Source: an optimization exercise on an open RTL-to-GDS flow (aim: small area and a short achievable clock period). Production flows keep margins and buffers that such runs may drop.
Where RTL was checked, it was by simulation tests only, not by an equivalence proof against the original.
Not every run is shown, and edits may drop behaviour that the tests do not exercise.
Only the layout flow was run in runs 3 to 6; the RTL was not checked for function there.
No activity file was given, so power comes from the tool's default toggle rates.

===== flow/design.v =====
module pfx_nnp (input gi, input pi, input gj, input pj, output go, output po);
assign go = ((~gi) | ((~pi) & (~gj)));
assign po = ((~pi) & (~pj));
endmodule
module pfx_nnp_g (input gi, input pi, input gj, output go);
assign go = ((~gi) | ((~pi) & (~gj)));
endmodule
module pfx_npp_g (input gi, input pi, input gj, output go);
assign go = ((~gi) | ((~pi) & (gj)));
endmodule
module pfx_pnn_g (input gi, input pi, input gj, output go);
assign go = ~((gi) | ((pi) & (~gj)));
endmodule
module pfx_ppn (input gi, input pi, input gj, input pj, output go, output po);
assign go = ~((gi) | ((pi) & (gj)));
assign po = ~((pi) & (pj));
endmodule
module pfx_ppn_g (input gi, input pi, input gj, output go);
assign go = ~((gi) | ((pi) & (gj)));
endmodule
module cpa (input [63:0] p0, input [63:0] g0, output [63:0] s);
wire g1_1, g1_3, p1_3, g1_5, p1_5, g1_7, p1_7, g1_9, p1_9, g1_11, p1_11, g1_13, p1_13, g1_15, p1_15, g1_17, p1_17, g1_19, p1_19, g1_21, p1_21, g1_23, p1_23, g1_25, p1_25, g1_27, p1_27, g1_29, p1_29, g1_31, p1_31, g1_33, p1_33, g1_35, p1_35, g1_37, p1_37, g1_39, p1_39, g1_41, p1_41, g1_43, p1_43, g1_45, p1_45, g1_47, p1_47, g1_49, p1_49, g1_51, p1_51, g1_53, p1_53, g1_55, p1_55, g1_57, p1_57, g1_59, p1_59, g1_61, p1_61, g2_3, g2_5, p2_5, g2_7, p2_7, g2_9, p2_9, g2_11, p2_11, g2_13, p2_13, g2_15, p2_15, g2_17, p2_17, g2_19, p2_19, g2_21, p2_21, g2_23, p2_23, g2_25, p2_25, g2_27, p2_27, g2_29, p2_29, g2_31, p2_31, g2_33, p2_33, g2_35, p2_35, g2_37, p2_37, g2_39, p2_39, g2_41, p2_41, g2_43, p2_43, g2_45, p2_45, g2_47, p2_47, g2_49, p2_49, g2_51, p2_51, g2_53, p2_53, g2_55, p2_55, g2_57, p2_57, g2_59, p2_59, g2_61, p2_61, g3_5, g3_7, g3_9, p3_9, g3_11, p3_11, g3_13, p3_13, g3_15, p3_15, g3_17, p3_17, g3_19, p3_19, g3_21, p3_21, g3_23, p3_23, g3_25, p3_25, g3_27, p3_27, g3_29, p3_29, g3_31, p3_31, g3_33, p3_33, g3_35, p3_35, g3_37, p3_37, g3_39, p3_39, g3_41, p3_41, g3_43, p3_43, g3_45, p3_45, g3_47, p3_47, g3_49, p3_49, g3_51, p3_51, g3_53, p3_53, g3_55, p3_55, g3_57, p3_57, g3_59, p3_59, g3_61, p3_61, g4_9, g4_11, g4_13, g4_15, g4_17, p4_17, g4_19, p4_19, g4_21, p4_21, g4_23, p4_23, g4_25, p4_25, g4_27, p4_27, g4_29, p4_29, g4_31, p4_31, g4_33, p4_33, g4_35, p4_35, g4_37, p4_37, g4_39, p4_39, g4_41, p4_41, g4_43, p4_43, g4_45, p4_45, g4_47, p4_47, g4_49, p4_49, g4_51, p4_51, g4_53, p4_53, g4_55, p4_55, g4_57, p4_57, g4_59, p4_59, g4_61, p4_61, g5_17, g5_19, g5_21, g5_23, g5_25, g5_27, g5_29, g5_31, g5_33, p5_33, g5_35, p5_35, g5_37, p5_37, g5_39, p5_39, g5_41, p5_41, g5_43, p5_43, g5_45, p5_45, g5_47, p5_47, g5_49, p5_49, g5_51, p5_51, g5_53, p5_53, g5_55, p5_55, g5_57, p5_57, g5_59, p5_59, g5_61, p5_61, g6_33, g6_35, g6_37, g6_39, g6_41, g6_43, g6_45, g6_47, g6_49, g6_51, g6_53, g6_55, g6_57, g6_59, g6_61, g7_2, g7_4, g7_6, g7_8, g7_10, g7_12, g7_14, g7_16, g7_18, g7_20, g7_22, g7_24, g7_26, g7_28, g7_30, g7_32, g7_34, g7_36, g7_38, g7_40, g7_42, g7_44, g7_46, g7_48, g7_50, g7_52, g7_54, g7_56, g7_58, g7_60, g7_62;
pfx_ppn_g u_1_1 (.gi(g0[1]), .pi(p0[1]), .gj(g0[0]), .go(g1_1));
pfx_ppn u_1_3 (.gi(g0[3]), .pi(p0[3]), .gj(g0[2]), .pj(p0[2]), .po(p1_3), .go(g1_3));
pfx_ppn u_1_5 (.gi(g0[5]), .pi(p0[5]), .gj(g0[4]), .pj(p0[4]), .po(p1_5), .go(g1_5));
pfx_ppn u_1_7 (.gi(g0[7]), .pi(p0[7]), .gj(g0[6]), .pj(p0[6]), .po(p1_7), .go(g1_7));
pfx_ppn u_1_9 (.gi(g0[9]), .pi(p0[9]), .gj(g0[8]), .pj(p0[8]), .po(p1_9), .go(g1_9));
pfx_ppn u_1_11 (.gi(g0[11]), .pi(p0[11]), .gj(g0[10]), .pj(p0[10]), .po(p1_11), .go(g1_11));
pfx_ppn u_1_13 (.gi(g0[13]), .pi(p0[13]), .gj(g0[12]), .pj(p0[12]), .po(p1_13), .go(g1_13));
pfx_ppn u_1_15 (.gi(g0[15]), .pi(p0[15]), .gj(g0[14]), .pj(p0[14]), .po(p1_15), .go(g1_15));
pfx_ppn u_1_17 (.gi(g0[17]), .pi(p0[17]), .gj(g0[16]), .pj(p0[16]), .po(p1_17), .go(g1_17));
pfx_ppn u_1_19 (.gi(g0[19]), .pi(p0[19]), .gj(g0[18]), .pj(p0[18]), .po(p1_19), .go(g1_19));
pfx_ppn u_1_21 (.gi(g0[21]), .pi(p0[21]), .gj(g0[20]), .pj(p0[20]), .po(p1_21), .go(g1_21));
pfx_ppn u_1_23 (.gi(g0[23]), .pi(p0[23]), .gj(g0[22]), .pj(p0[22]), .po(p1_23), .go(g1_23));
pfx_ppn u_1_25 (.gi(g0[25]), .pi(p0[25]), .gj(g0[24]), .pj(p0[24]), .po(p1_25), .go(g1_25));
pfx_ppn u_1_27 (.gi(g0[27]), .pi(p0[27]), .gj(g0[26]), .pj(p0[26]), .po(p1_27), .go(g1_27));
pfx_ppn u_1_29 (.gi(g0[29]), .pi(p0[29]), .gj(g0[28]), .pj(p0[28]), .po(p1_29), .go(g1_29));
pfx_ppn u_1_31 (.gi(g0[31]), .pi(p0[31]), .gj(g0[30]), .pj(p0[30]), .po(p1_31), .go(g1_31));
pfx_ppn u_1_33 (.gi(g0[33]), .pi(p0[33]), .gj(g0[32]), .pj(p0[32]), .po(p1_33), .go(g1_33));
pfx_ppn u_1_35 (.gi(g0[35]), .pi(p0[35]), .gj(g0[34]), .pj(p0[34]), .po(p1_35), .go(g1_35));
pfx_ppn u_1_37 (.gi(g0[37]), .pi(p0[37]), .gj(g0[36]), .pj(p0[36]), .po(p1_37), .go(g1_37));
pfx_ppn u_1_39 (.gi(g0[39]), .pi(p0[39]), .gj(g0[38]), .pj(p0[38]), .po(p1_39), .go(g1_39));
pfx_ppn u_1_41 (.gi(g0[41]), .pi(p0[41]), .gj(g0[40]), .pj(p0[40]), .po(p1_41), .go(g1_41));
pfx_ppn u_1_43 (.gi(g0[43]), .pi(p0[43]), .gj(g0[42]), .pj(p0[42]), .po(p1_43), .go(g1_43));
pfx_ppn u_1_45 (.gi(g0[45]), .pi(p0[45]), .gj(g0[44]), .pj(p0[44]), .po(p1_45), .go(g1_45));
pfx_ppn u_1_47 (.gi(g0[47]), .pi(p0[47]), .gj(g0[46]), .pj(p0[46]), .po(p1_47), .go(g1_47));
pfx_ppn u_1_49 (.gi(g0[49]), .pi(p0[49]), .gj(g0[48]), .pj(p0[48]), .po(p1_49), .go(g1_49));
pfx_ppn u_1_51 (.gi(g0[51]), .pi(p0[51]), .gj(g0[50]), .pj(p0[50]), .po(p1_51), .go(g1_51));
pfx_ppn u_1_53 (.gi(g0[53]), .pi(p0[53]), .gj(g0[52]), .pj(p0[52]), .po(p1_53), .go(g1_53));
pfx_ppn u_1_55 (.gi(g0[55]), .pi(p0[55]), .gj(g0[54]), .pj(p0[54]), .po(p1_55), .go(g1_55));
pfx_ppn u_1_57 (.gi(g0[57]), .pi(p0[57]), .gj(g0[56]), .pj(p0[56]), .po(p1_57), .go(g1_57));
pfx_ppn u_1_59 (.gi(g0[59]), .pi(p0[59]), .gj(g0[58]), .pj(p0[58]), .po(p1_59), .go(g1_59));
pfx_ppn u_1_61 (.gi(g0[61]), .pi(p0[61]), .gj(g0[60]), .pj(p0[60]), .po(p1_61), .go(g1_61));
pfx_nnp_g u_2_3 (.gi(g1_3), .pi(p1_3), .gj(g1_1), .go(g2_3));
pfx_nnp u_2_5 (.gi(g1_5), .pi(p1_5), .gj(g1_3), .pj(p1_3), .po(p2_5), .go(g2_5));
pfx_nnp u_2_7 (.gi(g1_7), .pi(p1_7), .gj(g1_5), .pj(p1_5), .po(p2_7), .go(g2_7));
pfx_nnp u_2_9 (.gi(g1_9), .pi(p1_9), .gj(g1_7), .pj(p1_7), .po(p2_9), .go(g2_9));
pfx_nnp u_2_11 (.gi(g1_11), .pi(p1_11), .gj(g1_9), .pj(p1_9), .po(p2_11), .go(g2_11));
pfx_nnp u_2_13 (.gi(g1_13), .pi(p1_13), .gj(g1_11), .pj(p1_11), .po(p2_13), .go(g2_13));
pfx_nnp u_2_15 (.gi(g1_15), .pi(p1_15), .gj(g1_13), .pj(p1_13), .po(p2_15), .go(g2_15));
pfx_nnp u_2_17 (.gi(g1_17), .pi(p1_17), .gj(g1_15), .pj(p1_15), .po(p2_17), .go(g2_17));
pfx_nnp u_2_19 (.gi(g1_19), .pi(p1_19), .gj(g1_17), .pj(p1_17), .po(p2_19), .go(g2_19));
pfx_nnp u_2_21 (.gi(g1_21), .pi(p1_21), .gj(g1_19), .pj(p1_19), .po(p2_21), .go(g2_21));
pfx_nnp u_2_23 (.gi(g1_23), .pi(p1_23), .gj(g1_21), .pj(p1_21), .po(p2_23), .go(g2_23));
pfx_nnp u_2_25 (.gi(g1_25), .pi(p1_25), .gj(g1_23), .pj(p1_23), .po(p2_25), .go(g2_25));
pfx_nnp u_2_27 (.gi(g1_27), .pi(p1_27), .gj(g1_25), .pj(p1_25), .po(p2_27), .go(g2_27));
pfx_nnp u_2_29 (.gi(g1_29), .pi(p1_29), .gj(g1_27), .pj(p1_27), .po(p2_29), .go(g2_29));
pfx_nnp u_2_31 (.gi(g1_31), .pi(p1_31), .gj(g1_29), .pj(p1_29), .po(p2_31), .go(g2_31));
pfx_nnp u_2_33 (.gi(g1_33), .pi(p1_33), .gj(g1_31), .pj(p1_31), .po(p2_33), .go(g2_33));
pfx_nnp u_2_35 (.gi(g1_35), .pi(p1_35), .gj(g1_33), .pj(p1_33), .po(p2_35), .go(g2_35));
pfx_nnp u_2_37 (.gi(g1_37), .pi(p1_37), .gj(g1_35), .pj(p1_35), .po(p2_37), .go(g2_37));
pfx_nnp u_2_39 (.gi(g1_39), .pi(p1_39), .gj(g1_37), .pj(p1_37), .po(p2_39), .go(g2_39));
pfx_nnp u_2_41 (.gi(g1_41), .pi(p1_41), .gj(g1_39), .pj(p1_39), .po(p2_41), .go(g2_41));
pfx_nnp u_2_43 (.gi(g1_43), .pi(p1_43), .gj(g1_41), .pj(p1_41), .po(p2_43), .go(g2_43));
pfx_nnp u_2_45 (.gi(g1_45), .pi(p1_45), .gj(g1_43), .pj(p1_43), .po(p2_45), .go(g2_45));
pfx_nnp u_2_47 (.gi(g1_47), .pi(p1_47), .gj(g1_45), .pj(p1_45), .po(p2_47), .go(g2_47));
pfx_nnp u_2_49 (.gi(g1_49), .pi(p1_49), .gj(g1_47), .pj(p1_47), .po(p2_49), .go(g2_49));
pfx_nnp u_2_51 (.gi(g1_51), .pi(p1_51), .gj(g1_49), .pj(p1_49), .po(p2_51), .go(g2_51));
pfx_nnp u_2_53 (.gi(g1_53), .pi(p1_53), .gj(g1_51), .pj(p1_51), .po(p2_53), .go(g2_53));
pfx_nnp u_2_55 (.gi(g1_55), .pi(p1_55), .gj(g1_53), .pj(p1_53), .po(p2_55), .go(g2_55));
pfx_nnp u_2_57 (.gi(g1_57), .pi(p1_57), .gj(g1_55), .pj(p1_55), .po(p2_57), .go(g2_57));
pfx_nnp u_2_59 (.gi(g1_59), .pi(p1_59), .gj(g1_57), .pj(p1_57), .po(p2_59), .go(g2_59));
pfx_nnp u_2_61 (.gi(g1_61), .pi(p1_61), .gj(g1_59), .pj(p1_59), .po(p2_61), .go(g2_61));
pfx_pnn_g u_3_5 (.gi(g2_5), .pi(p2_5), .gj(g1_1), .go(g3_5));
pfx_ppn_g u_3_7 (.gi(g2_7), .pi(p2_7), .gj(g2_3), .go(g3_7));
pfx_ppn u_3_9 (.gi(g2_9), .pi(p2_9), .gj(g2_5), .pj(p2_5), .po(p3_9), .go(g3_9));
pfx_ppn u_3_11 (.gi(g2_11), .pi(p2_11), .gj(g2_7), .pj(p2_7), .po(p3_11), .go(g3_11));
pfx_ppn u_3_13 (.gi(g2_13), .pi(p2_13), .gj(g2_9), .pj(p2_9), .po(p3_13), .go(g3_13));
pfx_ppn u_3_15 (.gi(g2_15), .pi(p2_15), .gj(g2_11), .pj(p2_11), .po(p3_15), .go(g3_15));
pfx_ppn u_3_17 (.gi(g2_17), .pi(p2_17), .gj(g2_13), .pj(p2_13), .po(p3_17), .go(g3_17));
pfx_ppn u_3_19 (.gi(g2_19), .pi(p2_19), .gj(g2_15), .pj(p2_15), .po(p3_19), .go(g3_19));
pfx_ppn u_3_21 (.gi(g2_21), .pi(p2_21), .gj(g2_17), .pj(p2_17), .po(p3_21), .go(g3_21));
pfx_ppn u_3_23 (.gi(g2_23), .pi(p2_23), .gj(g2_19), .pj(p2_19), .po(p3_23), .go(g3_23));
pfx_ppn u_3_25 (.gi(g2_25), .pi(p2_25), .gj(g2_21), .pj(p2_21), .po(p3_25), .go(g3_25));
pfx_ppn u_3_27 (.gi(g2_27), .pi(p2_27), .gj(g2_23), .pj(p2_23), .po(p3_27), .go(g3_27));
pfx_ppn u_3_29 (.gi(g2_29), .pi(p2_29), .gj(g2_25), .pj(p2_25), .po(p3_29), .go(g3_29));
pfx_ppn u_3_31 (.gi(g2_31), .pi(p2_31), .gj(g2_27), .pj(p2_27), .po(p3_31), .go(g3_31));
pfx_ppn u_3_33 (.gi(g2_33), .pi(p2_33), .gj(g2_29), .pj(p2_29), .po(p3_33), .go(g3_33));
pfx_ppn u_3_35 (.gi(g2_35), .pi(p2_35), .gj(g2_31), .pj(p2_31), .po(p3_35), .go(g3_35));
pfx_ppn u_3_37 (.gi(g2_37), .pi(p2_37), .gj(g2_33), .pj(p2_33), .po(p3_37), .go(g3_37));
pfx_ppn u_3_39 (.gi(g2_39), .pi(p2_39), .gj(g2_35), .pj(p2_35), .po(p3_39), .go(g3_39));
pfx_ppn u_3_41 (.gi(g2_41), .pi(p2_41), .gj(g2_37), .pj(p2_37), .po(p3_41), .go(g3_41));
pfx_ppn u_3_43 (.gi(g2_43), .pi(p2_43), .gj(g2_39), .pj(p2_39), .po(p3_43), .go(g3_43));
pfx_ppn u_3_45 (.gi(g2_45), .pi(p2_45), .gj(g2_41), .pj(p2_41), .po(p3_45), .go(g3_45));
pfx_ppn u_3_47 (.gi(g2_47), .pi(p2_47), .gj(g2_43), .pj(p2_43), .po(p3_47), .go(g3_47));
pfx_ppn u_3_49 (.gi(g2_49), .pi(p2_49), .gj(g2_45), .pj(p2_45), .po(p3_49), .go(g3_49));
pfx_ppn u_3_51 (.gi(g2_51), .pi(p2_51), .gj(g2_47), .pj(p2_47), .po(p3_51), .go(g3_51));
pfx_ppn u_3_53 (.gi(g2_53), .pi(p2_53), .gj(g2_49), .pj(p2_49), .po(p3_53), .go(g3_53));
pfx_ppn u_3_55 (.gi(g2_55), .pi(p2_55), .gj(g2_51), .pj(p2_51), .po(p3_55), .go(g3_55));
pfx_ppn u_3_57 (.gi(g2_57), .pi(p2_57), .gj(g2_53), .pj(p2_53), .po(p3_57), .go(g3_57));
pfx_ppn u_3_59 (.gi(g2_59), .pi(p2_59), .gj(g2_55), .pj(p2_55), .po(p3_59), .go(g3_59));
pfx_ppn u_3_61 (.gi(g2_61), .pi(p2_61), .gj(g2_57), .pj(p2_57), .po(p3_61), .go(g3_61));
pfx_nnp_g u_4_9 (.gi(g3_9), .pi(p3_9), .gj(g1_1), .go(g4_9));
pfx_npp_g u_4_11 (.gi(g3_11), .pi(p3_11), .gj(g2_3), .go(g4_11));
pfx_nnp_g u_4_13 (.gi(g3_13), .pi(p3_13), .gj(g3_5), .go(g4_13));
pfx_nnp_g u_4_15 (.gi(g3_15), .pi(p3_15), .gj(g3_7), .go(g4_15));
pfx_nnp u_4_17 (.gi(g3_17), .pi(p3_17), .gj(g3_9), .pj(p3_9), .po(p4_17), .go(g4_17));
pfx_nnp u_4_19 (.gi(g3_19), .pi(p3_19), .gj(g3_11), .pj(p3_11), .po(p4_19), .go(g4_19));
pfx_nnp u_4_21 (.gi(g3_21), .pi(p3_21), .gj(g3_13), .pj(p3_13), .po(p4_21), .go(g4_21));
pfx_nnp u_4_23 (.gi(g3_23), .pi(p3_23), .gj(g3_15), .pj(p3_15), .po(p4_23), .go(g4_23));
pfx_nnp u_4_25 (.gi(g3_25), .pi(p3_25), .gj(g3_17), .pj(p3_17), .po(p4_25), .go(g4_25));
pfx_nnp u_4_27 (.gi(g3_27), .pi(p3_27), .gj(g3_19), .pj(p3_19), .po(p4_27), .go(g4_27));
pfx_nnp u_4_29 (.gi(g3_29), .pi(p3_29), .gj(g3_21), .pj(p3_21), .po(p4_29), .go(g4_29));
pfx_nnp u_4_31 (.gi(g3_31), .pi(p3_31), .gj(g3_23), .pj(p3_23), .po(p4_31), .go(g4_31));
pfx_nnp u_4_33 (.gi(g3_33), .pi(p3_33), .gj(g3_25), .pj(p3_25), .po(p4_33), .go(g4_33));
pfx_nnp u_4_35 (.gi(g3_35), .pi(p3_35), .gj(g3_27), .pj(p3_27), .po(p4_35), .go(g4_35));
pfx_nnp u_4_37 (.gi(g3_37), .pi(p3_37), .gj(g3_29), .pj(p3_29), .po(p4_37), .go(g4_37));
pfx_nnp u_4_39 (.gi(g3_39), .pi(p3_39), .gj(g3_31), .pj(p3_31), .po(p4_39), .go(g4_39));
pfx_nnp u_4_41 (.gi(g3_41), .pi(p3_41), .gj(g3_33), .pj(p3_33), .po(p4_41), .go(g4_41));
pfx_nnp u_4_43 (.gi(g3_43), .pi(p3_43), .gj(g3_35), .pj(p3_35), .po(p4_43), .go(g4_43));
pfx_nnp u_4_45 (.gi(g3_45), .pi(p3_45), .gj(g3_37), .pj(p3_37), .po(p4_45), .go(g4_45));
pfx_nnp u_4_47 (.gi(g3_47), .pi(p3_47), .gj(g3_39), .pj(p3_39), .po(p4_47), .go(g4_47));
pfx_nnp u_4_49 (.gi(g3_49), .pi(p3_49), .gj(g3_41), .pj(p3_41), .po(p4_49), .go(g4_49));
pfx_nnp u_4_51 (.gi(g3_51), .pi(p3_51), .gj(g3_43), .pj(p3_43), .po(p4_51), .go(g4_51));
pfx_nnp u_4_53 (.gi(g3_53), .pi(p3_53), .gj(g3_45), .pj(p3_45), .po(p4_53), .go(g4_53));
pfx_nnp u_4_55 (.gi(g3_55), .pi(p3_55), .gj(g3_47), .pj(p3_47), .po(p4_55), .go(g4_55));
pfx_nnp u_4_57 (.gi(g3_57), .pi(p3_57), .gj(g3_49), .pj(p3_49), .po(p4_57), .go(g4_57));
pfx_nnp u_4_59 (.gi(g3_59), .pi(p3_59), .gj(g3_51), .pj(p3_51), .po(p4_59), .go(g4_59));
pfx_nnp u_4_61 (.gi(g3_61), .pi(p3_61), .gj(g3_53), .pj(p3_53), .po(p4_61), .go(g4_61));
pfx_pnn_g u_5_17 (.gi(g4_17), .pi(p4_17), .gj(g1_1), .go(g5_17));
pfx_ppn_g u_5_19 (.gi(g4_19), .pi(p4_19), .gj(g2_3), .go(g5_19));
pfx_pnn_g u_5_21 (.gi(g4_21), .pi(p4_21), .gj(g3_5), .go(g5_21));
pfx_pnn_g u_5_23 (.gi(g4_23), .pi(p4_23), .gj(g3_7), .go(g5_23));
pfx_ppn_g u_5_25 (.gi(g4_25), .pi(p4_25), .gj(g4_9), .go(g5_25));
pfx_ppn_g u_5_27 (.gi(g4_27), .pi(p4_27), .gj(g4_11), .go(g5_27));
pfx_ppn_g u_5_29 (.gi(g4_29), .pi(p4_29), .gj(g4_13), .go(g5_29));
pfx_ppn_g u_5_31 (.gi(g4_31), .pi(p4_31), .gj(g4_15), .go(g5_31));
pfx_ppn u_5_33 (.gi(g4_33), .pi(p4_33), .gj(g4_17), .pj(p4_17), .po(p5_33), .go(g5_33));
pfx_ppn u_5_35 (.gi(g4_35), .pi(p4_35), .gj(g4_19), .pj(p4_19), .po(p5_35), .go(g5_35));
pfx_ppn u_5_37 (.gi(g4_37), .pi(p4_37), .gj(g4_21), .pj(p4_21), .po(p5_37), .go(g5_37));
pfx_ppn u_5_39 (.gi(g4_39), .pi(p4_39), .gj(g4_23), .pj(p4_23), .po(p5_39), .go(g5_39));
pfx_ppn u_5_41 (.gi(g4_41), .pi(p4_41), .gj(g4_25), .pj(p4_25), .po(p5_41), .go(g5_41));
pfx_ppn u_5_43 (.gi(g4_43), .pi(p4_43), .gj(g4_27), .pj(p4_27), .po(p5_43), .go(g5_43));
pfx_ppn u_5_45 (.gi(g4_45), .pi(p4_45), .gj(g4_29), .pj(p4_29), .po(p5_45), .go(g5_45));
pfx_ppn u_5_47 (.gi(g4_47), .pi(p4_47), .gj(g4_31), .pj(p4_31), .po(p5_47), .go(g5_47));
pfx_ppn u_5_49 (.gi(g4_49), .pi(p4_49), .gj(g4_33), .pj(p4_33), .po(p5_49), .go(g5_49));
pfx_ppn u_5_51 (.gi(g4_51), .pi(p4_51), .gj(g4_35), .pj(p4_35), .po(p5_51), .go(g5_51));
pfx_ppn u_5_53 (.gi(g4_53), .pi(p4_53), .gj(g4_37), .pj(p4_37), .po(p5_53), .go(g5_53));
pfx_ppn u_5_55 (.gi(g4_55), .pi(p4_55), .gj(g4_39), .pj(p4_39), .po(p5_55), .go(g5_55));
pfx_ppn u_5_57 (.gi(g4_57), .pi(p4_57), .gj(g4_41), .pj(p4_41), .po(p5_57), .go(g5_57));
pfx_ppn u_5_59 (.gi(g4_59), .pi(p4_59), .gj(g4_43), .pj(p4_43), .po(p5_59), .go(g5_59));
pfx_ppn u_5_61 (.gi(g4_61), .pi(p4_61), .gj(g4_45), .pj(p4_45), .po(p5_61), .go(g5_61));
pfx_nnp_g u_6_33 (.gi(g5_33), .pi(p5_33), .gj(g1_1), .go(g6_33));
pfx_npp_g u_6_35 (.gi(g5_35), .pi(p5_35), .gj(g2_3), .go(g6_35));
pfx_nnp_g u_6_37 (.gi(g5_37), .pi(p5_37), .gj(g3_5), .go(g6_37));
pfx_nnp_g u_6_39 (.gi(g5_39), .pi(p5_39), .gj(g3_7), .go(g6_39));
pfx_npp_g u_6_41 (.gi(g5_41), .pi(p5_41), .gj(g4_9), .go(g6_41));
pfx_npp_g u_6_43 (.gi(g5_43), .pi(p5_43), .gj(g4_11), .go(g6_43));
pfx_npp_g u_6_45 (.gi(g5_45), .pi(p5_45), .gj(g4_13), .go(g6_45));
pfx_npp_g u_6_47 (.gi(g5_47), .pi(p5_47), .gj(g4_15), .go(g6_47));
pfx_nnp_g u_6_49 (.gi(g5_49), .pi(p5_49), .gj(g5_17), .go(g6_49));
pfx_nnp_g u_6_51 (.gi(g5_51), .pi(p5_51), .gj(g5_19), .go(g6_51));
pfx_nnp_g u_6_53 (.gi(g5_53), .pi(p5_53), .gj(g5_21), .go(g6_53));
pfx_nnp_g u_6_55 (.gi(g5_55), .pi(p5_55), .gj(g5_23), .go(g6_55));
pfx_nnp_g u_6_57 (.gi(g5_57), .pi(p5_57), .gj(g5_25), .go(g6_57));
pfx_nnp_g u_6_59 (.gi(g5_59), .pi(p5_59), .gj(g5_27), .go(g6_59));
pfx_nnp_g u_6_61 (.gi(g5_61), .pi(p5_61), .gj(g5_29), .go(g6_61));
pfx_pnn_g u_7_2 (.gi(g0[2]), .pi(p0[2]), .gj(g1_1), .go(g7_2));
pfx_ppn_g u_7_4 (.gi(g0[4]), .pi(p0[4]), .gj(g2_3), .go(g7_4));
pfx_pnn_g u_7_6 (.gi(g0[6]), .pi(p0[6]), .gj(g3_5), .go(g7_6));
pfx_pnn_g u_7_8 (.gi(g0[8]), .pi(p0[8]), .gj(g3_7), .go(g7_8));
pfx_ppn_g u_7_10 (.gi(g0[10]), .pi(p0[10]), .gj(g4_9), .go(g7_10));
pfx_ppn_g u_7_12 (.gi(g0[12]), .pi(p0[12]), .gj(g4_11), .go(g7_12));
pfx_ppn_g u_7_14 (.gi(g0[14]), .pi(p0[14]), .gj(g4_13), .go(g7_14));
pfx_ppn_g u_7_16 (.gi(g0[16]), .pi(p0[16]), .gj(g4_15), .go(g7_16));
pfx_pnn_g u_7_18 (.gi(g0[18]), .pi(p0[18]), .gj(g5_17), .go(g7_18));
pfx_pnn_g u_7_20 (.gi(g0[20]), .pi(p0[20]), .gj(g5_19), .go(g7_20));
pfx_pnn_g u_7_22 (.gi(g0[22]), .pi(p0[22]), .gj(g5_21), .go(g7_22));
pfx_pnn_g u_7_24 (.gi(g0[24]), .pi(p0[24]), .gj(g5_23), .go(g7_24));
pfx_pnn_g u_7_26 (.gi(g0[26]), .pi(p0[26]), .gj(g5_25), .go(g7_26));
pfx_pnn_g u_7_28 (.gi(g0[28]), .pi(p0[28]), .gj(g5_27), .go(g7_28));
pfx_pnn_g u_7_30 (.gi(g0[30]), .pi(p0[30]), .gj(g5_29), .go(g7_30));
pfx_pnn_g u_7_32 (.gi(g0[32]), .pi(p0[32]), .gj(g5_31), .go(g7_32));
pfx_ppn_g u_7_34 (.gi(g0[34]), .pi(p0[34]), .gj(g6_33), .go(g7_34));
pfx_ppn_g u_7_36 (.gi(g0[36]), .pi(p0[36]), .gj(g6_35), .go(g7_36));
pfx_ppn_g u_7_38 (.gi(g0[38]), .pi(p0[38]), .gj(g6_37), .go(g7_38));
pfx_ppn_g u_7_40 (.gi(g0[40]), .pi(p0[40]), .gj(g6_39), .go(g7_40));
pfx_ppn_g u_7_42 (.gi(g0[42]), .pi(p0[42]), .gj(g6_41), .go(g7_42));
pfx_ppn_g u_7_44 (.gi(g0[44]), .pi(p0[44]), .gj(g6_43), .go(g7_44));
pfx_ppn_g u_7_46 (.gi(g0[46]), .pi(p0[46]), .gj(g6_45), .go(g7_46));
pfx_ppn_g u_7_48 (.gi(g0[48]), .pi(p0[48]), .gj(g6_47), .go(g7_48));
pfx_ppn_g u_7_50 (.gi(g0[50]), .pi(p0[50]), .gj(g6_49), .go(g7_50));
pfx_ppn_g u_7_52 (.gi(g0[52]), .pi(p0[52]), .gj(g6_51), .go(g7_52));
pfx_ppn_g u_7_54 (.gi(g0[54]), .pi(p0[54]), .gj(g6_53), .go(g7_54));
pfx_ppn_g u_7_56 (.gi(g0[56]), .pi(p0[56]), .gj(g6_55), .go(g7_56));
pfx_ppn_g u_7_58 (.gi(g0[58]), .pi(p0[58]), .gj(g6_57), .go(g7_58));
pfx_ppn_g u_7_60 (.gi(g0[60]), .pi(p0[60]), .gj(g6_59), .go(g7_60));
pfx_ppn_g u_7_62 (.gi(g0[62]), .pi(p0[62]), .gj(g6_61), .go(g7_62));
assign s[0] = p0[0];
assign s[1] = p0[1] ^ g0[0];
assign s[2] = ~(p0[2] ^ g1_1);
assign s[3] = ~(p0[3] ^ g7_2);
assign s[4] = p0[4] ^ g2_3;
assign s[5] = ~(p0[5] ^ g7_4);
assign s[6] = ~(p0[6] ^ g3_5);
assign s[7] = ~(p0[7] ^ g7_6);
assign s[8] = ~(p0[8] ^ g3_7);
assign s[9] = ~(p0[9] ^ g7_8);
assign s[10] = p0[10] ^ g4_9;
assign s[11] = ~(p0[11] ^ g7_10);
assign s[12] = p0[12] ^ g4_11;
assign s[13] = ~(p0[13] ^ g7_12);
assign s[14] = p0[14] ^ g4_13;
assign s[15] = ~(p0[15] ^ g7_14);
assign s[16] = p0[16] ^ g4_15;
assign s[17] = ~(p0[17] ^ g7_16);
assign s[18] = ~(p0[18] ^ g5_17);
assign s[19] = ~(p0[19] ^ g7_18);
assign s[20] = ~(p0[20] ^ g5_19);
assign s[21] = ~(p0[21] ^ g7_20);
assign s[22] = ~(p0[22] ^ g5_21);
assign s[23] = ~(p0[23] ^ g7_22);
assign s[24] = ~(p0[24] ^ g5_23);
assign s[25] = ~(p0[25] ^ g7_24);
assign s[26] = ~(p0[26] ^ g5_25);
assign s[27] = ~(p0[27] ^ g7_26);
assign s[28] = ~(p0[28] ^ g5_27);
assign s[29] = ~(p0[29] ^ g7_28);
assign s[30] = ~(p0[30] ^ g5_29);
assign s[31] = ~(p0[31] ^ g7_30);
assign s[32] = ~(p0[32] ^ g5_31);
assign s[33] = ~(p0[33] ^ g7_32);
assign s[34] = p0[34] ^ g6_33;
assign s[35] = ~(p0[35] ^ g7_34);
assign s[36] = p0[36] ^ g6_35;
assign s[37] = ~(p0[37] ^ g7_36);
assign s[38] = p0[38] ^ g6_37;
assign s[39] = ~(p0[39] ^ g7_38);
assign s[40] = p0[40] ^ g6_39;
assign s[41] = ~(p0[41] ^ g7_40);
assign s[42] = p0[42] ^ g6_41;
assign s[43] = ~(p0[43] ^ g7_42);
assign s[44] = p0[44] ^ g6_43;
assign s[45] = ~(p0[45] ^ g7_44);
assign s[46] = p0[46] ^ g6_45;
assign s[47] = ~(p0[47] ^ g7_46);
assign s[48] = p0[48] ^ g6_47;
assign s[49] = ~(p0[49] ^ g7_48);
assign s[50] = p0[50] ^ g6_49;
assign s[51] = ~(p0[51] ^ g7_50);
assign s[52] = p0[52] ^ g6_51;
assign s[53] = ~(p0[53] ^ g7_52);
assign s[54] = p0[54] ^ g6_53;
assign s[55] = ~(p0[55] ^ g7_54);
assign s[56] = p0[56] ^ g6_55;
assign s[57] = ~(p0[57] ^ g7_56);
assign s[58] = p0[58] ^ g6_57;
assign s[59] = ~(p0[59] ^ g7_58);
assign s[60] = p0[60] ^ g6_59;
assign s[61] = ~(p0[61] ^ g7_60);
assign s[62] = p0[62] ^ g6_61;
assign s[63] = ~(p0[63] ^ g7_62);
endmodule
module fa_m (input a, input b, input c, output s, output co);
assign s = a ^ b ^ c;
assign co = (a & b) | (a & c) | (b & c);
endmodule
module ha_m (input a, input b, output s, output co);
assign s = a ^ b;
assign co = a & b;
endmodule
module adder_1 #(parameter DSIZE = 64)
            (
                in_a,
                in_b,
                in_c,
                in_d,
                sum,
                clk,
                rst_n
            );
input   [DSIZE-1:0]     in_a;
input   [DSIZE-1:0]     in_b;
input   [DSIZE-1:0]     in_c;
input   [DSIZE-1:0]     in_d;
output  [DSIZE-1:0]     sum ;
input                   clk;
input                   rst_n;
wire   [DSIZE-1:0]      s1, c1, s2, c2, pv, gv;
fa_m u_fa1_0 (.a(in_a[0]), .b(in_b[0]), .c(in_c[0]), .s(s1[0]), .co(c1[0]));
fa_m u_fa1_1 (.a(in_a[1]), .b(in_b[1]), .c(in_c[1]), .s(s1[1]), .co(c1[1]));
fa_m u_fa1_2 (.a(in_a[2]), .b(in_b[2]), .c(in_c[2]), .s(s1[2]), .co(c1[2]));
fa_m u_fa1_3 (.a(in_a[3]), .b(in_b[3]), .c(in_c[3]), .s(s1[3]), .co(c1[3]));
fa_m u_fa1_4 (.a(in_a[4]), .b(in_b[4]), .c(in_c[4]), .s(s1[4]), .co(c1[4]));
fa_m u_fa1_5 (.a(in_a[5]), .b(in_b[5]), .c(in_c[5]), .s(s1[5]), .co(c1[5]));
fa_m u_fa1_6 (.a(in_a[6]), .b(in_b[6]), .c(in_c[6]), .s(s1[6]), .co(c1[6]));
fa_m u_fa1_7 (.a(in_a[7]), .b(in_b[7]), .c(in_c[7]), .s(s1[7]), .co(c1[7]));
fa_m u_fa1_8 (.a(in_a[8]), .b(in_b[8]), .c(in_c[8]), .s(s1[8]), .co(c1[8]));
fa_m u_fa1_9 (.a(in_a[9]), .b(in_b[9]), .c(in_c[9]), .s(s1[9]), .co(c1[9]));
fa_m u_fa1_10 (.a(in_a[10]), .b(in_b[10]), .c(in_c[10]), .s(s1[10]), .co(c1[10]));
fa_m u_fa1_11 (.a(in_a[11]), .b(in_b[11]), .c(in_c[11]), .s(s1[11]), .co(c1[11]));
fa_m u_fa1_12 (.a(in_a[12]), .b(in_b[12]), .c(in_c[12]), .s(s1[12]), .co(c1[12]));
fa_m u_fa1_13 (.a(in_a[13]), .b(in_b[13]), .c(in_c[13]), .s(s1[13]), .co(c1[13]));
fa_m u_fa1_14 (.a(in_a[14]), .b(in_b[14]), .c(in_c[14]), .s(s1[14]), .co(c1[14]));
fa_m u_fa1_15 (.a(in_a[15]), .b(in_b[15]), .c(in_c[15]), .s(s1[15]), .co(c1[15]));
fa_m u_fa1_16 (.a(in_a[16]), .b(in_b[16]), .c(in_c[16]), .s(s1[16]), .co(c1[16]));
fa_m u_fa1_17 (.a(in_a[17]), .b(in_b[17]), .c(in_c[17]), .s(s1[17]), .co(c1[17]));
fa_m u_fa1_18 (.a(in_a[18]), .b(in_b[18]), .c(in_c[18]), .s(s1[18]), .co(c1[18]));
fa_m u_fa1_19 (.a(in_a[19]), .b(in_b[19]), .c(in_c[19]), .s(s1[19]), .co(c1[19]));
fa_m u_fa1_20 (.a(in_a[20]), .b(in_b[20]), .c(in_c[20]), .s(s1[20]), .co(c1[20]));
fa_m u_fa1_21 (.a(in_a[21]), .b(in_b[21]), .c(in_c[21]), .s(s1[21]), .co(c1[21]));
fa_m u_fa1_22 (.a(in_a[22]), .b(in_b[22]), .c(in_c[22]), .s(s1[22]), .co(c1[22]));
fa_m u_fa1_23 (.a(in_a[23]), .b(in_b[23]), .c(in_c[23]), .s(s1[23]), .co(c1[23]));
fa_m u_fa1_24 (.a(in_a[24]), .b(in_b[24]), .c(in_c[24]), .s(s1[24]), .co(c1[24]));
fa_m u_fa1_25 (.a(in_a[25]), .b(in_b[25]), .c(in_c[25]), .s(s1[25]), .co(c1[25]));
fa_m u_fa1_26 (.a(in_a[26]), .b(in_b[26]), .c(in_c[26]), .s(s1[26]), .co(c1[26]));
fa_m u_fa1_27 (.a(in_a[27]), .b(in_b[27]), .c(in_c[27]), .s(s1[27]), .co(c1[27]));
fa_m u_fa1_28 (.a(in_a[28]), .b(in_b[28]), .c(in_c[28]), .s(s1[28]), .co(c1[28]));
fa_m u_fa1_29 (.a(in_a[29]), .b(in_b[29]), .c(in_c[29]), .s(s1[29]), .co(c1[29]));
fa_m u_fa1_30 (.a(in_a[30]), .b(in_b[30]), .c(in_c[30]), .s(s1[30]), .co(c1[30]));
fa_m u_fa1_31 (.a(in_a[31]), .b(in_b[31]), .c(in_c[31]), .s(s1[31]), .co(c1[31]));
fa_m u_fa1_32 (.a(in_a[32]), .b(in_b[32]), .c(in_c[32]), .s(s1[32]), .co(c1[32]));
fa_m u_fa1_33 (.a(in_a[33]), .b(in_b[33]), .c(in_c[33]), .s(s1[33]), .co(c1[33]));
fa_m u_fa1_34 (.a(in_a[34]), .b(in_b[34]), .c(in_c[34]), .s(s1[34]), .co(c1[34]));
fa_m u_fa1_35 (.a(in_a[35]), .b(in_b[35]), .c(in_c[35]), .s(s1[35]), .co(c1[35]));
fa_m u_fa1_36 (.a(in_a[36]), .b(in_b[36]), .c(in_c[36]), .s(s1[36]), .co(c1[36]));
fa_m u_fa1_37 (.a(in_a[37]), .b(in_b[37]), .c(in_c[37]), .s(s1[37]), .co(c1[37]));
fa_m u_fa1_38 (.a(in_a[38]), .b(in_b[38]), .c(in_c[38]), .s(s1[38]), .co(c1[38]));
fa_m u_fa1_39 (.a(in_a[39]), .b(in_b[39]), .c(in_c[39]), .s(s1[39]), .co(c1[39]));
fa_m u_fa1_40 (.a(in_a[40]), .b(in_b[40]), .c(in_c[40]), .s(s1[40]), .co(c1[40]));
fa_m u_fa1_41 (.a(in_a[41]), .b(in_b[41]), .c(in_c[41]), .s(s1[41]), .co(c1[41]));
fa_m u_fa1_42 (.a(in_a[42]), .b(in_b[42]), .c(in_c[42]), .s(s1[42]), .co(c1[42]));
fa_m u_fa1_43 (.a(in_a[43]), .b(in_b[43]), .c(in_c[43]), .s(s1[43]), .co(c1[43]));
fa_m u_fa1_44 (.a(in_a[44]), .b(in_b[44]), .c(in_c[44]), .s(s1[44]), .co(c1[44]));
fa_m u_fa1_45 (.a(in_a[45]), .b(in_b[45]), .c(in_c[45]), .s(s1[45]), .co(c1[45]));
fa_m u_fa1_46 (.a(in_a[46]), .b(in_b[46]), .c(in_c[46]), .s(s1[46]), .co(c1[46]));
fa_m u_fa1_47 (.a(in_a[47]), .b(in_b[47]), .c(in_c[47]), .s(s1[47]), .co(c1[47]));
fa_m u_fa1_48 (.a(in_a[48]), .b(in_b[48]), .c(in_c[48]), .s(s1[48]), .co(c1[48]));
fa_m u_fa1_49 (.a(in_a[49]), .b(in_b[49]), .c(in_c[49]), .s(s1[49]), .co(c1[49]));
fa_m u_fa1_50 (.a(in_a[50]), .b(in_b[50]), .c(in_c[50]), .s(s1[50]), .co(c1[50]));
fa_m u_fa1_51 (.a(in_a[51]), .b(in_b[51]), .c(in_c[51]), .s(s1[51]), .co(c1[51]));
fa_m u_fa1_52 (.a(in_a[52]), .b(in_b[52]), .c(in_c[52]), .s(s1[52]), .co(c1[52]));
fa_m u_fa1_53 (.a(in_a[53]), .b(in_b[53]), .c(in_c[53]), .s(s1[53]), .co(c1[53]));
fa_m u_fa1_54 (.a(in_a[54]), .b(in_b[54]), .c(in_c[54]), .s(s1[54]), .co(c1[54]));
fa_m u_fa1_55 (.a(in_a[55]), .b(in_b[55]), .c(in_c[55]), .s(s1[55]), .co(c1[55]));
fa_m u_fa1_56 (.a(in_a[56]), .b(in_b[56]), .c(in_c[56]), .s(s1[56]), .co(c1[56]));
fa_m u_fa1_57 (.a(in_a[57]), .b(in_b[57]), .c(in_c[57]), .s(s1[57]), .co(c1[57]));
fa_m u_fa1_58 (.a(in_a[58]), .b(in_b[58]), .c(in_c[58]), .s(s1[58]), .co(c1[58]));
fa_m u_fa1_59 (.a(in_a[59]), .b(in_b[59]), .c(in_c[59]), .s(s1[59]), .co(c1[59]));
fa_m u_fa1_60 (.a(in_a[60]), .b(in_b[60]), .c(in_c[60]), .s(s1[60]), .co(c1[60]));
fa_m u_fa1_61 (.a(in_a[61]), .b(in_b[61]), .c(in_c[61]), .s(s1[61]), .co(c1[61]));
fa_m u_fa1_62 (.a(in_a[62]), .b(in_b[62]), .c(in_c[62]), .s(s1[62]), .co(c1[62]));
assign s1[63] = in_a[63] ^ in_b[63] ^ in_c[63];
assign c1[63] = 1'b0;
ha_m u_fa2_0 (.a(s1[0]), .b(in_d[0]), .s(s2[0]), .co(c2[0]));
fa_m u_fa2_1 (.a(s1[1]), .b(c1[0]), .c(in_d[1]), .s(s2[1]), .co(c2[1]));
fa_m u_fa2_2 (.a(s1[2]), .b(c1[1]), .c(in_d[2]), .s(s2[2]), .co(c2[2]));
fa_m u_fa2_3 (.a(s1[3]), .b(c1[2]), .c(in_d[3]), .s(s2[3]), .co(c2[3]));
fa_m u_fa2_4 (.a(s1[4]), .b(c1[3]), .c(in_d[4]), .s(s2[4]), .co(c2[4]));
fa_m u_fa2_5 (.a(s1[5]), .b(c1[4]), .c(in_d[5]), .s(s2[5]), .co(c2[5]));
fa_m u_fa2_6 (.a(s1[6]), .b(c1[5]), .c(in_d[6]), .s(s2[6]), .co(c2[6]));
fa_m u_fa2_7 (.a(s1[7]), .b(c1[6]), .c(in_d[7]), .s(s2[7]), .co(c2[7]));
fa_m u_fa2_8 (.a(s1[8]), .b(c1[7]), .c(in_d[8]), .s(s2[8]), .co(c2[8]));
fa_m u_fa2_9 (.a(s1[9]), .b(c1[8]), .c(in_d[9]), .s(s2[9]), .co(c2[9]));
fa_m u_fa2_10 (.a(s1[10]), .b(c1[9]), .c(in_d[10]), .s(s2[10]), .co(c2[10]));
fa_m u_fa2_11 (.a(s1[11]), .b(c1[10]), .c(in_d[11]), .s(s2[11]), .co(c2[11]));
fa_m u_fa2_12 (.a(s1[12]), .b(c1[11]), .c(in_d[12]), .s(s2[12]), .co(c2[12]));
fa_m u_fa2_13 (.a(s1[13]), .b(c1[12]), .c(in_d[13]), .s(s2[13]), .co(c2[13]));
fa_m u_fa2_14 (.a(s1[14]), .b(c1[13]), .c(in_d[14]), .s(s2[14]), .co(c2[14]));
fa_m u_fa2_15 (.a(s1[15]), .b(c1[14]), .c(in_d[15]), .s(s2[15]), .co(c2[15]));
fa_m u_fa2_16 (.a(s1[16]), .b(c1[15]), .c(in_d[16]), .s(s2[16]), .co(c2[16]));
fa_m u_fa2_17 (.a(s1[17]), .b(c1[16]), .c(in_d[17]), .s(s2[17]), .co(c2[17]));
fa_m u_fa2_18 (.a(s1[18]), .b(c1[17]), .c(in_d[18]), .s(s2[18]), .co(c2[18]));
fa_m u_fa2_19 (.a(s1[19]), .b(c1[18]), .c(in_d[19]), .s(s2[19]), .co(c2[19]));
fa_m u_fa2_20 (.a(s1[20]), .b(c1[19]), .c(in_d[20]), .s(s2[20]), .co(c2[20]));
fa_m u_fa2_21 (.a(s1[21]), .b(c1[20]), .c(in_d[21]), .s(s2[21]), .co(c2[21]));
fa_m u_fa2_22 (.a(s1[22]), .b(c1[21]), .c(in_d[22]), .s(s2[22]), .co(c2[22]));
fa_m u_fa2_23 (.a(s1[23]), .b(c1[22]), .c(in_d[23]), .s(s2[23]), .co(c2[23]));
fa_m u_fa2_24 (.a(s1[24]), .b(c1[23]), .c(in_d[24]), .s(s2[24]), .co(c2[24]));
fa_m u_fa2_25 (.a(s1[25]), .b(c1[24]), .c(in_d[25]), .s(s2[25]), .co(c2[25]));
fa_m u_fa2_26 (.a(s1[26]), .b(c1[25]), .c(in_d[26]), .s(s2[26]), .co(c2[26]));
fa_m u_fa2_27 (.a(s1[27]), .b(c1[26]), .c(in_d[27]), .s(s2[27]), .co(c2[27]));
fa_m u_fa2_28 (.a(s1[28]), .b(c1[27]), .c(in_d[28]), .s(s2[28]), .co(c2[28]));
fa_m u_fa2_29 (.a(s1[29]), .b(c1[28]), .c(in_d[29]), .s(s2[29]), .co(c2[29]));
fa_m u_fa2_30 (.a(s1[30]), .b(c1[29]), .c(in_d[30]), .s(s2[30]), .co(c2[30]));
fa_m u_fa2_31 (.a(s1[31]), .b(c1[30]), .c(in_d[31]), .s(s2[31]), .co(c2[31]));
fa_m u_fa2_32 (.a(s1[32]), .b(c1[31]), .c(in_d[32]), .s(s2[32]), .co(c2[32]));
fa_m u_fa2_33 (.a(s1[33]), .b(c1[32]), .c(in_d[33]), .s(s2[33]), .co(c2[33]));
fa_m u_fa2_34 (.a(s1[34]), .b(c1[33]), .c(in_d[34]), .s(s2[34]), .co(c2[34]));
fa_m u_fa2_35 (.a(s1[35]), .b(c1[34]), .c(in_d[35]), .s(s2[35]), .co(c2[35]));
fa_m u_fa2_36 (.a(s1[36]), .b(c1[35]), .c(in_d[36]), .s(s2[36]), .co(c2[36]));
fa_m u_fa2_37 (.a(s1[37]), .b(c1[36]), .c(in_d[37]), .s(s2[37]), .co(c2[37]));
fa_m u_fa2_38 (.a(s1[38]), .b(c1[37]), .c(in_d[38]), .s(s2[38]), .co(c2[38]));
fa_m u_fa2_39 (.a(s1[39]), .b(c1[38]), .c(in_d[39]), .s(s2[39]), .co(c2[39]));
fa_m u_fa2_40 (.a(s1[40]), .b(c1[39]), .c(in_d[40]), .s(s2[40]), .co(c2[40]));
fa_m u_fa2_41 (.a(s1[41]), .b(c1[40]), .c(in_d[41]), .s(s2[41]), .co(c2[41]));
fa_m u_fa2_42 (.a(s1[42]), .b(c1[41]), .c(in_d[42]), .s(s2[42]), .co(c2[42]));
fa_m u_fa2_43 (.a(s1[43]), .b(c1[42]), .c(in_d[43]), .s(s2[43]), .co(c2[43]));
fa_m u_fa2_44 (.a(s1[44]), .b(c1[43]), .c(in_d[44]), .s(s2[44]), .co(c2[44]));
fa_m u_fa2_45 (.a(s1[45]), .b(c1[44]), .c(in_d[45]), .s(s2[45]), .co(c2[45]));
fa_m u_fa2_46 (.a(s1[46]), .b(c1[45]), .c(in_d[46]), .s(s2[46]), .co(c2[46]));
fa_m u_fa2_47 (.a(s1[47]), .b(c1[46]), .c(in_d[47]), .s(s2[47]), .co(c2[47]));
fa_m u_fa2_48 (.a(s1[48]), .b(c1[47]), .c(in_d[48]), .s(s2[48]), .co(c2[48]));
fa_m u_fa2_49 (.a(s1[49]), .b(c1[48]), .c(in_d[49]), .s(s2[49]), .co(c2[49]));
fa_m u_fa2_50 (.a(s1[50]), .b(c1[49]), .c(in_d[50]), .s(s2[50]), .co(c2[50]));
fa_m u_fa2_51 (.a(s1[51]), .b(c1[50]), .c(in_d[51]), .s(s2[51]), .co(c2[51]));
fa_m u_fa2_52 (.a(s1[52]), .b(c1[51]), .c(in_d[52]), .s(s2[52]), .co(c2[52]));
fa_m u_fa2_53 (.a(s1[53]), .b(c1[52]), .c(in_d[53]), .s(s2[53]), .co(c2[53]));
fa_m u_fa2_54 (.a(s1[54]), .b(c1[53]), .c(in_d[54]), .s(s2[54]), .co(c2[54]));
fa_m u_fa2_55 (.a(s1[55]), .b(c1[54]), .c(in_d[55]), .s(s2[55]), .co(c2[55]));
fa_m u_fa2_56 (.a(s1[56]), .b(c1[55]), .c(in_d[56]), .s(s2[56]), .co(c2[56]));
fa_m u_fa2_57 (.a(s1[57]), .b(c1[56]), .c(in_d[57]), .s(s2[57]), .co(c2[57]));
fa_m u_fa2_58 (.a(s1[58]), .b(c1[57]), .c(in_d[58]), .s(s2[58]), .co(c2[58]));
fa_m u_fa2_59 (.a(s1[59]), .b(c1[58]), .c(in_d[59]), .s(s2[59]), .co(c2[59]));
fa_m u_fa2_60 (.a(s1[60]), .b(c1[59]), .c(in_d[60]), .s(s2[60]), .co(c2[60]));
fa_m u_fa2_61 (.a(s1[61]), .b(c1[60]), .c(in_d[61]), .s(s2[61]), .co(c2[61]));
fa_m u_fa2_62 (.a(s1[62]), .b(c1[61]), .c(in_d[62]), .s(s2[62]), .co(c2[62]));
assign s2[63] = s1[63] ^ c1[62] ^ in_d[63];
assign c2[63] = 1'b0;
assign pv[0] = s2[0];
assign gv[0] = 1'b0;
ha_m u_ha3_1 (.a(s2[1]), .b(c2[0]), .s(pv[1]), .co(gv[1]));
ha_m u_ha3_2 (.a(s2[2]), .b(c2[1]), .s(pv[2]), .co(gv[2]));
ha_m u_ha3_3 (.a(s2[3]), .b(c2[2]), .s(pv[3]), .co(gv[3]));
ha_m u_ha3_4 (.a(s2[4]), .b(c2[3]), .s(pv[4]), .co(gv[4]));
ha_m u_ha3_5 (.a(s2[5]), .b(c2[4]), .s(pv[5]), .co(gv[5]));
ha_m u_ha3_6 (.a(s2[6]), .b(c2[5]), .s(pv[6]), .co(gv[6]));
ha_m u_ha3_7 (.a(s2[7]), .b(c2[6]), .s(pv[7]), .co(gv[7]));
ha_m u_ha3_8 (.a(s2[8]), .b(c2[7]), .s(pv[8]), .co(gv[8]));
ha_m u_ha3_9 (.a(s2[9]), .b(c2[8]), .s(pv[9]), .co(gv[9]));
ha_m u_ha3_10 (.a(s2[10]), .b(c2[9]), .s(pv[10]), .co(gv[10]));
ha_m u_ha3_11 (.a(s2[11]), .b(c2[10]), .s(pv[11]), .co(gv[11]));
ha_m u_ha3_12 (.a(s2[12]), .b(c2[11]), .s(pv[12]), .co(gv[12]));
ha_m u_ha3_13 (.a(s2[13]), .b(c2[12]), .s(pv[13]), .co(gv[13]));
ha_m u_ha3_14 (.a(s2[14]), .b(c2[13]), .s(pv[14]), .co(gv[14]));
ha_m u_ha3_15 (.a(s2[15]), .b(c2[14]), .s(pv[15]), .co(gv[15]));
ha_m u_ha3_16 (.a(s2[16]), .b(c2[15]), .s(pv[16]), .co(gv[16]));
ha_m u_ha3_17 (.a(s2[17]), .b(c2[16]), .s(pv[17]), .co(gv[17]));
ha_m u_ha3_18 (.a(s2[18]), .b(c2[17]), .s(pv[18]), .co(gv[18]));
ha_m u_ha3_19 (.a(s2[19]), .b(c2[18]), .s(pv[19]), .co(gv[19]));
ha_m u_ha3_20 (.a(s2[20]), .b(c2[19]), .s(pv[20]), .co(gv[20]));
ha_m u_ha3_21 (.a(s2[21]), .b(c2[20]), .s(pv[21]), .co(gv[21]));
ha_m u_ha3_22 (.a(s2[22]), .b(c2[21]), .s(pv[22]), .co(gv[22]));
ha_m u_ha3_23 (.a(s2[23]), .b(c2[22]), .s(pv[23]), .co(gv[23]));
ha_m u_ha3_24 (.a(s2[24]), .b(c2[23]), .s(pv[24]), .co(gv[24]));
ha_m u_ha3_25 (.a(s2[25]), .b(c2[24]), .s(pv[25]), .co(gv[25]));
ha_m u_ha3_26 (.a(s2[26]), .b(c2[25]), .s(pv[26]), .co(gv[26]));
ha_m u_ha3_27 (.a(s2[27]), .b(c2[26]), .s(pv[27]), .co(gv[27]));
ha_m u_ha3_28 (.a(s2[28]), .b(c2[27]), .s(pv[28]), .co(gv[28]));
ha_m u_ha3_29 (.a(s2[29]), .b(c2[28]), .s(pv[29]), .co(gv[29]));
ha_m u_ha3_30 (.a(s2[30]), .b(c2[29]), .s(pv[30]), .co(gv[30]));
ha_m u_ha3_31 (.a(s2[31]), .b(c2[30]), .s(pv[31]), .co(gv[31]));
ha_m u_ha3_32 (.a(s2[32]), .b(c2[31]), .s(pv[32]), .co(gv[32]));
ha_m u_ha3_33 (.a(s2[33]), .b(c2[32]), .s(pv[33]), .co(gv[33]));
ha_m u_ha3_34 (.a(s2[34]), .b(c2[33]), .s(pv[34]), .co(gv[34]));
ha_m u_ha3_35 (.a(s2[35]), .b(c2[34]), .s(pv[35]), .co(gv[35]));
ha_m u_ha3_36 (.a(s2[36]), .b(c2[35]), .s(pv[36]), .co(gv[36]));
ha_m u_ha3_37 (.a(s2[37]), .b(c2[36]), .s(pv[37]), .co(gv[37]));
ha_m u_ha3_38 (.a(s2[38]), .b(c2[37]), .s(pv[38]), .co(gv[38]));
ha_m u_ha3_39 (.a(s2[39]), .b(c2[38]), .s(pv[39]), .co(gv[39]));
ha_m u_ha3_40 (.a(s2[40]), .b(c2[39]), .s(pv[40]), .co(gv[40]));
ha_m u_ha3_41 (.a(s2[41]), .b(c2[40]), .s(pv[41]), .co(gv[41]));
ha_m u_ha3_42 (.a(s2[42]), .b(c2[41]), .s(pv[42]), .co(gv[42]));
ha_m u_ha3_43 (.a(s2[43]), .b(c2[42]), .s(pv[43]), .co(gv[43]));
ha_m u_ha3_44 (.a(s2[44]), .b(c2[43]), .s(pv[44]), .co(gv[44]));
ha_m u_ha3_45 (.a(s2[45]), .b(c2[44]), .s(pv[45]), .co(gv[45]));
ha_m u_ha3_46 (.a(s2[46]), .b(c2[45]), .s(pv[46]), .co(gv[46]));
ha_m u_ha3_47 (.a(s2[47]), .b(c2[46]), .s(pv[47]), .co(gv[47]));
ha_m u_ha3_48 (.a(s2[48]), .b(c2[47]), .s(pv[48]), .co(gv[48]));
ha_m u_ha3_49 (.a(s2[49]), .b(c2[48]), .s(pv[49]), .co(gv[49]));
ha_m u_ha3_50 (.a(s2[50]), .b(c2[49]), .s(pv[50]), .co(gv[50]));
ha_m u_ha3_51 (.a(s2[51]), .b(c2[50]), .s(pv[51]), .co(gv[51]));
ha_m u_ha3_52 (.a(s2[52]), .b(c2[51]), .s(pv[52]), .co(gv[52]));
ha_m u_ha3_53 (.a(s2[53]), .b(c2[52]), .s(pv[53]), .co(gv[53]));
ha_m u_ha3_54 (.a(s2[54]), .b(c2[53]), .s(pv[54]), .co(gv[54]));
ha_m u_ha3_55 (.a(s2[55]), .b(c2[54]), .s(pv[55]), .co(gv[55]));
ha_m u_ha3_56 (.a(s2[56]), .b(c2[55]), .s(pv[56]), .co(gv[56]));
ha_m u_ha3_57 (.a(s2[57]), .b(c2[56]), .s(pv[57]), .co(gv[57]));
ha_m u_ha3_58 (.a(s2[58]), .b(c2[57]), .s(pv[58]), .co(gv[58]));
ha_m u_ha3_59 (.a(s2[59]), .b(c2[58]), .s(pv[59]), .co(gv[59]));
ha_m u_ha3_60 (.a(s2[60]), .b(c2[59]), .s(pv[60]), .co(gv[60]));
ha_m u_ha3_61 (.a(s2[61]), .b(c2[60]), .s(pv[61]), .co(gv[61]));
ha_m u_ha3_62 (.a(s2[62]), .b(c2[61]), .s(pv[62]), .co(gv[62]));
assign pv[63] = s2[63] ^ c2[62];
assign gv[63] = 1'b0;
reg    [DSIZE-1:0]      pv_l;
reg    [DSIZE-2:1]      gv_l;
reg    [DSIZE-1:0]      sum_l;
wire   [DSIZE-1:0]      sum_n;
cpa u_cpa (.p0(pv_l), .g0({1'b0, gv_l, 1'b0}), .s(sum_n));
always @(posedge clk or negedge rst_n)
begin
    if(~rst_n)
    begin
        pv_l    <= 0;
        gv_l    <= 0;
        sum_l   <= 0;
    end
    else
    begin
        pv_l    <= pv;
        gv_l    <= gv[DSIZE-2:1];
        sum_l   <= sum_n;
    end
end
assign sum = sum_l;
endmodule

===== flow/flow/run.sh =====
#!/bin/bash
export BUFFER_PORTS_ARGS="-buffer_cell sky130_fd_sc_hd__buf_1"
bash standard.sh ABC_LOAD_IN_FF=3 finish > standard.log 2>&1

===== flow/standard.sh =====
#!/bin/bash
# synth_recipe.tcl (not shown) runs the flow's synth.tcl, then flattens the netlist and writes it again
# the make line also repeats each setting of config.mk as NAME=value (left out here)
make -C /OpenROAD-flow-scripts/flow DESIGN_CONFIG=/design/flow/config.mk WORK_HOME=/design/flow/orfs CLKGATE_MAP_FILE= SYNTH_SCRIPT=/design/flow/synth_recipe.tcl "${@:-finish}"

===== flow/config.mk =====
export PLATFORM = sky130hd
export DESIGN_NAME = adder_1
export DESIGN_NICKNAME = adder_1
export VERILOG_FILES = /design/flow/design.v
export SDC_FILE = /design/flow/constraint.sdc
export NUM_CORES = 4
export LEC_CHECK = 0
export CAP_MARGIN = 20
export CORE_MARGIN = 2
export CORE_UTILIZATION = 40
export SETUP_SLACK_MARGIN = 2.0
export SLEW_MARGIN = 20
export SYNTH_HIERARCHICAL = 1
export SYNTH_MINIMUM_KEEP_SIZE = 0

===== flow/constraint.sdc =====
create_clock -name core_clock -period 4.0 [get_ports {clk}]
set_input_delay 0.8000 -clock core_clock [delete_from_list [all_inputs] [get_ports {clk}]]
set_output_delay 0.8000 -clock core_clock [all_outputs]
set_load 0.01 [all_outputs]

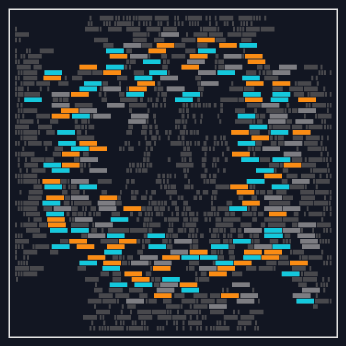
**Above:** run 1 (sequential cells grouped by signal name).
(2 px per µm) Other sequential cells in the stronger gray, the rest of the logic in the fainter gray.
legend:
  orange:
    netlist_name: `gv_l`
    sequential_cells: 62
    where: all over the die
  cyan:
    netlist_name: `pv_l`
    sequential_cells: 64
power dissipated in sequential cells: 3.13 mW
share of cell area taken by flip-flops and latches: 36.8%

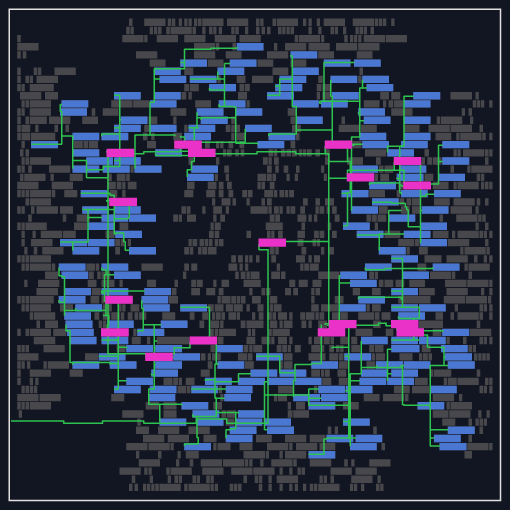
**Above:** run 1 (clock distribution).
(3 px per µm)
legend:
  green:
    item: clock wires
    length: 2140 µm
  blue:
    item: flip-flops
    count: 190
  magenta:
    item: clock drivers
    count: 17
routed clock nets: 18
flops lie: all over the die

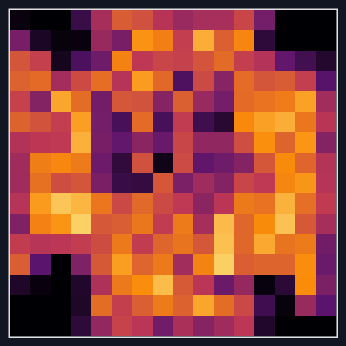
**Above:** run 1 (cell area per tile).
(2 px per µm) The die is cut into 16 by 16 equal tiles; black is low, pale yellow is high, 0 to 100% covered.
emptiest ninth of the die: bottom left
nearly empty tiles: 7.4%
mean over tiles: 47%
fullest tile: 90%
end-of-flow core utilization: 51.7%
total core area: 0.0250 mm²

-- run 1: stage by stage --
step / hold slack, ns / worst slack (ns)
6_report: 0.364 / 2.02
2_1_floorplan: 0.416 / 1.83
3_3_place_gp: 0.332 / 1.47
5_1_grt: 0.378 / 1.92
4_1_cts: 0.364 / 1.90
3_5_place_dp: 0.347 / 1.43
-- run 1: state kept, by name (all words and copies together) (netlist names) --
signal,cells
pv_l,64
sum_l,64
gv_l,62
-- run 1: Yosys stat by module, one instance, submodules excluded --
| module | flip-flops and latches | cells inside |
|---|---|---|
| adder_1 | 190 | 195 |
| cpa | 0 | 64 |
| fa_m | 0 | 1 |
| ha_m | 0 | 1 |
| pfx_nnp | 0 | 2 |
| pfx_npp_g | 0 | 2 |
| pfx_pnn_g | 0 | 2 |
| pfx_ppn | 0 | 2 |
| pfx_nnp_g | 0 | 1 |
| pfx_ppn_g | 0 | 1 |
-- run 1: routing by layer --
metal	up-vias	share of wire [%]	global-route usage, %
met4	0	1.1	3.94
li1	3311	-	-
met5	-	0	0
met3	17	7.5	4.60
met1	3546	42	24.7
met2	250	49	31.2
==> metrics list, run 1 <==
* Number of global-route vias before repair: ~7500
- Combinational cell fraction of total power: between 40 and 50%
- The floorplan step defined a die boundary enclosing approximately 0.027 mm².
* Initial standard-cell utilization of the core: roughly two fifths
- In this run switching power makes up 38.6% of total power.
* Most common library cell in the layout ignoring fill and taps: sky130_fd_sc_hd__buf_1
* Area occupied by multi-input gates: roughly 0.0057 mm²
- By area the synthesized netlist is led by sky130_fd_sc_hd__dfrtp_1 (47%), sky130_fd_sc_hd__fa_1 (25%), sky130_fd_sc_hd__ha_1 (7.8%).
- In the final layout, the share of cells above drive strength 1 is between 10% and 20%.
* Seq/Total Area, Yosys: 46.9%
* Total placed cells including tap cells: roughly 1400
* Mapped Area: between 0.01 and 0.015 mm²
- Cell class ranked first by area: multi-input gates
- For this run, the slowest stage of the critical path takes slightly above 0.6 ns.
- Number of buffers added to fix hold violations after cts: 0
* Series of cell instances along the critical path: buf_1, fa_1, fa_2, ha_1
* TritonCTS clock tree: built
* Router iterations before antenna repair: 5
- Final max-slew violation count: 0
- Nets: between 1500 and 2000
- In the routed design, unresolved DRC markers number 0.
- Most frequent cells in the layout: sky130_fd_sc_hd__buf_1 (320), sky130_fd_sc_hd__dfrtp_1 (189), sky130_fd_sc_hd__fa_1 (122)
- After synthesis, the most frequently instantiated cells are sky130_fd_sc_hd__dfrtp_1 (190), sky130_fd_sc_hd__fa_1 (125), sky130_fd_sc_hd__a21oi_1 (114), sky130_fd_sc_hd__nand2_1 (72), sky130_fd_sc_hd__o21ai_1 (72).
- The synthesized netlist contains 14 unique library cells.
- The flow ran to the end and the layout has no timing, DRC or antenna violations.
- Synthesis Warnings: 7
* HPWL after detailed placement: about 20000 µm
* Sum of negative setup slack: 0 ns
**Run 1: metal layers overlaid**

(3 px per µm) Only two layers are drawn.
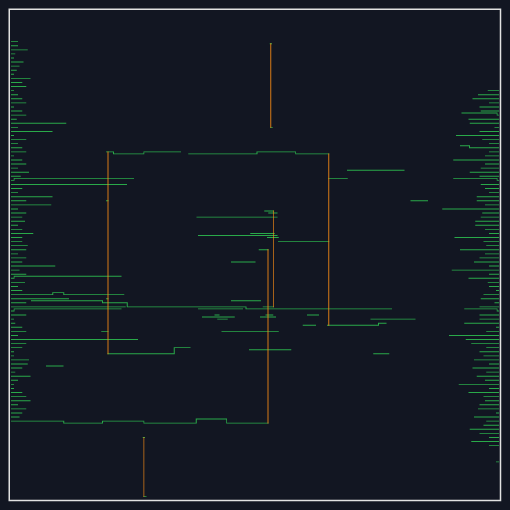

## Run 2: what changed since run 1
--- a/flow/config.mk
+++ b/flow/config.mk
@@ -8,6 +8,7 @@
 export CAP_MARGIN = 20
 export CORE_MARGIN = 2
 export CORE_UTILIZATION = 40
+export CTS_BUF_LIST = sky130_fd_sc_hd__clkbuf_4 sky130_fd_sc_hd__clkbuf_8
 export SETUP_SLACK_MARGIN = 2.0
 export SLEW_MARGIN = 20
 export SYNTH_HIERARCHICAL = 1
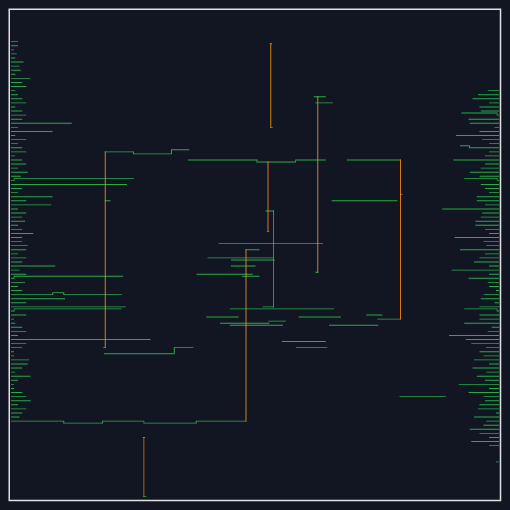
**Above:** run 2 (metal layers overlaid).
(3 px per µm) Only two layers are drawn.
legend:
  orange:
    layer: metal 4
    wire_length: 337 µm
  green:
    layer: metal 3
    wire_length: 1740 µm
overall global routing resource usage: 18.5%
routed length per placed instance: 16.2 µm
vias: 7087
overall routed net length: 23900 µm

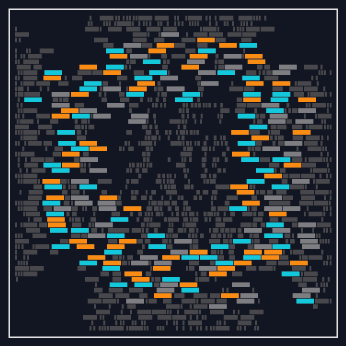
**Above:** run 2 (sequential cells grouped by signal name).
(2 px per µm) Other sequential cells in the stronger gray, the rest of the logic in the fainter gray.
legend:
  orange:
    netlist_name: `gv_l`
    sequential_cells: 62
    where: all over the die
  cyan:
    netlist_name: `pv_l`
    sequential_cells: 64
not colored: 64
end-of-flow core utilization: 51.2%
Sequential Area: 0.00476 mm²
share of cell area taken by flip-flops and latches: 37.1%

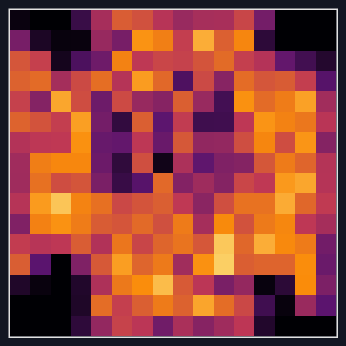
**Above:** run 2 (cell area per tile).
(2 px per µm) The die is cut into 16 by 16 equal tiles; black is low, pale yellow is high, 0 to 100% covered.
mean over tiles: 47%
emptiest ninth of the die: bottom left
tiles over 75% full: 9.8%
nearly empty tiles: 7.4%

==> metrics list, run 2 <==
- The die outline area is 0.0266 mm² (unchanged).
- The delay contributed by the slowest stage of the critical path is 0.65 ns (+0.04 ns).
- Commonest cells in the netlist: sky130_fd_sc_hd__dfrtp_1 (190), sky130_fd_sc_hd__fa_1 (125), sky130_fd_sc_hd__a21oi_1 (114), sky130_fd_sc_hd__nand2_1 (72), sky130_fd_sc_hd__o21ai_1 (72)
- Total core area: 0.0250 mm² (unchanged)
* Number of buffers added to fix hold violations after cts: 0 (unchanged)
- The met3 demand-to-capacity share in global routing is 4.27% (-0.33 points).
- Met2 routed wirelength: 11700 µm (-0.96%)
- Biggest area contributors in the synthesized netlist: sky130_fd_sc_hd__dfrtp_1 (47%), sky130_fd_sc_hd__fa_1 (25%), sky130_fd_sc_hd__ha_1 (7.8%)
- Power dissipated in sequential cells: 3.13 mW (about the same)
* Fmax achieved: 503 MHz
- Status: timing/DRC/antenna clean
- Sum of negative setup slack: 0 ns (unchanged)
- The net switching share of the total power was 40.2% (+1.6 points).
- Root cell of the clock tree: sky130_fd_sc_hd__clkbuf_8
- Most common library cell in the layout ignoring fill and taps: sky130_fd_sc_hd__buf_1
* Series of cell instances along the critical path: buf_1, fa_1, fa_2, ha_1
- The final number of max-transition violations was 0 (unchanged).
* Seq/Total Area, Yosys: 46.9% (unchanged)
* Met1 layer wirelength in the final routing: 10100 µm (about the same)
- HPWL after detailed placement: 20100 µm (unchanged)
* Crit path launch type: input port
- The pre-CTS setup slack is 1.43 ns (unchanged).
* TritonCTS clock tree: built
- The synthesized area came to 0.0101 mm² (unchanged).
- The initial cell density of the core came to 40.5% (unchanged).
- The net total in the final layout came to 1583 (+0.063%).
- Layer with the highest usage: met2
- The DRC violation count after routing is 0 (unchanged).
- Synthesis Warnings: 7 (unchanged)
- Number of global-route vias before repair: 7518 (+0.11%)
- The setup slack after layout was 2.01 ns (-0.00900 ns).
* Total placed cells including tap cells: 1432 (unchanged)
- Biggest regs: pv_l x64, sum_l x64, gv_l x62
- Most frequent cells in the layout: sky130_fd_sc_hd__buf_1 (320), sky130_fd_sc_hd__dfrtp_1 (189), sky130_fd_sc_hd__fa_1 (122)
- The met2 capacity usage during global routing came to 30.9% (-0.31 points).
* Uppermost metal layer occupied by signal nets: met4
* Number of distinct standard cells referenced by the synthesized netlist: 14 (unchanged)
- roughly 320 I/O pins were placed.
* Required time of the critical path: 4.34 ns
[run 2: cell count changes in the layout (fill, tap and decap cells not counted)]
cell and delta:
sky130_fd_sc_hd__a21oi_1 -4, sky130_fd_sc_hd__buf_4 +1, sky130_fd_sc_hd__nor2_1 -7, sky130_fd_sc_hd__nor2_4 +1, sky130_fd_sc_hd__o21ai_1 -2, sky130_fd_sc_hd__clkbuf_16 -17
sky130_fd_sc_hd__o21ai_2 +1, sky130_fd_sc_hd__a21oi_4 +2, sky130_fd_sc_hd__a21oi_2 +2, sky130_fd_sc_hd__o21ai_4 +1, sky130_fd_sc_hd__clkbuf_8 +17, sky130_fd_sc_hd__nor2_2 +6
[run 2: Yosys stat by module, one instance, submodules excluded]
module     flip-flops and latches  copies in the design  cells inside
fa_m                            0                   125             1
cpa                             0                     1            64
pfx_ppn                         0                    72             2
ha_m                            0                    63             1
pfx_pnn_g                       0                    15             2
pfx_nnp                         0                    52             2
adder_1                       190                     1           195
pfx_ppn_g                       0                    27             1
pfx_npp_g                       0                     6             2
pfx_nnp_g                       0                    14             1
**Run 2: full-chip view from the flow's report step**

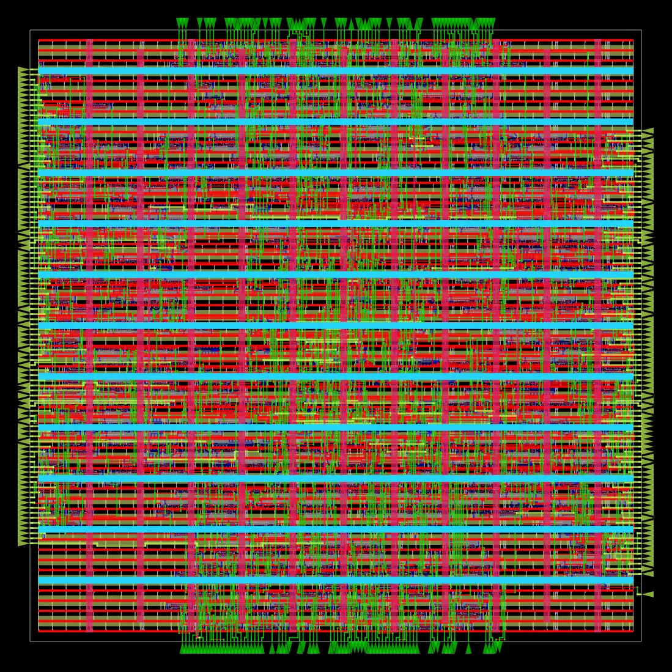

## Run 3: what changed since run 2
--- a/flow/design.v
+++ b/flow/design.v
@@ -275,6 +275,13 @@
 assign s = a ^ b ^ c;
 assign co = (a & b) | (a & c) | (b & c);
 endmodule
+module c42_m (input a, input b, input c, input d, input ci, output s, output cy, output co);
+wire x1 = a ^ b;
+wire x = x1 ^ c ^ d;
+assign co = x1 ? c : a;
+assign s = x ^ ci;
+assign cy = x ? ci : d;
+endmodule
 module ha_m (input a, input b, output s, output co);
 assign s = a ^ b;
 assign co = a & b;
@@ -297,136 +304,71 @@
 input                   clk;
 input                   rst_n;
 wire   [DSIZE-1:0]      s1, c1, s2, c2, pv, gv;
-fa_m u_fa1_0 (.a(in_a[0]), .b(in_b[0]), .c(in_c[0]), .s(s1[0]), .co(c1[0]));
-fa_m u_fa1_1 (.a(in_a[1]), .b(in_b[1]), .c(in_c[1]), .s(s1[1]), .co(c1[1]));
-fa_m u_fa1_2 (.a(in_a[2]), .b(in_b[2]), .c(in_c[2]), .s(s1[2]), .co(c1[2]));
-fa_m u_fa1_3 (.a(in_a[3]), .b(in_b[3]), .c(in_c[3]), .s(s1[3]), .co(c1[3]));
-fa_m u_fa1_4 (.a(in_a[4]), .b(in_b[4]), .c(in_c[4]), .s(s1[4]), .co(c1[4]));
-fa_m u_fa1_5 (.a(in_a[5]), .b(in_b[5]), .c(in_c[5]), .s(s1[5]), .co(c1[5]));
-fa_m u_fa1_6 (.a(in_a[6]), .b(in_b[6]), .c(in_c[6]), .s(s1[6]), .co(c1[6]));
-fa_m u_fa1_7 (.a(in_a[7]), .b(in_b[7]), .c(in_c[7]), .s(s1[7]), .co(c1[7]));
-fa_m u_fa1_8 (.a(in_a[8]), .b(in_b[8]), .c(in_c[8]), .s(s1[8]), .co(c1[8]));
-fa_m u_fa1_9 (.a(in_a[9]), .b(in_b[9]), .c(in_c[9]), .s(s1[9]), .co(c1[9]));
-fa_m u_fa1_10 (.a(in_a[10]), .b(in_b[10]), .c(in_c[10]), .s(s1[10]), .co(c1[10]));
-fa_m u_fa1_11 (.a(in_a[11]), .b(in_b[11]), .c(in_c[11]), .s(s1[11]), .co(c1[11]));
-fa_m u_fa1_12 (.a(in_a[12]), .b(in_b[12]), .c(in_c[12]), .s(s1[12]), .co(c1[12]));
-fa_m u_fa1_13 (.a(in_a[13]), .b(in_b[13]), .c(in_c[13]), .s(s1[13]), .co(c1[13]));
-fa_m u_fa1_14 (.a(in_a[14]), .b(in_b[14]), .c(in_c[14]), .s(s1[14]), .co(c1[14]));
-fa_m u_fa1_15 (.a(in_a[15]), .b(in_b[15]), .c(in_c[15]), .s(s1[15]), .co(c1[15]));
-fa_m u_fa1_16 (.a(in_a[16]), .b(in_b[16]), .c(in_c[16]), .s(s1[16]), .co(c1[16]));
-fa_m u_fa1_17 (.a(in_a[17]), .b(in_b[17]), .c(in_c[17]), .s(s1[17]), .co(c1[17]));
-fa_m u_fa1_18 (.a(in_a[18]), .b(in_b[18]), .c(in_c[18]), .s(s1[18]), .co(c1[18]));
-fa_m u_fa1_19 (.a(in_a[19]), .b(in_b[19]), .c(in_c[19]), .s(s1[19]), .co(c1[19]));
-fa_m u_fa1_20 (.a(in_a[20]), .b(in_b[20]), .c(in_c[20]), .s(s1[20]), .co(c1[20]));
-fa_m u_fa1_21 (.a(in_a[21]), .b(in_b[21]), .c(in_c[21]), .s(s1[21]), .co(c1[21]));
-fa_m u_fa1_22 (.a(in_a[22]), .b(in_b[22]), .c(in_c[22]), .s(s1[22]), .co(c1[22]));
-fa_m u_fa1_23 (.a(in_a[23]), .b(in_b[23]), .c(in_c[23]), .s(s1[23]), .co(c1[23]));
-fa_m u_fa1_24 (.a(in_a[24]), .b(in_b[24]), .c(in_c[24]), .s(s1[24]), .co(c1[24]));
-fa_m u_fa1_25 (.a(in_a[25]), .b(in_b[25]), .c(in_c[25]), .s(s1[25]), .co(c1[25]));
-fa_m u_fa1_26 (.a(in_a[26]), .b(in_b[26]), .c(in_c[26]), .s(s1[26]), .co(c1[26]));
-fa_m u_fa1_27 (.a(in_a[27]), .b(in_b[27]), .c(in_c[27]), .s(s1[27]), .co(c1[27]));
-fa_m u_fa1_28 (.a(in_a[28]), .b(in_b[28]), .c(in_c[28]), .s(s1[28]), .co(c1[28]));
-fa_m u_fa1_29 (.a(in_a[29]), .b(in_b[29]), .c(in_c[29]), .s(s1[29]), .co(c1[29]));
-fa_m u_fa1_30 (.a(in_a[30]), .b(in_b[30]), .c(in_c[30]), .s(s1[30]), .co(c1[30]));
-fa_m u_fa1_31 (.a(in_a[31]), .b(in_b[31]), .c(in_c[31]), .s(s1[31]), .co(c1[31]));
-fa_m u_fa1_32 (.a(in_a[32]), .b(in_b[32]), .c(in_c[32]), .s(s1[32]), .co(c1[32]));
-fa_m u_fa1_33 (.a(in_a[33]), .b(in_b[33]), .c(in_c[33]), .s(s1[33]), .co(c1[33]));
-fa_m u_fa1_34 (.a(in_a[34]), .b(in_b[34]), .c(in_c[34]), .s(s1[34]), .co(c1[34]));
-fa_m u_fa1_35 (.a(in_a[35]), .b(in_b[35]), .c(in_c[35]), .s(s1[35]), .co(c1[35]));
-fa_m u_fa1_36 (.a(in_a[36]), .b(in_b[36]), .c(in_c[36]), .s(s1[36]), .co(c1[36]));
-fa_m u_fa1_37 (.a(in_a[37]), .b(in_b[37]), .c(in_c[37]), .s(s1[37]), .co(c1[37]));
-fa_m u_fa1_38 (.a(in_a[38]), .b(in_b[38]), .c(in_c[38]), .s(s1[38]), .co(c1[38]));
-fa_m u_fa1_39 (.a(in_a[39]), .b(in_b[39]), .c(in_c[39]), .s(s1[39]), .co(c1[39]));
-fa_m u_fa1_40 (.a(in_a[40]), .b(in_b[40]), .c(in_c[40]), .s(s1[40]), .co(c1[40]));
-fa_m u_fa1_41 (.a(in_a[41]), .b(in_b[41]), .c(in_c[41]), .s(s1[41]), .co(c1[41]));
-fa_m u_fa1_42 (.a(in_a[42]), .b(in_b[42]), .c(in_c[42]), .s(s1[42]), .co(c1[42]));
-fa_m u_fa1_43 (.a(in_a[43]), .b(in_b[43]), .c(in_c[43]), .s(s1[43]), .co(c1[43]));
-fa_m u_fa1_44 (.a(in_a[44]), .b(in_b[44]), .c(in_c[44]), .s(s1[44]), .co(c1[44]));
-fa_m u_fa1_45 (.a(in_a[45]), .b(in_b[45]), .c(in_c[45]), .s(s1[45]), .co(c1[45]));
-fa_m u_fa1_46 (.a(in_a[46]), .b(in_b[46]), .c(in_c[46]), .s(s1[46]), .co(c1[46]));
-fa_m u_fa1_47 (.a(in_a[47]), .b(in_b[47]), .c(in_c[47]), .s(s1[47]), .co(c1[47]));
-fa_m u_fa1_48 (.a(in_a[48]), .b(in_b[48]), .c(in_c[48]), .s(s1[48]), .co(c1[48]));
-fa_m u_fa1_49 (.a(in_a[49]), .b(in_b[49]), .c(in_c[49]), .s(s1[49]), .co(c1[49]));
-fa_m u_fa1_50 (.a(in_a[50]), .b(in_b[50]), .c(in_c[50]), .s(s1[50]), .co(c1[50]));
-fa_m u_fa1_51 (.a(in_a[51]), .b(in_b[51]), .c(in_c[51]), .s(s1[51]), .co(c1[51]));
-fa_m u_fa1_52 (.a(in_a[52]), .b(in_b[52]), .c(in_c[52]), .s(s1[52]), .co(c1[52]));
-fa_m u_fa1_53 (.a(in_a[53]), .b(in_b[53]), .c(in_c[53]), .s(s1[53]), .co(c1[53]));
-fa_m u_fa1_54 (.a(in_a[54]), .b(in_b[54]), .c(in_c[54]), .s(s1[54]), .co(c1[54]));
-fa_m u_fa1_55 (.a(in_a[55]), .b(in_b[55]), .c(in_c[55]), .s(s1[55]), .co(c1[55]));
-fa_m u_fa1_56 (.a(in_a[56]), .b(in_b[56]), .c(in_c[56]), .s(s1[56]), .co(c1[56]));
-fa_m u_fa1_57 (.a(in_a[57]), .b(in_b[57]), .c(in_c[57]), .s(s1[57]), .co(c1[57]));
-fa_m u_fa1_58 (.a(in_a[58]), .b(in_b[58]), .c(in_c[58]), .s(s1[58]), .co(c1[58]));
-fa_m u_fa1_59 (.a(in_a[59]), .b(in_b[59]), .c(in_c[59]), .s(s1[59]), .co(c1[59]));
-fa_m u_fa1_60 (.a(in_a[60]), .b(in_b[60]), .c(in_c[60]), .s(s1[60]), .co(c1[60]));
-fa_m u_fa1_61 (.a(in_a[61]), .b(in_b[61]), .c(in_c[61]), .s(s1[61]), .co(c1[61]));
-fa_m u_fa1_62 (.a(in_a[62]), .b(in_b[62]), .c(in_c[62]), .s(s1[62]), .co(c1[62]));
-assign s1[63] = in_a[63] ^ in_b[63] ^ in_c[63];
-assign c1[63] = 1'b0;
-ha_m u_fa2_0 (.a(s1[0]), .b(in_d[0]), .s(s2[0]), .co(c2[0]));
-fa_m u_fa2_1 (.a(s1[1]), .b(c1[0]), .c(in_d[1]), .s(s2[1]), .co(c2[1]));
-fa_m u_fa2_2 (.a(s1[2]), .b(c1[1]), .c(in_d[2]), .s(s2[2]), .co(c2[2]));
-fa_m u_fa2_3 (.a(s1[3]), .b(c1[2]), .c(in_d[3]), .s(s2[3]), .co(c2[3]));
-fa_m u_fa2_4 (.a(s1[4]), .b(c1[3]), .c(in_d[4]), .s(s2[4]), .co(c2[4]));
-fa_m u_fa2_5 (.a(s1[5]), .b(c1[4]), .c(in_d[5]), .s(s2[5]), .co(c2[5]));
-fa_m u_fa2_6 (.a(s1[6]), .b(c1[5]), .c(in_d[6]), .s(s2[6]), .co(c2[6]));
-fa_m u_fa2_7 (.a(s1[7]), .b(c1[6]), .c(in_d[7]), .s(s2[7]), .co(c2[7]));
-fa_m u_fa2_8 (.a(s1[8]), .b(c1[7]), .c(in_d[8]), .s(s2[8]), .co(c2[8]));
-fa_m u_fa2_9 (.a(s1[9]), .b(c1[8]), .c(in_d[9]), .s(s2[9]), .co(c2[9]));
-fa_m u_fa2_10 (.a(s1[10]), .b(c1[9]), .c(in_d[10]), .s(s2[10]), .co(c2[10]));
-fa_m u_fa2_11 (.a(s1[11]), .b(c1[10]), .c(in_d[11]), .s(s2[11]), .co(c2[11]));
-fa_m u_fa2_12 (.a(s1[12]), .b(c1[11]), .c(in_d[12]), .s(s2[12]), .co(c2[12]));
-fa_m u_fa2_13 (.a(s1[13]), .b(c1[12]), .c(in_d[13]), .s(s2[13]), .co(c2[13]));
-fa_m u_fa2_14 (.a(s1[14]), .b(c1[13]), .c(in_d[14]), .s(s2[14]), .co(c2[14]));
-fa_m u_fa2_15 (.a(s1[15]), .b(c1[14]), .c(in_d[15]), .s(s2[15]), .co(c2[15]));
-fa_m u_fa2_16 (.a(s1[16]), .b(c1[15]), .c(in_d[16]), .s(s2[16]), .co(c2[16]));
-fa_m u_fa2_17 (.a(s1[17]), .b(c1[16]), .c(in_d[17]), .s(s2[17]), .co(c2[17]));
-fa_m u_fa2_18 (.a(s1[18]), .b(c1[17]), .c(in_d[18]), .s(s2[18]), .co(c2[18]));
-fa_m u_fa2_19 (.a(s1[19]), .b(c1[18]), .c(in_d[19]), .s(s2[19]), .co(c2[19]));
-fa_m u_fa2_20 (.a(s1[20]), .b(c1[19]), .c(in_d[20]), .s(s2[20]), .co(c2[20]));
-fa_m u_fa2_21 (.a(s1[21]), .b(c1[20]), .c(in_d[21]), .s(s2[21]), .co(c2[21]));
-fa_m u_fa2_22 (.a(s1[22]), .b(c1[21]), .c(in_d[22]), .s(s2[22]), .co(c2[22]));
-fa_m u_fa2_23 (.a(s1[23]), .b(c1[22]), .c(in_d[23]), .s(s2[23]), .co(c2[23]));
-fa_m u_fa2_24 (.a(s1[24]), .b(c1[23]), .c(in_d[24]), .s(s2[24]), .co(c2[24]));
-fa_m u_fa2_25 (.a(s1[25]), .b(c1[24]), .c(in_d[25]), .s(s2[25]), .co(c2[25]));
-fa_m u_fa2_26 (.a(s1[26]), .b(c1[25]), .c(in_d[26]), .s(s2[26]), .co(c2[26]));
-fa_m u_fa2_27 (.a(s1[27]), .b(c1[26]), .c(in_d[27]), .s(s2[27]), .co(c2[27]));
-fa_m u_fa2_28 (.a(s1[28]), .b(c1[27]), .c(in_d[28]), .s(s2[28]), .co(c2[28]));
-fa_m u_fa2_29 (.a(s1[29]), .b(c1[28]), .c(in_d[29]), .s(s2[29]), .co(c2[29]));
-fa_m u_fa2_30 (.a(s1[30]), .b(c1[29]), .c(in_d[30]), .s(s2[30]), .co(c2[30]));
-fa_m u_fa2_31 (.a(s1[31]), .b(c1[30]), .c(in_d[31]), .s(s2[31]), .co(c2[31]));
-fa_m u_fa2_32 (.a(s1[32]), .b(c1[31]), .c(in_d[32]), .s(s2[32]), .co(c2[32]));
-fa_m u_fa2_33 (.a(s1[33]), .b(c1[32]), .c(in_d[33]), .s(s2[33]), .co(c2[33]));
-fa_m u_fa2_34 (.a(s1[34]), .b(c1[33]), .c(in_d[34]), .s(s2[34]), .co(c2[34]));
-fa_m u_fa2_35 (.a(s1[35]), .b(c1[34]), .c(in_d[35]), .s(s2[35]), .co(c2[35]));
-fa_m u_fa2_36 (.a(s1[36]), .b(c1[35]), .c(in_d[36]), .s(s2[36]), .co(c2[36]));
-fa_m u_fa2_37 (.a(s1[37]), .b(c1[36]), .c(in_d[37]), .s(s2[37]), .co(c2[37]));
-fa_m u_fa2_38 (.a(s1[38]), .b(c1[37]), .c(in_d[38]), .s(s2[38]), .co(c2[38]));
-fa_m u_fa2_39 (.a(s1[39]), .b(c1[38]), .c(in_d[39]), .s(s2[39]), .co(c2[39]));
-fa_m u_fa2_40 (.a(s1[40]), .b(c1[39]), .c(in_d[40]), .s(s2[40]), .co(c2[40]));
-fa_m u_fa2_41 (.a(s1[41]), .b(c1[40]), .c(in_d[41]), .s(s2[41]), .co(c2[41]));
-fa_m u_fa2_42 (.a(s1[42]), .b(c1[41]), .c(in_d[42]), .s(s2[42]), .co(c2[42]));
-fa_m u_fa2_43 (.a(s1[43]), .b(c1[42]), .c(in_d[43]), .s(s2[43]), .co(c2[43]));
-fa_m u_fa2_44 (.a(s1[44]), .b(c1[43]), .c(in_d[44]), .s(s2[44]), .co(c2[44]));
-fa_m u_fa2_45 (.a(s1[45]), .b(c1[44]), .c(in_d[45]), .s(s2[45]), .co(c2[45]));
-fa_m u_fa2_46 (.a(s1[46]), .b(c1[45]), .c(in_d[46]), .s(s2[46]), .co(c2[46]));
-fa_m u_fa2_47 (.a(s1[47]), .b(c1[46]), .c(in_d[47]), .s(s2[47]), .co(c2[47]));
-fa_m u_fa2_48 (.a(s1[48]), .b(c1[47]), .c(in_d[48]), .s(s2[48]), .co(c2[48]));
-fa_m u_fa2_49 (.a(s1[49]), .b(c1[48]), .c(in_d[49]), .s(s2[49]), .co(c2[49]));
-fa_m u_fa2_50 (.a(s1[50]), .b(c1[49]), .c(in_d[50]), .s(s2[50]), .co(c2[50]));
-fa_m u_fa2_51 (.a(s1[51]), .b(c1[50]), .c(in_d[51]), .s(s2[51]), .co(c2[51]));
-fa_m u_fa2_52 (.a(s1[52]), .b(c1[51]), .c(in_d[52]), .s(s2[52]), .co(c2[52]));
-fa_m u_fa2_53 (.a(s1[53]), .b(c1[52]), .c(in_d[53]), .s(s2[53]), .co(c2[53]));
-fa_m u_fa2_54 (.a(s1[54]), .b(c1[53]), .c(in_d[54]), .s(s2[54]), .co(c2[54]));
-fa_m u_fa2_55 (.a(s1[55]), .b(c1[54]), .c(in_d[55]), .s(s2[55]), .co(c2[55]));
-fa_m u_fa2_56 (.a(s1[56]), .b(c1[55]), .c(in_d[56]), .s(s2[56]), .co(c2[56]));
-fa_m u_fa2_57 (.a(s1[57]), .b(c1[56]), .c(in_d[57]), .s(s2[57]), .co(c2[57]));
-fa_m u_fa2_58 (.a(s1[58]), .b(c1[57]), .c(in_d[58]), .s(s2[58]), .co(c2[58]));
-fa_m u_fa2_59 (.a(s1[59]), .b(c1[58]), .c(in_d[59]), .s(s2[59]), .co(c2[59]));
-fa_m u_fa2_60 (.a(s1[60]), .b(c1[59]), .c(in_d[60]), .s(s2[60]), .co(c2[60]));
-fa_m u_fa2_61 (.a(s1[61]), .b(c1[60]), .c(in_d[61]), .s(s2[61]), .co(c2[61]));
-fa_m u_fa2_62 (.a(s1[62]), .b(c1[61]), .c(in_d[62]), .s(s2[62]), .co(c2[62]));
-assign s2[63] = s1[63] ^ c1[62] ^ in_d[63];
-assign c2[63] = 1'b0;
+c42_m u_c42_0 (.a(in_a[0]), .b(in_b[0]), .c(in_c[0]), .d(in_d[0]), .ci(1'b0), .s(s2[0]), .cy(c2[0]), .co(c1[0]));
+c42_m u_c42_1 (.a(in_a[1]), .b(in_b[1]), .c(in_c[1]), .d(in_d[1]), .ci(c1[0]), .s(s2[1]), .cy(c2[1]), .co(c1[1]));
+c42_m u_c42_2 (.a(in_a[2]), .b(in_b[2]), .c(in_c[2]), .d(in_d[2]), .ci(c1[1]), .s(s2[2]), .cy(c2[2]), .co(c1[2]));
+c42_m u_c42_3 (.a(in_a[3]), .b(in_b[3]), .c(in_c[3]), .d(in_d[3]), .ci(c1[2]), .s(s2[3]), .cy(c2[3]), .co(c1[3]));
+c42_m u_c42_4 (.a(in_a[4]), .b(in_b[4]), .c(in_c[4]), .d(in_d[4]), .ci(c1[3]), .s(s2[4]), .cy(c2[4]), .co(c1[4]));
+c42_m u_c42_5 (.a(in_a[5]), .b(in_b[5]), .c(in_c[5]), .d(in_d[5]), .ci(c1[4]), .s(s2[5]), .cy(c2[5]), .co(c1[5]));
+c42_m u_c42_6 (.a(in_a[6]), .b(in_b[6]), .c(in_c[6]), .d(in_d[6]), .ci(c1[5]), .s(s2[6]), .cy(c2[6]), .co(c1[6]));
+c42_m u_c42_7 (.a(in_a[7]), .b(in_b[7]), .c(in_c[7]), .d(in_d[7]), .ci(c1[6]), .s(s2[7]), .cy(c2[7]), .co(c1[7]));
+c42_m u_c42_8 (.a(in_a[8]), .b(in_b[8]), .c(in_c[8]), .d(in_d[8]), .ci(c1[7]), .s(s2[8]), .cy(c2[8]), .co(c1[8]));
+c42_m u_c42_9 (.a(in_a[9]), .b(in_b[9]), .c(in_c[9]), .d(in_d[9]), .ci(c1[8]), .s(s2[9]), .cy(c2[9]), .co(c1[9]));
+c42_m u_c42_10 (.a(in_a[10]), .b(in_b[10]), .c(in_c[10]), .d(in_d[10]), .ci(c1[9]), .s(s2[10]), .cy(c2[10]), .co(c1[10]));
+c42_m u_c42_11 (.a(in_a[11]), .b(in_b[11]), .c(in_c[11]), .d(in_d[11]), .ci(c1[10]), .s(s2[11]), .cy(c2[11]), .co(c1[11]));
+c42_m u_c42_12 (.a(in_a[12]), .b(in_b[12]), .c(in_c[12]), .d(in_d[12]), .ci(c1[11]), .s(s2[12]), .cy(c2[12]), .co(c1[12]));
+c42_m u_c42_13 (.a(in_a[13]), .b(in_b[13]), .c(in_c[13]), .d(in_d[13]), .ci(c1[12]), .s(s2[13]), .cy(c2[13]), .co(c1[13]));
+c42_m u_c42_14 (.a(in_a[14]), .b(in_b[14]), .c(in_c[14]), .d(in_d[14]), .ci(c1[13]), .s(s2[14]), .cy(c2[14]), .co(c1[14]));
+c42_m u_c42_15 (.a(in_a[15]), .b(in_b[15]), .c(in_c[15]), .d(in_d[15]), .ci(c1[14]), .s(s2[15]), .cy(c2[15]), .co(c1[15]));
+c42_m u_c42_16 (.a(in_a[16]), .b(in_b[16]), .c(in_c[16]), .d(in_d[16]), .ci(c1[15]), .s(s2[16]), .cy(c2[16]), .co(c1[16]));
+c42_m u_c42_17 (.a(in_a[17]), .b(in_b[17]), .c(in_c[17]), .d(in_d[17]), .ci(c1[16]), .s(s2[17]), .cy(c2[17]), .co(c1[17]));
+c42_m u_c42_18 (.a(in_a[18]), .b(in_b[18]), .c(in_c[18]), .d(in_d[18]), .ci(c1[17]), .s(s2[18]), .cy(c2[18]), .co(c1[18]));
+c42_m u_c42_19 (.a(in_a[19]), .b(in_b[19]), .c(in_c[19]), .d(in_d[19]), .ci(c1[18]), .s(s2[19]), .cy(c2[19]), .co(c1[19]));
+c42_m u_c42_20 (.a(in_a[20]), .b(in_b[20]), .c(in_c[20]), .d(in_d[20]), .ci(c1[19]), .s(s2[20]), .cy(c2[20]), .co(c1[20]));
+c42_m u_c42_21 (.a(in_a[21]), .b(in_b[21]), .c(in_c[21]), .d(in_d[21]), .ci(c1[20]), .s(s2[21]), .cy(c2[21]), .co(c1[21]));
+c42_m u_c42_22 (.a(in_a[22]), .b(in_b[22]), .c(in_c[22]), .d(in_d[22]), .ci(c1[21]), .s(s2[22]), .cy(c2[22]), .co(c1[22]));
+c42_m u_c42_23 (.a(in_a[23]), .b(in_b[23]), .c(in_c[23]), .d(in_d[23]), .ci(c1[22]), .s(s2[23]), .cy(c2[23]), .co(c1[23]));
+c42_m u_c42_24 (.a(in_a[24]), .b(in_b[24]), .c(in_c[24]), .d(in_d[24]), .ci(c1[23]), .s(s2[24]), .cy(c2[24]), .co(c1[24]));
+c42_m u_c42_25 (.a(in_a[25]), .b(in_b[25]), .c(in_c[25]), .d(in_d[25]), .ci(c1[24]), .s(s2[25]), .cy(c2[25]), .co(c1[25]));
+c42_m u_c42_26 (.a(in_a[26]), .b(in_b[26]), .c(in_c[26]), .d(in_d[26]), .ci(c1[25]), .s(s2[26]), .cy(c2[26]), .co(c1[26]));
+c42_m u_c42_27 (.a(in_a[27]), .b(in_b[27]), .c(in_c[27]), .d(in_d[27]), .ci(c1[26]), .s(s2[27]), .cy(c2[27]), .co(c1[27]));
+c42_m u_c42_28 (.a(in_a[28]), .b(in_b[28]), .c(in_c[28]), .d(in_d[28]), .ci(c1[27]), .s(s2[28]), .cy(c2[28]), .co(c1[28]));
+c42_m u_c42_29 (.a(in_a[29]), .b(in_b[29]), .c(in_c[29]), .d(in_d[29]), .ci(c1[28]), .s(s2[29]), .cy(c2[29]), .co(c1[29]));
+c42_m u_c42_30 (.a(in_a[30]), .b(in_b[30]), .c(in_c[30]), .d(in_d[30]), .ci(c1[29]), .s(s2[30]), .cy(c2[30]), .co(c1[30]));
+c42_m u_c42_31 (.a(in_a[31]), .b(in_b[31]), .c(in_c[31]), .d(in_d[31]), .ci(c1[30]), .s(s2[31]), .cy(c2[31]), .co(c1[31]));
+c42_m u_c42_32 (.a(in_a[32]), .b(in_b[32]), .c(in_c[32]), .d(in_d[32]), .ci(c1[31]), .s(s2[32]), .cy(c2[32]), .co(c1[32]));
+c42_m u_c42_33 (.a(in_a[33]), .b(in_b[33]), .c(in_c[33]), .d(in_d[33]), .ci(c1[32]), .s(s2[33]), .cy(c2[33]), .co(c1[33]));
+c42_m u_c42_34 (.a(in_a[34]), .b(in_b[34]), .c(in_c[34]), .d(in_d[34]), .ci(c1[33]), .s(s2[34]), .cy(c2[34]), .co(c1[34]));
+c42_m u_c42_35 (.a(in_a[35]), .b(in_b[35]), .c(in_c[35]), .d(in_d[35]), .ci(c1[34]), .s(s2[35]), .cy(c2[35]), .co(c1[35]));
+c42_m u_c42_36 (.a(in_a[36]), .b(in_b[36]), .c(in_c[36]), .d(in_d[36]), .ci(c1[35]), .s(s2[36]), .cy(c2[36]), .co(c1[36]));
+c42_m u_c42_37 (.a(in_a[37]), .b(in_b[37]), .c(in_c[37]), .d(in_d[37]), .ci(c1[36]), .s(s2[37]), .cy(c2[37]), .co(c1[37]));
+c42_m u_c42_38 (.a(in_a[38]), .b(in_b[38]), .c(in_c[38]), .d(in_d[38]), .ci(c1[37]), .s(s2[38]), .cy(c2[38]), .co(c1[38]));
+c42_m u_c42_39 (.a(in_a[39]), .b(in_b[39]), .c(in_c[39]), .d(in_d[39]), .ci(c1[38]), .s(s2[39]), .cy(c2[39]), .co(c1[39]));
+c42_m u_c42_40 (.a(in_a[40]), .b(in_b[40]), .c(in_c[40]), .d(in_d[40]), .ci(c1[39]), .s(s2[40]), .cy(c2[40]), .co(c1[40]));
+c42_m u_c42_41 (.a(in_a[41]), .b(in_b[41]), .c(in_c[41]), .d(in_d[41]), .ci(c1[40]), .s(s2[41]), .cy(c2[41]), .co(c1[41]));
+c42_m u_c42_42 (.a(in_a[42]), .b(in_b[42]), .c(in_c[42]), .d(in_d[42]), .ci(c1[41]), .s(s2[42]), .cy(c2[42]), .co(c1[42]));
+c42_m u_c42_43 (.a(in_a[43]), .b(in_b[43]), .c(in_c[43]), .d(in_d[43]), .ci(c1[42]), .s(s2[43]), .cy(c2[43]), .co(c1[43]));
+c42_m u_c42_44 (.a(in_a[44]), .b(in_b[44]), .c(in_c[44]), .d(in_d[44]), .ci(c1[43]), .s(s2[44]), .cy(c2[44]), .co(c1[44]));
+c42_m u_c42_45 (.a(in_a[45]), .b(in_b[45]), .c(in_c[45]), .d(in_d[45]), .ci(c1[44]), .s(s2[45]), .cy(c2[45]), .co(c1[45]));
+c42_m u_c42_46 (.a(in_a[46]), .b(in_b[46]), .c(in_c[46]), .d(in_d[46]), .ci(c1[45]), .s(s2[46]), .cy(c2[46]), .co(c1[46]));
+c42_m u_c42_47 (.a(in_a[47]), .b(in_b[47]), .c(in_c[47]), .d(in_d[47]), .ci(c1[46]), .s(s2[47]), .cy(c2[47]), .co(c1[47]));
+c42_m u_c42_48 (.a(in_a[48]), .b(in_b[48]), .c(in_c[48]), .d(in_d[48]), .ci(c1[47]), .s(s2[48]), .cy(c2[48]), .co(c1[48]));
+c42_m u_c42_49 (.a(in_a[49]), .b(in_b[49]), .c(in_c[49]), .d(in_d[49]), .ci(c1[48]), .s(s2[49]), .cy(c2[49]), .co(c1[49]));
+c42_m u_c42_50 (.a(in_a[50]), .b(in_b[50]), .c(in_c[50]), .d(in_d[50]), .ci(c1[49]), .s(s2[50]), .cy(c2[50]), .co(c1[50]));
+c42_m u_c42_51 (.a(in_a[51]), .b(in_b[51]), .c(in_c[51]), .d(in_d[51]), .ci(c1[50]), .s(s2[51]), .cy(c2[51]), .co(c1[51]));
+c42_m u_c42_52 (.a(in_a[52]), .b(in_b[52]), .c(in_c[52]), .d(in_d[52]), .ci(c1[51]), .s(s2[52]), .cy(c2[52]), .co(c1[52]));
+c42_m u_c42_53 (.a(in_a[53]), .b(in_b[53]), .c(in_c[53]), .d(in_d[53]), .ci(c1[52]), .s(s2[53]), .cy(c2[53]), .co(c1[53]));
+c42_m u_c42_54 (.a(in_a[54]), .b(in_b[54]), .c(in_c[54]), .d(in_d[54]), .ci(c1[53]), .s(s2[54]), .cy(c2[54]), .co(c1[54]));
+c42_m u_c42_55 (.a(in_a[55]), .b(in_b[55]), .c(in_c[55]), .d(in_d[55]), .ci(c1[54]), .s(s2[55]), .cy(c2[55]), .co(c1[55]));
+c42_m u_c42_56 (.a(in_a[56]), .b(in_b[56]), .c(in_c[56]), .d(in_d[56]), .ci(c1[55]), .s(s2[56]), .cy(c2[56]), .co(c1[56]));
+c42_m u_c42_57 (.a(in_a[57]), .b(in_b[57]), .c(in_c[57]), .d(in_d[57]), .ci(c1[56]), .s(s2[57]), .cy(c2[57]), .co(c1[57]));
+c42_m u_c42_58 (.a(in_a[58]), .b(in_b[58]), .c(in_c[58]), .d(in_d[58]), .ci(c1[57]), .s(s2[58]), .cy(c2[58]), .co(c1[58]));
+c42_m u_c42_59 (.a(in_a[59]), .b(in_b[59]), .c(in_c[59]), .d(in_d[59]), .ci(c1[58]), .s(s2[59]), .cy(c2[59]), .co(c1[59]));
+c42_m u_c42_60 (.a(in_a[60]), .b(in_b[60]), .c(in_c[60]), .d(in_d[60]), .ci(c1[59]), .s(s2[60]), .cy(c2[60]), .co(c1[60]));
+c42_m u_c42_61 (.a(in_a[61]), .b(in_b[61]), .c(in_c[61]), .d(in_d[61]), .ci(c1[60]), .s(s2[61]), .cy(c2[61]), .co(c1[61]));
+c42_m u_c42_62 (.a(in_a[62]), .b(in_b[62]), .c(in_c[62]), .d(in_d[62]), .ci(c1[61]), .s(s2[62]), .cy(c2[62]), .co(c1[62]));
+c42_m u_c42_63 (.a(in_a[63]), .b(in_b[63]), .c(in_c[63]), .d(in_d[63]), .ci(c1[62]), .s(s2[63]), .cy(c2[63]), .co(c1[63]));
+assign s1 = 0;
 assign pv[0] = s2[0];
 assign gv[0] = 1'b0;
 ha_m u_ha3_1 (.a(s2[1]), .b(c2[0]), .s(pv[1]), .co(gv[1]));
==> flow/flow/run.sh (replaced) <==
#!/bin/bash
export BUFFER_PORTS_ARGS="-buffer_cell sky130_fd_sc_hd__buf_1"
bash standard.sh ADDER_MAP_FILE= ABC_LOAD_IN_FF=3 finish > standard.log 2>&1
--- a/flow/config.mk
+++ b/flow/config.mk
@@ -8,8 +8,7 @@
 export CAP_MARGIN = 20
 export CORE_MARGIN = 2
 export CORE_UTILIZATION = 40
-export CTS_BUF_LIST = sky130_fd_sc_hd__clkbuf_4 sky130_fd_sc_hd__clkbuf_8
-export SETUP_SLACK_MARGIN = 2.0
+export SETUP_SLACK_MARGIN = 2.3
 export SLEW_MARGIN = 20
 export SYNTH_HIERARCHICAL = 1
 export SYNTH_MINIMUM_KEEP_SIZE = 0
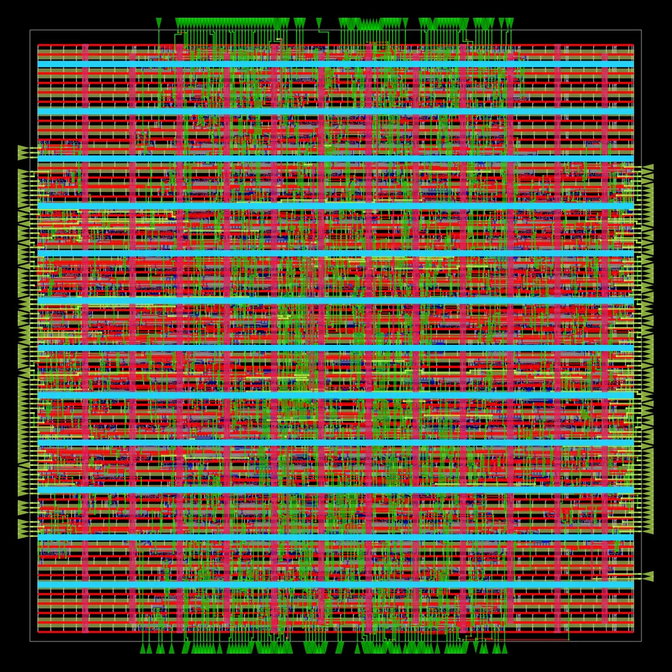
**Above:** run 3 (full-chip view from the flow's report step).
number of placed I/O pins: 322
overall die width: 176 µm

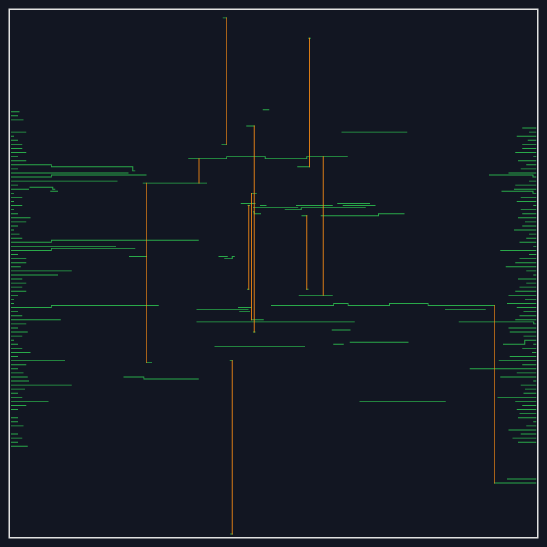
**Above:** run 3 (metal layers overlaid).
(3 px per µm) Only two layers are drawn.
legend:
  orange:
    layer: metal 4
    wire_length: 479 µm
  green:
    layer: metal 3
    wire_length: 1700 µm
overall global routing resource usage: 18.6%
vias: 9301
routed length per placed instance: 14.9 µm
overall routed net length: 29000 µm

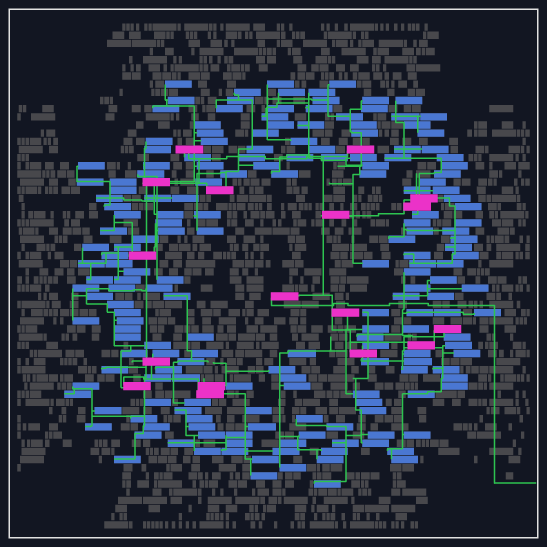
**Above:** run 3 (clock distribution).
(3 px per µm)
legend:
  blue:
    item: flip-flops
    count: 190
  green:
    item: clock wires
    length: 2230 µm
  magenta:
    item: clock drivers
    count: 17
flops lie: all over the die

==> metrics list, run 3 <==
- Mapped Area: 0.0118 mm² (+16%)
- The first detailed-routing pass took 6 iterations.
- The analysis attributes to cell leakage a power of between 6 and 7 nW.
- The floorplan has between 60 and 70 rows.
- Total non-filler cell area in the finished layout: approximately 0.016 mm²
* Number of buffers added to fix hold violations after cts: 0 (unchanged)
* Synthesis Warnings: 7 (unchanged)
- The number of global-route vias before repair was 9131 (+21%).
- The delay contributed by the slowest stage of the critical path is 0.43 ns (-0.22 ns).
- The clock net in this run drives a total of 190 sinks.
* CTS resizes: 240
- The total half-perimeter wirelength after legalization and detailed placement is 23100 µm (+15%).
- Count of final hold-check violations: 0
- The placeable core region was 0.0289 mm² (+15%).
* Sum of negative setup slack: 0 ns (unchanged)
* Drc violations: 0 (unchanged)
- Fmax achieved: 527 MHz (+4.8%)
* CTS clk-pin slew, worst paths: 0.07 ns
- For this block, the initial DRC count from the detailed router was between 400 and 500.
- DRT antenna net count: 0
- CP max FO: 3
* Clock buffer depth: 2
- Required time of the critical path: 4.35 ns (about the same)
- In the layout the commonest cells are sky130_fd_sc_hd__buf_1 (256), sky130_fd_sc_hd__dfrtp_1 (184), sky130_fd_sc_hd__xor2_1 (148).
- Most common library cell in the layout ignoring fill and taps: sky130_fd_sc_hd__buf_1
- Post-layout power: roughly 9.8 mW
- H-tree levels: 4
- The setup slack after layout came to 2.10 ns (+0.0908 ns).
- Relative max-transition margin: roughly 66%
* Series of cell instances along the critical path: a21oi_4, o21ai_4, a21oi_4, buf_6, o21ai_4, a21oi_4, o21ai_4, a21oi_2, xnor2_1
- The die outline area came to 0.0309 mm² (+16%).
* Root cell of the clock tree: sky130_fd_sc_hd__clkbuf_16
- The largest registers in the layout are pv_l x64, sum_l x64, gv_l x62.
* Status: timing/DRC/antenna clean
- The final critical path takes up approximately 47% of the cycle.
* Total grt overflow: 0
- The count of buffers added on input and output ports is approximately 320.
- The net total in the final layout came to 1805 (+14%).
- TritonCTS clock tree: built
* Final max-slew violation count: 0 (unchanged)
- Setup violations remaining at the end of the flow were counted as 0.
- Cell class contributing the biggest share of worst-path delay: compound AO/OA/AOI/OAI gates
- The utilization after layout is 55.5% (+4.3 points).
* Post-route worst hold slack: between 0.2 and 0.25 ns
* Initial standard-cell utilization of the core: 40.9% (+0.36 points)
- At the later pin of the worst-skew pair, clock insertion delay measures about 0.43 ns.
* Total placed cells including tap cells: 1865 (+30%)
- The worst setup path is launched from a flop.
- Power density over the cells: about 610 mW/mm²
- Worst-case setup slack after placement: 1.56 ns (+0.130 ns)
[run 3: final timing paths]
check                      slack, ns   endpoint  cells after the start  startpoint
max in group asynchronous       3.00   pv_l[21]                      2       rst_n
hold reg to reg                 0.36   sum_l[0]                      0     pv_l[0]
hold / removal                  0.25  sum_l[13]                      1       rst_n
setup reg to reg                2.10  sum_l[63]                      9     pv_l[5]
min in group core_clock         0.36   sum_l[0]                      0     pv_l[0]
setup / recovery                2.10  sum_l[63]                      9     pv_l[5]
[run 3: layout make-up]
type,count,area (µm²),share of cell area (%)
sequential,190,4760,29.7
tap,384,480,3.00
inverter,21,83.8,0.523
multi-input combinational,947,8240,51.4
clock buffer,23,478,2.98
clock inverter,9,62.6,0.391
timing repair buffer,370,1910,11.9
[run 3: layer usage]
| layer | global-route usage (%) | vias up | share of wire (%) |
|---|---|---|---|
| li1 | - | 4651 | - |
| met1 | 24.1 | 4392 | 43 |
| met2 | 31.6 | 234 | 49 |
| met3 | 4.24 | 24 | 5.9 |
| met4 | 4.72 | 0 | 1.7 |
| met5 | 0 | - | 0 |
[run 3: power by group]
part           total [mW]  switching [mW]  internal [mW]
registers            3.33           0.623           2.71
logic                4.94            2.60           2.33
clock network        1.55           0.707          0.843
**Run 3: cell area per tile**

(2 px per µm) The die is cut into 18 by 18 equal tiles; black is low, pale yellow is high, 0 to 100% covered.
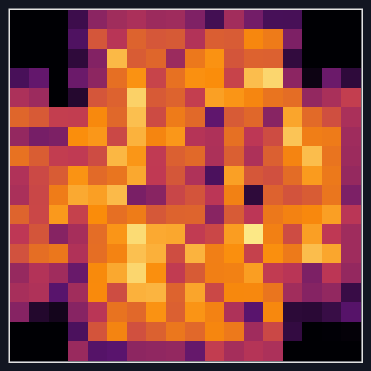

## Run 4: files that changed since run 3, shown whole
==> flow/design.v <==
module pfx_nnp (input gi, input pi, input gj, input pj, output go, output po);
assign go = ((~gi) | ((~pi) & (~gj)));
assign po = ((~pi) & (~pj));
endmodule
module pfx_nnp_g (input gi, input pi, input gj, output go);
assign go = ((~gi) | ((~pi) & (~gj)));
endmodule
module pfx_npp_g (input gi, input pi, input gj, output go);
assign go = ((~gi) | ((~pi) & (gj)));
endmodule
module pfx_pnn_g (input gi, input pi, input gj, output go);
assign go = ~((gi) | ((pi) & (~gj)));
endmodule
module pfx_ppn (input gi, input pi, input gj, input pj, output go, output po);
assign go = ~((gi) | ((pi) & (gj)));
assign po = ~((pi) & (pj));
endmodule
module pfx_ppn_g (input gi, input pi, input gj, output go);
assign go = ~((gi) | ((pi) & (gj)));
endmodule
module cpa (input [63:0] x, input [63:0] y, output [63:0] s);
wire [63:0] g0 = x & y;
wire [63:0] p0 = x ^ y;
wire g1_1, g1_2, p1_2, g1_3, p1_3, g1_4, p1_4, g1_5, p1_5, g1_6, p1_6, g1_7, p1_7, g1_8, p1_8, g1_9, p1_9, g1_10, p1_10, g1_11, p1_11, g1_12, p1_12, g1_13, p1_13, g1_14, p1_14, g1_15, p1_15, g1_16, p1_16, g1_17, p1_17, g1_18, p1_18, g1_19, p1_19, g1_20, p1_20, g1_21, p1_21, g1_22, p1_22, g1_23, p1_23, g1_24, p1_24, g1_25, p1_25, g1_26, p1_26, g1_27, p1_27, g1_28, p1_28, g1_29, p1_29, g1_30, p1_30, g1_31, p1_31, g1_32, p1_32, g1_33, p1_33, g1_34, p1_34, g1_35, p1_35, g1_36, p1_36, g1_37, p1_37, g1_38, p1_38, g1_39, p1_39, g1_40, p1_40, g1_41, p1_41, g1_42, p1_42, g1_43, p1_43, g1_44, p1_44, g1_45, p1_45, g1_46, p1_46, g1_47, p1_47, g1_48, p1_48, g1_49, p1_49, g1_50, p1_50, g1_51, p1_51, g1_52, p1_52, g1_53, p1_53, g1_54, p1_54, g1_55, p1_55, g1_56, p1_56, g1_57, p1_57, g1_58, p1_58, g1_59, p1_59, g1_60, p1_60, g1_61, p1_61, g1_62, p1_62, g2_2, g2_3, g2_4, p2_4, g2_5, p2_5, g2_6, p2_6, g2_7, p2_7, g2_8, p2_8, g2_9, p2_9, g2_10, p2_10, g2_11, p2_11, g2_12, p2_12, g2_13, p2_13, g2_14, p2_14, g2_15, p2_15, g2_16, p2_16, g2_17, p2_17, g2_18, p2_18, g2_19, p2_19, g2_20, p2_20, g2_21, p2_21, g2_22, p2_22, g2_23, p2_23, g2_24, p2_24, g2_25, p2_25, g2_26, p2_26, g2_27, p2_27, g2_28, p2_28, g2_29, p2_29, g2_30, p2_30, g2_31, p2_31, g2_32, p2_32, g2_33, p2_33, g2_34, p2_34, g2_35, p2_35, g2_36, p2_36, g2_37, p2_37, g2_38, p2_38, g2_39, p2_39, g2_40, p2_40, g2_41, p2_41, g2_42, p2_42, g2_43, p2_43, g2_44, p2_44, g2_45, p2_45, g2_46, p2_46, g2_47, p2_47, g2_48, p2_48, g2_49, p2_49, g2_50, p2_50, g2_51, p2_51, g2_52, p2_52, g2_53, p2_53, g2_54, p2_54, g2_55, p2_55, g2_56, p2_56, g2_57, p2_57, g2_58, p2_58, g2_59, p2_59, g2_60, p2_60, g2_61, p2_61, g2_62, p2_62, g3_4, g3_5, g3_6, g3_7, g3_8, p3_8, g3_9, p3_9, g3_10, p3_10, g3_11, p3_11, g3_12, p3_12, g3_13, p3_13, g3_14, p3_14, g3_15, p3_15, g3_16, p3_16, g3_17, p3_17, g3_18, p3_18, g3_19, p3_19, g3_20, p3_20, g3_21, p3_21, g3_22, p3_22, g3_23, p3_23, g3_24, p3_24, g3_25, p3_25, g3_26, p3_26, g3_27, p3_27, g3_28, p3_28, g3_29, p3_29, g3_30, p3_30, g3_31, p3_31, g3_32, p3_32, g3_33, p3_33, g3_34, p3_34, g3_35, p3_35, g3_36, p3_36, g3_37, p3_37, g3_38, p3_38, g3_39, p3_39, g3_40, p3_40, g3_41, p3_41, g3_42, p3_42, g3_43, p3_43, g3_44, p3_44, g3_45, p3_45, g3_46, p3_46, g3_47, p3_47, g3_48, p3_48, g3_49, p3_49, g3_50, p3_50, g3_51, p3_51, g3_52, p3_52, g3_53, p3_53, g3_54, p3_54, g3_55, p3_55, g3_56, p3_56, g3_57, p3_57, g3_58, p3_58, g3_59, p3_59, g3_60, p3_60, g3_61, p3_61, g3_62, p3_62, g4_8, g4_9, g4_10, g4_11, g4_12, g4_13, g4_14, g4_15, g4_16, p4_16, g4_17, p4_17, g4_18, p4_18, g4_19, p4_19, g4_20, p4_20, g4_21, p4_21, g4_22, p4_22, g4_23, p4_23, g4_24, p4_24, g4_25, p4_25, g4_26, p4_26, g4_27, p4_27, g4_28, p4_28, g4_29, p4_29, g4_30, p4_30, g4_31, p4_31, g4_32, p4_32, g4_33, p4_33, g4_34, p4_34, g4_35, p4_35, g4_36, p4_36, g4_37, p4_37, g4_38, p4_38, g4_39, p4_39, g4_40, p4_40, g4_41, p4_41, g4_42, p4_42, g4_43, p4_43, g4_44, p4_44, g4_45, p4_45, g4_46, p4_46, g4_47, p4_47, g4_48, p4_48, g4_49, p4_49, g4_50, p4_50, g4_51, p4_51, g4_52, p4_52, g4_53, p4_53, g4_54, p4_54, g4_55, p4_55, g4_56, p4_56, g4_57, p4_57, g4_58, p4_58, g4_59, p4_59, g4_60, p4_60, g4_61, p4_61, g4_62, p4_62, g5_16, g5_17, g5_18, g5_19, g5_20, g5_21, g5_22, g5_23, g5_24, g5_25, g5_26, g5_27, g5_28, g5_29, g5_30, g5_31, g5_32, p5_32, g5_33, p5_33, g5_34, p5_34, g5_35, p5_35, g5_36, p5_36, g5_37, p5_37, g5_38, p5_38, g5_39, p5_39, g5_40, p5_40, g5_41, p5_41, g5_42, p5_42, g5_43, p5_43, g5_44, p5_44, g5_45, p5_45, g5_46, p5_46, g5_47, p5_47, g5_48, p5_48, g5_49, p5_49, g5_50, p5_50, g5_51, p5_51, g5_52, p5_52, g5_53, p5_53, g5_54, p5_54, g5_55, p5_55, g5_56, p5_56, g5_57, p5_57, g5_58, p5_58, g5_59, p5_59, g5_60, p5_60, g5_61, p5_61, g5_62, p5_62, g6_32, g6_33, g6_34, g6_35, g6_36, g6_37, g6_38, g6_39, g6_40, g6_41, g6_42, g6_43, g6_44, g6_45, g6_46, g6_47, g6_48, g6_49, g6_50, g6_51, g6_52, g6_53, g6_54, g6_55, g6_56, g6_57, g6_58, g6_59, g6_60, g6_61, g6_62;
pfx_ppn_g u_1_1 (.gi(g0[1]), .pi(p0[1]), .gj(g0[0]), .go(g1_1));
pfx_ppn u_1_2 (.gi(g0[2]), .pi(p0[2]), .gj(g0[1]), .pj(p0[1]), .po(p1_2), .go(g1_2));
pfx_ppn u_1_3 (.gi(g0[3]), .pi(p0[3]), .gj(g0[2]), .pj(p0[2]), .po(p1_3), .go(g1_3));
pfx_ppn u_1_4 (.gi(g0[4]), .pi(p0[4]), .gj(g0[3]), .pj(p0[3]), .po(p1_4), .go(g1_4));
pfx_ppn u_1_5 (.gi(g0[5]), .pi(p0[5]), .gj(g0[4]), .pj(p0[4]), .po(p1_5), .go(g1_5));
pfx_ppn u_1_6 (.gi(g0[6]), .pi(p0[6]), .gj(g0[5]), .pj(p0[5]), .po(p1_6), .go(g1_6));
pfx_ppn u_1_7 (.gi(g0[7]), .pi(p0[7]), .gj(g0[6]), .pj(p0[6]), .po(p1_7), .go(g1_7));
pfx_ppn u_1_8 (.gi(g0[8]), .pi(p0[8]), .gj(g0[7]), .pj(p0[7]), .po(p1_8), .go(g1_8));
pfx_ppn u_1_9 (.gi(g0[9]), .pi(p0[9]), .gj(g0[8]), .pj(p0[8]), .po(p1_9), .go(g1_9));
pfx_ppn u_1_10 (.gi(g0[10]), .pi(p0[10]), .gj(g0[9]), .pj(p0[9]), .po(p1_10), .go(g1_10));
pfx_ppn u_1_11 (.gi(g0[11]), .pi(p0[11]), .gj(g0[10]), .pj(p0[10]), .po(p1_11), .go(g1_11));
pfx_ppn u_1_12 (.gi(g0[12]), .pi(p0[12]), .gj(g0[11]), .pj(p0[11]), .po(p1_12), .go(g1_12));
pfx_ppn u_1_13 (.gi(g0[13]), .pi(p0[13]), .gj(g0[12]), .pj(p0[12]), .po(p1_13), .go(g1_13));
pfx_ppn u_1_14 (.gi(g0[14]), .pi(p0[14]), .gj(g0[13]), .pj(p0[13]), .po(p1_14), .go(g1_14));
pfx_ppn u_1_15 (.gi(g0[15]), .pi(p0[15]), .gj(g0[14]), .pj(p0[14]), .po(p1_15), .go(g1_15));
pfx_ppn u_1_16 (.gi(g0[16]), .pi(p0[16]), .gj(g0[15]), .pj(p0[15]), .po(p1_16), .go(g1_16));
pfx_ppn u_1_17 (.gi(g0[17]), .pi(p0[17]), .gj(g0[16]), .pj(p0[16]), .po(p1_17), .go(g1_17));
pfx_ppn u_1_18 (.gi(g0[18]), .pi(p0[18]), .gj(g0[17]), .pj(p0[17]), .po(p1_18), .go(g1_18));
pfx_ppn u_1_19 (.gi(g0[19]), .pi(p0[19]), .gj(g0[18]), .pj(p0[18]), .po(p1_19), .go(g1_19));
pfx_ppn u_1_20 (.gi(g0[20]), .pi(p0[20]), .gj(g0[19]), .pj(p0[19]), .po(p1_20), .go(g1_20));
pfx_ppn u_1_21 (.gi(g0[21]), .pi(p0[21]), .gj(g0[20]), .pj(p0[20]), .po(p1_21), .go(g1_21));
pfx_ppn u_1_22 (.gi(g0[22]), .pi(p0[22]), .gj(g0[21]), .pj(p0[21]), .po(p1_22), .go(g1_22));
pfx_ppn u_1_23 (.gi(g0[23]), .pi(p0[23]), .gj(g0[22]), .pj(p0[22]), .po(p1_23), .go(g1_23));
pfx_ppn u_1_24 (.gi(g0[24]), .pi(p0[24]), .gj(g0[23]), .pj(p0[23]), .po(p1_24), .go(g1_24));
pfx_ppn u_1_25 (.gi(g0[25]), .pi(p0[25]), .gj(g0[24]), .pj(p0[24]), .po(p1_25), .go(g1_25));
pfx_ppn u_1_26 (.gi(g0[26]), .pi(p0[26]), .gj(g0[25]), .pj(p0[25]), .po(p1_26), .go(g1_26));
pfx_ppn u_1_27 (.gi(g0[27]), .pi(p0[27]), .gj(g0[26]), .pj(p0[26]), .po(p1_27), .go(g1_27));
pfx_ppn u_1_28 (.gi(g0[28]), .pi(p0[28]), .gj(g0[27]), .pj(p0[27]), .po(p1_28), .go(g1_28));
pfx_ppn u_1_29 (.gi(g0[29]), .pi(p0[29]), .gj(g0[28]), .pj(p0[28]), .po(p1_29), .go(g1_29));
pfx_ppn u_1_30 (.gi(g0[30]), .pi(p0[30]), .gj(g0[29]), .pj(p0[29]), .po(p1_30), .go(g1_30));
pfx_ppn u_1_31 (.gi(g0[31]), .pi(p0[31]), .gj(g0[30]), .pj(p0[30]), .po(p1_31), .go(g1_31));
pfx_ppn u_1_32 (.gi(g0[32]), .pi(p0[32]), .gj(g0[31]), .pj(p0[31]), .po(p1_32), .go(g1_32));
pfx_ppn u_1_33 (.gi(g0[33]), .pi(p0[33]), .gj(g0[32]), .pj(p0[32]), .po(p1_33), .go(g1_33));
pfx_ppn u_1_34 (.gi(g0[34]), .pi(p0[34]), .gj(g0[33]), .pj(p0[33]), .po(p1_34), .go(g1_34));
pfx_ppn u_1_35 (.gi(g0[35]), .pi(p0[35]), .gj(g0[34]), .pj(p0[34]), .po(p1_35), .go(g1_35));
pfx_ppn u_1_36 (.gi(g0[36]), .pi(p0[36]), .gj(g0[35]), .pj(p0[35]), .po(p1_36), .go(g1_36));
pfx_ppn u_1_37 (.gi(g0[37]), .pi(p0[37]), .gj(g0[36]), .pj(p0[36]), .po(p1_37), .go(g1_37));
pfx_ppn u_1_38 (.gi(g0[38]), .pi(p0[38]), .gj(g0[37]), .pj(p0[37]), .po(p1_38), .go(g1_38));
pfx_ppn u_1_39 (.gi(g0[39]), .pi(p0[39]), .gj(g0[38]), .pj(p0[38]), .po(p1_39), .go(g1_39));
pfx_ppn u_1_40 (.gi(g0[40]), .pi(p0[40]), .gj(g0[39]), .pj(p0[39]), .po(p1_40), .go(g1_40));
pfx_ppn u_1_41 (.gi(g0[41]), .pi(p0[41]), .gj(g0[40]), .pj(p0[40]), .po(p1_41), .go(g1_41));
pfx_ppn u_1_42 (.gi(g0[42]), .pi(p0[42]), .gj(g0[41]), .pj(p0[41]), .po(p1_42), .go(g1_42));
pfx_ppn u_1_43 (.gi(g0[43]), .pi(p0[43]), .gj(g0[42]), .pj(p0[42]), .po(p1_43), .go(g1_43));
pfx_ppn u_1_44 (.gi(g0[44]), .pi(p0[44]), .gj(g0[43]), .pj(p0[43]), .po(p1_44), .go(g1_44));
pfx_ppn u_1_45 (.gi(g0[45]), .pi(p0[45]), .gj(g0[44]), .pj(p0[44]), .po(p1_45), .go(g1_45));
pfx_ppn u_1_46 (.gi(g0[46]), .pi(p0[46]), .gj(g0[45]), .pj(p0[45]), .po(p1_46), .go(g1_46));
pfx_ppn u_1_47 (.gi(g0[47]), .pi(p0[47]), .gj(g0[46]), .pj(p0[46]), .po(p1_47), .go(g1_47));
pfx_ppn u_1_48 (.gi(g0[48]), .pi(p0[48]), .gj(g0[47]), .pj(p0[47]), .po(p1_48), .go(g1_48));
pfx_ppn u_1_49 (.gi(g0[49]), .pi(p0[49]), .gj(g0[48]), .pj(p0[48]), .po(p1_49), .go(g1_49));
pfx_ppn u_1_50 (.gi(g0[50]), .pi(p0[50]), .gj(g0[49]), .pj(p0[49]), .po(p1_50), .go(g1_50));
pfx_ppn u_1_51 (.gi(g0[51]), .pi(p0[51]), .gj(g0[50]), .pj(p0[50]), .po(p1_51), .go(g1_51));
pfx_ppn u_1_52 (.gi(g0[52]), .pi(p0[52]), .gj(g0[51]), .pj(p0[51]), .po(p1_52), .go(g1_52));
pfx_ppn u_1_53 (.gi(g0[53]), .pi(p0[53]), .gj(g0[52]), .pj(p0[52]), .po(p1_53), .go(g1_53));
pfx_ppn u_1_54 (.gi(g0[54]), .pi(p0[54]), .gj(g0[53]), .pj(p0[53]), .po(p1_54), .go(g1_54));
pfx_ppn u_1_55 (.gi(g0[55]), .pi(p0[55]), .gj(g0[54]), .pj(p0[54]), .po(p1_55), .go(g1_55));
pfx_ppn u_1_56 (.gi(g0[56]), .pi(p0[56]), .gj(g0[55]), .pj(p0[55]), .po(p1_56), .go(g1_56));
pfx_ppn u_1_57 (.gi(g0[57]), .pi(p0[57]), .gj(g0[56]), .pj(p0[56]), .po(p1_57), .go(g1_57));
pfx_ppn u_1_58 (.gi(g0[58]), .pi(p0[58]), .gj(g0[57]), .pj(p0[57]), .po(p1_58), .go(g1_58));
pfx_ppn u_1_59 (.gi(g0[59]), .pi(p0[59]), .gj(g0[58]), .pj(p0[58]), .po(p1_59), .go(g1_59));
pfx_ppn u_1_60 (.gi(g0[60]), .pi(p0[60]), .gj(g0[59]), .pj(p0[59]), .po(p1_60), .go(g1_60));
pfx_ppn u_1_61 (.gi(g0[61]), .pi(p0[61]), .gj(g0[60]), .pj(p0[60]), .po(p1_61), .go(g1_61));
pfx_ppn u_1_62 (.gi(g0[62]), .pi(p0[62]), .gj(g0[61]), .pj(p0[61]), .po(p1_62), .go(g1_62));
pfx_npp_g u_2_2 (.gi(g1_2), .pi(p1_2), .gj(g0[0]), .go(g2_2));
pfx_nnp_g u_2_3 (.gi(g1_3), .pi(p1_3), .gj(g1_1), .go(g2_3));
pfx_nnp u_2_4 (.gi(g1_4), .pi(p1_4), .gj(g1_2), .pj(p1_2), .po(p2_4), .go(g2_4));
pfx_nnp u_2_5 (.gi(g1_5), .pi(p1_5), .gj(g1_3), .pj(p1_3), .po(p2_5), .go(g2_5));
pfx_nnp u_2_6 (.gi(g1_6), .pi(p1_6), .gj(g1_4), .pj(p1_4), .po(p2_6), .go(g2_6));
pfx_nnp u_2_7 (.gi(g1_7), .pi(p1_7), .gj(g1_5), .pj(p1_5), .po(p2_7), .go(g2_7));
pfx_nnp u_2_8 (.gi(g1_8), .pi(p1_8), .gj(g1_6), .pj(p1_6), .po(p2_8), .go(g2_8));
pfx_nnp u_2_9 (.gi(g1_9), .pi(p1_9), .gj(g1_7), .pj(p1_7), .po(p2_9), .go(g2_9));
pfx_nnp u_2_10 (.gi(g1_10), .pi(p1_10), .gj(g1_8), .pj(p1_8), .po(p2_10), .go(g2_10));
pfx_nnp u_2_11 (.gi(g1_11), .pi(p1_11), .gj(g1_9), .pj(p1_9), .po(p2_11), .go(g2_11));
pfx_nnp u_2_12 (.gi(g1_12), .pi(p1_12), .gj(g1_10), .pj(p1_10), .po(p2_12), .go(g2_12));
pfx_nnp u_2_13 (.gi(g1_13), .pi(p1_13), .gj(g1_11), .pj(p1_11), .po(p2_13), .go(g2_13));
pfx_nnp u_2_14 (.gi(g1_14), .pi(p1_14), .gj(g1_12), .pj(p1_12), .po(p2_14), .go(g2_14));
pfx_nnp u_2_15 (.gi(g1_15), .pi(p1_15), .gj(g1_13), .pj(p1_13), .po(p2_15), .go(g2_15));
pfx_nnp u_2_16 (.gi(g1_16), .pi(p1_16), .gj(g1_14), .pj(p1_14), .po(p2_16), .go(g2_16));
pfx_nnp u_2_17 (.gi(g1_17), .pi(p1_17), .gj(g1_15), .pj(p1_15), .po(p2_17), .go(g2_17));
pfx_nnp u_2_18 (.gi(g1_18), .pi(p1_18), .gj(g1_16), .pj(p1_16), .po(p2_18), .go(g2_18));
pfx_nnp u_2_19 (.gi(g1_19), .pi(p1_19), .gj(g1_17), .pj(p1_17), .po(p2_19), .go(g2_19));
pfx_nnp u_2_20 (.gi(g1_20), .pi(p1_20), .gj(g1_18), .pj(p1_18), .po(p2_20), .go(g2_20));
pfx_nnp u_2_21 (.gi(g1_21), .pi(p1_21), .gj(g1_19), .pj(p1_19), .po(p2_21), .go(g2_21));
pfx_nnp u_2_22 (.gi(g1_22), .pi(p1_22), .gj(g1_20), .pj(p1_20), .po(p2_22), .go(g2_22));
pfx_nnp u_2_23 (.gi(g1_23), .pi(p1_23), .gj(g1_21), .pj(p1_21), .po(p2_23), .go(g2_23));
pfx_nnp u_2_24 (.gi(g1_24), .pi(p1_24), .gj(g1_22), .pj(p1_22), .po(p2_24), .go(g2_24));
pfx_nnp u_2_25 (.gi(g1_25), .pi(p1_25), .gj(g1_23), .pj(p1_23), .po(p2_25), .go(g2_25));
pfx_nnp u_2_26 (.gi(g1_26), .pi(p1_26), .gj(g1_24), .pj(p1_24), .po(p2_26), .go(g2_26));
pfx_nnp u_2_27 (.gi(g1_27), .pi(p1_27), .gj(g1_25), .pj(p1_25), .po(p2_27), .go(g2_27));
pfx_nnp u_2_28 (.gi(g1_28), .pi(p1_28), .gj(g1_26), .pj(p1_26), .po(p2_28), .go(g2_28));
pfx_nnp u_2_29 (.gi(g1_29), .pi(p1_29), .gj(g1_27), .pj(p1_27), .po(p2_29), .go(g2_29));
pfx_nnp u_2_30 (.gi(g1_30), .pi(p1_30), .gj(g1_28), .pj(p1_28), .po(p2_30), .go(g2_30));
pfx_nnp u_2_31 (.gi(g1_31), .pi(p1_31), .gj(g1_29), .pj(p1_29), .po(p2_31), .go(g2_31));
pfx_nnp u_2_32 (.gi(g1_32), .pi(p1_32), .gj(g1_30), .pj(p1_30), .po(p2_32), .go(g2_32));
pfx_nnp u_2_33 (.gi(g1_33), .pi(p1_33), .gj(g1_31), .pj(p1_31), .po(p2_33), .go(g2_33));
pfx_nnp u_2_34 (.gi(g1_34), .pi(p1_34), .gj(g1_32), .pj(p1_32), .po(p2_34), .go(g2_34));
pfx_nnp u_2_35 (.gi(g1_35), .pi(p1_35), .gj(g1_33), .pj(p1_33), .po(p2_35), .go(g2_35));
pfx_nnp u_2_36 (.gi(g1_36), .pi(p1_36), .gj(g1_34), .pj(p1_34), .po(p2_36), .go(g2_36));
pfx_nnp u_2_37 (.gi(g1_37), .pi(p1_37), .gj(g1_35), .pj(p1_35), .po(p2_37), .go(g2_37));
pfx_nnp u_2_38 (.gi(g1_38), .pi(p1_38), .gj(g1_36), .pj(p1_36), .po(p2_38), .go(g2_38));
pfx_nnp u_2_39 (.gi(g1_39), .pi(p1_39), .gj(g1_37), .pj(p1_37), .po(p2_39), .go(g2_39));
pfx_nnp u_2_40 (.gi(g1_40), .pi(p1_40), .gj(g1_38), .pj(p1_38), .po(p2_40), .go(g2_40));
pfx_nnp u_2_41 (.gi(g1_41), .pi(p1_41), .gj(g1_39), .pj(p1_39), .po(p2_41), .go(g2_41));
pfx_nnp u_2_42 (.gi(g1_42), .pi(p1_42), .gj(g1_40), .pj(p1_40), .po(p2_42), .go(g2_42));
pfx_nnp u_2_43 (.gi(g1_43), .pi(p1_43), .gj(g1_41), .pj(p1_41), .po(p2_43), .go(g2_43));
pfx_nnp u_2_44 (.gi(g1_44), .pi(p1_44), .gj(g1_42), .pj(p1_42), .po(p2_44), .go(g2_44));
pfx_nnp u_2_45 (.gi(g1_45), .pi(p1_45), .gj(g1_43), .pj(p1_43), .po(p2_45), .go(g2_45));
pfx_nnp u_2_46 (.gi(g1_46), .pi(p1_46), .gj(g1_44), .pj(p1_44), .po(p2_46), .go(g2_46));
pfx_nnp u_2_47 (.gi(g1_47), .pi(p1_47), .gj(g1_45), .pj(p1_45), .po(p2_47), .go(g2_47));
pfx_nnp u_2_48 (.gi(g1_48), .pi(p1_48), .gj(g1_46), .pj(p1_46), .po(p2_48), .go(g2_48));
pfx_nnp u_2_49 (.gi(g1_49), .pi(p1_49), .gj(g1_47), .pj(p1_47), .po(p2_49), .go(g2_49));
pfx_nnp u_2_50 (.gi(g1_50), .pi(p1_50), .gj(g1_48), .pj(p1_48), .po(p2_50), .go(g2_50));
pfx_nnp u_2_51 (.gi(g1_51), .pi(p1_51), .gj(g1_49), .pj(p1_49), .po(p2_51), .go(g2_51));
pfx_nnp u_2_52 (.gi(g1_52), .pi(p1_52), .gj(g1_50), .pj(p1_50), .po(p2_52), .go(g2_52));
pfx_nnp u_2_53 (.gi(g1_53), .pi(p1_53), .gj(g1_51), .pj(p1_51), .po(p2_53), .go(g2_53));
pfx_nnp u_2_54 (.gi(g1_54), .pi(p1_54), .gj(g1_52), .pj(p1_52), .po(p2_54), .go(g2_54));
pfx_nnp u_2_55 (.gi(g1_55), .pi(p1_55), .gj(g1_53), .pj(p1_53), .po(p2_55), .go(g2_55));
pfx_nnp u_2_56 (.gi(g1_56), .pi(p1_56), .gj(g1_54), .pj(p1_54), .po(p2_56), .go(g2_56));
pfx_nnp u_2_57 (.gi(g1_57), .pi(p1_57), .gj(g1_55), .pj(p1_55), .po(p2_57), .go(g2_57));
pfx_nnp u_2_58 (.gi(g1_58), .pi(p1_58), .gj(g1_56), .pj(p1_56), .po(p2_58), .go(g2_58));
pfx_nnp u_2_59 (.gi(g1_59), .pi(p1_59), .gj(g1_57), .pj(p1_57), .po(p2_59), .go(g2_59));
pfx_nnp u_2_60 (.gi(g1_60), .pi(p1_60), .gj(g1_58), .pj(p1_58), .po(p2_60), .go(g2_60));
pfx_nnp u_2_61 (.gi(g1_61), .pi(p1_61), .gj(g1_59), .pj(p1_59), .po(p2_61), .go(g2_61));
pfx_nnp u_2_62 (.gi(g1_62), .pi(p1_62), .gj(g1_60), .pj(p1_60), .po(p2_62), .go(g2_62));
pfx_ppn_g u_3_4 (.gi(g2_4), .pi(p2_4), .gj(g0[0]), .go(g3_4));
pfx_pnn_g u_3_5 (.gi(g2_5), .pi(p2_5), .gj(g1_1), .go(g3_5));
pfx_ppn_g u_3_6 (.gi(g2_6), .pi(p2_6), .gj(g2_2), .go(g3_6));
pfx_ppn_g u_3_7 (.gi(g2_7), .pi(p2_7), .gj(g2_3), .go(g3_7));
pfx_ppn u_3_8 (.gi(g2_8), .pi(p2_8), .gj(g2_4), .pj(p2_4), .po(p3_8), .go(g3_8));
pfx_ppn u_3_9 (.gi(g2_9), .pi(p2_9), .gj(g2_5), .pj(p2_5), .po(p3_9), .go(g3_9));
pfx_ppn u_3_10 (.gi(g2_10), .pi(p2_10), .gj(g2_6), .pj(p2_6), .po(p3_10), .go(g3_10));
pfx_ppn u_3_11 (.gi(g2_11), .pi(p2_11), .gj(g2_7), .pj(p2_7), .po(p3_11), .go(g3_11));
pfx_ppn u_3_12 (.gi(g2_12), .pi(p2_12), .gj(g2_8), .pj(p2_8), .po(p3_12), .go(g3_12));
pfx_ppn u_3_13 (.gi(g2_13), .pi(p2_13), .gj(g2_9), .pj(p2_9), .po(p3_13), .go(g3_13));
pfx_ppn u_3_14 (.gi(g2_14), .pi(p2_14), .gj(g2_10), .pj(p2_10), .po(p3_14), .go(g3_14));
pfx_ppn u_3_15 (.gi(g2_15), .pi(p2_15), .gj(g2_11), .pj(p2_11), .po(p3_15), .go(g3_15));
pfx_ppn u_3_16 (.gi(g2_16), .pi(p2_16), .gj(g2_12), .pj(p2_12), .po(p3_16), .go(g3_16));
pfx_ppn u_3_17 (.gi(g2_17), .pi(p2_17), .gj(g2_13), .pj(p2_13), .po(p3_17), .go(g3_17));
pfx_ppn u_3_18 (.gi(g2_18), .pi(p2_18), .gj(g2_14), .pj(p2_14), .po(p3_18), .go(g3_18));
pfx_ppn u_3_19 (.gi(g2_19), .pi(p2_19), .gj(g2_15), .pj(p2_15), .po(p3_19), .go(g3_19));
pfx_ppn u_3_20 (.gi(g2_20), .pi(p2_20), .gj(g2_16), .pj(p2_16), .po(p3_20), .go(g3_20));
pfx_ppn u_3_21 (.gi(g2_21), .pi(p2_21), .gj(g2_17), .pj(p2_17), .po(p3_21), .go(g3_21));
pfx_ppn u_3_22 (.gi(g2_22), .pi(p2_22), .gj(g2_18), .pj(p2_18), .po(p3_22), .go(g3_22));
pfx_ppn u_3_23 (.gi(g2_23), .pi(p2_23), .gj(g2_19), .pj(p2_19), .po(p3_23), .go(g3_23));
pfx_ppn u_3_24 (.gi(g2_24), .pi(p2_24), .gj(g2_20), .pj(p2_20), .po(p3_24), .go(g3_24));
pfx_ppn u_3_25 (.gi(g2_25), .pi(p2_25), .gj(g2_21), .pj(p2_21), .po(p3_25), .go(g3_25));
pfx_ppn u_3_26 (.gi(g2_26), .pi(p2_26), .gj(g2_22), .pj(p2_22), .po(p3_26), .go(g3_26));
pfx_ppn u_3_27 (.gi(g2_27), .pi(p2_27), .gj(g2_23), .pj(p2_23), .po(p3_27), .go(g3_27));
pfx_ppn u_3_28 (.gi(g2_28), .pi(p2_28), .gj(g2_24), .pj(p2_24), .po(p3_28), .go(g3_28));
pfx_ppn u_3_29 (.gi(g2_29), .pi(p2_29), .gj(g2_25), .pj(p2_25), .po(p3_29), .go(g3_29));
pfx_ppn u_3_30 (.gi(g2_30), .pi(p2_30), .gj(g2_26), .pj(p2_26), .po(p3_30), .go(g3_30));
pfx_ppn u_3_31 (.gi(g2_31), .pi(p2_31), .gj(g2_27), .pj(p2_27), .po(p3_31), .go(g3_31));
pfx_ppn u_3_32 (.gi(g2_32), .pi(p2_32), .gj(g2_28), .pj(p2_28), .po(p3_32), .go(g3_32));
pfx_ppn u_3_33 (.gi(g2_33), .pi(p2_33), .gj(g2_29), .pj(p2_29), .po(p3_33), .go(g3_33));
pfx_ppn u_3_34 (.gi(g2_34), .pi(p2_34), .gj(g2_30), .pj(p2_30), .po(p3_34), .go(g3_34));
pfx_ppn u_3_35 (.gi(g2_35), .pi(p2_35), .gj(g2_31), .pj(p2_31), .po(p3_35), .go(g3_35));
pfx_ppn u_3_36 (.gi(g2_36), .pi(p2_36), .gj(g2_32), .pj(p2_32), .po(p3_36), .go(g3_36));
pfx_ppn u_3_37 (.gi(g2_37), .pi(p2_37), .gj(g2_33), .pj(p2_33), .po(p3_37), .go(g3_37));
pfx_ppn u_3_38 (.gi(g2_38), .pi(p2_38), .gj(g2_34), .pj(p2_34), .po(p3_38), .go(g3_38));
pfx_ppn u_3_39 (.gi(g2_39), .pi(p2_39), .gj(g2_35), .pj(p2_35), .po(p3_39), .go(g3_39));
pfx_ppn u_3_40 (.gi(g2_40), .pi(p2_40), .gj(g2_36), .pj(p2_36), .po(p3_40), .go(g3_40));
pfx_ppn u_3_41 (.gi(g2_41), .pi(p2_41), .gj(g2_37), .pj(p2_37), .po(p3_41), .go(g3_41));
pfx_ppn u_3_42 (.gi(g2_42), .pi(p2_42), .gj(g2_38), .pj(p2_38), .po(p3_42), .go(g3_42));
pfx_ppn u_3_43 (.gi(g2_43), .pi(p2_43), .gj(g2_39), .pj(p2_39), .po(p3_43), .go(g3_43));
pfx_ppn u_3_44 (.gi(g2_44), .pi(p2_44), .gj(g2_40), .pj(p2_40), .po(p3_44), .go(g3_44));
pfx_ppn u_3_45 (.gi(g2_45), .pi(p2_45), .gj(g2_41), .pj(p2_41), .po(p3_45), .go(g3_45));
pfx_ppn u_3_46 (.gi(g2_46), .pi(p2_46), .gj(g2_42), .pj(p2_42), .po(p3_46), .go(g3_46));
pfx_ppn u_3_47 (.gi(g2_47), .pi(p2_47), .gj(g2_43), .pj(p2_43), .po(p3_47), .go(g3_47));
pfx_ppn u_3_48 (.gi(g2_48), .pi(p2_48), .gj(g2_44), .pj(p2_44), .po(p3_48), .go(g3_48));
pfx_ppn u_3_49 (.gi(g2_49), .pi(p2_49), .gj(g2_45), .pj(p2_45), .po(p3_49), .go(g3_49));
pfx_ppn u_3_50 (.gi(g2_50), .pi(p2_50), .gj(g2_46), .pj(p2_46), .po(p3_50), .go(g3_50));
pfx_ppn u_3_51 (.gi(g2_51), .pi(p2_51), .gj(g2_47), .pj(p2_47), .po(p3_51), .go(g3_51));
pfx_ppn u_3_52 (.gi(g2_52), .pi(p2_52), .gj(g2_48), .pj(p2_48), .po(p3_52), .go(g3_52));
pfx_ppn u_3_53 (.gi(g2_53), .pi(p2_53), .gj(g2_49), .pj(p2_49), .po(p3_53), .go(g3_53));
pfx_ppn u_3_54 (.gi(g2_54), .pi(p2_54), .gj(g2_50), .pj(p2_50), .po(p3_54), .go(g3_54));
pfx_ppn u_3_55 (.gi(g2_55), .pi(p2_55), .gj(g2_51), .pj(p2_51), .po(p3_55), .go(g3_55));
pfx_ppn u_3_56 (.gi(g2_56), .pi(p2_56), .gj(g2_52), .pj(p2_52), .po(p3_56), .go(g3_56));
pfx_ppn u_3_57 (.gi(g2_57), .pi(p2_57), .gj(g2_53), .pj(p2_53), .po(p3_57), .go(g3_57));
pfx_ppn u_3_58 (.gi(g2_58), .pi(p2_58), .gj(g2_54), .pj(p2_54), .po(p3_58), .go(g3_58));
pfx_ppn u_3_59 (.gi(g2_59), .pi(p2_59), .gj(g2_55), .pj(p2_55), .po(p3_59), .go(g3_59));
pfx_ppn u_3_60 (.gi(g2_60), .pi(p2_60), .gj(g2_56), .pj(p2_56), .po(p3_60), .go(g3_60));
pfx_ppn u_3_61 (.gi(g2_61), .pi(p2_61), .gj(g2_57), .pj(p2_57), .po(p3_61), .go(g3_61));
pfx_ppn u_3_62 (.gi(g2_62), .pi(p2_62), .gj(g2_58), .pj(p2_58), .po(p3_62), .go(g3_62));
pfx_npp_g u_4_8 (.gi(g3_8), .pi(p3_8), .gj(g0[0]), .go(g4_8));
pfx_nnp_g u_4_9 (.gi(g3_9), .pi(p3_9), .gj(g1_1), .go(g4_9));
pfx_npp_g u_4_10 (.gi(g3_10), .pi(p3_10), .gj(g2_2), .go(g4_10));
pfx_npp_g u_4_11 (.gi(g3_11), .pi(p3_11), .gj(g2_3), .go(g4_11));
pfx_nnp_g u_4_12 (.gi(g3_12), .pi(p3_12), .gj(g3_4), .go(g4_12));
pfx_nnp_g u_4_13 (.gi(g3_13), .pi(p3_13), .gj(g3_5), .go(g4_13));
pfx_nnp_g u_4_14 (.gi(g3_14), .pi(p3_14), .gj(g3_6), .go(g4_14));
pfx_nnp_g u_4_15 (.gi(g3_15), .pi(p3_15), .gj(g3_7), .go(g4_15));
pfx_nnp u_4_16 (.gi(g3_16), .pi(p3_16), .gj(g3_8), .pj(p3_8), .po(p4_16), .go(g4_16));
pfx_nnp u_4_17 (.gi(g3_17), .pi(p3_17), .gj(g3_9), .pj(p3_9), .po(p4_17), .go(g4_17));
pfx_nnp u_4_18 (.gi(g3_18), .pi(p3_18), .gj(g3_10), .pj(p3_10), .po(p4_18), .go(g4_18));
pfx_nnp u_4_19 (.gi(g3_19), .pi(p3_19), .gj(g3_11), .pj(p3_11), .po(p4_19), .go(g4_19));
pfx_nnp u_4_20 (.gi(g3_20), .pi(p3_20), .gj(g3_12), .pj(p3_12), .po(p4_20), .go(g4_20));
pfx_nnp u_4_21 (.gi(g3_21), .pi(p3_21), .gj(g3_13), .pj(p3_13), .po(p4_21), .go(g4_21));
pfx_nnp u_4_22 (.gi(g3_22), .pi(p3_22), .gj(g3_14), .pj(p3_14), .po(p4_22), .go(g4_22));
pfx_nnp u_4_23 (.gi(g3_23), .pi(p3_23), .gj(g3_15), .pj(p3_15), .po(p4_23), .go(g4_23));
pfx_nnp u_4_24 (.gi(g3_24), .pi(p3_24), .gj(g3_16), .pj(p3_16), .po(p4_24), .go(g4_24));
pfx_nnp u_4_25 (.gi(g3_25), .pi(p3_25), .gj(g3_17), .pj(p3_17), .po(p4_25), .go(g4_25));
pfx_nnp u_4_26 (.gi(g3_26), .pi(p3_26), .gj(g3_18), .pj(p3_18), .po(p4_26), .go(g4_26));
pfx_nnp u_4_27 (.gi(g3_27), .pi(p3_27), .gj(g3_19), .pj(p3_19), .po(p4_27), .go(g4_27));
pfx_nnp u_4_28 (.gi(g3_28), .pi(p3_28), .gj(g3_20), .pj(p3_20), .po(p4_28), .go(g4_28));
pfx_nnp u_4_29 (.gi(g3_29), .pi(p3_29), .gj(g3_21), .pj(p3_21), .po(p4_29), .go(g4_29));
pfx_nnp u_4_30 (.gi(g3_30), .pi(p3_30), .gj(g3_22), .pj(p3_22), .po(p4_30), .go(g4_30));
pfx_nnp u_4_31 (.gi(g3_31), .pi(p3_31), .gj(g3_23), .pj(p3_23), .po(p4_31), .go(g4_31));
pfx_nnp u_4_32 (.gi(g3_32), .pi(p3_32), .gj(g3_24), .pj(p3_24), .po(p4_32), .go(g4_32));
pfx_nnp u_4_33 (.gi(g3_33), .pi(p3_33), .gj(g3_25), .pj(p3_25), .po(p4_33), .go(g4_33));
pfx_nnp u_4_34 (.gi(g3_34), .pi(p3_34), .gj(g3_26), .pj(p3_26), .po(p4_34), .go(g4_34));
pfx_nnp u_4_35 (.gi(g3_35), .pi(p3_35), .gj(g3_27), .pj(p3_27), .po(p4_35), .go(g4_35));
pfx_nnp u_4_36 (.gi(g3_36), .pi(p3_36), .gj(g3_28), .pj(p3_28), .po(p4_36), .go(g4_36));
pfx_nnp u_4_37 (.gi(g3_37), .pi(p3_37), .gj(g3_29), .pj(p3_29), .po(p4_37), .go(g4_37));
pfx_nnp u_4_38 (.gi(g3_38), .pi(p3_38), .gj(g3_30), .pj(p3_30), .po(p4_38), .go(g4_38));
pfx_nnp u_4_39 (.gi(g3_39), .pi(p3_39), .gj(g3_31), .pj(p3_31), .po(p4_39), .go(g4_39));
pfx_nnp u_4_40 (.gi(g3_40), .pi(p3_40), .gj(g3_32), .pj(p3_32), .po(p4_40), .go(g4_40));
pfx_nnp u_4_41 (.gi(g3_41), .pi(p3_41), .gj(g3_33), .pj(p3_33), .po(p4_41), .go(g4_41));
pfx_nnp u_4_42 (.gi(g3_42), .pi(p3_42), .gj(g3_34), .pj(p3_34), .po(p4_42), .go(g4_42));
pfx_nnp u_4_43 (.gi(g3_43), .pi(p3_43), .gj(g3_35), .pj(p3_35), .po(p4_43), .go(g4_43));
pfx_nnp u_4_44 (.gi(g3_44), .pi(p3_44), .gj(g3_36), .pj(p3_36), .po(p4_44), .go(g4_44));
pfx_nnp u_4_45 (.gi(g3_45), .pi(p3_45), .gj(g3_37), .pj(p3_37), .po(p4_45), .go(g4_45));
pfx_nnp u_4_46 (.gi(g3_46), .pi(p3_46), .gj(g3_38), .pj(p3_38), .po(p4_46), .go(g4_46));
pfx_nnp u_4_47 (.gi(g3_47), .pi(p3_47), .gj(g3_39), .pj(p3_39), .po(p4_47), .go(g4_47));
pfx_nnp u_4_48 (.gi(g3_48), .pi(p3_48), .gj(g3_40), .pj(p3_40), .po(p4_48), .go(g4_48));
pfx_nnp u_4_49 (.gi(g3_49), .pi(p3_49), .gj(g3_41), .pj(p3_41), .po(p4_49), .go(g4_49));
pfx_nnp u_4_50 (.gi(g3_50), .pi(p3_50), .gj(g3_42), .pj(p3_42), .po(p4_50), .go(g4_50));
pfx_nnp u_4_51 (.gi(g3_51), .pi(p3_51), .gj(g3_43), .pj(p3_43), .po(p4_51), .go(g4_51));
pfx_nnp u_4_52 (.gi(g3_52), .pi(p3_52), .gj(g3_44), .pj(p3_44), .po(p4_52), .go(g4_52));
pfx_nnp u_4_53 (.gi(g3_53), .pi(p3_53), .gj(g3_45), .pj(p3_45), .po(p4_53), .go(g4_53));
pfx_nnp u_4_54 (.gi(g3_54), .pi(p3_54), .gj(g3_46), .pj(p3_46), .po(p4_54), .go(g4_54));
pfx_nnp u_4_55 (.gi(g3_55), .pi(p3_55), .gj(g3_47), .pj(p3_47), .po(p4_55), .go(g4_55));
pfx_nnp u_4_56 (.gi(g3_56), .pi(p3_56), .gj(g3_48), .pj(p3_48), .po(p4_56), .go(g4_56));
pfx_nnp u_4_57 (.gi(g3_57), .pi(p3_57), .gj(g3_49), .pj(p3_49), .po(p4_57), .go(g4_57));
pfx_nnp u_4_58 (.gi(g3_58), .pi(p3_58), .gj(g3_50), .pj(p3_50), .po(p4_58), .go(g4_58));
pfx_nnp u_4_59 (.gi(g3_59), .pi(p3_59), .gj(g3_51), .pj(p3_51), .po(p4_59), .go(g4_59));
pfx_nnp u_4_60 (.gi(g3_60), .pi(p3_60), .gj(g3_52), .pj(p3_52), .po(p4_60), .go(g4_60));
pfx_nnp u_4_61 (.gi(g3_61), .pi(p3_61), .gj(g3_53), .pj(p3_53), .po(p4_61), .go(g4_61));
pfx_nnp u_4_62 (.gi(g3_62), .pi(p3_62), .gj(g3_54), .pj(p3_54), .po(p4_62), .go(g4_62));
pfx_ppn_g u_5_16 (.gi(g4_16), .pi(p4_16), .gj(g0[0]), .go(g5_16));
pfx_pnn_g u_5_17 (.gi(g4_17), .pi(p4_17), .gj(g1_1), .go(g5_17));
pfx_ppn_g u_5_18 (.gi(g4_18), .pi(p4_18), .gj(g2_2), .go(g5_18));
pfx_ppn_g u_5_19 (.gi(g4_19), .pi(p4_19), .gj(g2_3), .go(g5_19));
pfx_pnn_g u_5_20 (.gi(g4_20), .pi(p4_20), .gj(g3_4), .go(g5_20));
pfx_pnn_g u_5_21 (.gi(g4_21), .pi(p4_21), .gj(g3_5), .go(g5_21));
pfx_pnn_g u_5_22 (.gi(g4_22), .pi(p4_22), .gj(g3_6), .go(g5_22));
pfx_pnn_g u_5_23 (.gi(g4_23), .pi(p4_23), .gj(g3_7), .go(g5_23));
pfx_ppn_g u_5_24 (.gi(g4_24), .pi(p4_24), .gj(g4_8), .go(g5_24));
pfx_ppn_g u_5_25 (.gi(g4_25), .pi(p4_25), .gj(g4_9), .go(g5_25));
pfx_ppn_g u_5_26 (.gi(g4_26), .pi(p4_26), .gj(g4_10), .go(g5_26));
pfx_ppn_g u_5_27 (.gi(g4_27), .pi(p4_27), .gj(g4_11), .go(g5_27));
pfx_ppn_g u_5_28 (.gi(g4_28), .pi(p4_28), .gj(g4_12), .go(g5_28));
pfx_ppn_g u_5_29 (.gi(g4_29), .pi(p4_29), .gj(g4_13), .go(g5_29));
pfx_ppn_g u_5_30 (.gi(g4_30), .pi(p4_30), .gj(g4_14), .go(g5_30));
pfx_ppn_g u_5_31 (.gi(g4_31), .pi(p4_31), .gj(g4_15), .go(g5_31));
pfx_ppn u_5_32 (.gi(g4_32), .pi(p4_32), .gj(g4_16), .pj(p4_16), .po(p5_32), .go(g5_32));
pfx_ppn u_5_33 (.gi(g4_33), .pi(p4_33), .gj(g4_17), .pj(p4_17), .po(p5_33), .go(g5_33));
pfx_ppn u_5_34 (.gi(g4_34), .pi(p4_34), .gj(g4_18), .pj(p4_18), .po(p5_34), .go(g5_34));
pfx_ppn u_5_35 (.gi(g4_35), .pi(p4_35), .gj(g4_19), .pj(p4_19), .po(p5_35), .go(g5_35));
pfx_ppn u_5_36 (.gi(g4_36), .pi(p4_36), .gj(g4_20), .pj(p4_20), .po(p5_36), .go(g5_36));
pfx_ppn u_5_37 (.gi(g4_37), .pi(p4_37), .gj(g4_21), .pj(p4_21), .po(p5_37), .go(g5_37));
pfx_ppn u_5_38 (.gi(g4_38), .pi(p4_38), .gj(g4_22), .pj(p4_22), .po(p5_38), .go(g5_38));
pfx_ppn u_5_39 (.gi(g4_39), .pi(p4_39), .gj(g4_23), .pj(p4_23), .po(p5_39), .go(g5_39));
pfx_ppn u_5_40 (.gi(g4_40), .pi(p4_40), .gj(g4_24), .pj(p4_24), .po(p5_40), .go(g5_40));
pfx_ppn u_5_41 (.gi(g4_41), .pi(p4_41), .gj(g4_25), .pj(p4_25), .po(p5_41), .go(g5_41));
pfx_ppn u_5_42 (.gi(g4_42), .pi(p4_42), .gj(g4_26), .pj(p4_26), .po(p5_42), .go(g5_42));
pfx_ppn u_5_43 (.gi(g4_43), .pi(p4_43), .gj(g4_27), .pj(p4_27), .po(p5_43), .go(g5_43));
pfx_ppn u_5_44 (.gi(g4_44), .pi(p4_44), .gj(g4_28), .pj(p4_28), .po(p5_44), .go(g5_44));
pfx_ppn u_5_45 (.gi(g4_45), .pi(p4_45), .gj(g4_29), .pj(p4_29), .po(p5_45), .go(g5_45));
pfx_ppn u_5_46 (.gi(g4_46), .pi(p4_46), .gj(g4_30), .pj(p4_30), .po(p5_46), .go(g5_46));
pfx_ppn u_5_47 (.gi(g4_47), .pi(p4_47), .gj(g4_31), .pj(p4_31), .po(p5_47), .go(g5_47));
pfx_ppn u_5_48 (.gi(g4_48), .pi(p4_48), .gj(g4_32), .pj(p4_32), .po(p5_48), .go(g5_48));
pfx_ppn u_5_49 (.gi(g4_49), .pi(p4_49), .gj(g4_33), .pj(p4_33), .po(p5_49), .go(g5_49));
pfx_ppn u_5_50 (.gi(g4_50), .pi(p4_50), .gj(g4_34), .pj(p4_34), .po(p5_50), .go(g5_50));
pfx_ppn u_5_51 (.gi(g4_51), .pi(p4_51), .gj(g4_35), .pj(p4_35), .po(p5_51), .go(g5_51));
pfx_ppn u_5_52 (.gi(g4_52), .pi(p4_52), .gj(g4_36), .pj(p4_36), .po(p5_52), .go(g5_52));
pfx_ppn u_5_53 (.gi(g4_53), .pi(p4_53), .gj(g4_37), .pj(p4_37), .po(p5_53), .go(g5_53));
pfx_ppn u_5_54 (.gi(g4_54), .pi(p4_54), .gj(g4_38), .pj(p4_38), .po(p5_54), .go(g5_54));
pfx_ppn u_5_55 (.gi(g4_55), .pi(p4_55), .gj(g4_39), .pj(p4_39), .po(p5_55), .go(g5_55));
pfx_ppn u_5_56 (.gi(g4_56), .pi(p4_56), .gj(g4_40), .pj(p4_40), .po(p5_56), .go(g5_56));
pfx_ppn u_5_57 (.gi(g4_57), .pi(p4_57), .gj(g4_41), .pj(p4_41), .po(p5_57), .go(g5_57));
pfx_ppn u_5_58 (.gi(g4_58), .pi(p4_58), .gj(g4_42), .pj(p4_42), .po(p5_58), .go(g5_58));
pfx_ppn u_5_59 (.gi(g4_59), .pi(p4_59), .gj(g4_43), .pj(p4_43), .po(p5_59), .go(g5_59));
pfx_ppn u_5_60 (.gi(g4_60), .pi(p4_60), .gj(g4_44), .pj(p4_44), .po(p5_60), .go(g5_60));
pfx_ppn u_5_61 (.gi(g4_61), .pi(p4_61), .gj(g4_45), .pj(p4_45), .po(p5_61), .go(g5_61));
pfx_ppn u_5_62 (.gi(g4_62), .pi(p4_62), .gj(g4_46), .pj(p4_46), .po(p5_62), .go(g5_62));
pfx_npp_g u_6_32 (.gi(g5_32), .pi(p5_32), .gj(g0[0]), .go(g6_32));
pfx_nnp_g u_6_33 (.gi(g5_33), .pi(p5_33), .gj(g1_1), .go(g6_33));
pfx_npp_g u_6_34 (.gi(g5_34), .pi(p5_34), .gj(g2_2), .go(g6_34));
pfx_npp_g u_6_35 (.gi(g5_35), .pi(p5_35), .gj(g2_3), .go(g6_35));
pfx_nnp_g u_6_36 (.gi(g5_36), .pi(p5_36), .gj(g3_4), .go(g6_36));
pfx_nnp_g u_6_37 (.gi(g5_37), .pi(p5_37), .gj(g3_5), .go(g6_37));
pfx_nnp_g u_6_38 (.gi(g5_38), .pi(p5_38), .gj(g3_6), .go(g6_38));
pfx_nnp_g u_6_39 (.gi(g5_39), .pi(p5_39), .gj(g3_7), .go(g6_39));
pfx_npp_g u_6_40 (.gi(g5_40), .pi(p5_40), .gj(g4_8), .go(g6_40));
pfx_npp_g u_6_41 (.gi(g5_41), .pi(p5_41), .gj(g4_9), .go(g6_41));
pfx_npp_g u_6_42 (.gi(g5_42), .pi(p5_42), .gj(g4_10), .go(g6_42));
pfx_npp_g u_6_43 (.gi(g5_43), .pi(p5_43), .gj(g4_11), .go(g6_43));
pfx_npp_g u_6_44 (.gi(g5_44), .pi(p5_44), .gj(g4_12), .go(g6_44));
pfx_npp_g u_6_45 (.gi(g5_45), .pi(p5_45), .gj(g4_13), .go(g6_45));
pfx_npp_g u_6_46 (.gi(g5_46), .pi(p5_46), .gj(g4_14), .go(g6_46));
pfx_npp_g u_6_47 (.gi(g5_47), .pi(p5_47), .gj(g4_15), .go(g6_47));
pfx_nnp_g u_6_48 (.gi(g5_48), .pi(p5_48), .gj(g5_16), .go(g6_48));
pfx_nnp_g u_6_49 (.gi(g5_49), .pi(p5_49), .gj(g5_17), .go(g6_49));
pfx_nnp_g u_6_50 (.gi(g5_50), .pi(p5_50), .gj(g5_18), .go(g6_50));
pfx_nnp_g u_6_51 (.gi(g5_51), .pi(p5_51), .gj(g5_19), .go(g6_51));
pfx_nnp_g u_6_52 (.gi(g5_52), .pi(p5_52), .gj(g5_20), .go(g6_52));
pfx_nnp_g u_6_53 (.gi(g5_53), .pi(p5_53), .gj(g5_21), .go(g6_53));
pfx_nnp_g u_6_54 (.gi(g5_54), .pi(p5_54), .gj(g5_22), .go(g6_54));
pfx_nnp_g u_6_55 (.gi(g5_55), .pi(p5_55), .gj(g5_23), .go(g6_55));
pfx_nnp_g u_6_56 (.gi(g5_56), .pi(p5_56), .gj(g5_24), .go(g6_56));
pfx_nnp_g u_6_57 (.gi(g5_57), .pi(p5_57), .gj(g5_25), .go(g6_57));
pfx_nnp_g u_6_58 (.gi(g5_58), .pi(p5_58), .gj(g5_26), .go(g6_58));
pfx_nnp_g u_6_59 (.gi(g5_59), .pi(p5_59), .gj(g5_27), .go(g6_59));
pfx_nnp_g u_6_60 (.gi(g5_60), .pi(p5_60), .gj(g5_28), .go(g6_60));
pfx_nnp_g u_6_61 (.gi(g5_61), .pi(p5_61), .gj(g5_29), .go(g6_61));
pfx_nnp_g u_6_62 (.gi(g5_62), .pi(p5_62), .gj(g5_30), .go(g6_62));
assign s[0] = p0[0];
assign s[1] = p0[1] ^ g0[0];
assign s[2] = ~(p0[2] ^ g1_1);
assign s[3] = p0[3] ^ g2_2;
assign s[4] = p0[4] ^ g2_3;
assign s[5] = ~(p0[5] ^ g3_4);
assign s[6] = ~(p0[6] ^ g3_5);
assign s[7] = ~(p0[7] ^ g3_6);
assign s[8] = ~(p0[8] ^ g3_7);
assign s[9] = p0[9] ^ g4_8;
assign s[10] = p0[10] ^ g4_9;
assign s[11] = p0[11] ^ g4_10;
assign s[12] = p0[12] ^ g4_11;
assign s[13] = p0[13] ^ g4_12;
assign s[14] = p0[14] ^ g4_13;
assign s[15] = p0[15] ^ g4_14;
assign s[16] = p0[16] ^ g4_15;
assign s[17] = ~(p0[17] ^ g5_16);
assign s[18] = ~(p0[18] ^ g5_17);
assign s[19] = ~(p0[19] ^ g5_18);
assign s[20] = ~(p0[20] ^ g5_19);
assign s[21] = ~(p0[21] ^ g5_20);
assign s[22] = ~(p0[22] ^ g5_21);
assign s[23] = ~(p0[23] ^ g5_22);
assign s[24] = ~(p0[24] ^ g5_23);
assign s[25] = ~(p0[25] ^ g5_24);
assign s[26] = ~(p0[26] ^ g5_25);
assign s[27] = ~(p0[27] ^ g5_26);
assign s[28] = ~(p0[28] ^ g5_27);
assign s[29] = ~(p0[29] ^ g5_28);
assign s[30] = ~(p0[30] ^ g5_29);
assign s[31] = ~(p0[31] ^ g5_30);
assign s[32] = ~(p0[32] ^ g5_31);
assign s[33] = p0[33] ^ g6_32;
assign s[34] = p0[34] ^ g6_33;
assign s[35] = p0[35] ^ g6_34;
assign s[36] = p0[36] ^ g6_35;
assign s[37] = p0[37] ^ g6_36;
assign s[38] = p0[38] ^ g6_37;
assign s[39] = p0[39] ^ g6_38;
assign s[40] = p0[40] ^ g6_39;
assign s[41] = p0[41] ^ g6_40;
assign s[42] = p0[42] ^ g6_41;
assign s[43] = p0[43] ^ g6_42;
assign s[44] = p0[44] ^ g6_43;
assign s[45] = p0[45] ^ g6_44;
assign s[46] = p0[46] ^ g6_45;
assign s[47] = p0[47] ^ g6_46;
assign s[48] = p0[48] ^ g6_47;
assign s[49] = p0[49] ^ g6_48;
assign s[50] = p0[50] ^ g6_49;
assign s[51] = p0[51] ^ g6_50;
assign s[52] = p0[52] ^ g6_51;
assign s[53] = p0[53] ^ g6_52;
assign s[54] = p0[54] ^ g6_53;
assign s[55] = p0[55] ^ g6_54;
assign s[56] = p0[56] ^ g6_55;
assign s[57] = p0[57] ^ g6_56;
assign s[58] = p0[58] ^ g6_57;
assign s[59] = p0[59] ^ g6_58;
assign s[60] = p0[60] ^ g6_59;
assign s[61] = p0[61] ^ g6_60;
assign s[62] = p0[62] ^ g6_61;
assign s[63] = p0[63] ^ g6_62;
endmodule
module adder_1 #(parameter DSIZE = 64)
            (
                in_a,
                in_b,
                in_c,
                in_d,
                sum,
                clk,
                rst_n
            );
input   [DSIZE-1:0]     in_a;
input   [DSIZE-1:0]     in_b;
input   [DSIZE-1:0]     in_c;
input   [DSIZE-1:0]     in_d;
output  [DSIZE-1:0]     sum ;
input                   clk;
input                   rst_n;
wire   [DSIZE-1:0]      s1 = in_a ^ in_b ^ in_c;
wire   [DSIZE-1:0]      c1 = (in_a & in_b) | (in_a & in_c) | (in_b & in_c);
wire   [DSIZE-1:0]      c1s = {c1[DSIZE-2:0], 1'b0};
wire   [DSIZE-1:0]      s2 = s1 ^ c1s ^ in_d;
wire   [DSIZE-1:0]      c2 = (s1 & c1s) | (s1 & in_d) | (c1s & in_d);
reg    [DSIZE-1:0]      sv_l;
reg    [DSIZE-1:1]      cv_l;
reg    [DSIZE-1:0]      sum_l;
wire   [DSIZE-1:0]      sum_n;
cpa u_cpa (.x(sv_l), .y({cv_l, 1'b0}), .s(sum_n));
always @(posedge clk or negedge rst_n)
begin
    if(~rst_n)
    begin
        sv_l    <= 0;
        cv_l    <= 0;
        sum_l   <= 0;
    end
    else
    begin
        sv_l    <= s2;
        cv_l    <= c2[DSIZE-2:0];
        sum_l   <= sum_n;
    end
end
assign sum = sum_l;
endmodule
==> flow/flow/run.sh <==
#!/bin/bash
export BUFFER_PORTS_ARGS="-buffer_cell sky130_fd_sc_hd__buf_1"
bash standard.sh > standard.log 2>&1
==> flow/config.mk <==
export PLATFORM = sky130hd
export DESIGN_NAME = adder_1
export DESIGN_NICKNAME = adder_1
export VERILOG_FILES = /design/flow/design.v
export SDC_FILE = /design/flow/constraint.sdc
export NUM_CORES = 4
export LEC_CHECK = 0
export CAP_MARGIN = 20
export CORE_MARGIN = 2
export CORE_UTILIZATION = 40
export SETUP_SLACK_MARGIN = 2.1
export SLEW_MARGIN = 20
export SYNTH_HIERARCHICAL = 1
export SYNTH_MINIMUM_KEEP_SIZE = 0
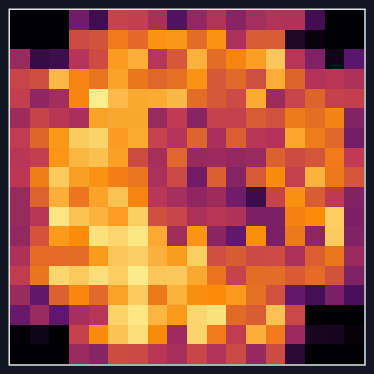
**Above:** run 4 (cell area per tile).
(2 px per µm) The die is cut into 18 by 18 equal tiles; black is low, pale yellow is high, 0 to 100% covered.
mean over tiles: 56%
emptiest ninth of the die: bottom right
tiles over 75% full: 26%
nearly empty tiles: 7.1%
fullest tile: 96%

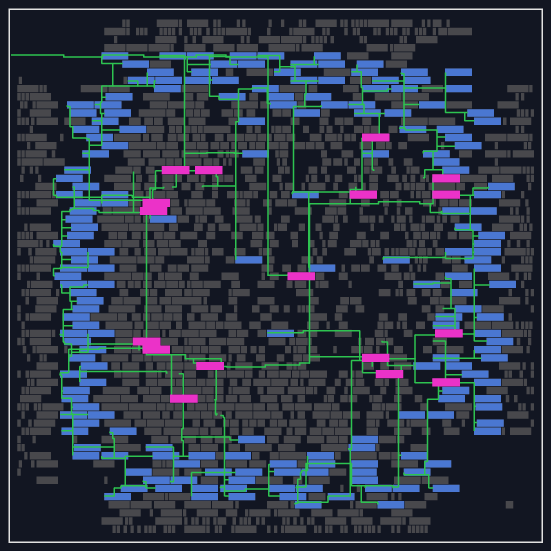
**Above:** run 4 (clock distribution).
(3 px per µm)
legend:
  magenta:
    item: clock drivers
    count: 17
  green:
    item: clock wires
    length: 2480 µm
  blue:
    item: flip-flops
    count: 191
routed clock nets: 18
flops lie: all over the die

==> metrics list, run 4 <==
- The total half-perimeter wirelength after legalization and detailed placement was 29800 µm (+29%).
- Series of cell instances along the critical path: ha_4, nand2_4, nor2_4, nand2_2, nor2_2, a21oi_4, o21ai_2, xor2_1
- Clk latency of the worst-skew pair: 0.45 ns (+0.02 ns)
- Biggest regs: sum_l x64, sv_l x64, cv_l x63
* Multi-In Gates: 824 (-13%)
- Post-route worst hold slack: 0.476 ns (+0.227 ns)
* Count of final hold-check violations: 0 (unchanged)
* Nets: 1903 (+5.4%)
- The register fraction of the total cell area is 26.7% (-3.1 points).
- The flip-flop and latch count was 191 (+0.53%).
- TritonCTS built the clock tree.
- In this run the critical register-to-register path is launched from cv_l[12].
* Router iterations before antenna repair: 5 (-1)
- H-tree levels: 4 (unchanged)
* Cell class contributing the biggest share of worst-path delay: simple AND/OR/NAND/NOR gates
- Buffering overhead: 10.6% (-1.4 points)
- Die ar.: 0.0314 mm² (+1.7%)
* Area occupied by multi-input gates: 0.0101 mm² (+23%)
* FF-to-FF setup slack: 1.93 ns (-0.17 ns)
- The worst setup path is launched from a flop.
- In this run the clock root is driven by a sky130_fd_sc_hd__clkbuf_16.
* Reg2reg end: sum_l[52]
- The count of routing violations after the opening detailed-route iteration was 531 (+20%).
* CP max FO: 4 (+1)
* Initial standard-cell utilization of the core: 40.6% (-0.29 points)
- CTS clk-pin slew, worst paths: 0.08 ns (about the same)
- The routed length per instance was 20.5 µm (+37%).
* Non-clock inverters: 21 (unchanged)
- The count of endpoints failing setup in the final report is 0 (unchanged).
- The required time at the worst-slack endpoint is 4.36 ns (about the same).
- Most common library cell in the layout ignoring fill and taps: sky130_fd_sc_hd__buf_1
* Relative max-transition margin: 46.0% (-20 points)
- The final number of max-transition violations was 0 (unchanged).
* Overall die width: 177 µm (+0.83%)
- The proportion of cell area spent on the clock network came to 3.14% (-0.23 points).
- Cell class ranked first by area: multi-input gates
- The top-level port count is 322 (unchanged).
* Status: timing/DRC/antenna clean
- Synthesis Warnings: 7 (unchanged)
- Sequential Area: 0.00478 mm² (+0.37%)
- The leakage component of the power came to 6.52 nW (-3.1%).
* End-of-flow core utilization: 60.7% (+5.1 points)
- Count of clock buffers in the final design: 18 (-22%)
* Mapped Area: 0.0120 mm² (+1.7%)
* Count of plain and timing-repair buffers: 401 (+8.4%)
- The share of the clock period used by the worst path was 51.6% (+4.2 points).
- DRT antenna net count: 0 (unchanged)
- Vias: 9563 (+2.8%)
* Min setup slack post-route: 1.93 ns (-0.170 ns)
- Clock buffer depth: 2 (unchanged)
* Number of standard-cell rows in the floorplan: 63 (+1.6%)
- Fmax achieved: 484 MHz (-8.2%)
- The placeable core region is 0.0296 mm² (+2.4%).
- The aggregate negative setup slack is 0 ns (unchanged).
- Proportion of cell area occupied by multi-input gates: 56.5% (+5.0 points)
- Register-to-Register Path Depth: 8 (-1)
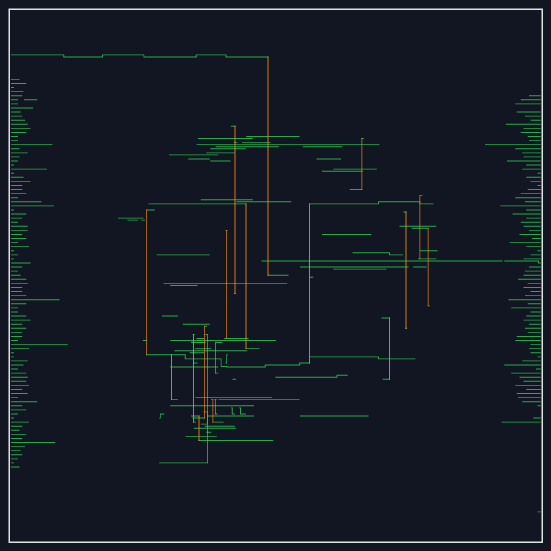
**Above:** run 4 (metal layers overlaid).
(3 px per µm) Only two layers are drawn.
legend:
  orange:
    layer: metal 4
    wire_length: 586 µm
  green:
    layer: metal 3
    wire_length: 2070 µm

## run 4: what timing repair did
| action | CTS | global route |
|---|---|---|
| buffers inserted | 58 | 19 |
| pin swaps | 108 | 66 |
| gates resized for setup | 489 | 126 |
| endpoints found under the setup margin | 52 | 50 |
## run 4: kinds of logic (layout without fill, tap and decap cells)
group	after synthesis	count (layout)	synth area share, %
xor gates and xnor gates	66	66	5.06
buffers and inverters	22	453	0.720
and+or+nand+nor	253	253	7.92
AOI/OAI and AO/OA	315	315	18.9
other	1	1	0.0313
DFF	191	191	39.9
adders and majority gates	189	189	27.5
## run 4: where the power goes
group          switching, mW  internal [mW]
Combinational           4.48           3.06
Sequential             0.373           2.56
Clock                  0.822          0.835
## run 4: per-layer routing
layer	vias up	GRT usage [%]	routed length (µm)	share of wire, %
li1	4356	-	-	-
met1	4833	34.9	16700	44
met2	333	40.4	18700	49
met3	41	3.37	2070	5.4
met4	0	5.51	585	1.5
met5	-	0	0	0
## run 4: worst max path at each step
stage                           end  cells after the start
after floorplan           sum_l[48]                      8
after global placement    sum_l[63]                      8
after detailed placement  sum_l[63]                      8
after CTS                 sum_l[52]                      8
after global routing      sum_l[52]                      8
final                     sum_l[52]                      8
**Run 4: sequential cells grouped by signal name**

(2 px per µm) Other sequential cells in the stronger gray, the rest of the logic in the fainter gray.
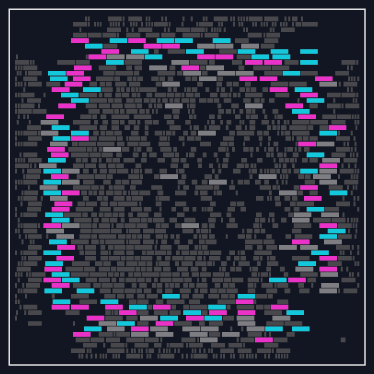

## Run 5: large edit since run 4, in outline
flow/design.v: 448 -> 514 lines; modules unchanged: 6
  cpa: edited, 384 -> 252 lines
  fa_m: new, 4 lines
  ha_m: new, 4 lines
  adder_1: edited, 44 -> 234 lines
==> module fa_m as of run 5 <==
module fa_m (input a, input b, input c, output s, output co);
assign s = a ^ b ^ c;
assign co = (a & b) | (a & c) | (b & c);
endmodule
==> module ha_m as of run 5 <==
module ha_m (input a, input b, output s, output co);
assign s = a ^ b;
assign co = a & b;
endmodule
==> flow/flow/run.sh (replaced) <==
#!/bin/bash
export BUFFER_PORTS_ARGS="-buffer_cell sky130_fd_sc_hd__buf_1"
bash standard.sh ABC_LOAD_IN_FF=3 finish > standard.log 2>&1
--- a/flow/config.mk
+++ b/flow/config.mk
@@ -9,5 +9,6 @@
 export CORE_MARGIN = 2
 export CORE_UTILIZATION = 40
-export SETUP_SLACK_MARGIN = 2.1
+export CTS_BUF_LIST = sky130_fd_sc_hd__clkbuf_4 sky130_fd_sc_hd__clkbuf_8
+export SETUP_SLACK_MARGIN = 2.0
 export SLEW_MARGIN = 20
 export SYNTH_HIERARCHICAL = 1
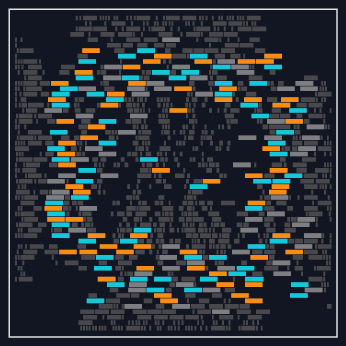
**Above:** run 5 (sequential cells grouped by signal name).
(2 px per µm) Other sequential cells in the stronger gray, the rest of the logic in the fainter gray.
legend:
  orange:
    netlist_name: `gv_l`
    sequential_cells: 62
    where: all over the die
  cyan:
    netlist_name: `pv_l`
    sequential_cells: 64
    where: all over the die
not colored: 64
end-of-flow core utilization: 51.0%
power dissipated in sequential cells: 3.12 mW
share of cell area taken by flip-flops and latches: 37.2%

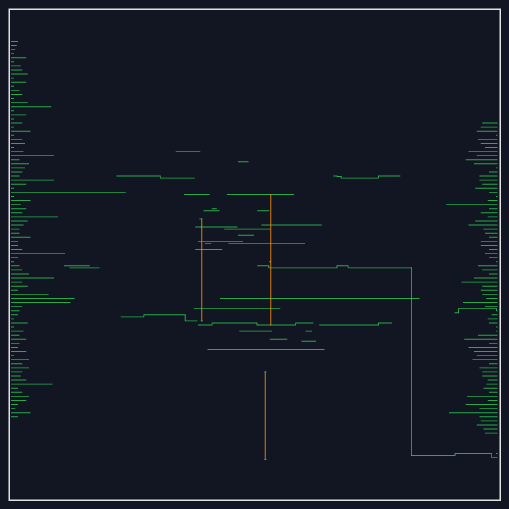
**Above:** run 5 (metal layers overlaid).
(3 px per µm) Only two layers are drawn.
legend:
  green:
    layer: metal 3
    wire_length: 1420 µm
  orange:
    layer: metal 4
    wire_length: 169 µm

==> metrics list, run 5 <==
- Area share of fa/ha/maj cells after synthesis: 32.5% (+4.9 points)
* Area occupied by multi-input gates: 0.00581 mm² (-43%)
- Series of cell instances along the critical path: buf_1, fa_1, fa_1, ha_1
* Reg2reg end: sum_l[52]
- The parity-gate share of the synthesized area counting xor and xnor cells was 5.92% (+0.86 points).
* Total number of sequential cells: 190 (-0.52%)
- Static leakage: 5.05 nW (-23%)
* Sum of negative setup slack: 0 ns (unchanged)
* Cell class ranked first by area: multi-input gates
- Proportion of cell area occupied by multi-input gates: 45.5% (-11 points)
- Fraction of the mapped netlist area in compound gates: 9.14% (-9.7 points)
- H-tree levels: 4 (unchanged)
- The share of the clock period used by the worst path was 49.0% (-2.6 points).
- Status: timing/DRC/antenna clean
* Relative max-transition margin: 42.1% (-3.9 points)
- FF-to-FF setup slack: 2.06 ns (+0.13 ns)
* Die ar.: 0.0266 mm² (-15%)
- The root buffer cell chosen for the clock tree is sky130_fd_sc_hd__clkbuf_8.
- The maximum fanout along the worst path came to 1 (-3).
* Post-route worst hold slack: 0.355 ns (-0.121 ns)
- The critical path depth in cells was 4 (-4).
* Sequential Area: 0.00476 mm² (-0.50%)
- The worst setup path is launched from an input port.
- The number of non-clock buffers came to 334 (-17%).
- Register-to-Register Path Depth: 9 (+1)
* Cell class contributing the biggest share of worst-path delay: adder cells
- The count of routing violations after the opening detailed-route iteration is 304 (-43%).
* Count of final hold-check violations: 0 (unchanged)
* Biggest regs: pv_l x64, sum_l x64, gv_l x62
- The initial cell density of the core was 40.5% (-0.11 points).
- TritonCTS clock tree: built
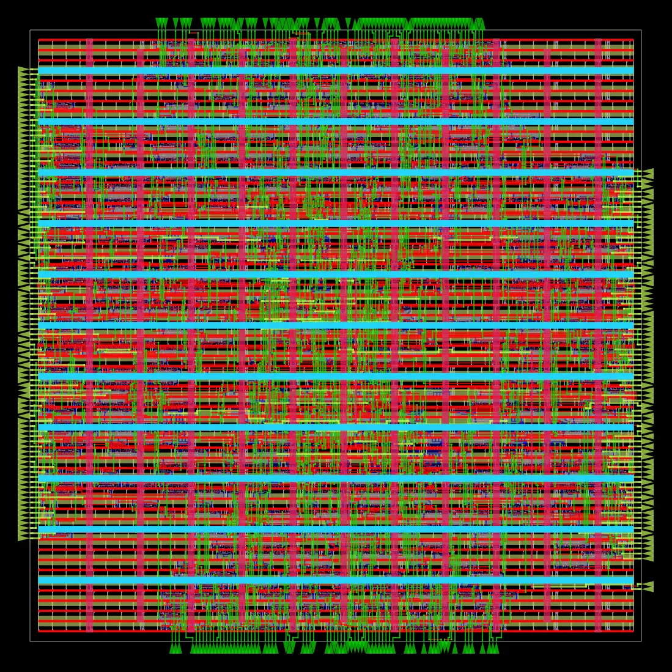
**Above:** run 5 (full-chip view from the flow's report step).
final non-filler cell total: 1470
overall routed net length: 24100 µm
overall die width: 163 µm

run 5: routing by layer:
metal / share of wire, % / track usage, % / up-vias
met5: 0 / 0 / -
met4: 0.70 / 3.74 / 0
met3: 5.9 / 3.66 / 9
met2: 51 / 32.2 / 240
met1: 43 / 25.3 / 3474
li1: - / - / 3290
run 5: Yosys stat by module (local to each module, per instance):
module     cells  cell area (µm²)  flops+latches  times used
adder_1      194             4810            190           1
pfx_npp_g      2             8.76              0           6
ha_m           1             12.5              0          63
pfx_nnp        2             8.76              0          52
pfx_ppn        2             8.76              0          72
cpa           64              558              0           1
pfx_ppn_g      1             5.00              0          26
pfx_nnp_g      1             5.00              0          14
pfx_pnn_g      2             8.76              0          15
fa_m           1             20.0              0         125
run 5: what timing repair did:
| item | CTS | global route |
|---|---|---|
| pin swaps | 1 | 7 |
| endpoints found under the setup margin | 39 | 32 |
| hold endpoints to repair | 0 | 0 |
| resized for setup | 37 | 71 |
| setup buffers | 5 | 6 |
run 5: power breakdown:
part	internal [mW]	switching, mW	total, mW
Clock	0.514	0.727	1.24
Sequential	2.67	0.453	3.12
Combinational	1.29	1.96	3.25
Total	4.48	3.14	7.62
**Run 5: cell area per tile**

(2 px per µm) The die is cut into 16 by 16 equal tiles; black is low, pale yellow is high, 0 to 100% covered.
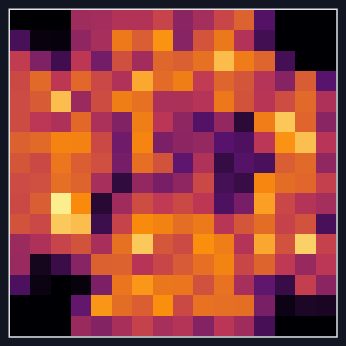

## Run 6: what changed since run 5
--- a/flow/config.mk
+++ b/flow/config.mk
@@ -9,6 +9,7 @@
 export CORE_MARGIN = 2
 export CORE_UTILIZATION = 40
 export CTS_BUF_LIST = sky130_fd_sc_hd__clkbuf_4 sky130_fd_sc_hd__clkbuf_8
+export PLACE_DENSITY = 0.5
 export SETUP_SLACK_MARGIN = 2.0
 export SLEW_MARGIN = 20
 export SYNTH_HIERARCHICAL = 1
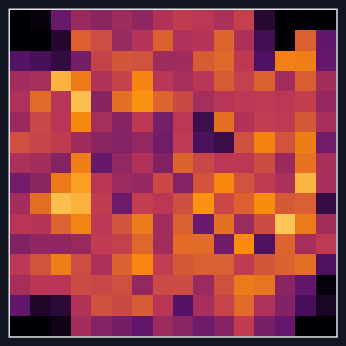
**Above:** run 6 (cell area per tile).
(2 px per µm) The die is cut into 16 by 16 equal tiles; black is low, pale yellow is high, 0 to 100% covered.
tiles over 75% full: 3.5%
mean over tiles: 47%
fullest tile: 87%
nearly empty tiles: 5.1%

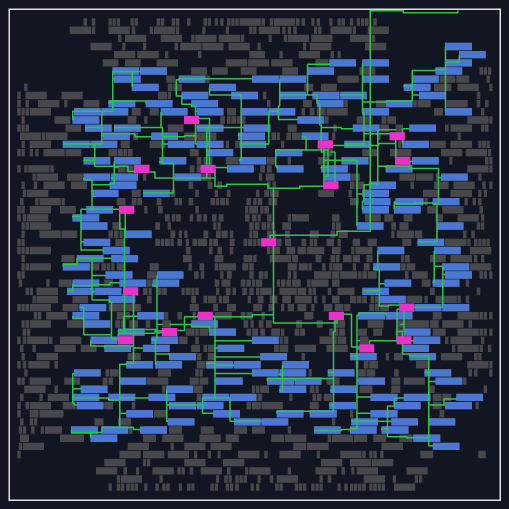
**Above:** run 6 (clock distribution).
(3 px per µm)
legend:
  blue:
    item: flip-flops
    count: 190
  magenta:
    item: clock drivers
    count: 17
  green:
    item: clock wires
    length: 2240 µm
flops lie: all over the die

==> metrics list, run 6 <==
- Status: timing/DRC/antenna clean
* Buffering overhead: 10.4%
- The CTS H-tree depth is 4 (unchanged).
- Area occupied by multi-input gates: 0.00579 mm² (-0.37%)
* Register-to-Register Path Depth: 8 (-1)
- In this run the critical register-to-register path is captured at sum_l[54].
* Non-clock inverters: 21
* CTS clk-pin slew, worst paths: ~0.09 ns
- Largest clock skew in the final design: 0.0150 ns
- Number of DRC markers after the initial detailed-route iteration: 250 (-18%)
* Relative max-transition margin: 54.7% (+13 points)
- The first global-routing pass estimated roughly 37000 µm of wire.
- Counting the fill cells in the layout gives 2343.
* Biggest regs: pv_l x64, sum_l x64, gv_l x62
- Maximum number of pins on one net before global-route repair: 82
- TritonCTS built the clock tree.
- End-of-flow core utilization: 51.0% (about the same)
- CP max FO: 3 (+2)
* Reg-to-Reg Start: pv_l[34]
* Sum of negative setup slack: 0 ns (unchanged)
* Slew of the pin with the lowest slew margin: between 0.6 and 0.7 ns
- FF-to-FF setup slack: 2.07 ns (about the same)
- Total number of sequential cells: 190 (unchanged)
- The leakage component of the power was 5.06 nW (+0.13%).
- The die outline area is 0.0266 mm² (unchanged).
- The worst hold margin was 0.358 ns (+0.00278 ns).
* Count of plain and timing-repair buffers: 334 (unchanged)
- The fraction of area in multi-input gates is 45.3% (-0.18 points).
- The register fraction of the total cell area came to 37.2% (about the same).
- Gate Count Post-Synth: roughly 780
* Endpoint of the worst hold-timing path: sum_l[0]
- Final worst path period share: 48.3% (-0.69 points)
- By area, the combinational part of the netlist is dominated by adder cells.
* Root cell of the clock tree: sky130_fd_sc_hd__clkbuf_8
- The hold violation total from the final report came to 0 (unchanged).
- Initial standard-cell utilization of the core: 40.5% (unchanged)
* Setup repair bufs after CTS: 2 (-3)
- Among all cell classes, the greatest summed area belongs to multi-input gates.
- In this run the worst setup path terminates at sum_l[54].
- Overall die width: 163 µm (unchanged)
* Fraction of the mapped netlist area in compound gates: 9.14% (unchanged)
- The parity-gate share of the synthesized area counting xor and xnor cells is 5.92% (unchanged).
- Sequential Area: 0.00476 mm² (unchanged)
- Hold depth: 0
- CTS resizes: 34 (-8.1%)
- The routed wire length came to 23300 µm (-3.5%).
- At the placement stage, the worst setup path has a slack of around 1.4 ns.
- Min-delay worst type: flop to flop
* Leading cell type by number of instances after synthesis: sky130_fd_sc_hd__dfrtp_1
- Crit path launch type: flop
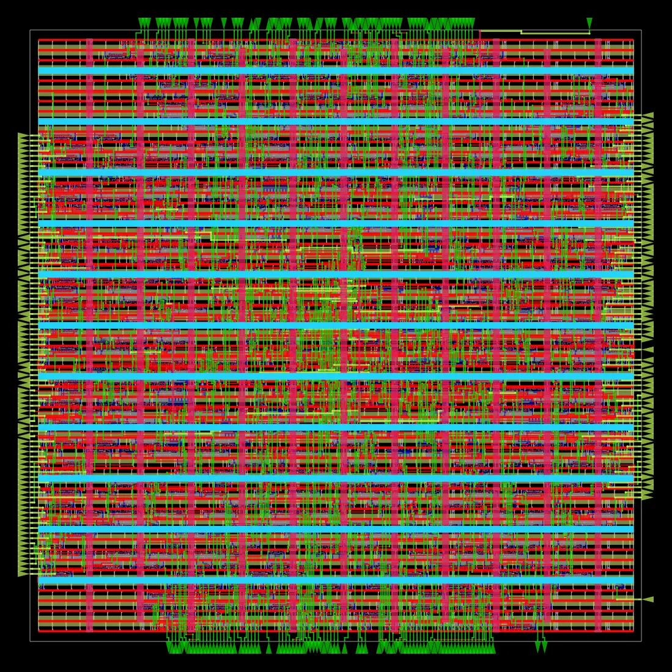
**Above:** run 6 (full-chip view from the flow's report step).
final non-filler cell total: 1468
number of standard-cell rows in the floorplan: 58
die height: 163 µm

## run 6: cell counts after synthesis
Identical to the previous run, type by type.
## run 6: power by group
group          internal (mW)  total [mW]  switching [mW]
Sequential              2.67        3.14           0.466
Clock                  0.635        1.31           0.675
Combinational           1.28        3.16            1.88
## run 6: metal layers
| layer | up-vias | share of wire, % | global-route usage, % |
|---|---|---|---|
| li1 | 3286 | - | - |
| met1 | 3405 | 43 | 24.5 |
| met2 | 209 | 51 | 31.3 |
| met3 | 9 | 5.2 | 3.43 |
| met4 | 0 | 0.66 | 3.74 |
| met5 | - | 0 | 0 |
## run 6: worst max-delay path, stage by stage (launching register included)
cell                      delay [ns]
sky130_fd_sc_hd__dfrtp_1        0.44
sky130_fd_sc_hd__nand2_1        0.13
sky130_fd_sc_hd__nor2_1         0.26
sky130_fd_sc_hd__nand2_1        0.20
sky130_fd_sc_hd__o21ai_1        0.30
sky130_fd_sc_hd__a21oi_1        0.12
sky130_fd_sc_hd__o21ai_2        0.12
sky130_fd_sc_hd__a21oi_1        0.12
sky130_fd_sc_hd__xnor2_1        0.13
**Run 6: sequential cells grouped by signal name**

(2 px per µm) Other sequential cells in the stronger gray, the rest of the logic in the fainter gray.
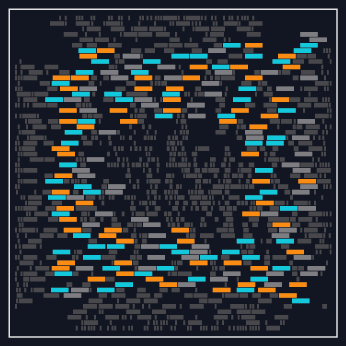

## Run 7: large edit since run 6, in outline
flow/design.v: 514 -> 513 lines; modules unchanged: 9
  adder_1: edited, 234 -> 233 lines
--- a/flow/config.mk
+++ b/flow/config.mk
@@ -10,6 +10,5 @@
 export CORE_UTILIZATION = 40
 export CTS_BUF_LIST = sky130_fd_sc_hd__clkbuf_4 sky130_fd_sc_hd__clkbuf_8
-export PLACE_DENSITY = 0.5
-export SETUP_SLACK_MARGIN = 2.0
+export SETUP_SLACK_MARGIN = 2.1
 export SLEW_MARGIN = 20
 export SYNTH_HIERARCHICAL = 1
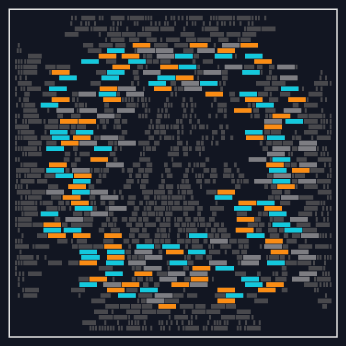
**Above:** run 7 (sequential cells grouped by signal name).
(2 px per µm) Other sequential cells in the stronger gray, the rest of the logic in the fainter gray.
legend:
  cyan:
    netlist_name: `pv_l`
    sequential_cells: 64
    where: all over the die
  orange:
    netlist_name: `gv_l`
    sequential_cells: 62
    where: all over the die
power dissipated in sequential cells: 3.19 mW
end-of-flow core utilization: 53.3%
share of cell area taken by flip-flops and latches: 35.7%

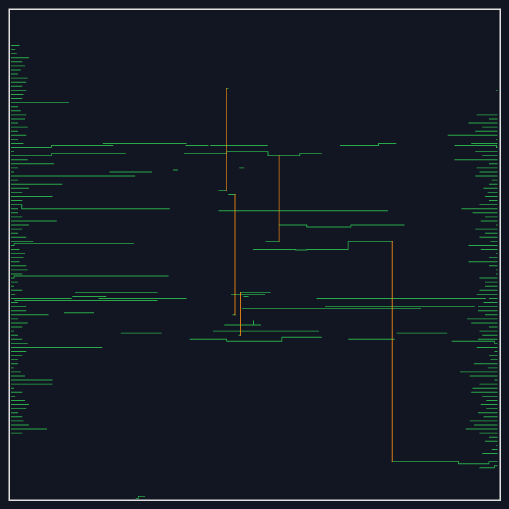
**Above:** run 7 (metal layers overlaid).
(3 px per µm) Only two layers are drawn.
legend:
  green:
    layer: metal 3
    wire_length: 1960 µm
  orange:
    layer: metal 4
    wire_length: 190 µm
vias: 7093
routed length per placed instance: 16.5 µm
overall routed net length: 24600 µm
overall global routing resource usage: 18.8%

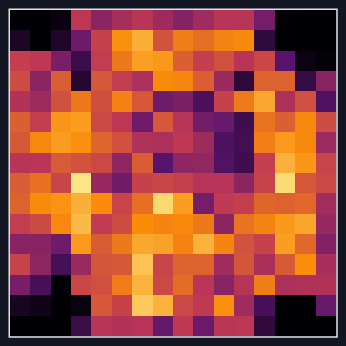
**Above:** run 7 (cell area per tile).
(2 px per µm) The die is cut into 16 by 16 equal tiles; black is low, pale yellow is high, 0 to 100% covered.
nearly empty tiles: 7.8%
fullest tile: 95%
tiles over 75% full: 13%
initial standard-cell utilization of the core: 40.5%

==> metrics list, run 7 <==
- Clk. pwr: 1.16 mW (-11%)
- The post-CTS clock slew at the launch and capture registers of the worst setup and hold paths was 0.09 ns (about the same).
- FF-to-FF setup slack: 2.12 ns (+0.05 ns)
- Gate Count Post-Synth: 776 (unchanged)
- The share of the clock period used by the worst path came to 47.7% (-0.57 points).
* Slowest cell on the critical path: sky130_fd_sc_hd__fa_1
- The relative slew slack is 24.6% (-30 points).
- The delay contributed by the slowest stage of the critical path came to 0.56 ns (+0.12 ns).
* Global routing met1 resource utilization: 24.3% (-0.27 points)
* Leading cell type by number of instances after synthesis: sky130_fd_sc_hd__dfrtp_1
- Maximum number of pins on one net before global-route repair: 191 (+130%)
- Largest clock skew in the final design: 0.0179 ns (+0.00294 ns)
* Sequential Area: 0.00476 mm² (about the same)
* Biggest regs: pv_l x64, sum_l x64, gv_l x62
* Min-delay worst type: flop to flop
- Cell class contributing the biggest share of worst-path delay: adder cells
* Register-to-Register Path Depth: 9 (+1)
- Power attributed to combinational cells: 3.62 mW (+15%)
- Number of standard-cell rows in the floorplan: 58 (unchanged)
- Proportion of cell area occupied by multi-input gates: 46.9% (+1.6 points)
- Largest power group: combinational cells
- Number of DRC markers after the initial detailed-route iteration: 286 (+14%)
- After synthesis, the largest family of logic cells by area is adder cells.
* Reg2reg end: sum_l[26]
* Slew of the pin with the lowest slew margin: 1.13 ns (+0.452 ns)
- Setup repair bufs after CTS: 15 (+13)
- By area, the class that comes first in the final layout consists of multi-input gates.
* Buffering stage count on the worst path with inverters included: 1 (+1)
- Root cell of the clock tree: sky130_fd_sc_hd__clkbuf_8
- Cell-internal power: 4.67 mW (+1.7%)
* Reg-to-Reg Start: pv_l[4]
- Share of power burned in registers: 40.1% (-1.1 points)
* Xor and xnor area share after synthesis: 5.92% (unchanged)
* Switching component of the power: 3.29 mW (+9.0%)
- The aggregate negative setup slack came to 0 ns (unchanged).
- The net switching share of the total power is 41.3% (+1.7 points).
- The overall die height was 163 µm (unchanged).
- The fraction of power consumed by combinational cells came to 45.4% (+3.9 points).
* Worst-case setup slack after placement: 1.41 ns (+0.00191 ns)
- The buffer share of cell area was 11.0% (+0.62 points).
- The wire length on met2 is 12500 µm (+4.8%).
- Routed signal wires occupy layers up through met4.
* TritonCTS clock tree: built
- Crit path launch type: input port
- The filler cell count in the final layout was 2246 (-4.1%).
- In this design, the critical path's most frequently occurring cell is sky130_fd_sc_hd__fa_1.
- The number of non-clock buffers is 354 (+6.0%).
- The area taken by multi-input logic gates was 0.00626 mm² (+8.2%).
- The flow ran to the end and the layout has no timing, DRC or antenna violations.
* H-tree levels: 4 (unchanged)
* Static leakage: 5.14 nW (+1.7%)
- The critical path ends at pv_l[33].
* Overall die width: 163 µm (unchanged)
- Final non-filler cell total: 1490 (+1.5%)
- The clock group share of total power came to 14.5% (-2.7 points).
- Fraction of the mapped netlist area in compound gates: 9.14% (unchanged)
run 7: cell count changes in the layout (fill, tap and decap cells not counted), moves of 21 or more:
cell,previous run,this run
sky130_fd_sc_hd__ha_1,27,1
sky130_fd_sc_hd__a21oi_1,78,48
sky130_fd_sc_hd__buf_4,11,32
sky130_fd_sc_hd__ha_2,36,62
sky130_fd_sc_hd__nand2_1,71,50
sky130_fd_sc_hd__a21oi_2,26,52
run 7: worst min path at each step:
| stage | endpoint | slack, ns | cells past startpoint |
|---|---|---|---|
| finish | sum_l[1] | 0.36 | 0 |
| global placement | sum_l[1] | 0.33 | 0 |
| global route | sum_l[1] | 0.37 | 0 |
| floorplan | sum_l[63] | 0.42 | 1 |
| CTS | sum_l[1] | 0.36 | 0 |
| detailed placement | sum_l[1] | 0.34 | 0 |
run 7: kinds of logic (layout without fill, tap and decap cells):
kind of cell | count (synthesis) | in the layout
flip-flops | 190 | 190
adder cells (fa/ha/maj) | 188 | 188
AO/OA/AOI/OAI | 185 | 185
AND/OR/NAND/NOR | 124 | 124
other | 0 | 1
XOR/XNOR | 66 | 66
buffers and inverters | 23 | 406
**Run 7: clock distribution**

(3 px per µm)
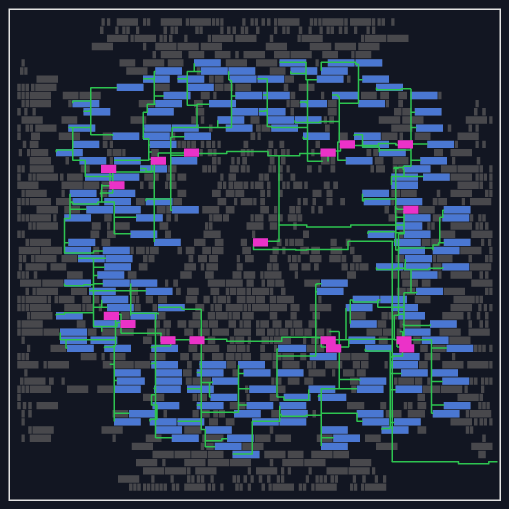

## Run 8: what changed since run 7
--- a/flow/config.mk
+++ b/flow/config.mk
@@ -9,7 +9,7 @@
 export CORE_MARGIN = 2
 export CORE_UTILIZATION = 40
 export CTS_BUF_LIST = sky130_fd_sc_hd__clkbuf_4 sky130_fd_sc_hd__clkbuf_8
-export SETUP_SLACK_MARGIN = 2.1
+export SETUP_SLACK_MARGIN = 2.05
 export SLEW_MARGIN = 20
 export SYNTH_HIERARCHICAL = 1
 export SYNTH_MINIMUM_KEEP_SIZE = 0
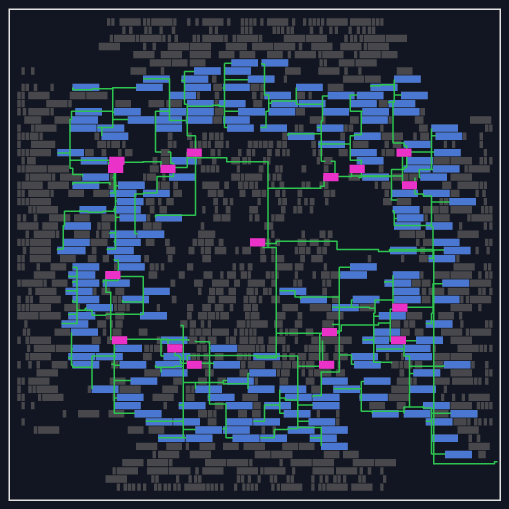
**Above:** run 8 (clock distribution).
(3 px per µm)
legend:
  green:
    item: clock wires
    length: 2090 µm
  blue:
    item: flip-flops
    count: 190
  magenta:
    item: clock drivers
    count: 17
flops lie: all over the die
routed clock nets: 18

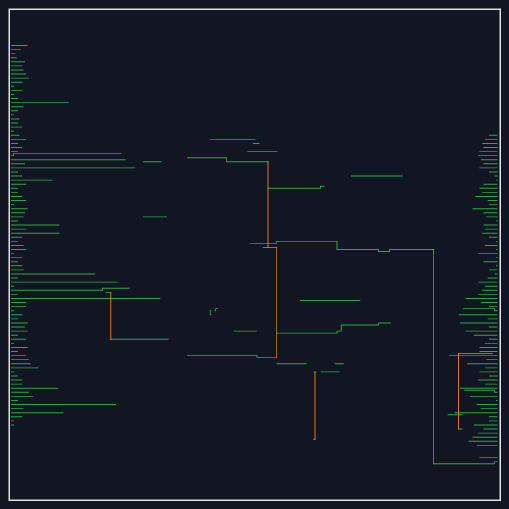
**Above:** run 8 (metal layers overlaid).
(3 px per µm) Only two layers are drawn.
legend:
  orange:
    layer: metal 4
    wire_length: 200 µm
  green:
    layer: metal 3
    wire_length: 1420 µm
vias: 7069
routed length per placed instance: 16.2 µm
overall routed net length: 23900 µm

==> metrics list, run 8 <==
- Endpoint of the worst hold-timing path: sum_l[1]
* Hold depth: 0 (unchanged)
- The wire length on met2 was 12100 µm (-2.6%).
- Cell class contributing the biggest share of worst-path delay: adder cells
- By area, the combinational part of the netlist is dominated by adder cells.
- Relative max-transition margin: 31.1% (+6.5 points)
- The post-route clock skew was 0.0131 ns (-0.00483 ns).
- Ranked by power, first place goes to combinational cells.
* Number of standard-cell rows in the floorplan: 58 (unchanged)
* Status: timing/DRC/antenna clean
- The part of the total power dissipated in sequential elements came to 40.8% (+0.7 points).
- Power dissipated in sequential cells: 3.14 mW (-2%)
* Clk. pwr: 1.21 mW (+4%)
- The leakage component of the power came to 5.05 nW (-1.9%).
- The delay contributed by the slowest stage of the critical path is 0.57 ns (about the same).
- Worst path most repeated cell: sky130_fd_sc_hd__fa_1
- Cell class ranked first by area: multi-input gates
- Root cell of the clock tree: sky130_fd_sc_hd__clkbuf_8
- Share of total power in the clock network: 15.7% (+1.2 points)
- The power in combinational cells was 3.35 mW (-7.5%).
* Biggest regs: pv_l x64, sum_l x64, gv_l x62
- The internal power component came to 4.57 mW (-2.2%).
- The maximum number of pins on one net before global-route repair came to 191 (unchanged).
* Initial standard-cell utilization of the core: 40.5% (unchanged)
- The area taken by multi-input logic gates was 0.00594 mm² (-5.3%).
- In this run the top signal layer used is met4.
- Worst-case setup slack after placement: 1.44 ns (+0.0272 ns)
* Global routing met1 resource utilization: 24.2% (-0.080 points)
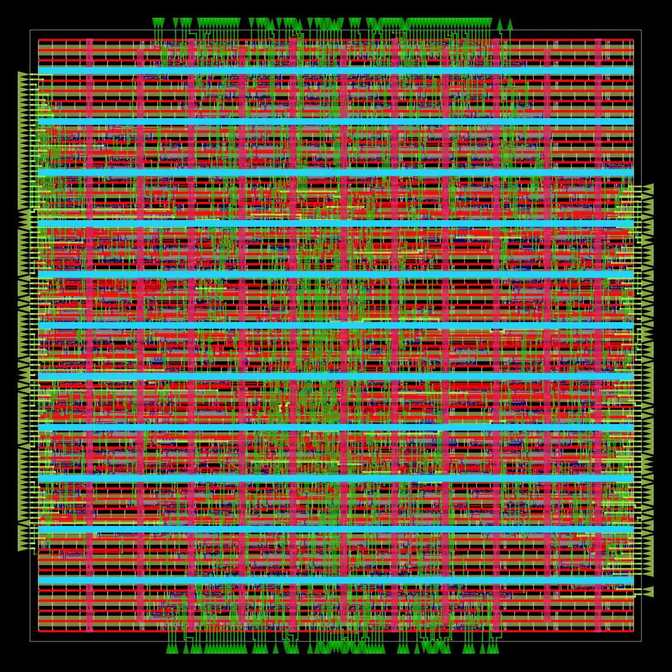
**Above:** run 8 (full-chip view from the flow's report step).
final non-filler cell total: 1479
end-of-flow core utilization: 51.7%

==> run 8: worst register-to-register path, cell delays in order, from the launching register on <==
cell,delay [ns]
sky130_fd_sc_hd__dfrtp_1,0.41
sky130_fd_sc_hd__nand2_1,0.18
sky130_fd_sc_hd__nor2_2,0.20
sky130_fd_sc_hd__a21oi_4,0.10
sky130_fd_sc_hd__buf_4,0.15
sky130_fd_sc_hd__o21ai_4,0.19
sky130_fd_sc_hd__inv_1,0.11
sky130_fd_sc_hd__o21ai_4,0.22
sky130_fd_sc_hd__a21oi_1,0.12
sky130_fd_sc_hd__xnor2_1,0.14
==> run 8: per-module statistics from Yosys (local to each module, per instance), a selection <==
module,flops+latches,times used,area (µm²),cells inside
pfx_npp_g,0,6,8.76,2
pfx_nnp,0,52,8.76,2
ha_m,0,63,12.5,1
pfx_ppn,0,72,8.76,2
pfx_pnn_g,0,15,8.76,2
adder_1,190,1,4810,194
cpa,0,1,558,64
pfx_nnp_g,0,14,5.00,1
==> run 8: repair_timing <==
action | 4_1_cts | 5_1_grt
endpoints found under the hold margin | 0 | 0
gates resized for setup | 35 | 91
setup buffers | 8 | 13
endpoints found under the setup margin | 42 | 38
pin swaps | 2 | 11
**Run 8: cell area per tile**

(2 px per µm) The die is cut into 16 by 16 equal tiles; black is low, pale yellow is high, 0 to 100% covered.
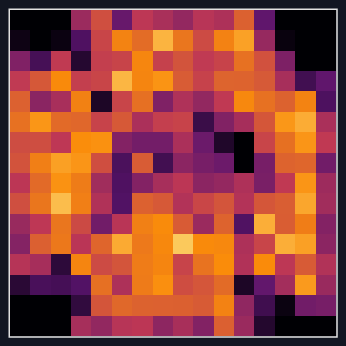

## Run 9: what changed since run 8
--- a/flow/config.mk
+++ b/flow/config.mk
@@ -9,7 +9,7 @@
 export CORE_MARGIN = 2
 export CORE_UTILIZATION = 40
 export CTS_BUF_LIST = sky130_fd_sc_hd__clkbuf_4 sky130_fd_sc_hd__clkbuf_8
-export SETUP_SLACK_MARGIN = 2.05
+export SETUP_SLACK_MARGIN = 1.95
 export SLEW_MARGIN = 20
 export SYNTH_HIERARCHICAL = 1
 export SYNTH_MINIMUM_KEEP_SIZE = 0
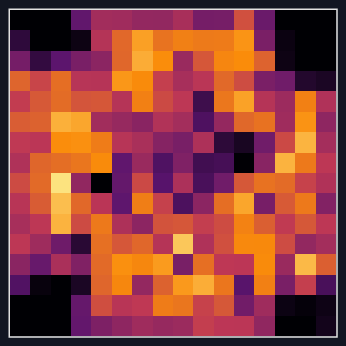
**Above:** run 9 (cell area per tile).
(2 px per µm) The die is cut into 16 by 16 equal tiles; black is low, pale yellow is high, 0 to 100% covered.
mean over tiles: 45%
tiles over 75% full: 9.0%
emptiest ninth of the die: bottom left
fullest tile: 94%
end-of-flow core utilization: 49.7%

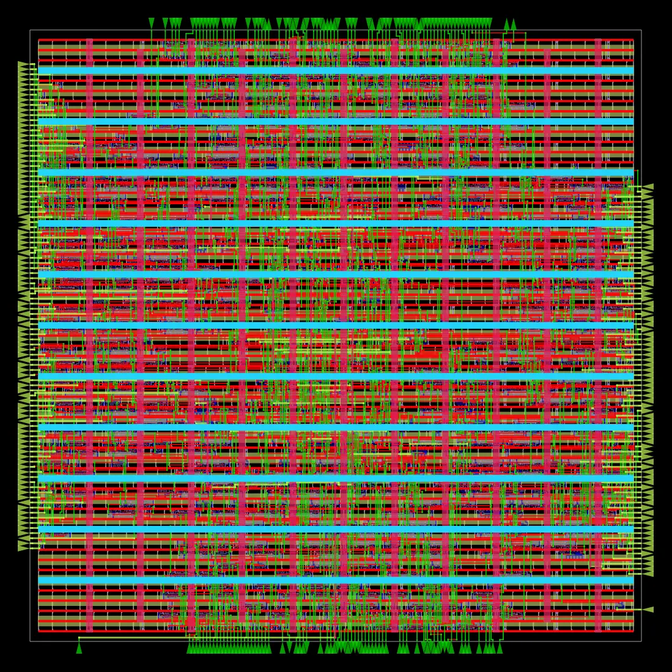
**Above:** run 9 (full-chip view from the flow's report step).
final non-filler cell total: 1468
total non-filler cell area in the finished layout: 0.0124 mm²
overall routed net length: 24100 µm
Die ar.: 0.0266 mm²

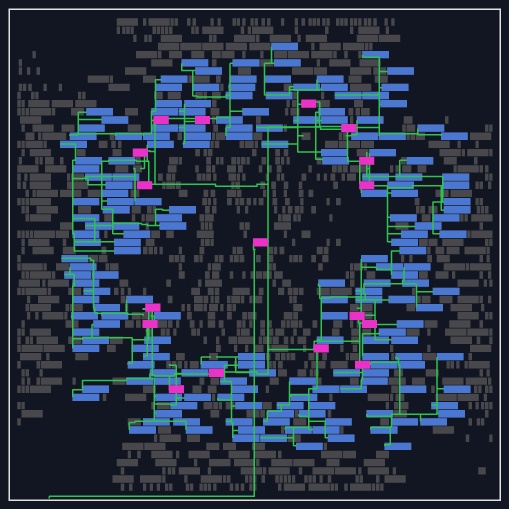
**Above:** run 9 (clock distribution).
(3 px per µm)
legend:
  blue:
    item: flip-flops
    count: 190
  green:
    item: clock wires
    length: 2050 µm
  magenta:
    item: clock drivers
    count: 17
flops lie: all over the die
routed clock nets: 18

==> metrics list, run 9 <==
- The run finished with no timing, DRC or antenna violations.
- Number of setup violations in the final report: 0
- Delay of the slowest cell on the worst path: 0.43 ns (-0.14 ns)
* Routed length per placed instance: 16.4 µm (+1.7%)
* Relative max-transition margin: 67.5% (+36 points)
* Largest power group: registers
- The highest metal layer carrying signal wires in the routed design is met4.
- Kind of critical path: flop to flop
- 0 antenna diodes ended up in the layout.
- The library cell used most frequently in the layout, excluding fill and tap cells, is sky130_fd_sc_hd__buf_1.
- Biggest regs: pv_l x64, sum_l x64, gv_l x62
- Most frequent cells in the layout: sky130_fd_sc_hd__buf_1 (320), sky130_fd_sc_hd__dfrtp_1 (190), sky130_fd_sc_hd__fa_1 (125)
- Sequential Area: around 0.0048 mm²
- Buffering stage count on the worst path with inverters included: 1
* Met2 routed wirelength: 11900 µm (-1.9%)
- The site row count is 58 (unchanged).
- The initial cell density of the core came to 40.5% (unchanged).
- Slew of the pin with the lowest slew margin: 0.487 ns
* Biggest area contributors in the synthesized netlist: sky130_fd_sc_hd__dfrtp_1 (47%), sky130_fd_sc_hd__fa_1 (25%), sky130_fd_sc_hd__ha_1 (7.8%)
- The clock group share of total power was 15.5% (-0.2 points).
- Combinational cell fraction of total power: a little over two fifths
- Series of cell instances along the critical path: a21oi_2, o21ai_4, a21oi_4, inv_1, a21oi_2, o21ai_1, a21oi_1, xnor2_1
- In this run the clock root is driven by a sky130_fd_sc_hd__clkbuf_8.
* Final worst path period share: roughly 50%
- The clock-net power was 1.13 mW (-7%).
* CTS resizes: 26 (-26%)
- Among cell families on the critical path, the largest total delay comes from compound AO/OA/AOI/OAI gates.
* Largest clock skew in the final design: 0.0123 ns (-0.000834 ns)
- Slowest cell on the critical path: sky130_fd_sc_hd__dfrtp_1
- In this run the worst hold path is classified as input port to asynchronous set/reset pin.
* Global routing met1 resource utilization: 25.2% (+0.97 points)
* Vias: 6959 (-1.6%)
* Leading cell type by number of instances after synthesis: sky130_fd_sc_hd__dfrtp_1
- Buffers inserted during clock tree synthesis total 17.
- The fraction of final cell area spent on clock buffers and inverters in this run is 2.83%.
- Setup repair bufs after CTS: 3 (-5)
- Before antenna repair, the detailed router went through 4 iterations.
* Share of power burned in registers: 42.7% (+1.9 points)
- The maximum number of pins on one net before global-route repair came to 96 (-50%).
- The hold violation total from the final report is 0.
* Power dissipated in sequential cells: 3.11 mW (about the same)
- Power attributed to combinational cells: 3.05 mW (-9.0%)
- The analysis attributes to net switching a power of between 2 and 3 mW.
- The worst register-to-register path begins at pv_l[4].
- The most numerous cell type found on the critical path is sky130_fd_sc_hd__a21oi_2.
- The design has 190 sequential cells.
- Ranked by total area, the top cell class in this layout is multi-input gates.
- The internal power component came to 4.33 mW (-5.3%).
- Static leakage: 5.06 nW (+0.18%)
* Area occupied by multi-input gates: 0.00552 mm² (-7.0%)
- The floorplan step defined a core boundary enclosing 0.0250 mm².
* H-tree levels: 4
==> run 9: cell families after synthesis <==
| group | synth area share (%) |
|---|---|
| xor+xnor | 5.92 |
| fa+ha+maj | 32.5 |
| buf+inv | 0.926 |
| flops | 46.9 |
| compound gates | 9.14 |
| simple gates | 4.59 |
==> run 9: metrics by stage <==
step / utilization [%] / setup WS, ns / cell area (µm²) / hold WS (ns)
6_report: 49.7 / 1.98 / 12400 / 0.233
5_1_grt: 49.7 / 1.88 / 12400 / 0.215
4_1_cts: 49.0 / 1.92 / 12300 / 0.201
3_5_place_dp: 47.1 / 1.47 / 11800 / 0.343
3_3_place_gp: 47.1 / 1.51 / 11800 / 0.334
2_1_floorplan: - / 1.85 / 10100 / 0.417
==> run 9: worst max path at each step <==
| stage | end | slack, ns |
|---|---|---|
| after floorplan | pv_l[63] | 1.85 |
| after CTS | sum_l[44] | 1.92 |
| after global placement | sum_l[63] | 1.51 |
| final | sum_l[58] | 1.98 |
| after global routing | sum_l[58] | 1.88 |
| after detailed placement | sum_l[50] | 1.47 |
**Run 9: metal layers overlaid**

(3 px per µm) Only two layers are drawn.
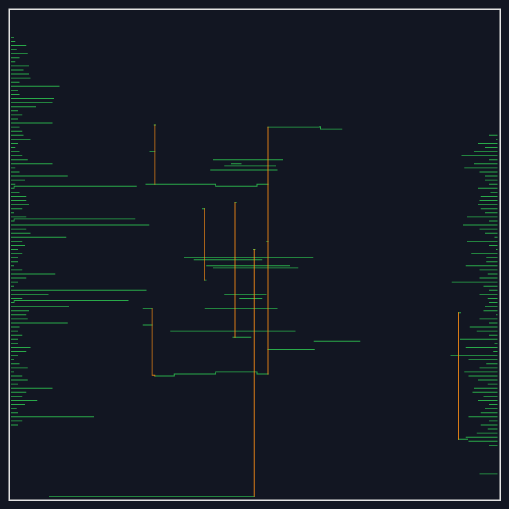

## Run 10: what changed since run 9
--- a/flow/config.mk
+++ b/flow/config.mk
@@ -9,7 +9,9 @@
 export CORE_MARGIN = 2
 export CORE_UTILIZATION = 40
 export CTS_BUF_LIST = sky130_fd_sc_hd__clkbuf_4 sky130_fd_sc_hd__clkbuf_8
-export SETUP_SLACK_MARGIN = 1.95
+export CTS_CLUSTER_DIAMETER = 150
+export CTS_CLUSTER_SIZE = 40
+export SETUP_SLACK_MARGIN = 2.0
 export SLEW_MARGIN = 20
 export SYNTH_HIERARCHICAL = 1
 export SYNTH_MINIMUM_KEEP_SIZE = 0
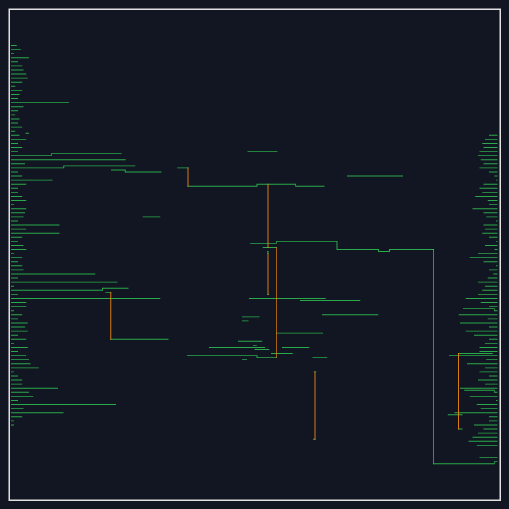
**Above:** run 10 (metal layers overlaid).
(3 px per µm) Only two layers are drawn.
legend:
  orange:
    layer: metal 4
    wire_length: 212 µm
  green:
    layer: metal 3
    wire_length: 1480 µm
overall routed net length: 23700 µm
vias: 7054
overall global routing resource usage: 18.6%

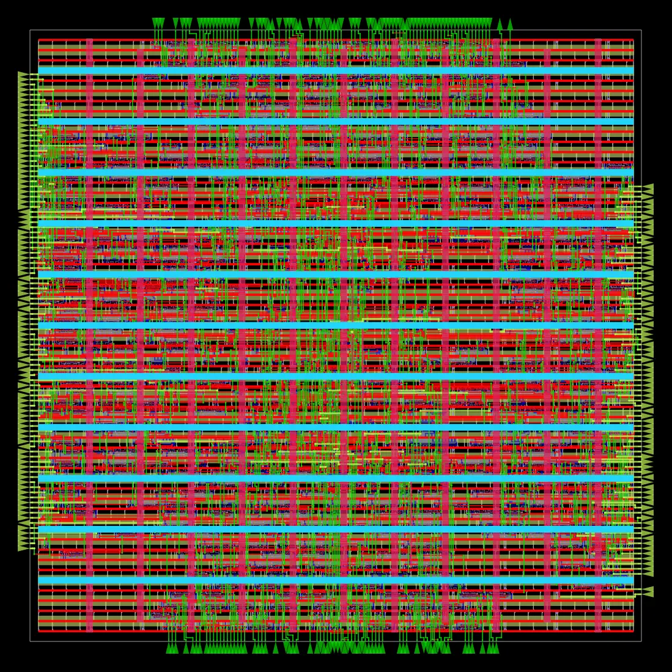
**Above:** run 10 (full-chip view from the flow's report step).
end-of-flow core utilization: 51.2%
final non-filler cell total: 1474

==> metrics list, run 10 <==
- Area occupied by multi-input gates: 0.00585 mm² (+6.0%)
- The count of endpoints failing setup in the final report was 0 (unchanged).
- Fraction of the mapped netlist area in compound gates: 9.14% (unchanged)
- The part of the total power dissipated in sequential elements is 41.3% (-1.4 points).
* Switching component of the power: 3.07 mW (+3.4%)
- Cell class contributing the biggest share of worst-path delay: adder cells
* Largest clock skew in the final design: 0.0135 ns (+0.00124 ns)
- Of the total standard cell area in the layout, the multi-input combinational portion is 45.6%.
- Most common library cell in the layout ignoring fill and taps: sky130_fd_sc_hd__buf_1
* Min setup slack post-route: 2.05 ns (+0.0736 ns)
- Total non-filler cell area in the finished layout: 0.0128 mm² (+3.2%)
* Largest family of logic cells by synthesized area: adder cells
* Slowest cell on the critical path: sky130_fd_sc_hd__fa_1
- H-tree levels: 4 (unchanged)
- The total CTS buffers came to 17 (unchanged).
- By area the synthesized netlist is led by sky130_fd_sc_hd__dfrtp_1 (47%), sky130_fd_sc_hd__fa_1 (25%), sky130_fd_sc_hd__ha_1 (7.8%).
- The design draws approximately 7.6 mW.
- Biggest regs: pv_l x64, sum_l x64, gv_l x62
- Root cell of the clock tree: sky130_fd_sc_hd__clkbuf_8
- The clock group share of total power is 16.0% (+0.5 points).
- Sum of negative setup slack: 0 ns
- Worst-case setup slack after placement: 1.44 ns (-0.0296 ns)
* Worst path most repeated cell: sky130_fd_sc_hd__fa_1
* Static leakage: 5.01 nW (-0.86%)
- Min-delay worst type: flop to flop
- Reg-to-Reg Start: pv_l[4]
- Kind of critical path: input port to flop
* Delay of the slowest cell on the worst path: 0.57 ns (+0.14 ns)
- Traced cell by cell, the critical path runs through buf_1, fa_1, fa_1, ha_2.
- In the routed design, unresolved DRC markers number 0.
* Routed length per placed instance: 16.1 µm (-2.1%)
- The run finished with no timing, DRC or antenna violations.
- The site row count was 58 (unchanged).
- Initial standard-cell utilization of the core: 40.5% (unchanged)
- The sequential cell area in the final layout came to 0.00476 mm² (about the same).
- Most frequent cells in the layout: sky130_fd_sc_hd__buf_1 (320), sky130_fd_sc_hd__dfrtp_1 (189), sky130_fd_sc_hd__fa_1 (125)
* Final worst path period share: 48.6% (-1.8 points)
- In the final design, more cell area goes to multi-input gates than to any other class.
* Mux share of post-synthesis cell area: 0% (unchanged)
- The fraction of power consumed by combinational cells was 42.7% (+0.9 points).
- The die outline area came to 0.0266 mm² (unchanged).
- Fraction of area in clock buffers and inverters: 2.98% (+0.15 points)
* Router iterations before antenna repair: 4 (unchanged)
- The post-place instance area is 0.0119 mm² (+1.1%).
- Xor and xnor area share after synthesis: 5.92% (unchanged)
* Total number of sequential cells: 190 (unchanged)
- Relative max-transition margin: 31.1% (-36 points)
- Cell-internal power: 4.51 mW (+4.3%)
* Buffering stage count on the worst path with inverters included: 1 (unchanged)
- Post-route worst hold slack: 0.361 ns (+0.128 ns)
- The hold violation total from the final report is 0 (unchanged).
* Simple-gate share of the synthesized area: 4.59% (unchanged)
* Total core area: 0.0250 mm² (unchanged)
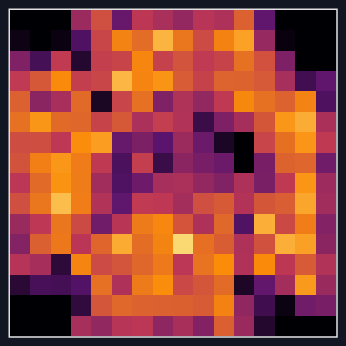
**Above:** run 10 (cell area per tile).
(2 px per µm) The die is cut into 16 by 16 equal tiles; black is low, pale yellow is high, 0 to 100% covered.
mean over tiles: 47%
tiles over 75% full: 8.6%
fullest tile: 92%

run 10: cell types whose count changed in the layout (fill, tap and decap cells not counted), sizes merged:
| cell | previous run | this run |
|---|---|---|
| bufinv | 0 | 1 |
| clkinv | 7 | 5 |
| buf | 331 | 337 |
| clkinvlp | 2 | 3 |
run 10: path summary, 6_finish.rpt:
path                       slack [ns]         to
min reg2reg                      0.36   sum_l[1]
max                              2.05   pv_l[33]
max reg2reg                      2.08  sum_l[62]
max in group asynchronous        2.69   pv_l[17]
min in group asynchronous        0.49   sum_l[0]
min                              0.36   sum_l[1]
run 10: power by group through the flow:
stage,clock network [mW],registers (mW),logic (mW)
floorplan,0,3.21,1.63
global placement,0,3.13,2.87
detailed placement,0,3.14,2.89
CTS,1.26,3.11,3.03
global route,1.34,3.23,3.65
finish,1.21,3.13,3.24
run 10: per-layer routing:
metal	GRT usage [%]	vias to the layer above	routed length, µm
met5	0	-	0
met4	4.71	0	212
met3	4.16	17	1480
met2	31.7	227	12000
met1	24.1	3508	10100
li1	-	3302	-
run 10: what timing repair did:
item	4_1_cts	5_1_grt
endpoints found under the setup margin	38	32
hold endpoints to repair	0	0
buffers inserted	5	11
gates resized for setup	24	81
pin swaps	1	4
**Run 10: clock distribution**

(3 px per µm)
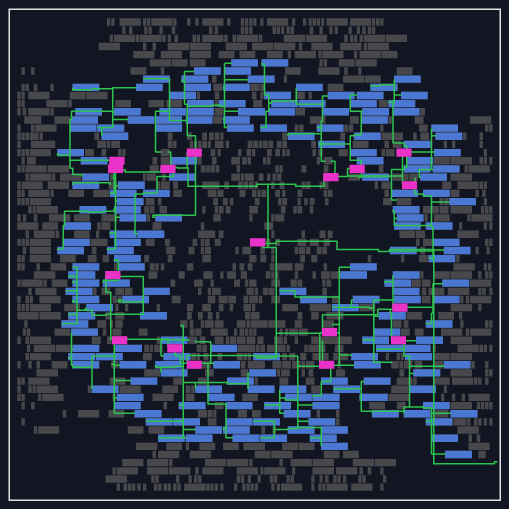

## Run 11: what changed since run 10
--- a/flow/config.mk
+++ b/flow/config.mk
@@ -7,10 +7,8 @@
 export LEC_CHECK = 0
 export CAP_MARGIN = 20
 export CORE_MARGIN = 2
-export CORE_UTILIZATION = 40
+export CORE_UTILIZATION = 50
 export CTS_BUF_LIST = sky130_fd_sc_hd__clkbuf_4 sky130_fd_sc_hd__clkbuf_8
-export CTS_CLUSTER_DIAMETER = 150
-export CTS_CLUSTER_SIZE = 40
 export SETUP_SLACK_MARGIN = 2.0
 export SLEW_MARGIN = 20
 export SYNTH_HIERARCHICAL = 1
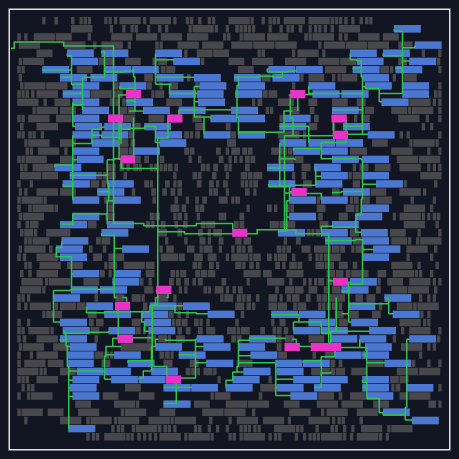
**Above:** run 11 (clock distribution).
(3 px per µm)
legend:
  magenta:
    item: clock drivers
    count: 17
  green:
    item: clock wires
    length: 1990 µm
  blue:
    item: flip-flops
    count: 190
flops lie: all over the die

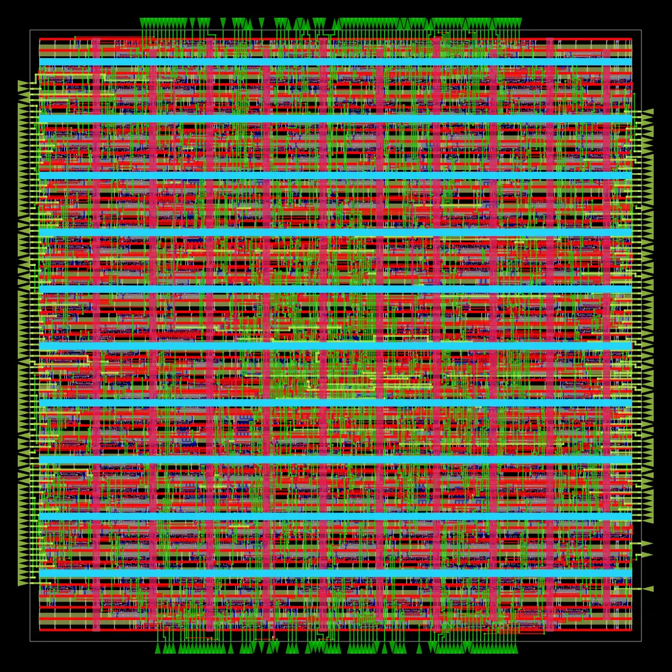
**Above:** run 11 (full-chip view from the flow's report step).
end-of-flow core utilization: 62.9%
number of standard-cell rows in the floorplan: 52
overall die width: 146 µm
overall routed net length: 23000 µm
total non-filler cell area in the finished layout: 0.0126 mm²

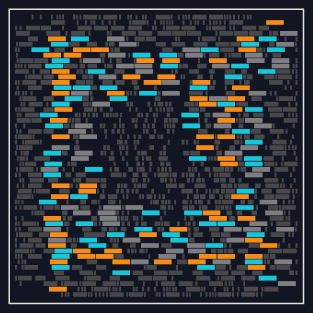
**Above:** run 11 (sequential cells grouped by signal name).
(2 px per µm) Other sequential cells in the stronger gray, the rest of the logic in the fainter gray.
legend:
  orange:
    netlist_name: `gv_l`
    sequential_cells: 62
    where: all over the die
  cyan:
    netlist_name: `pv_l`
    sequential_cells: 64
    where: all over the die

==> metrics list, run 11 <==
* Status: timing/DRC/antenna clean
- The aggregate global-route resource usage came to 22.7% (+4.1 points).
* Min setup slack post-route: 2.03 ns (-0.0269 ns)
* Most frequent cells in the layout: sky130_fd_sc_hd__buf_1 (320), sky130_fd_sc_hd__dfrtp_1 (190), sky130_fd_sc_hd__fa_1 (125)
* Switching component of the power: 3.02 mW (-1.5%)
- Among all stages on the critical path, the largest delay is contributed by sky130_fd_sc_hd__dfrtp_1.
- The count of endpoints failing setup in the final report is 0 (unchanged).
- The number of standard cells in the layout, taps in and fillers out came to 1411 (-4.3%).
* Clock buffer count from CTS: 17 (unchanged)
- The routed length per instance is 16.3 µm (+1.4%).
* Initial standard-cell utilization of the core: 50.5% (+10 points)
- Clk. pwr: 1.23 mW (about the same)
* Cell-internal power: 4.46 mW (-1.2%)
- Area occupied by multi-input gates: 0.00572 mm² (-2.2%)
- The largest registers in the layout are pv_l x64, sum_l x64, gv_l x62.
- The share of the clock period used by the worst path was 49.3% (+0.67 points).
- The delay contributed by the slowest stage of the critical path came to 0.43 ns (-0.14 ns).
- Crit path capture: sum_l[58]
- H-tree levels: 4 (unchanged)
- Walking the worst path, the cells encountered are a21oi_4, o21ai_4, a21oi_4, inv_1, a21oi_4, o21ai_1, a21oi_1, xnor2_1.
* Most common library cell in the layout ignoring fill and taps: sky130_fd_sc_hd__buf_1
- The die outline area came to 0.0214 mm² (-20%).
* Post-route worst hold slack: 0.305 ns (-0.0555 ns)
- Clock tree synthesis selected as its root buffer the cell sky130_fd_sc_hd__clkbuf_8.
- Met2 routed wirelength: 11600 µm (-3.3%)
- Vias: 7058 (+0.057%)
* Largest power group: combinational cells
- Total core area: 0.0200 mm² (-20%)
* Met3 Routed Length: 1410 µm (-4.9%)
- The pre-CTS setup slack came to 1.45 ns (+0.0119 ns).
* Min-delay worst type: input port to asynchronous set/reset pin
- FF-to-FF setup slack: 2.03 ns (-0.05 ns)
- The part of the total power dissipated in sequential elements came to 41.7% (+0.4 points).
- Placement Cell Area: 0.0118 mm² (-0.57%)
- The setup path with the least slack is of type flop to flop.
- Broken down by cell family, the worst path's largest delay share belongs to compound AO/OA/AOI/OAI gates.
- Drc violations: 0 (unchanged)
- The total of cells resized after clock tree synthesis is 19 (-21%).
* Static leakage: 4.99 nW (-0.47%)
* Combinational cell fraction of total power: 41.9% (-0.8 points)
- The aggregate negative setup slack was 0 ns (unchanged).
- Met1 layer wirelength in the final routing: 9730 µm (-3.2%)
* Worst path most repeated cell: sky130_fd_sc_hd__a21oi_4
- Biggest area contributors in the synthesized netlist: sky130_fd_sc_hd__dfrtp_1 (47%), sky130_fd_sc_hd__fa_1 (25%), sky130_fd_sc_hd__ha_1 (7.8%)
* Uppermost metal layer occupied by signal nets: met4
* Reg-to-Reg Start: gv_l[1]
-- run 11: routing by layer --
metal | track usage [%] | vias to the layer above
met4 | 6.12 | 0
met1 | 30.9 | 3521
met5 | 0 | -
met3 | 4.13 | 25
li1 | - | 3293
met2 | 38.2 | 219
-- run 11: cells by family (layout without fill, tap and decap cells) --
group	count (synthesis)	in the layout	share of synthesized area, %
compound gates	185	185	9.14
xor+xnor	66	66	5.92
fa+ha+maj	188	188	32.5
buf+inv	23	388	0.926
flops	190	190	46.9
simple gates	124	124	4.59
-- run 11: cell type report --
class	instances	area share [%]
Inverter	21	0.625
Multi-Input combinational cell	563	45.3
Clock inverter	14	1.20
Sequential cell	190	37.7
Timing Repair Buffer	335	10.5
Clock buffer	18	1.92
Tap cell	270	2.68
-- run 11: worst min path at each step --
stage	startpoint	endpoint	slack (ns)
after floorplan	pv_l[63]	sum_l[63]	0.42
after global placement	pv_l[0]	sum_l[0]	0.34
after detailed placement	pv_l[1]	sum_l[1]	0.34
after CTS	rst_n	sum_l[14]	0.30
after global routing	rst_n	sum_l[14]	0.31
final	rst_n	sum_l[14]	0.31
**Run 11: metal layers overlaid**

(3 px per µm) Only two layers are drawn.
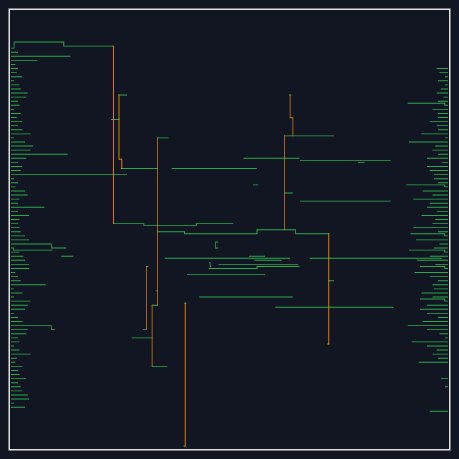

## Run 12: what changed since run 11
--- a/flow/config.mk
+++ b/flow/config.mk
@@ -7,7 +7,7 @@
 export LEC_CHECK = 0
 export CAP_MARGIN = 20
 export CORE_MARGIN = 2
-export CORE_UTILIZATION = 50
+export CORE_UTILIZATION = 33
 export CTS_BUF_LIST = sky130_fd_sc_hd__clkbuf_4 sky130_fd_sc_hd__clkbuf_8
 export SETUP_SLACK_MARGIN = 2.0
 export SLEW_MARGIN = 20
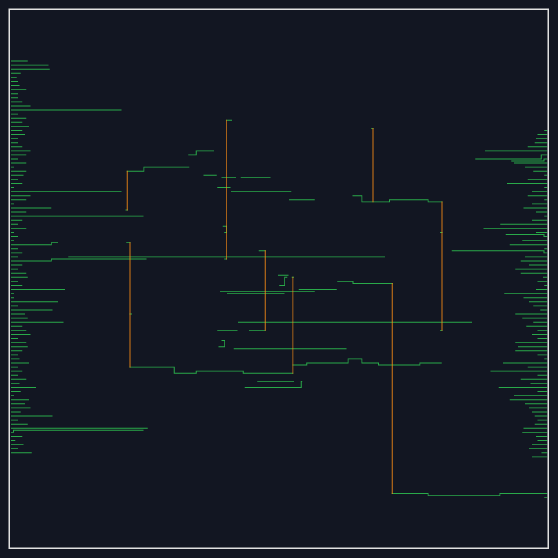
**Above:** run 12 (metal layers overlaid).
(3 px per µm) Only two layers are drawn.
legend:
  green:
    layer: metal 3
    wire_length: 1900 µm
  orange:
    layer: metal 4
    wire_length: 297 µm

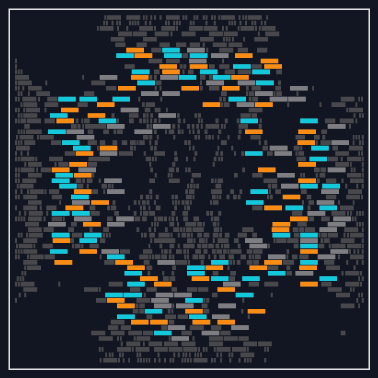
**Above:** run 12 (sequential cells grouped by signal name).
(2 px per µm) Other sequential cells in the stronger gray, the rest of the logic in the fainter gray.
legend:
  orange:
    netlist_name: `gv_l`
    sequential_cells: 62
    where: all over the die
  cyan:
    netlist_name: `pv_l`
    sequential_cells: 64
    where: all over the die
not colored: 64
end-of-flow core utilization: 42.5%
share of cell area taken by flip-flops and latches: 36.8%
power dissipated in sequential cells: 3.15 mW

==> metrics list, run 12 <==
- The post-place instance area came to 0.0120 mm² (+1.6%).
* Biggest regs: pv_l x64, sum_l x64, gv_l x62
* Met2 routed wirelength: 13300 µm (+15%)
- Number of standard-cell rows in the floorplan: 64 (+23%)
* Count of clock buffers in the final design: 18 (unchanged)
* Uppermost metal layer occupied by signal nets: met4
- Routed length per placed instance: 17.2 µm (+5.1%)
- Root cell of the clock tree: sky130_fd_sc_hd__clkbuf_8
* FF-to-FF setup slack: 1.98 ns (-0.05 ns)
* Biggest area contributors in the synthesized netlist: sky130_fd_sc_hd__dfrtp_1 (47%), sky130_fd_sc_hd__fa_1 (25%), sky130_fd_sc_hd__ha_1 (7.8%)
- The multiplexer share of the synthesized area was 0% (unchanged).
- For the pin with the worst max-slew slack, the measured transition is ~0.95 ns.
* Global routing met1 resource utilization: 21.6% (-9.3 points)
- The flip-flop and latch count was 190 (unchanged).
- Min setup slack post-route: 1.98 ns (-0.0495 ns)
- The leakage component of the power was 5.04 nW (+1.1%).
- Hold Crit Start: pv_l[0]
- The critical path in this run is classified as flop to flop.
- The wire length on met1 came to 10900 µm (+13%).
* Post-route worst hold slack: 0.361 ns (+0.0554 ns)
- Largest family of logic cells by synthesized area: adder cells
- The tapcell count is 396 (+47%).
- The aggregate global-route resource usage is 16.9% (-5.8 points).
- Most frequent cells in the layout: sky130_fd_sc_hd__buf_1 (320), sky130_fd_sc_hd__dfrtp_1 (189), sky130_fd_sc_hd__fa_1 (125)
- The routed wire length was 26400 µm (+15%).
- The placeable core region came to 0.0304 mm² (+52%).
- The run finished with no timing, DRC or antenna violations.
- CTS resizes: 33 (+14)
* Multi-In Gates: 563 (unchanged)
* Layer with the highest usage: met2
- The aggregate negative setup slack came to 0 ns (unchanged).
- Worst-case setup slack after placement: 1.52 ns (+0.0666 ns)
- Counting stages on the worst path, the most repeated cell is sky130_fd_sc_hd__nand2_1.
- Initial standard-cell utilization of the core: 33.3% (-17 points)
- The met2 capacity usage during global routing is 29.2% (-9.0 points).
- Fraction of the mapped netlist area in compound gates: 9.14% (unchanged)
* Fraction of area in clock buffers and inverters: 3.14% (+0.027 points)
- Commonest cells in the netlist: sky130_fd_sc_hd__dfrtp_1 (190), sky130_fd_sc_hd__fa_1 (125), sky130_fd_sc_hd__a21oi_1 (113), sky130_fd_sc_hd__nand2_1 (72), sky130_fd_sc_hd__o21ai_1 (72)
- The min-delay analysis places its worst path in the category flop to flop.
- The area taken by multi-input logic gates was 0.00583 mm² (+2.0%).
- The buffer share of cell area was 10.6% (+0.059 points).
- The parity-gate share of the synthesized area counting xor and xnor cells was 5.92% (unchanged).
* Final worst path period share: 50.5% (+1.2 points)
* Count of plain and timing-repair buffers: 339 (+1.2%)
- The count of endpoints failing setup in the final report was 0 (unchanged).
* Area share of fa/ha/maj cells after synthesis: 32.5% (unchanged)
* Series of cell instances along the critical path: nand2_1, nor2_2, nand2_1, nor2_1, nand2_1, o21ai_2, a21oi_1, xnor2_1
- Met3 Routed Length: 1900 µm (+35%)
- The slowest stage of the critical path belongs to the cell sky130_fd_sc_hd__dfrtp_1.
- Crit path capture: sum_l[40]
* Clock buffer count from CTS: 17 (unchanged)
* Vias: 7043 (-0.21%)
- Cell class ranked first by area: multi-input gates
- Largest clock skew in the final design: between 0.015 and 0.02 ns
- The fraction of the mapped netlist area in simple logic gates was 4.59% (unchanged).
* Number of distinct standard cells referenced by the synthesized netlist: 13
- HPWL after detailed placement: between 20000 and 25000 µm
* Overall die width: 179 µm (+22%)
* Drc violations: 0 (unchanged)
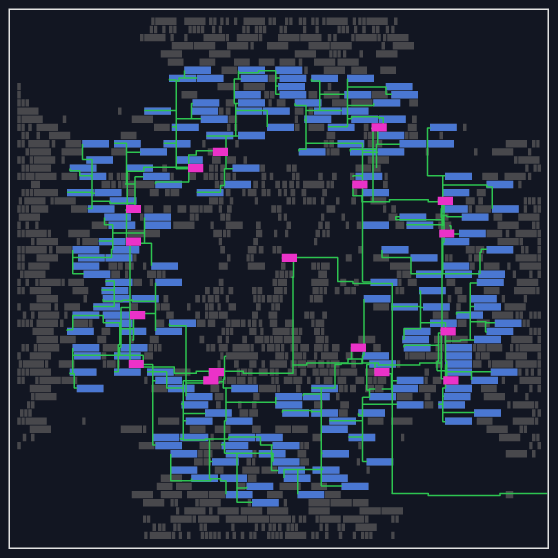
**Above:** run 12 (clock distribution).
(3 px per µm)
legend:
  magenta:
    item: clock drivers
    count: 17
  blue:
    item: flip-flops
    count: 190
  green:
    item: clock wires
    length: 2280 µm
routed clock nets: 18
flops lie: all over the die
clk latency of the worst-skew pair: 0.48 ns
share of total power in the clock network: 16.9%

## run 12: cell counts after synthesis
No cell type changed its count.
## run 12: critical path: cells and delay by family, from the launching register on
kind | cells | cell delay [ns]
AOI/OAI and AO/OA | 2 | 0.38
xor gates and xnor gates | 1 | 0.14
DFF | 1 | 0.42
and+or+nand+nor | 5 | 0.96
## run 12: Yosys stat by module (local to each module, per instance)
module | cells inside | copies in the design
pfx_nnp_g | 1 | 14
pfx_ppn | 2 | 72
adder_1 | 194 | 1
pfx_nnp | 2 | 52
pfx_ppn_g | 1 | 26
fa_m | 1 | 125
ha_m | 1 | 63
pfx_npp_g | 2 | 6
cpa | 64 | 1
pfx_pnn_g | 2 | 15
## run 12: power breakdown
part           leakage (nW)  switching (mW)  internal (mW)
Sequential             2.29           0.474           2.67
Combinational          2.54            1.97           1.32
Clock                 0.207           0.683          0.626
## run 12: logic make-up (layout without fill, tap and decap cells)
group	count (synthesis)	in the layout
flip-flops	190	190
XOR/XNOR	66	66
buffers and inverters	23	391
AND/OR/NAND/NOR	124	124
adder cells (fa/ha/maj)	188	188
AO/OA/AOI/OAI	185	185
**Run 12: full-chip view from the flow's report step**

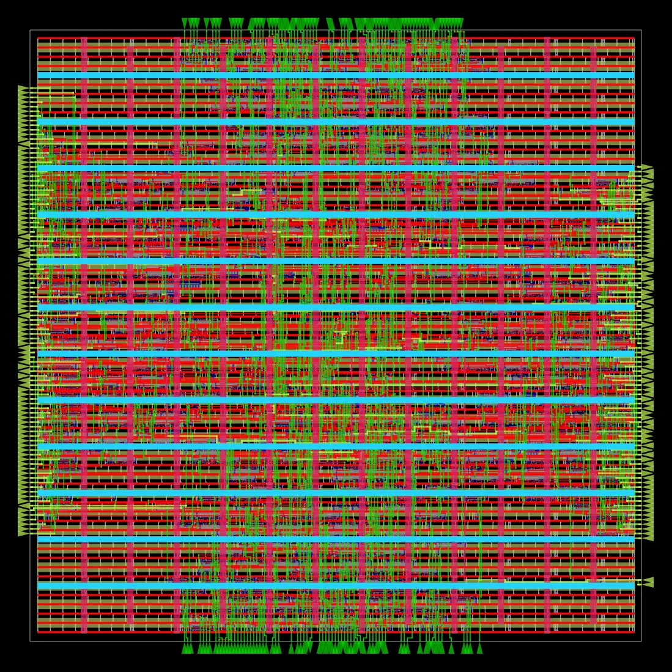

## Run 13: what changed since run 12
--- a/flow/config.mk
+++ b/flow/config.mk
@@ -7,8 +7,9 @@
 export LEC_CHECK = 0
 export CAP_MARGIN = 20
 export CORE_MARGIN = 2
-export CORE_UTILIZATION = 33
+export CORE_UTILIZATION = 40
 export CTS_BUF_LIST = sky130_fd_sc_hd__clkbuf_4 sky130_fd_sc_hd__clkbuf_8
+export PLACE_DENSITY = 0.65
 export SETUP_SLACK_MARGIN = 2.0
 export SLEW_MARGIN = 20
 export SYNTH_HIERARCHICAL = 1
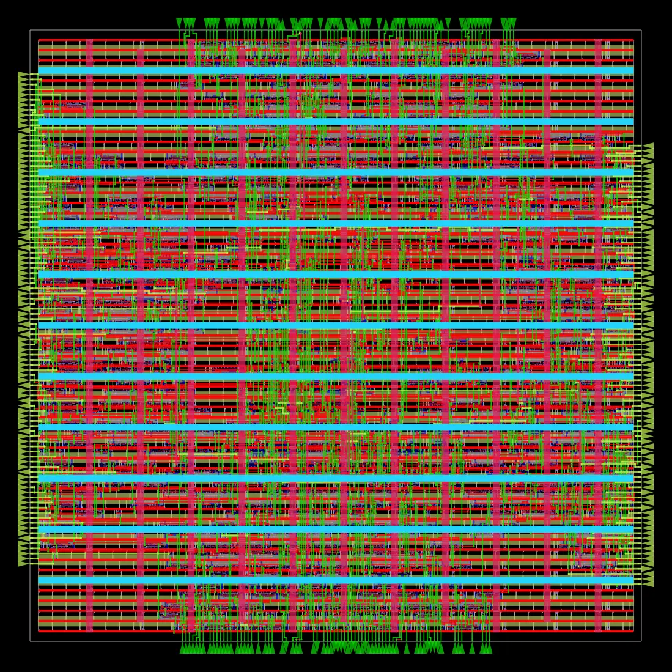
**Above:** run 13 (full-chip view from the flow's report step).
total non-filler cell area in the finished layout: 0.0128 mm²
overall routed net length: 24100 µm
final non-filler cell total: 1473
end-of-flow core utilization: 51.3%
number of standard-cell rows in the floorplan: 58

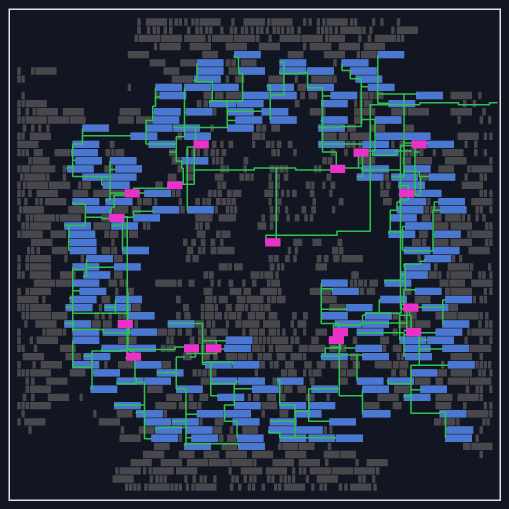
**Above:** run 13 (clock distribution).
(3 px per µm)
legend:
  green:
    item: clock wires
    length: 2050 µm
  magenta:
    item: clock drivers
    count: 17
  blue:
    item: flip-flops
    count: 190
routed clock nets: 18
flops lie: all over the die

==> metrics list, run 13 <==
* Buffering stage count on the worst path with inverters included: 0 (unchanged)
- Global routing met1 resource utilization: 24.7% (+3.1 points)
* Uppermost metal layer occupied by signal nets: met4
- The pre-CTS setup slack was 1.31 ns (-0.211 ns).
* Slowest cell on the critical path: sky130_fd_sc_hd__dfrtp_1
* Post-route worst hold slack: 0.358 ns (-0.00263 ns)
* Placement Cell Area: 0.0119 mm² (-0.75%)
* Setup repair after global routing missed its margin: true
* Layer with the highest usage: met2
- Largest clock skew in the final design: 0.0135 ns (-0.00507 ns)
* Overall global routing resource usage: 18.9% (+2.1 points)
- The net switching share of the total power came to 40.6% (+0.20 points).
- Cell-internal power: 4.47 mW (-3.2%)
* Min setup slack post-route: 2.03 ns (+0.0504 ns)
- Largest power group: combinational cells
* Largest family of logic cells by synthesized area: adder cells
- Kind of critical path: flop to flop
* Commonest cells in the netlist: sky130_fd_sc_hd__dfrtp_1 (190), sky130_fd_sc_hd__fa_1 (125), sky130_fd_sc_hd__a21oi_1 (113), sky130_fd_sc_hd__nand2_1 (72), sky130_fd_sc_hd__o21ai_1 (72)
- Power attributed to combinational cells: 3.27 mW (about the same)
- Clk latency of the worst-skew pair: 0.46 ns (-0.02 ns)
- The total CTS buffers was 17 (unchanged).
- The worst-margin pin slew is 0.826 ns (-0.127 ns).
* Initial standard-cell utilization of the core: 40.5% (+7.2 points)
- Fraction of the mapped netlist area in compound gates: 9.14% (unchanged)
- The flow ran to the end and the layout has no timing, DRC or antenna violations.
- Walking the worst path, the cells encountered are nand2_1, nor2_2, nand2_1, nor2_2, a21oi_2, o21ai_1, a21oi_1, xnor2_1.
* Simple-gate share of the synthesized area: 4.59% (unchanged)
- FF-to-FF setup slack: 2.03 ns (+0.05 ns)
- Mux share of post-synthesis cell area: 0% (unchanged)
* Met3 Routed Length: 1530 µm (-20%)
- Biggest area contributors in the synthesized netlist: sky130_fd_sc_hd__dfrtp_1 (47%), sky130_fd_sc_hd__fa_1 (25%), sky130_fd_sc_hd__ha_1 (7.8%)
- The clock group share of total power is 14.9% (-2.0 points).
- Met1 layer wirelength in the final routing: 10300 µm (-6.2%)
* Share of power burned in registers: 41.6% (+1.0 points)
- The clock-net power came to 1.12 mW (-15%).
- Number of distinct standard cells referenced by the synthesized netlist: 13 (unchanged)
- CTS resizes: 37 (+12%)
- Static leakage: 5.01 nW (-0.67%)
- After the first detailed-routing iteration, the DRC count stood at approximately 230.
* Sum of negative setup slack: 0 ns (unchanged)
* Most frequent cells in the layout: sky130_fd_sc_hd__buf_1 (320), sky130_fd_sc_hd__dfrtp_1 (189), sky130_fd_sc_hd__fa_1 (125)
* Min-delay worst type: flop to flop
- Combinational cell fraction of total power: 43.5% (+1.0 points)
* Number of diodes added for antenna fixing: 0
- Area share of fa/ha/maj cells after synthesis: 32.5% (unchanged)
- The DRC violation count after routing is 0 (unchanged).
* Biggest regs: pv_l x64, sum_l x64, gv_l x62
- The routed length per instance was 16.4 µm (-4.5%).
- The parity-gate share of the synthesized area counting xor and xnor cells is 5.92% (unchanged).
- Met2 routed wirelength: 11900 µm (-10%)
* Switching component of the power: 3.05 mW (-2.4%)
- The horizontal die dimension was 163 µm (-9.0%).
- A synthesized cell averages about 13 µm².
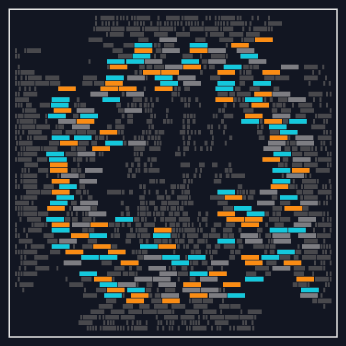
**Above:** run 13 (sequential cells grouped by signal name).
(2 px per µm) Other sequential cells in the stronger gray, the rest of the logic in the fainter gray.
legend:
  cyan:
    netlist_name: `pv_l`
    sequential_cells: 64
    where: all over the die
  orange:
    netlist_name: `gv_l`
    sequential_cells: 62
    where: all over the die
not colored: 64
share of cell area taken by flip-flops and latches: 37.1%
power dissipated in sequential cells: 3.13 mW

==> run 13: cell count changes in the layout (fill, tap and decap cells not counted), moves of 3 or more <==
cell                        delta
sky130_fd_sc_hd__nor2_1        -3
sky130_fd_sc_hd__nand2_2       +3
sky130_fd_sc_hd__bufinv_16     -3
sky130_fd_sc_hd__inv_6         -3
sky130_fd_sc_hd__nand2_1       -3
sky130_fd_sc_hd__o21ai_2       -3
sky130_fd_sc_hd__nor2_4        +5
==> run 13: layout make-up <==
type | count | area, µm² | area share (%)
clock buffer | 22 | 284 | 2.21
multi-input combinational | 563 | 5880 | 45.8
inverter | 21 | 78.8 | 0.614
timing repair buffer | 338 | 1360 | 10.6
sequential | 190 | 4760 | 37.1
tap | 330 | 413 | 3.22
clock inverter | 9 | 65.1 | 0.507
==> run 13: worst paths after layout <==
check	from	endpoint	cells after the start
setup reg to reg	pv_l[16]	sum_l[60]	8
max in group asynchronous	rst_n	pv_l[57]	2
hold reg to reg	pv_l[1]	sum_l[1]	0
hold / removal	pv_l[1]	sum_l[1]	0
setup / recovery	pv_l[16]	sum_l[60]	8
min in group asynchronous	rst_n	sum_l[38]	1
## Run 14: what changed since run 13
--- a/flow/config.mk
+++ b/flow/config.mk
@@ -9,7 +9,6 @@
 export CORE_MARGIN = 2
 export CORE_UTILIZATION = 40
 export CTS_BUF_LIST = sky130_fd_sc_hd__clkbuf_4 sky130_fd_sc_hd__clkbuf_8
-export PLACE_DENSITY = 0.65
 export SETUP_SLACK_MARGIN = 2.0
 export SLEW_MARGIN = 20
 export SYNTH_HIERARCHICAL = 1
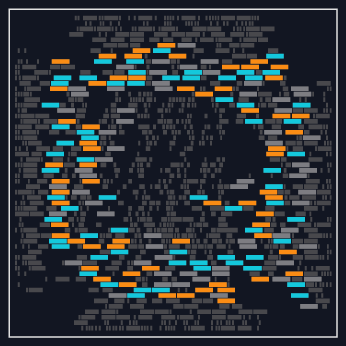
**Above:** run 14 (sequential cells grouped by signal name).
(2 px per µm) Other sequential cells in the stronger gray, the rest of the logic in the fainter gray.
legend:
  orange:
    netlist_name: `gv_l`
    sequential_cells: 62
    where: all over the die
  cyan:
    netlist_name: `pv_l`
    sequential_cells: 64
    where: all over the die
not colored: 64
end-of-flow core utilization: 51.2%
share of cell area taken by flip-flops and latches: 37.1%

==> metrics list, run 14 <==
* Status: timing/DRC/antenna clean
- The DRC violation count after routing came to 0 (unchanged).
* Met2 routed wirelength: 12000 µm (+0.78%)
* Total number of sequential cells: 190 (unchanged)
- The number of non-clock buffers was 338 (unchanged).
- Share of power burned in registers: 41.3% (-0.3 points)
* Power dissipated in sequential cells: 3.13 mW (about the same)
- Endpoint of the worst hold-timing path: sum_l[1]
- The post-route clock skew came to 0.0135 ns (+0.0000206 ns).
- The worst-margin pin slew came to 1.03 ns (+0.208 ns).
* Power attributed to combinational cells: 3.24 mW (about the same)
- Number of standard-cell rows in the floorplan: 58 (unchanged)
- Area occupied by multi-input gates: 0.00585 mm² (-0.51%)
- Following the worst setup path forward leads to its endpoint at pv_l[33].
* Overall die width: 163 µm (unchanged)
* Sequential Area: 0.00476 mm² (unchanged)
- Number of distinct standard cells referenced by the synthesized netlist: 13 (unchanged)
* Clk. pwr: 1.21 mW (+8%)
* Global routing met1 resource utilization: 24.1% (-0.56 points)
* Cell-internal power: 4.51 mW (+0.94%)
- Multi-In Gates: 563 (unchanged)
- Placement Cell Area: 0.0119 mm² (-0.23%)
* FF-to-FF setup slack: 2.08 ns (+0.05 ns)
- Total non-filler cell area in the finished layout: 0.0128 mm² (about the same)
- Kind of critical path: input port to flop
* Hold Crit Start: pv_l[1]
* Clock buffer count from CTS: 17 (unchanged)
- Cell class ranked first by area: multi-input gates
==> run 14: modules after synthesis (local to each module, per instance), a selection <==
module     area, µm²  cells  flops+latches  times used
pfx_ppn         8.76      2              0          72
cpa              558     64              0           1
pfx_pnn_g       8.76      2              0          15
adder_1         4810    194            190           1
pfx_npp_g       8.76      2              0           6
pfx_nnp_g       5.00      1              0          14
pfx_nnp         8.76      2              0          52
==> run 14: logic make-up (layout without fill, tap and decap cells) <==
logic type / after synthesis / in the layout / share of synthesized area, %
xor gates and xnor gates: 66 / 66 / 5.92
adders and majority gates: 188 / 188 / 32.5
AOI/OAI and AO/OA: 185 / 185 / 9.14
buffers and inverters: 23 / 391 / 0.926
and+or+nand+nor: 124 / 124 / 4.59
DFF: 190 / 190 / 46.9
==> run 14: through the flow <==
stage / total power [mW] / cells
floorplan: 4.84 / 776
global placement: 6.00 / 1426
detailed placement: 6.03 / 1426
CTS: 7.40 / 1463
global route: 8.21 / 1474
finish: 7.58 / 1474
==> run 14: critical path, cell delays in order <==
cell and delay [ns]:
sky130_fd_sc_hd__buf_1 0.11, sky130_fd_sc_hd__fa_1 0.56, sky130_fd_sc_hd__fa_1 0.57, sky130_fd_sc_hd__ha_2 0.26
## Run 15: what changed since run 14
==> flow/flow/run.sh (replaced) <==
#!/bin/bash
export BUFFER_PORTS_ARGS="-buffer_cell sky130_fd_sc_hd__buf_1"
bash standard.sh ABC_LOAD_IN_FF=3 RECOVER_POWER=100 finish > standard.log 2>&1
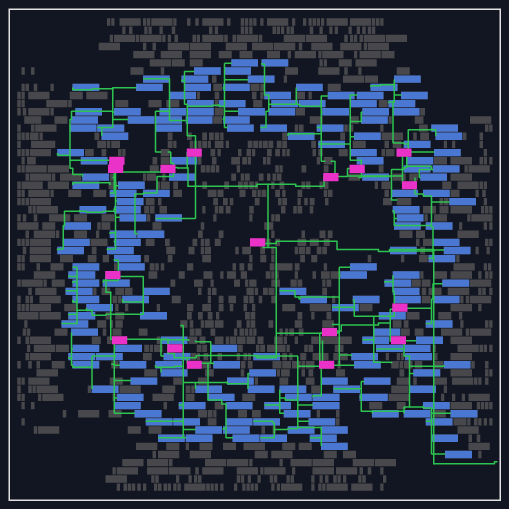
**Above:** run 15 (clock distribution).
(3 px per µm)
legend:
  green:
    item: clock wires
    length: 2100 µm
  magenta:
    item: clock drivers
    count: 17
  blue:
    item: flip-flops
    count: 190
routed clock nets: 18
flops lie: all over the die

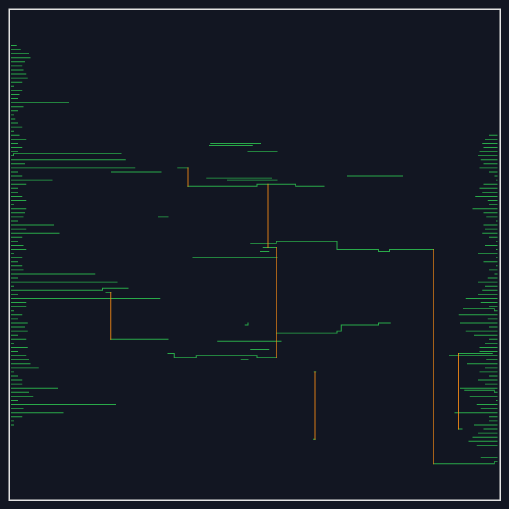
**Above:** run 15 (metal layers overlaid).
(3 px per µm) Only two layers are drawn.
legend:
  green:
    layer: metal 3
    wire_length: 1510 µm
  orange:
    layer: metal 4
    wire_length: 199 µm
vias: 7019
overall routed net length: 23700 µm
routed length per placed instance: 16.1 µm

==> metrics list, run 15 <==
* Crit path capture: sum_l[46]
- The count of different cell masters after synthesis is 13 (unchanged).
- Sequential Area: 0.00476 mm² (unchanged)
- The utilization after layout was 49.8% (-1.4 points).
* Global routing met1 resource utilization: 24.1% (unchanged)
* Total placed cells including tap cells: 1426 (unchanged)
- Drc violations: 0 (unchanged)
- The internal reg-to-reg setup slack was 1.19 ns (-0.89 ns).
- Clk. pwr: 1.21 mW (about the same)
* Clock buffer count from CTS: 17 (unchanged)
- Power dissipated in sequential cells: 3.13 mW (about the same)
- Buffering stage count on the worst path with inverters included: 2 (+1)
* Slew of the pin with the lowest slew margin: 1.03 ns (+0.000231 ns)
- Area share of fa/ha/maj cells after synthesis: 32.5% (unchanged)
- Worst path most repeated cell: sky130_fd_sc_hd__o21ai_0
- Cell-internal power: 4.39 mW (-2.6%)
* Mux share of post-synthesis cell area: 0% (unchanged)
- The area of all placed cells without fillers was 0.0125 mm² (-2.7%).
- Series of cell instances along the critical path: a21oi_1, o21ai_0, inv_1, o21ai_0, inv_1, o21ai_0, a21oi_1, xnor2_1
- Largest clock skew in the final design: 0.0127 ns (-0.000781 ns)
* Cell class contributing the biggest share of worst-path delay: compound AO/OA/AOI/OAI gates
- The post-place instance area was 0.0119 mm² (unchanged).
- Largest family of logic cells by synthesized area: adder cells
- The horizontal die dimension came to 163 µm (unchanged).
- The critical path depth in cells is 8 (+4).
- Fraction of the mapped netlist area in compound gates: 9.14% (unchanged)
* Endpoint of the worst hold-timing path: sum_l[1]
* Hold Crit Start: pv_l[1]
* Area occupied by multi-input gates: 0.00553 mm² (-5.5%)
- The run finished with no timing, DRC or antenna violations.
- The slowest stage of the critical path is the sky130_fd_sc_hd__o21ai_0 cell.
- Number of standard-cell rows in the floorplan: 58 (unchanged)
- The delay contributed by the slowest stage of the critical path was 0.65 ns (+0.08 ns).
- Xor and xnor area share after synthesis: 5.92% (unchanged)
- The critical path is of the flop to flop type.
- The number of standard cells in the layout, taps in and fillers out is 1474 (unchanged).
* Simple-gate share of the synthesized area: 4.59% (unchanged)
* Share of power burned in registers: 42.5% (+1.2 points)
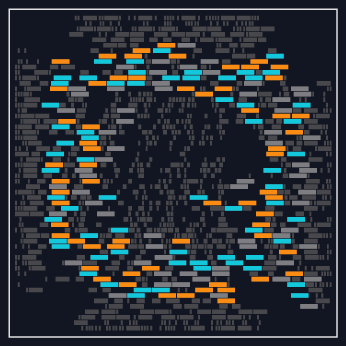
**Above:** run 15 (sequential cells grouped by signal name).
(2 px per µm) Other sequential cells in the stronger gray, the rest of the logic in the fainter gray.
legend:
  orange:
    netlist_name: `gv_l`
    sequential_cells: 62
    where: all over the die
  cyan:
    netlist_name: `pv_l`
    sequential_cells: 64
    where: all over the die
not colored: 64

[run 15: changes by cell type in the layout (fill, tap and decap cells not counted), moves of 3 or more]
cell	previous run	this run
sky130_fd_sc_hd__clkbuf_4	1	4
sky130_fd_sc_hd__clkbuf_1	0	8
sky130_fd_sc_hd__buf_4	16	5
sky130_fd_sc_hd__ha_1	1	63
sky130_fd_sc_hd__o21ai_2	17	9
sky130_fd_sc_hd__o21ai_4	7	1
sky130_fd_sc_hd__a21oi_1	71	80
sky130_fd_sc_hd__o21ai_0	0	18
sky130_fd_sc_hd__ha_2	62	0
sky130_fd_sc_hd__a21oi_2	36	31
sky130_fd_sc_hd__a21oi_4	6	2
sky130_fd_sc_hd__o21ai_1	48	44
[run 15: final cells by class]
class | instances | area share, %
inverters | 21 | 0.632
repair buffers | 338 | 10.6
multi-input cells | 563 | 44.3
well taps | 330 | 3.31
clock inverters | 14 | 1.07
flip-flops and latches | 190 | 38.1
clock buffers | 18 | 1.99
[run 15: repair_timing]
item / 4_1_cts / 5_1_grt
setup endpoints to repair: 38 / 32
hold endpoints to repair: 0 / 0
pin swaps: 1 / 4
cloned: 0 / 0
gates resized for setup: 24 / 81
buffers inserted: 5 / 11
hold buffers: 0 / 0
**Run 15: full-chip view from the flow's report step**

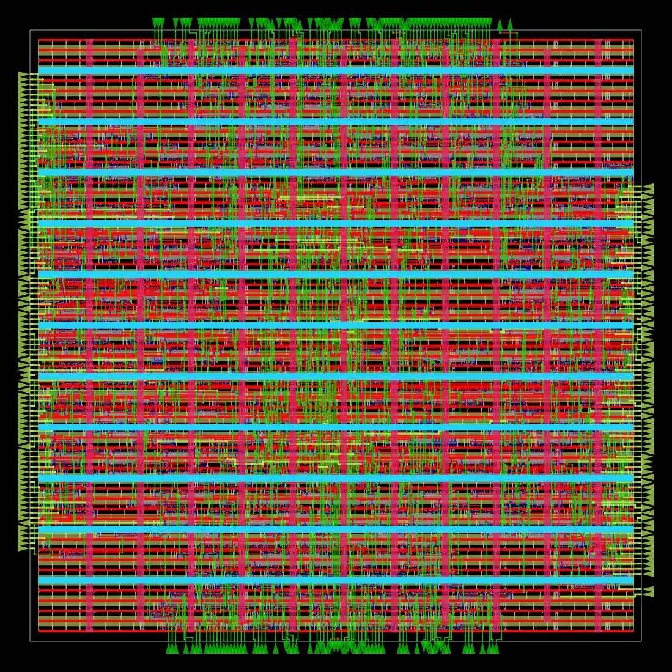

## Run 16: what changed since run 15
==> flow/flow/run.sh (replaced) <==
#!/bin/bash
export BUFFER_PORTS_ARGS="-buffer_cell sky130_fd_sc_hd__buf_1"
bash standard.sh ABC_LOAD_IN_FF=3 IO_CONSTRAINTS=$PWD/flow/io.tcl finish > standard.log 2>&1
==> flow/flow/io.tcl (new file) <==
# pin order: operand bits grouped by bit, sums in bit order
set_io_pin_constraint -region left:* -group -order -pin_names {in_a[0] in_b[0] in_c[0] in_d[0] in_a[1] in_b[1] in_c[1] in_d[1] in_a[2] in_b[2] in_c[2] in_d[2] in_a[3] in_b[3] in_c[3] in_d[3] in_a[4] in_b[4] in_c[4] in_d[4] in_a[5] in_b[5] in_c[5] in_d[5] in_a[6] in_b[6] in_c[6] in_d[6] in_a[7] in_b[7] in_c[7] in_d[7] in_a[8] in_b[8] in_c[8] in_d[8] in_a[9] in_b[9] in_c[9] in_d[9] in_a[10] in_b[10] in_c[10] in_d[10] in_a[11] in_b[11] in_c[11] in_d[11] in_a[12] in_b[12] in_c[12] in_d[12] in_a[13] in_b[13] in_c[13] in_d[13] in_a[14] in_b[14] in_c[14] in_d[14] in_a[15] in_b[15] in_c[15] in_d[15] in_a[16] in_b[16] in_c[16] in_d[16] in_a[17] in_b[17] in_c[17] in_d[17] in_a[18] in_b[18] in_c[18] in_d[18] in_a[19] in_b[19] in_c[19] in_d[19] in_a[20] in_b[20] in_c[20] in_d[20]}
set_io_pin_constraint -region top:* -group -order -pin_names {in_a[21] in_b[21] in_c[21] in_d[21] in_a[22] in_b[22] in_c[22] in_d[22] in_a[23] in_b[23] in_c[23] in_d[23] in_a[24] in_b[24] in_c[24] in_d[24] in_a[25] in_b[25] in_c[25] in_d[25] in_a[26] in_b[26] in_c[26] in_d[26] in_a[27] in_b[27] in_c[27] in_d[27] in_a[28] in_b[28] in_c[28] in_d[28] in_a[29] in_b[29] in_c[29] in_d[29] in_a[30] in_b[30] in_c[30] in_d[30] in_a[31] in_b[31] in_c[31] in_d[31] in_a[32] in_b[32] in_c[32] in_d[32] in_a[33] in_b[33] in_c[33] in_d[33] in_a[34] in_b[34] in_c[34] in_d[34] in_a[35] in_b[35] in_c[35] in_d[35] in_a[36] in_b[36] in_c[36] in_d[36] in_a[37] in_b[37] in_c[37] in_d[37] in_a[38] in_b[38] in_c[38] in_d[38] in_a[39] in_b[39] in_c[39] in_d[39] in_a[40] in_b[40] in_c[40] in_d[40] in_a[41] in_b[41] in_c[41] in_d[41] in_a[42] in_b[42] in_c[42] in_d[42]}
set_io_pin_constraint -region right:* -group -order -pin_names {in_a[63] in_b[63] in_c[63] in_d[63] in_a[62] in_b[62] in_c[62] in_d[62] in_a[61] in_b[61] in_c[61] in_d[61] in_a[60] in_b[60] in_c[60] in_d[60] in_a[59] in_b[59] in_c[59] in_d[59] in_a[58] in_b[58] in_c[58] in_d[58] in_a[57] in_b[57] in_c[57] in_d[57] in_a[56] in_b[56] in_c[56] in_d[56] in_a[55] in_b[55] in_c[55] in_d[55] in_a[54] in_b[54] in_c[54] in_d[54] in_a[53] in_b[53] in_c[53] in_d[53] in_a[52] in_b[52] in_c[52] in_d[52] in_a[51] in_b[51] in_c[51] in_d[51] in_a[50] in_b[50] in_c[50] in_d[50] in_a[49] in_b[49] in_c[49] in_d[49] in_a[48] in_b[48] in_c[48] in_d[48] in_a[47] in_b[47] in_c[47] in_d[47] in_a[46] in_b[46] in_c[46] in_d[46] in_a[45] in_b[45] in_c[45] in_d[45] in_a[44] in_b[44] in_c[44] in_d[44] in_a[43] in_b[43] in_c[43] in_d[43]}
set_io_pin_constraint -region bottom:* -group -order -pin_names {sum[0] sum[1] sum[2] sum[3] sum[4] sum[5] sum[6] sum[7] sum[8] sum[9] sum[10] sum[11] sum[12] sum[13] sum[14] sum[15] sum[16] sum[17] sum[18] sum[19] sum[20] sum[21] sum[22] sum[23] sum[24] sum[25] sum[26] sum[27] sum[28] sum[29] sum[30] sum[31] sum[32] sum[33] sum[34] sum[35] sum[36] sum[37] sum[38] sum[39] sum[40] sum[41] sum[42] sum[43] sum[44] sum[45] sum[46] sum[47] sum[48] sum[49] sum[50] sum[51] sum[52] sum[53] sum[54] sum[55] sum[56] sum[57] sum[58] sum[59] sum[60] sum[61] sum[62] sum[63]}
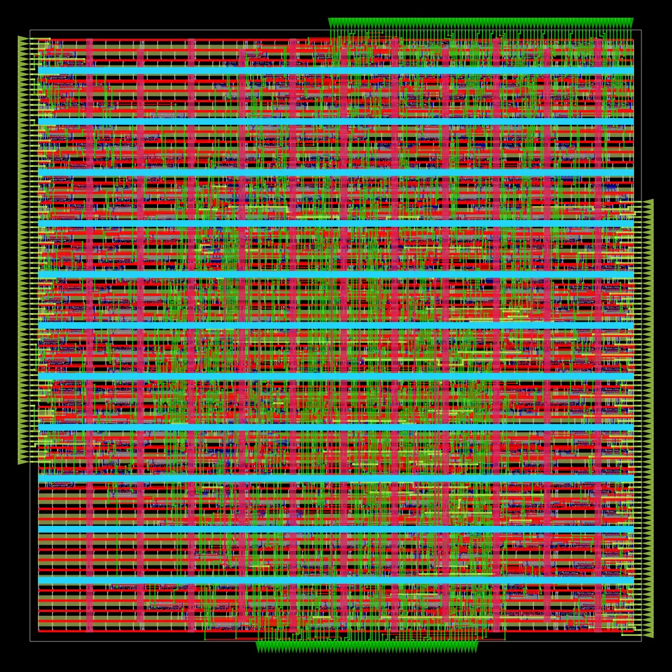
**Above:** run 16 (full-chip view from the flow's report step).
final non-filler cell total: 1471
overall routed net length: 28600 µm
total non-filler cell area in the finished layout: 0.0130 mm²

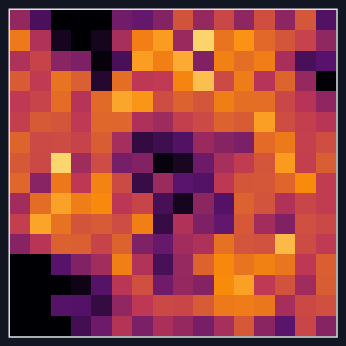
**Above:** run 16 (cell area per tile).
(2 px per µm) The die is cut into 16 by 16 equal tiles; black is low, pale yellow is high, 0 to 100% covered.
mean over tiles: 47%
tiles over 75% full: 5.9%
emptiest ninth of the die: bottom left
fullest tile: 91%
nearly empty tiles: 6.2%

==> metrics list, run 16 <==
- Crit path capture: sum_l[56]
* Share of power burned in registers: 40.1% (-2.4 points)
- The flip-flop and latch count was 190 (unchanged).
- The count of different cell masters after synthesis came to 13 (unchanged).
- End-of-flow core utilization: 51.9% (+2.1 points)
- Overall die width: 163 µm (unchanged)
* Tapcell Cnt: 330 (unchanged)
* Share of cell area taken by flip-flops and latches: 36.7% (-1.4 points)
- The run finished with no timing, DRC or antenna violations.
- The post-place instance area was 0.0119 mm² (unchanged).
* Count of clock buffers in the final design: 18 (unchanged)
- The sequential cell area in the final layout came to 0.00477 mm² (+0.37%).
- The fraction of area in multi-input gates was 46.1% (+1.8 points).
- Cell-internal power: 4.59 mW (+4.5%)
- Clock buffer count from CTS: 17 (unchanged)
- FF-to-FF setup slack: 1.99 ns (+0.80 ns)
- The routed length per instance was 19.5 µm (+21%).
- The site row count was 58 (unchanged).
* Buffering overhead: 10.4% (-0.22 points)
* Worst path most repeated cell: sky130_fd_sc_hd__nand2_1
* Fraction of area in clock buffers and inverters: 3.10% (+0.039 points)
- The critical path depth in cells came to 8 (unchanged).
- Largest clock skew in the final design: 0.0133 ns (+0.000540 ns)
- Drc violations: 0 (unchanged)
- The count of buffer and inverter cells on the critical path is 0 (-2).
- The clock-net power was 1.26 mW (+4%).
* Multi-In Gates: 563 (unchanged)
* Number of buffers added to fix hold violations after cts: 0 (unchanged)
* Kind of critical path: flop to flop
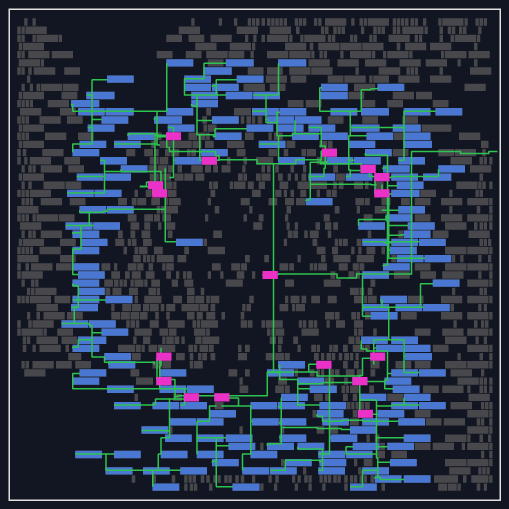
**Above:** run 16 (clock distribution).
(3 px per µm)
legend:
  green:
    item: clock wires
    length: 2130 µm
  magenta:
    item: clock drivers
    count: 17
  blue:
    item: flip-flops
    count: 190
routed clock nets: 18
flops lie: all over the die

[run 16: per-layer routing]
metal / up-vias / global-route usage, %
met5: - / 0
met1: 3585 / 28.0
met4: 0 / 7.64
li1: 3293 / -
met3: 33 / 3.48
met2: 258 / 37.8
[run 16: timing repair]
| item | CTS | global route |
|---|---|---|
| cloned | 0 | 0 |
| pin swaps | 7 | 13 |
| buffers inserted | 5 | 7 |
| resized for setup | 56 | 92 |
| endpoints found under the setup margin | 42 | 35 |
[run 16: logic make-up (layout without fill, tap and decap cells)]
group,after synthesis,count (layout),share of synthesized area (%)
buffers and inverters,23,388,0.926
DFF,190,190,46.9
and+or+nand+nor,124,124,4.59
adders and majority gates,188,188,32.5
xor gates and xnor gates,66,66,5.92
AOI/OAI and AO/OA,185,185,9.14
[run 16: worst min-delay path by stage]
stage | from | end
2_1_floorplan | pv_l[63] | sum_l[63]
5_1_grt | pv_l[1] | sum_l[1]
6_report | pv_l[1] | sum_l[1]
3_3_place_gp | pv_l[1] | sum_l[1]
4_1_cts | pv_l[1] | sum_l[1]
3_5_place_dp | pv_l[1] | sum_l[1]

port drivers added, routing unchanged:
The results above use ideal ports. As a check the final layouts listed here were re-extracted and re-timed, cells and wires unchanged. Step 1 assumes that a clkbuf_16 drives the clock port and a buf_2 every other input. Step 2 moves the port delays by t, midway between the first and last clock arrival at a register: inputs arrive t later, outputs are due t later. That takes back most of the time a late clock gives input paths. Slacks: ideal ports / drivers / drivers and shift; pairs: ideal ports / drivers.
run	shift t [ns]	setup WS [ns]	slew at the worst register clock pin (ns)
run 1	0.468	2.022 / 2.046 / 1.578	0.07 / 0.07
run 2	0.500	2.013 / 2.031 / 1.531	0.10 / 0.10
run 3	0.472	2.104 / 2.104 / 1.958	0.07 / 0.07
run 4	0.491	1.934 / 1.934 / 1.934	0.08 / 0.08
run 5	0.496	2.040 / 2.055 / 1.565	0.11 / 0.11
run 6	0.498	2.068 / 2.068 / 1.616	0.10 / 0.10
run 7	0.501	2.090 / 2.116 / 1.615	0.10 / 0.10
run 8	0.504	2.048 / 2.059 / 1.570	0.10 / 0.10
run 9	0.503	1.981 / 1.981 / 1.641	0.10 / 0.10
run 10	0.504	2.054 / 2.079 / 1.575	0.10 / 0.10
run 11	0.502	2.028 / 2.028 / 1.555	0.10 / 0.10
run 12	0.511	1.978 / 1.978 / 1.586	0.10 / 0.10
run 13	0.490	2.029 / 2.029 / 1.612	0.09 / 0.09
run 14	0.504	2.054 / 2.079 / 1.575	0.10 / 0.10
run 15	0.506	1.192 / 1.192 / 1.192	0.10 / 0.10
run 16	0.497	1.993 / 1.993 / 1.656	0.11 / 0.11
After both steps setup and hold are still met in every run listed. The setup slack of run 2, which loses most, moves by +0.018 ns with the drivers and by -0.482 ns with both steps.
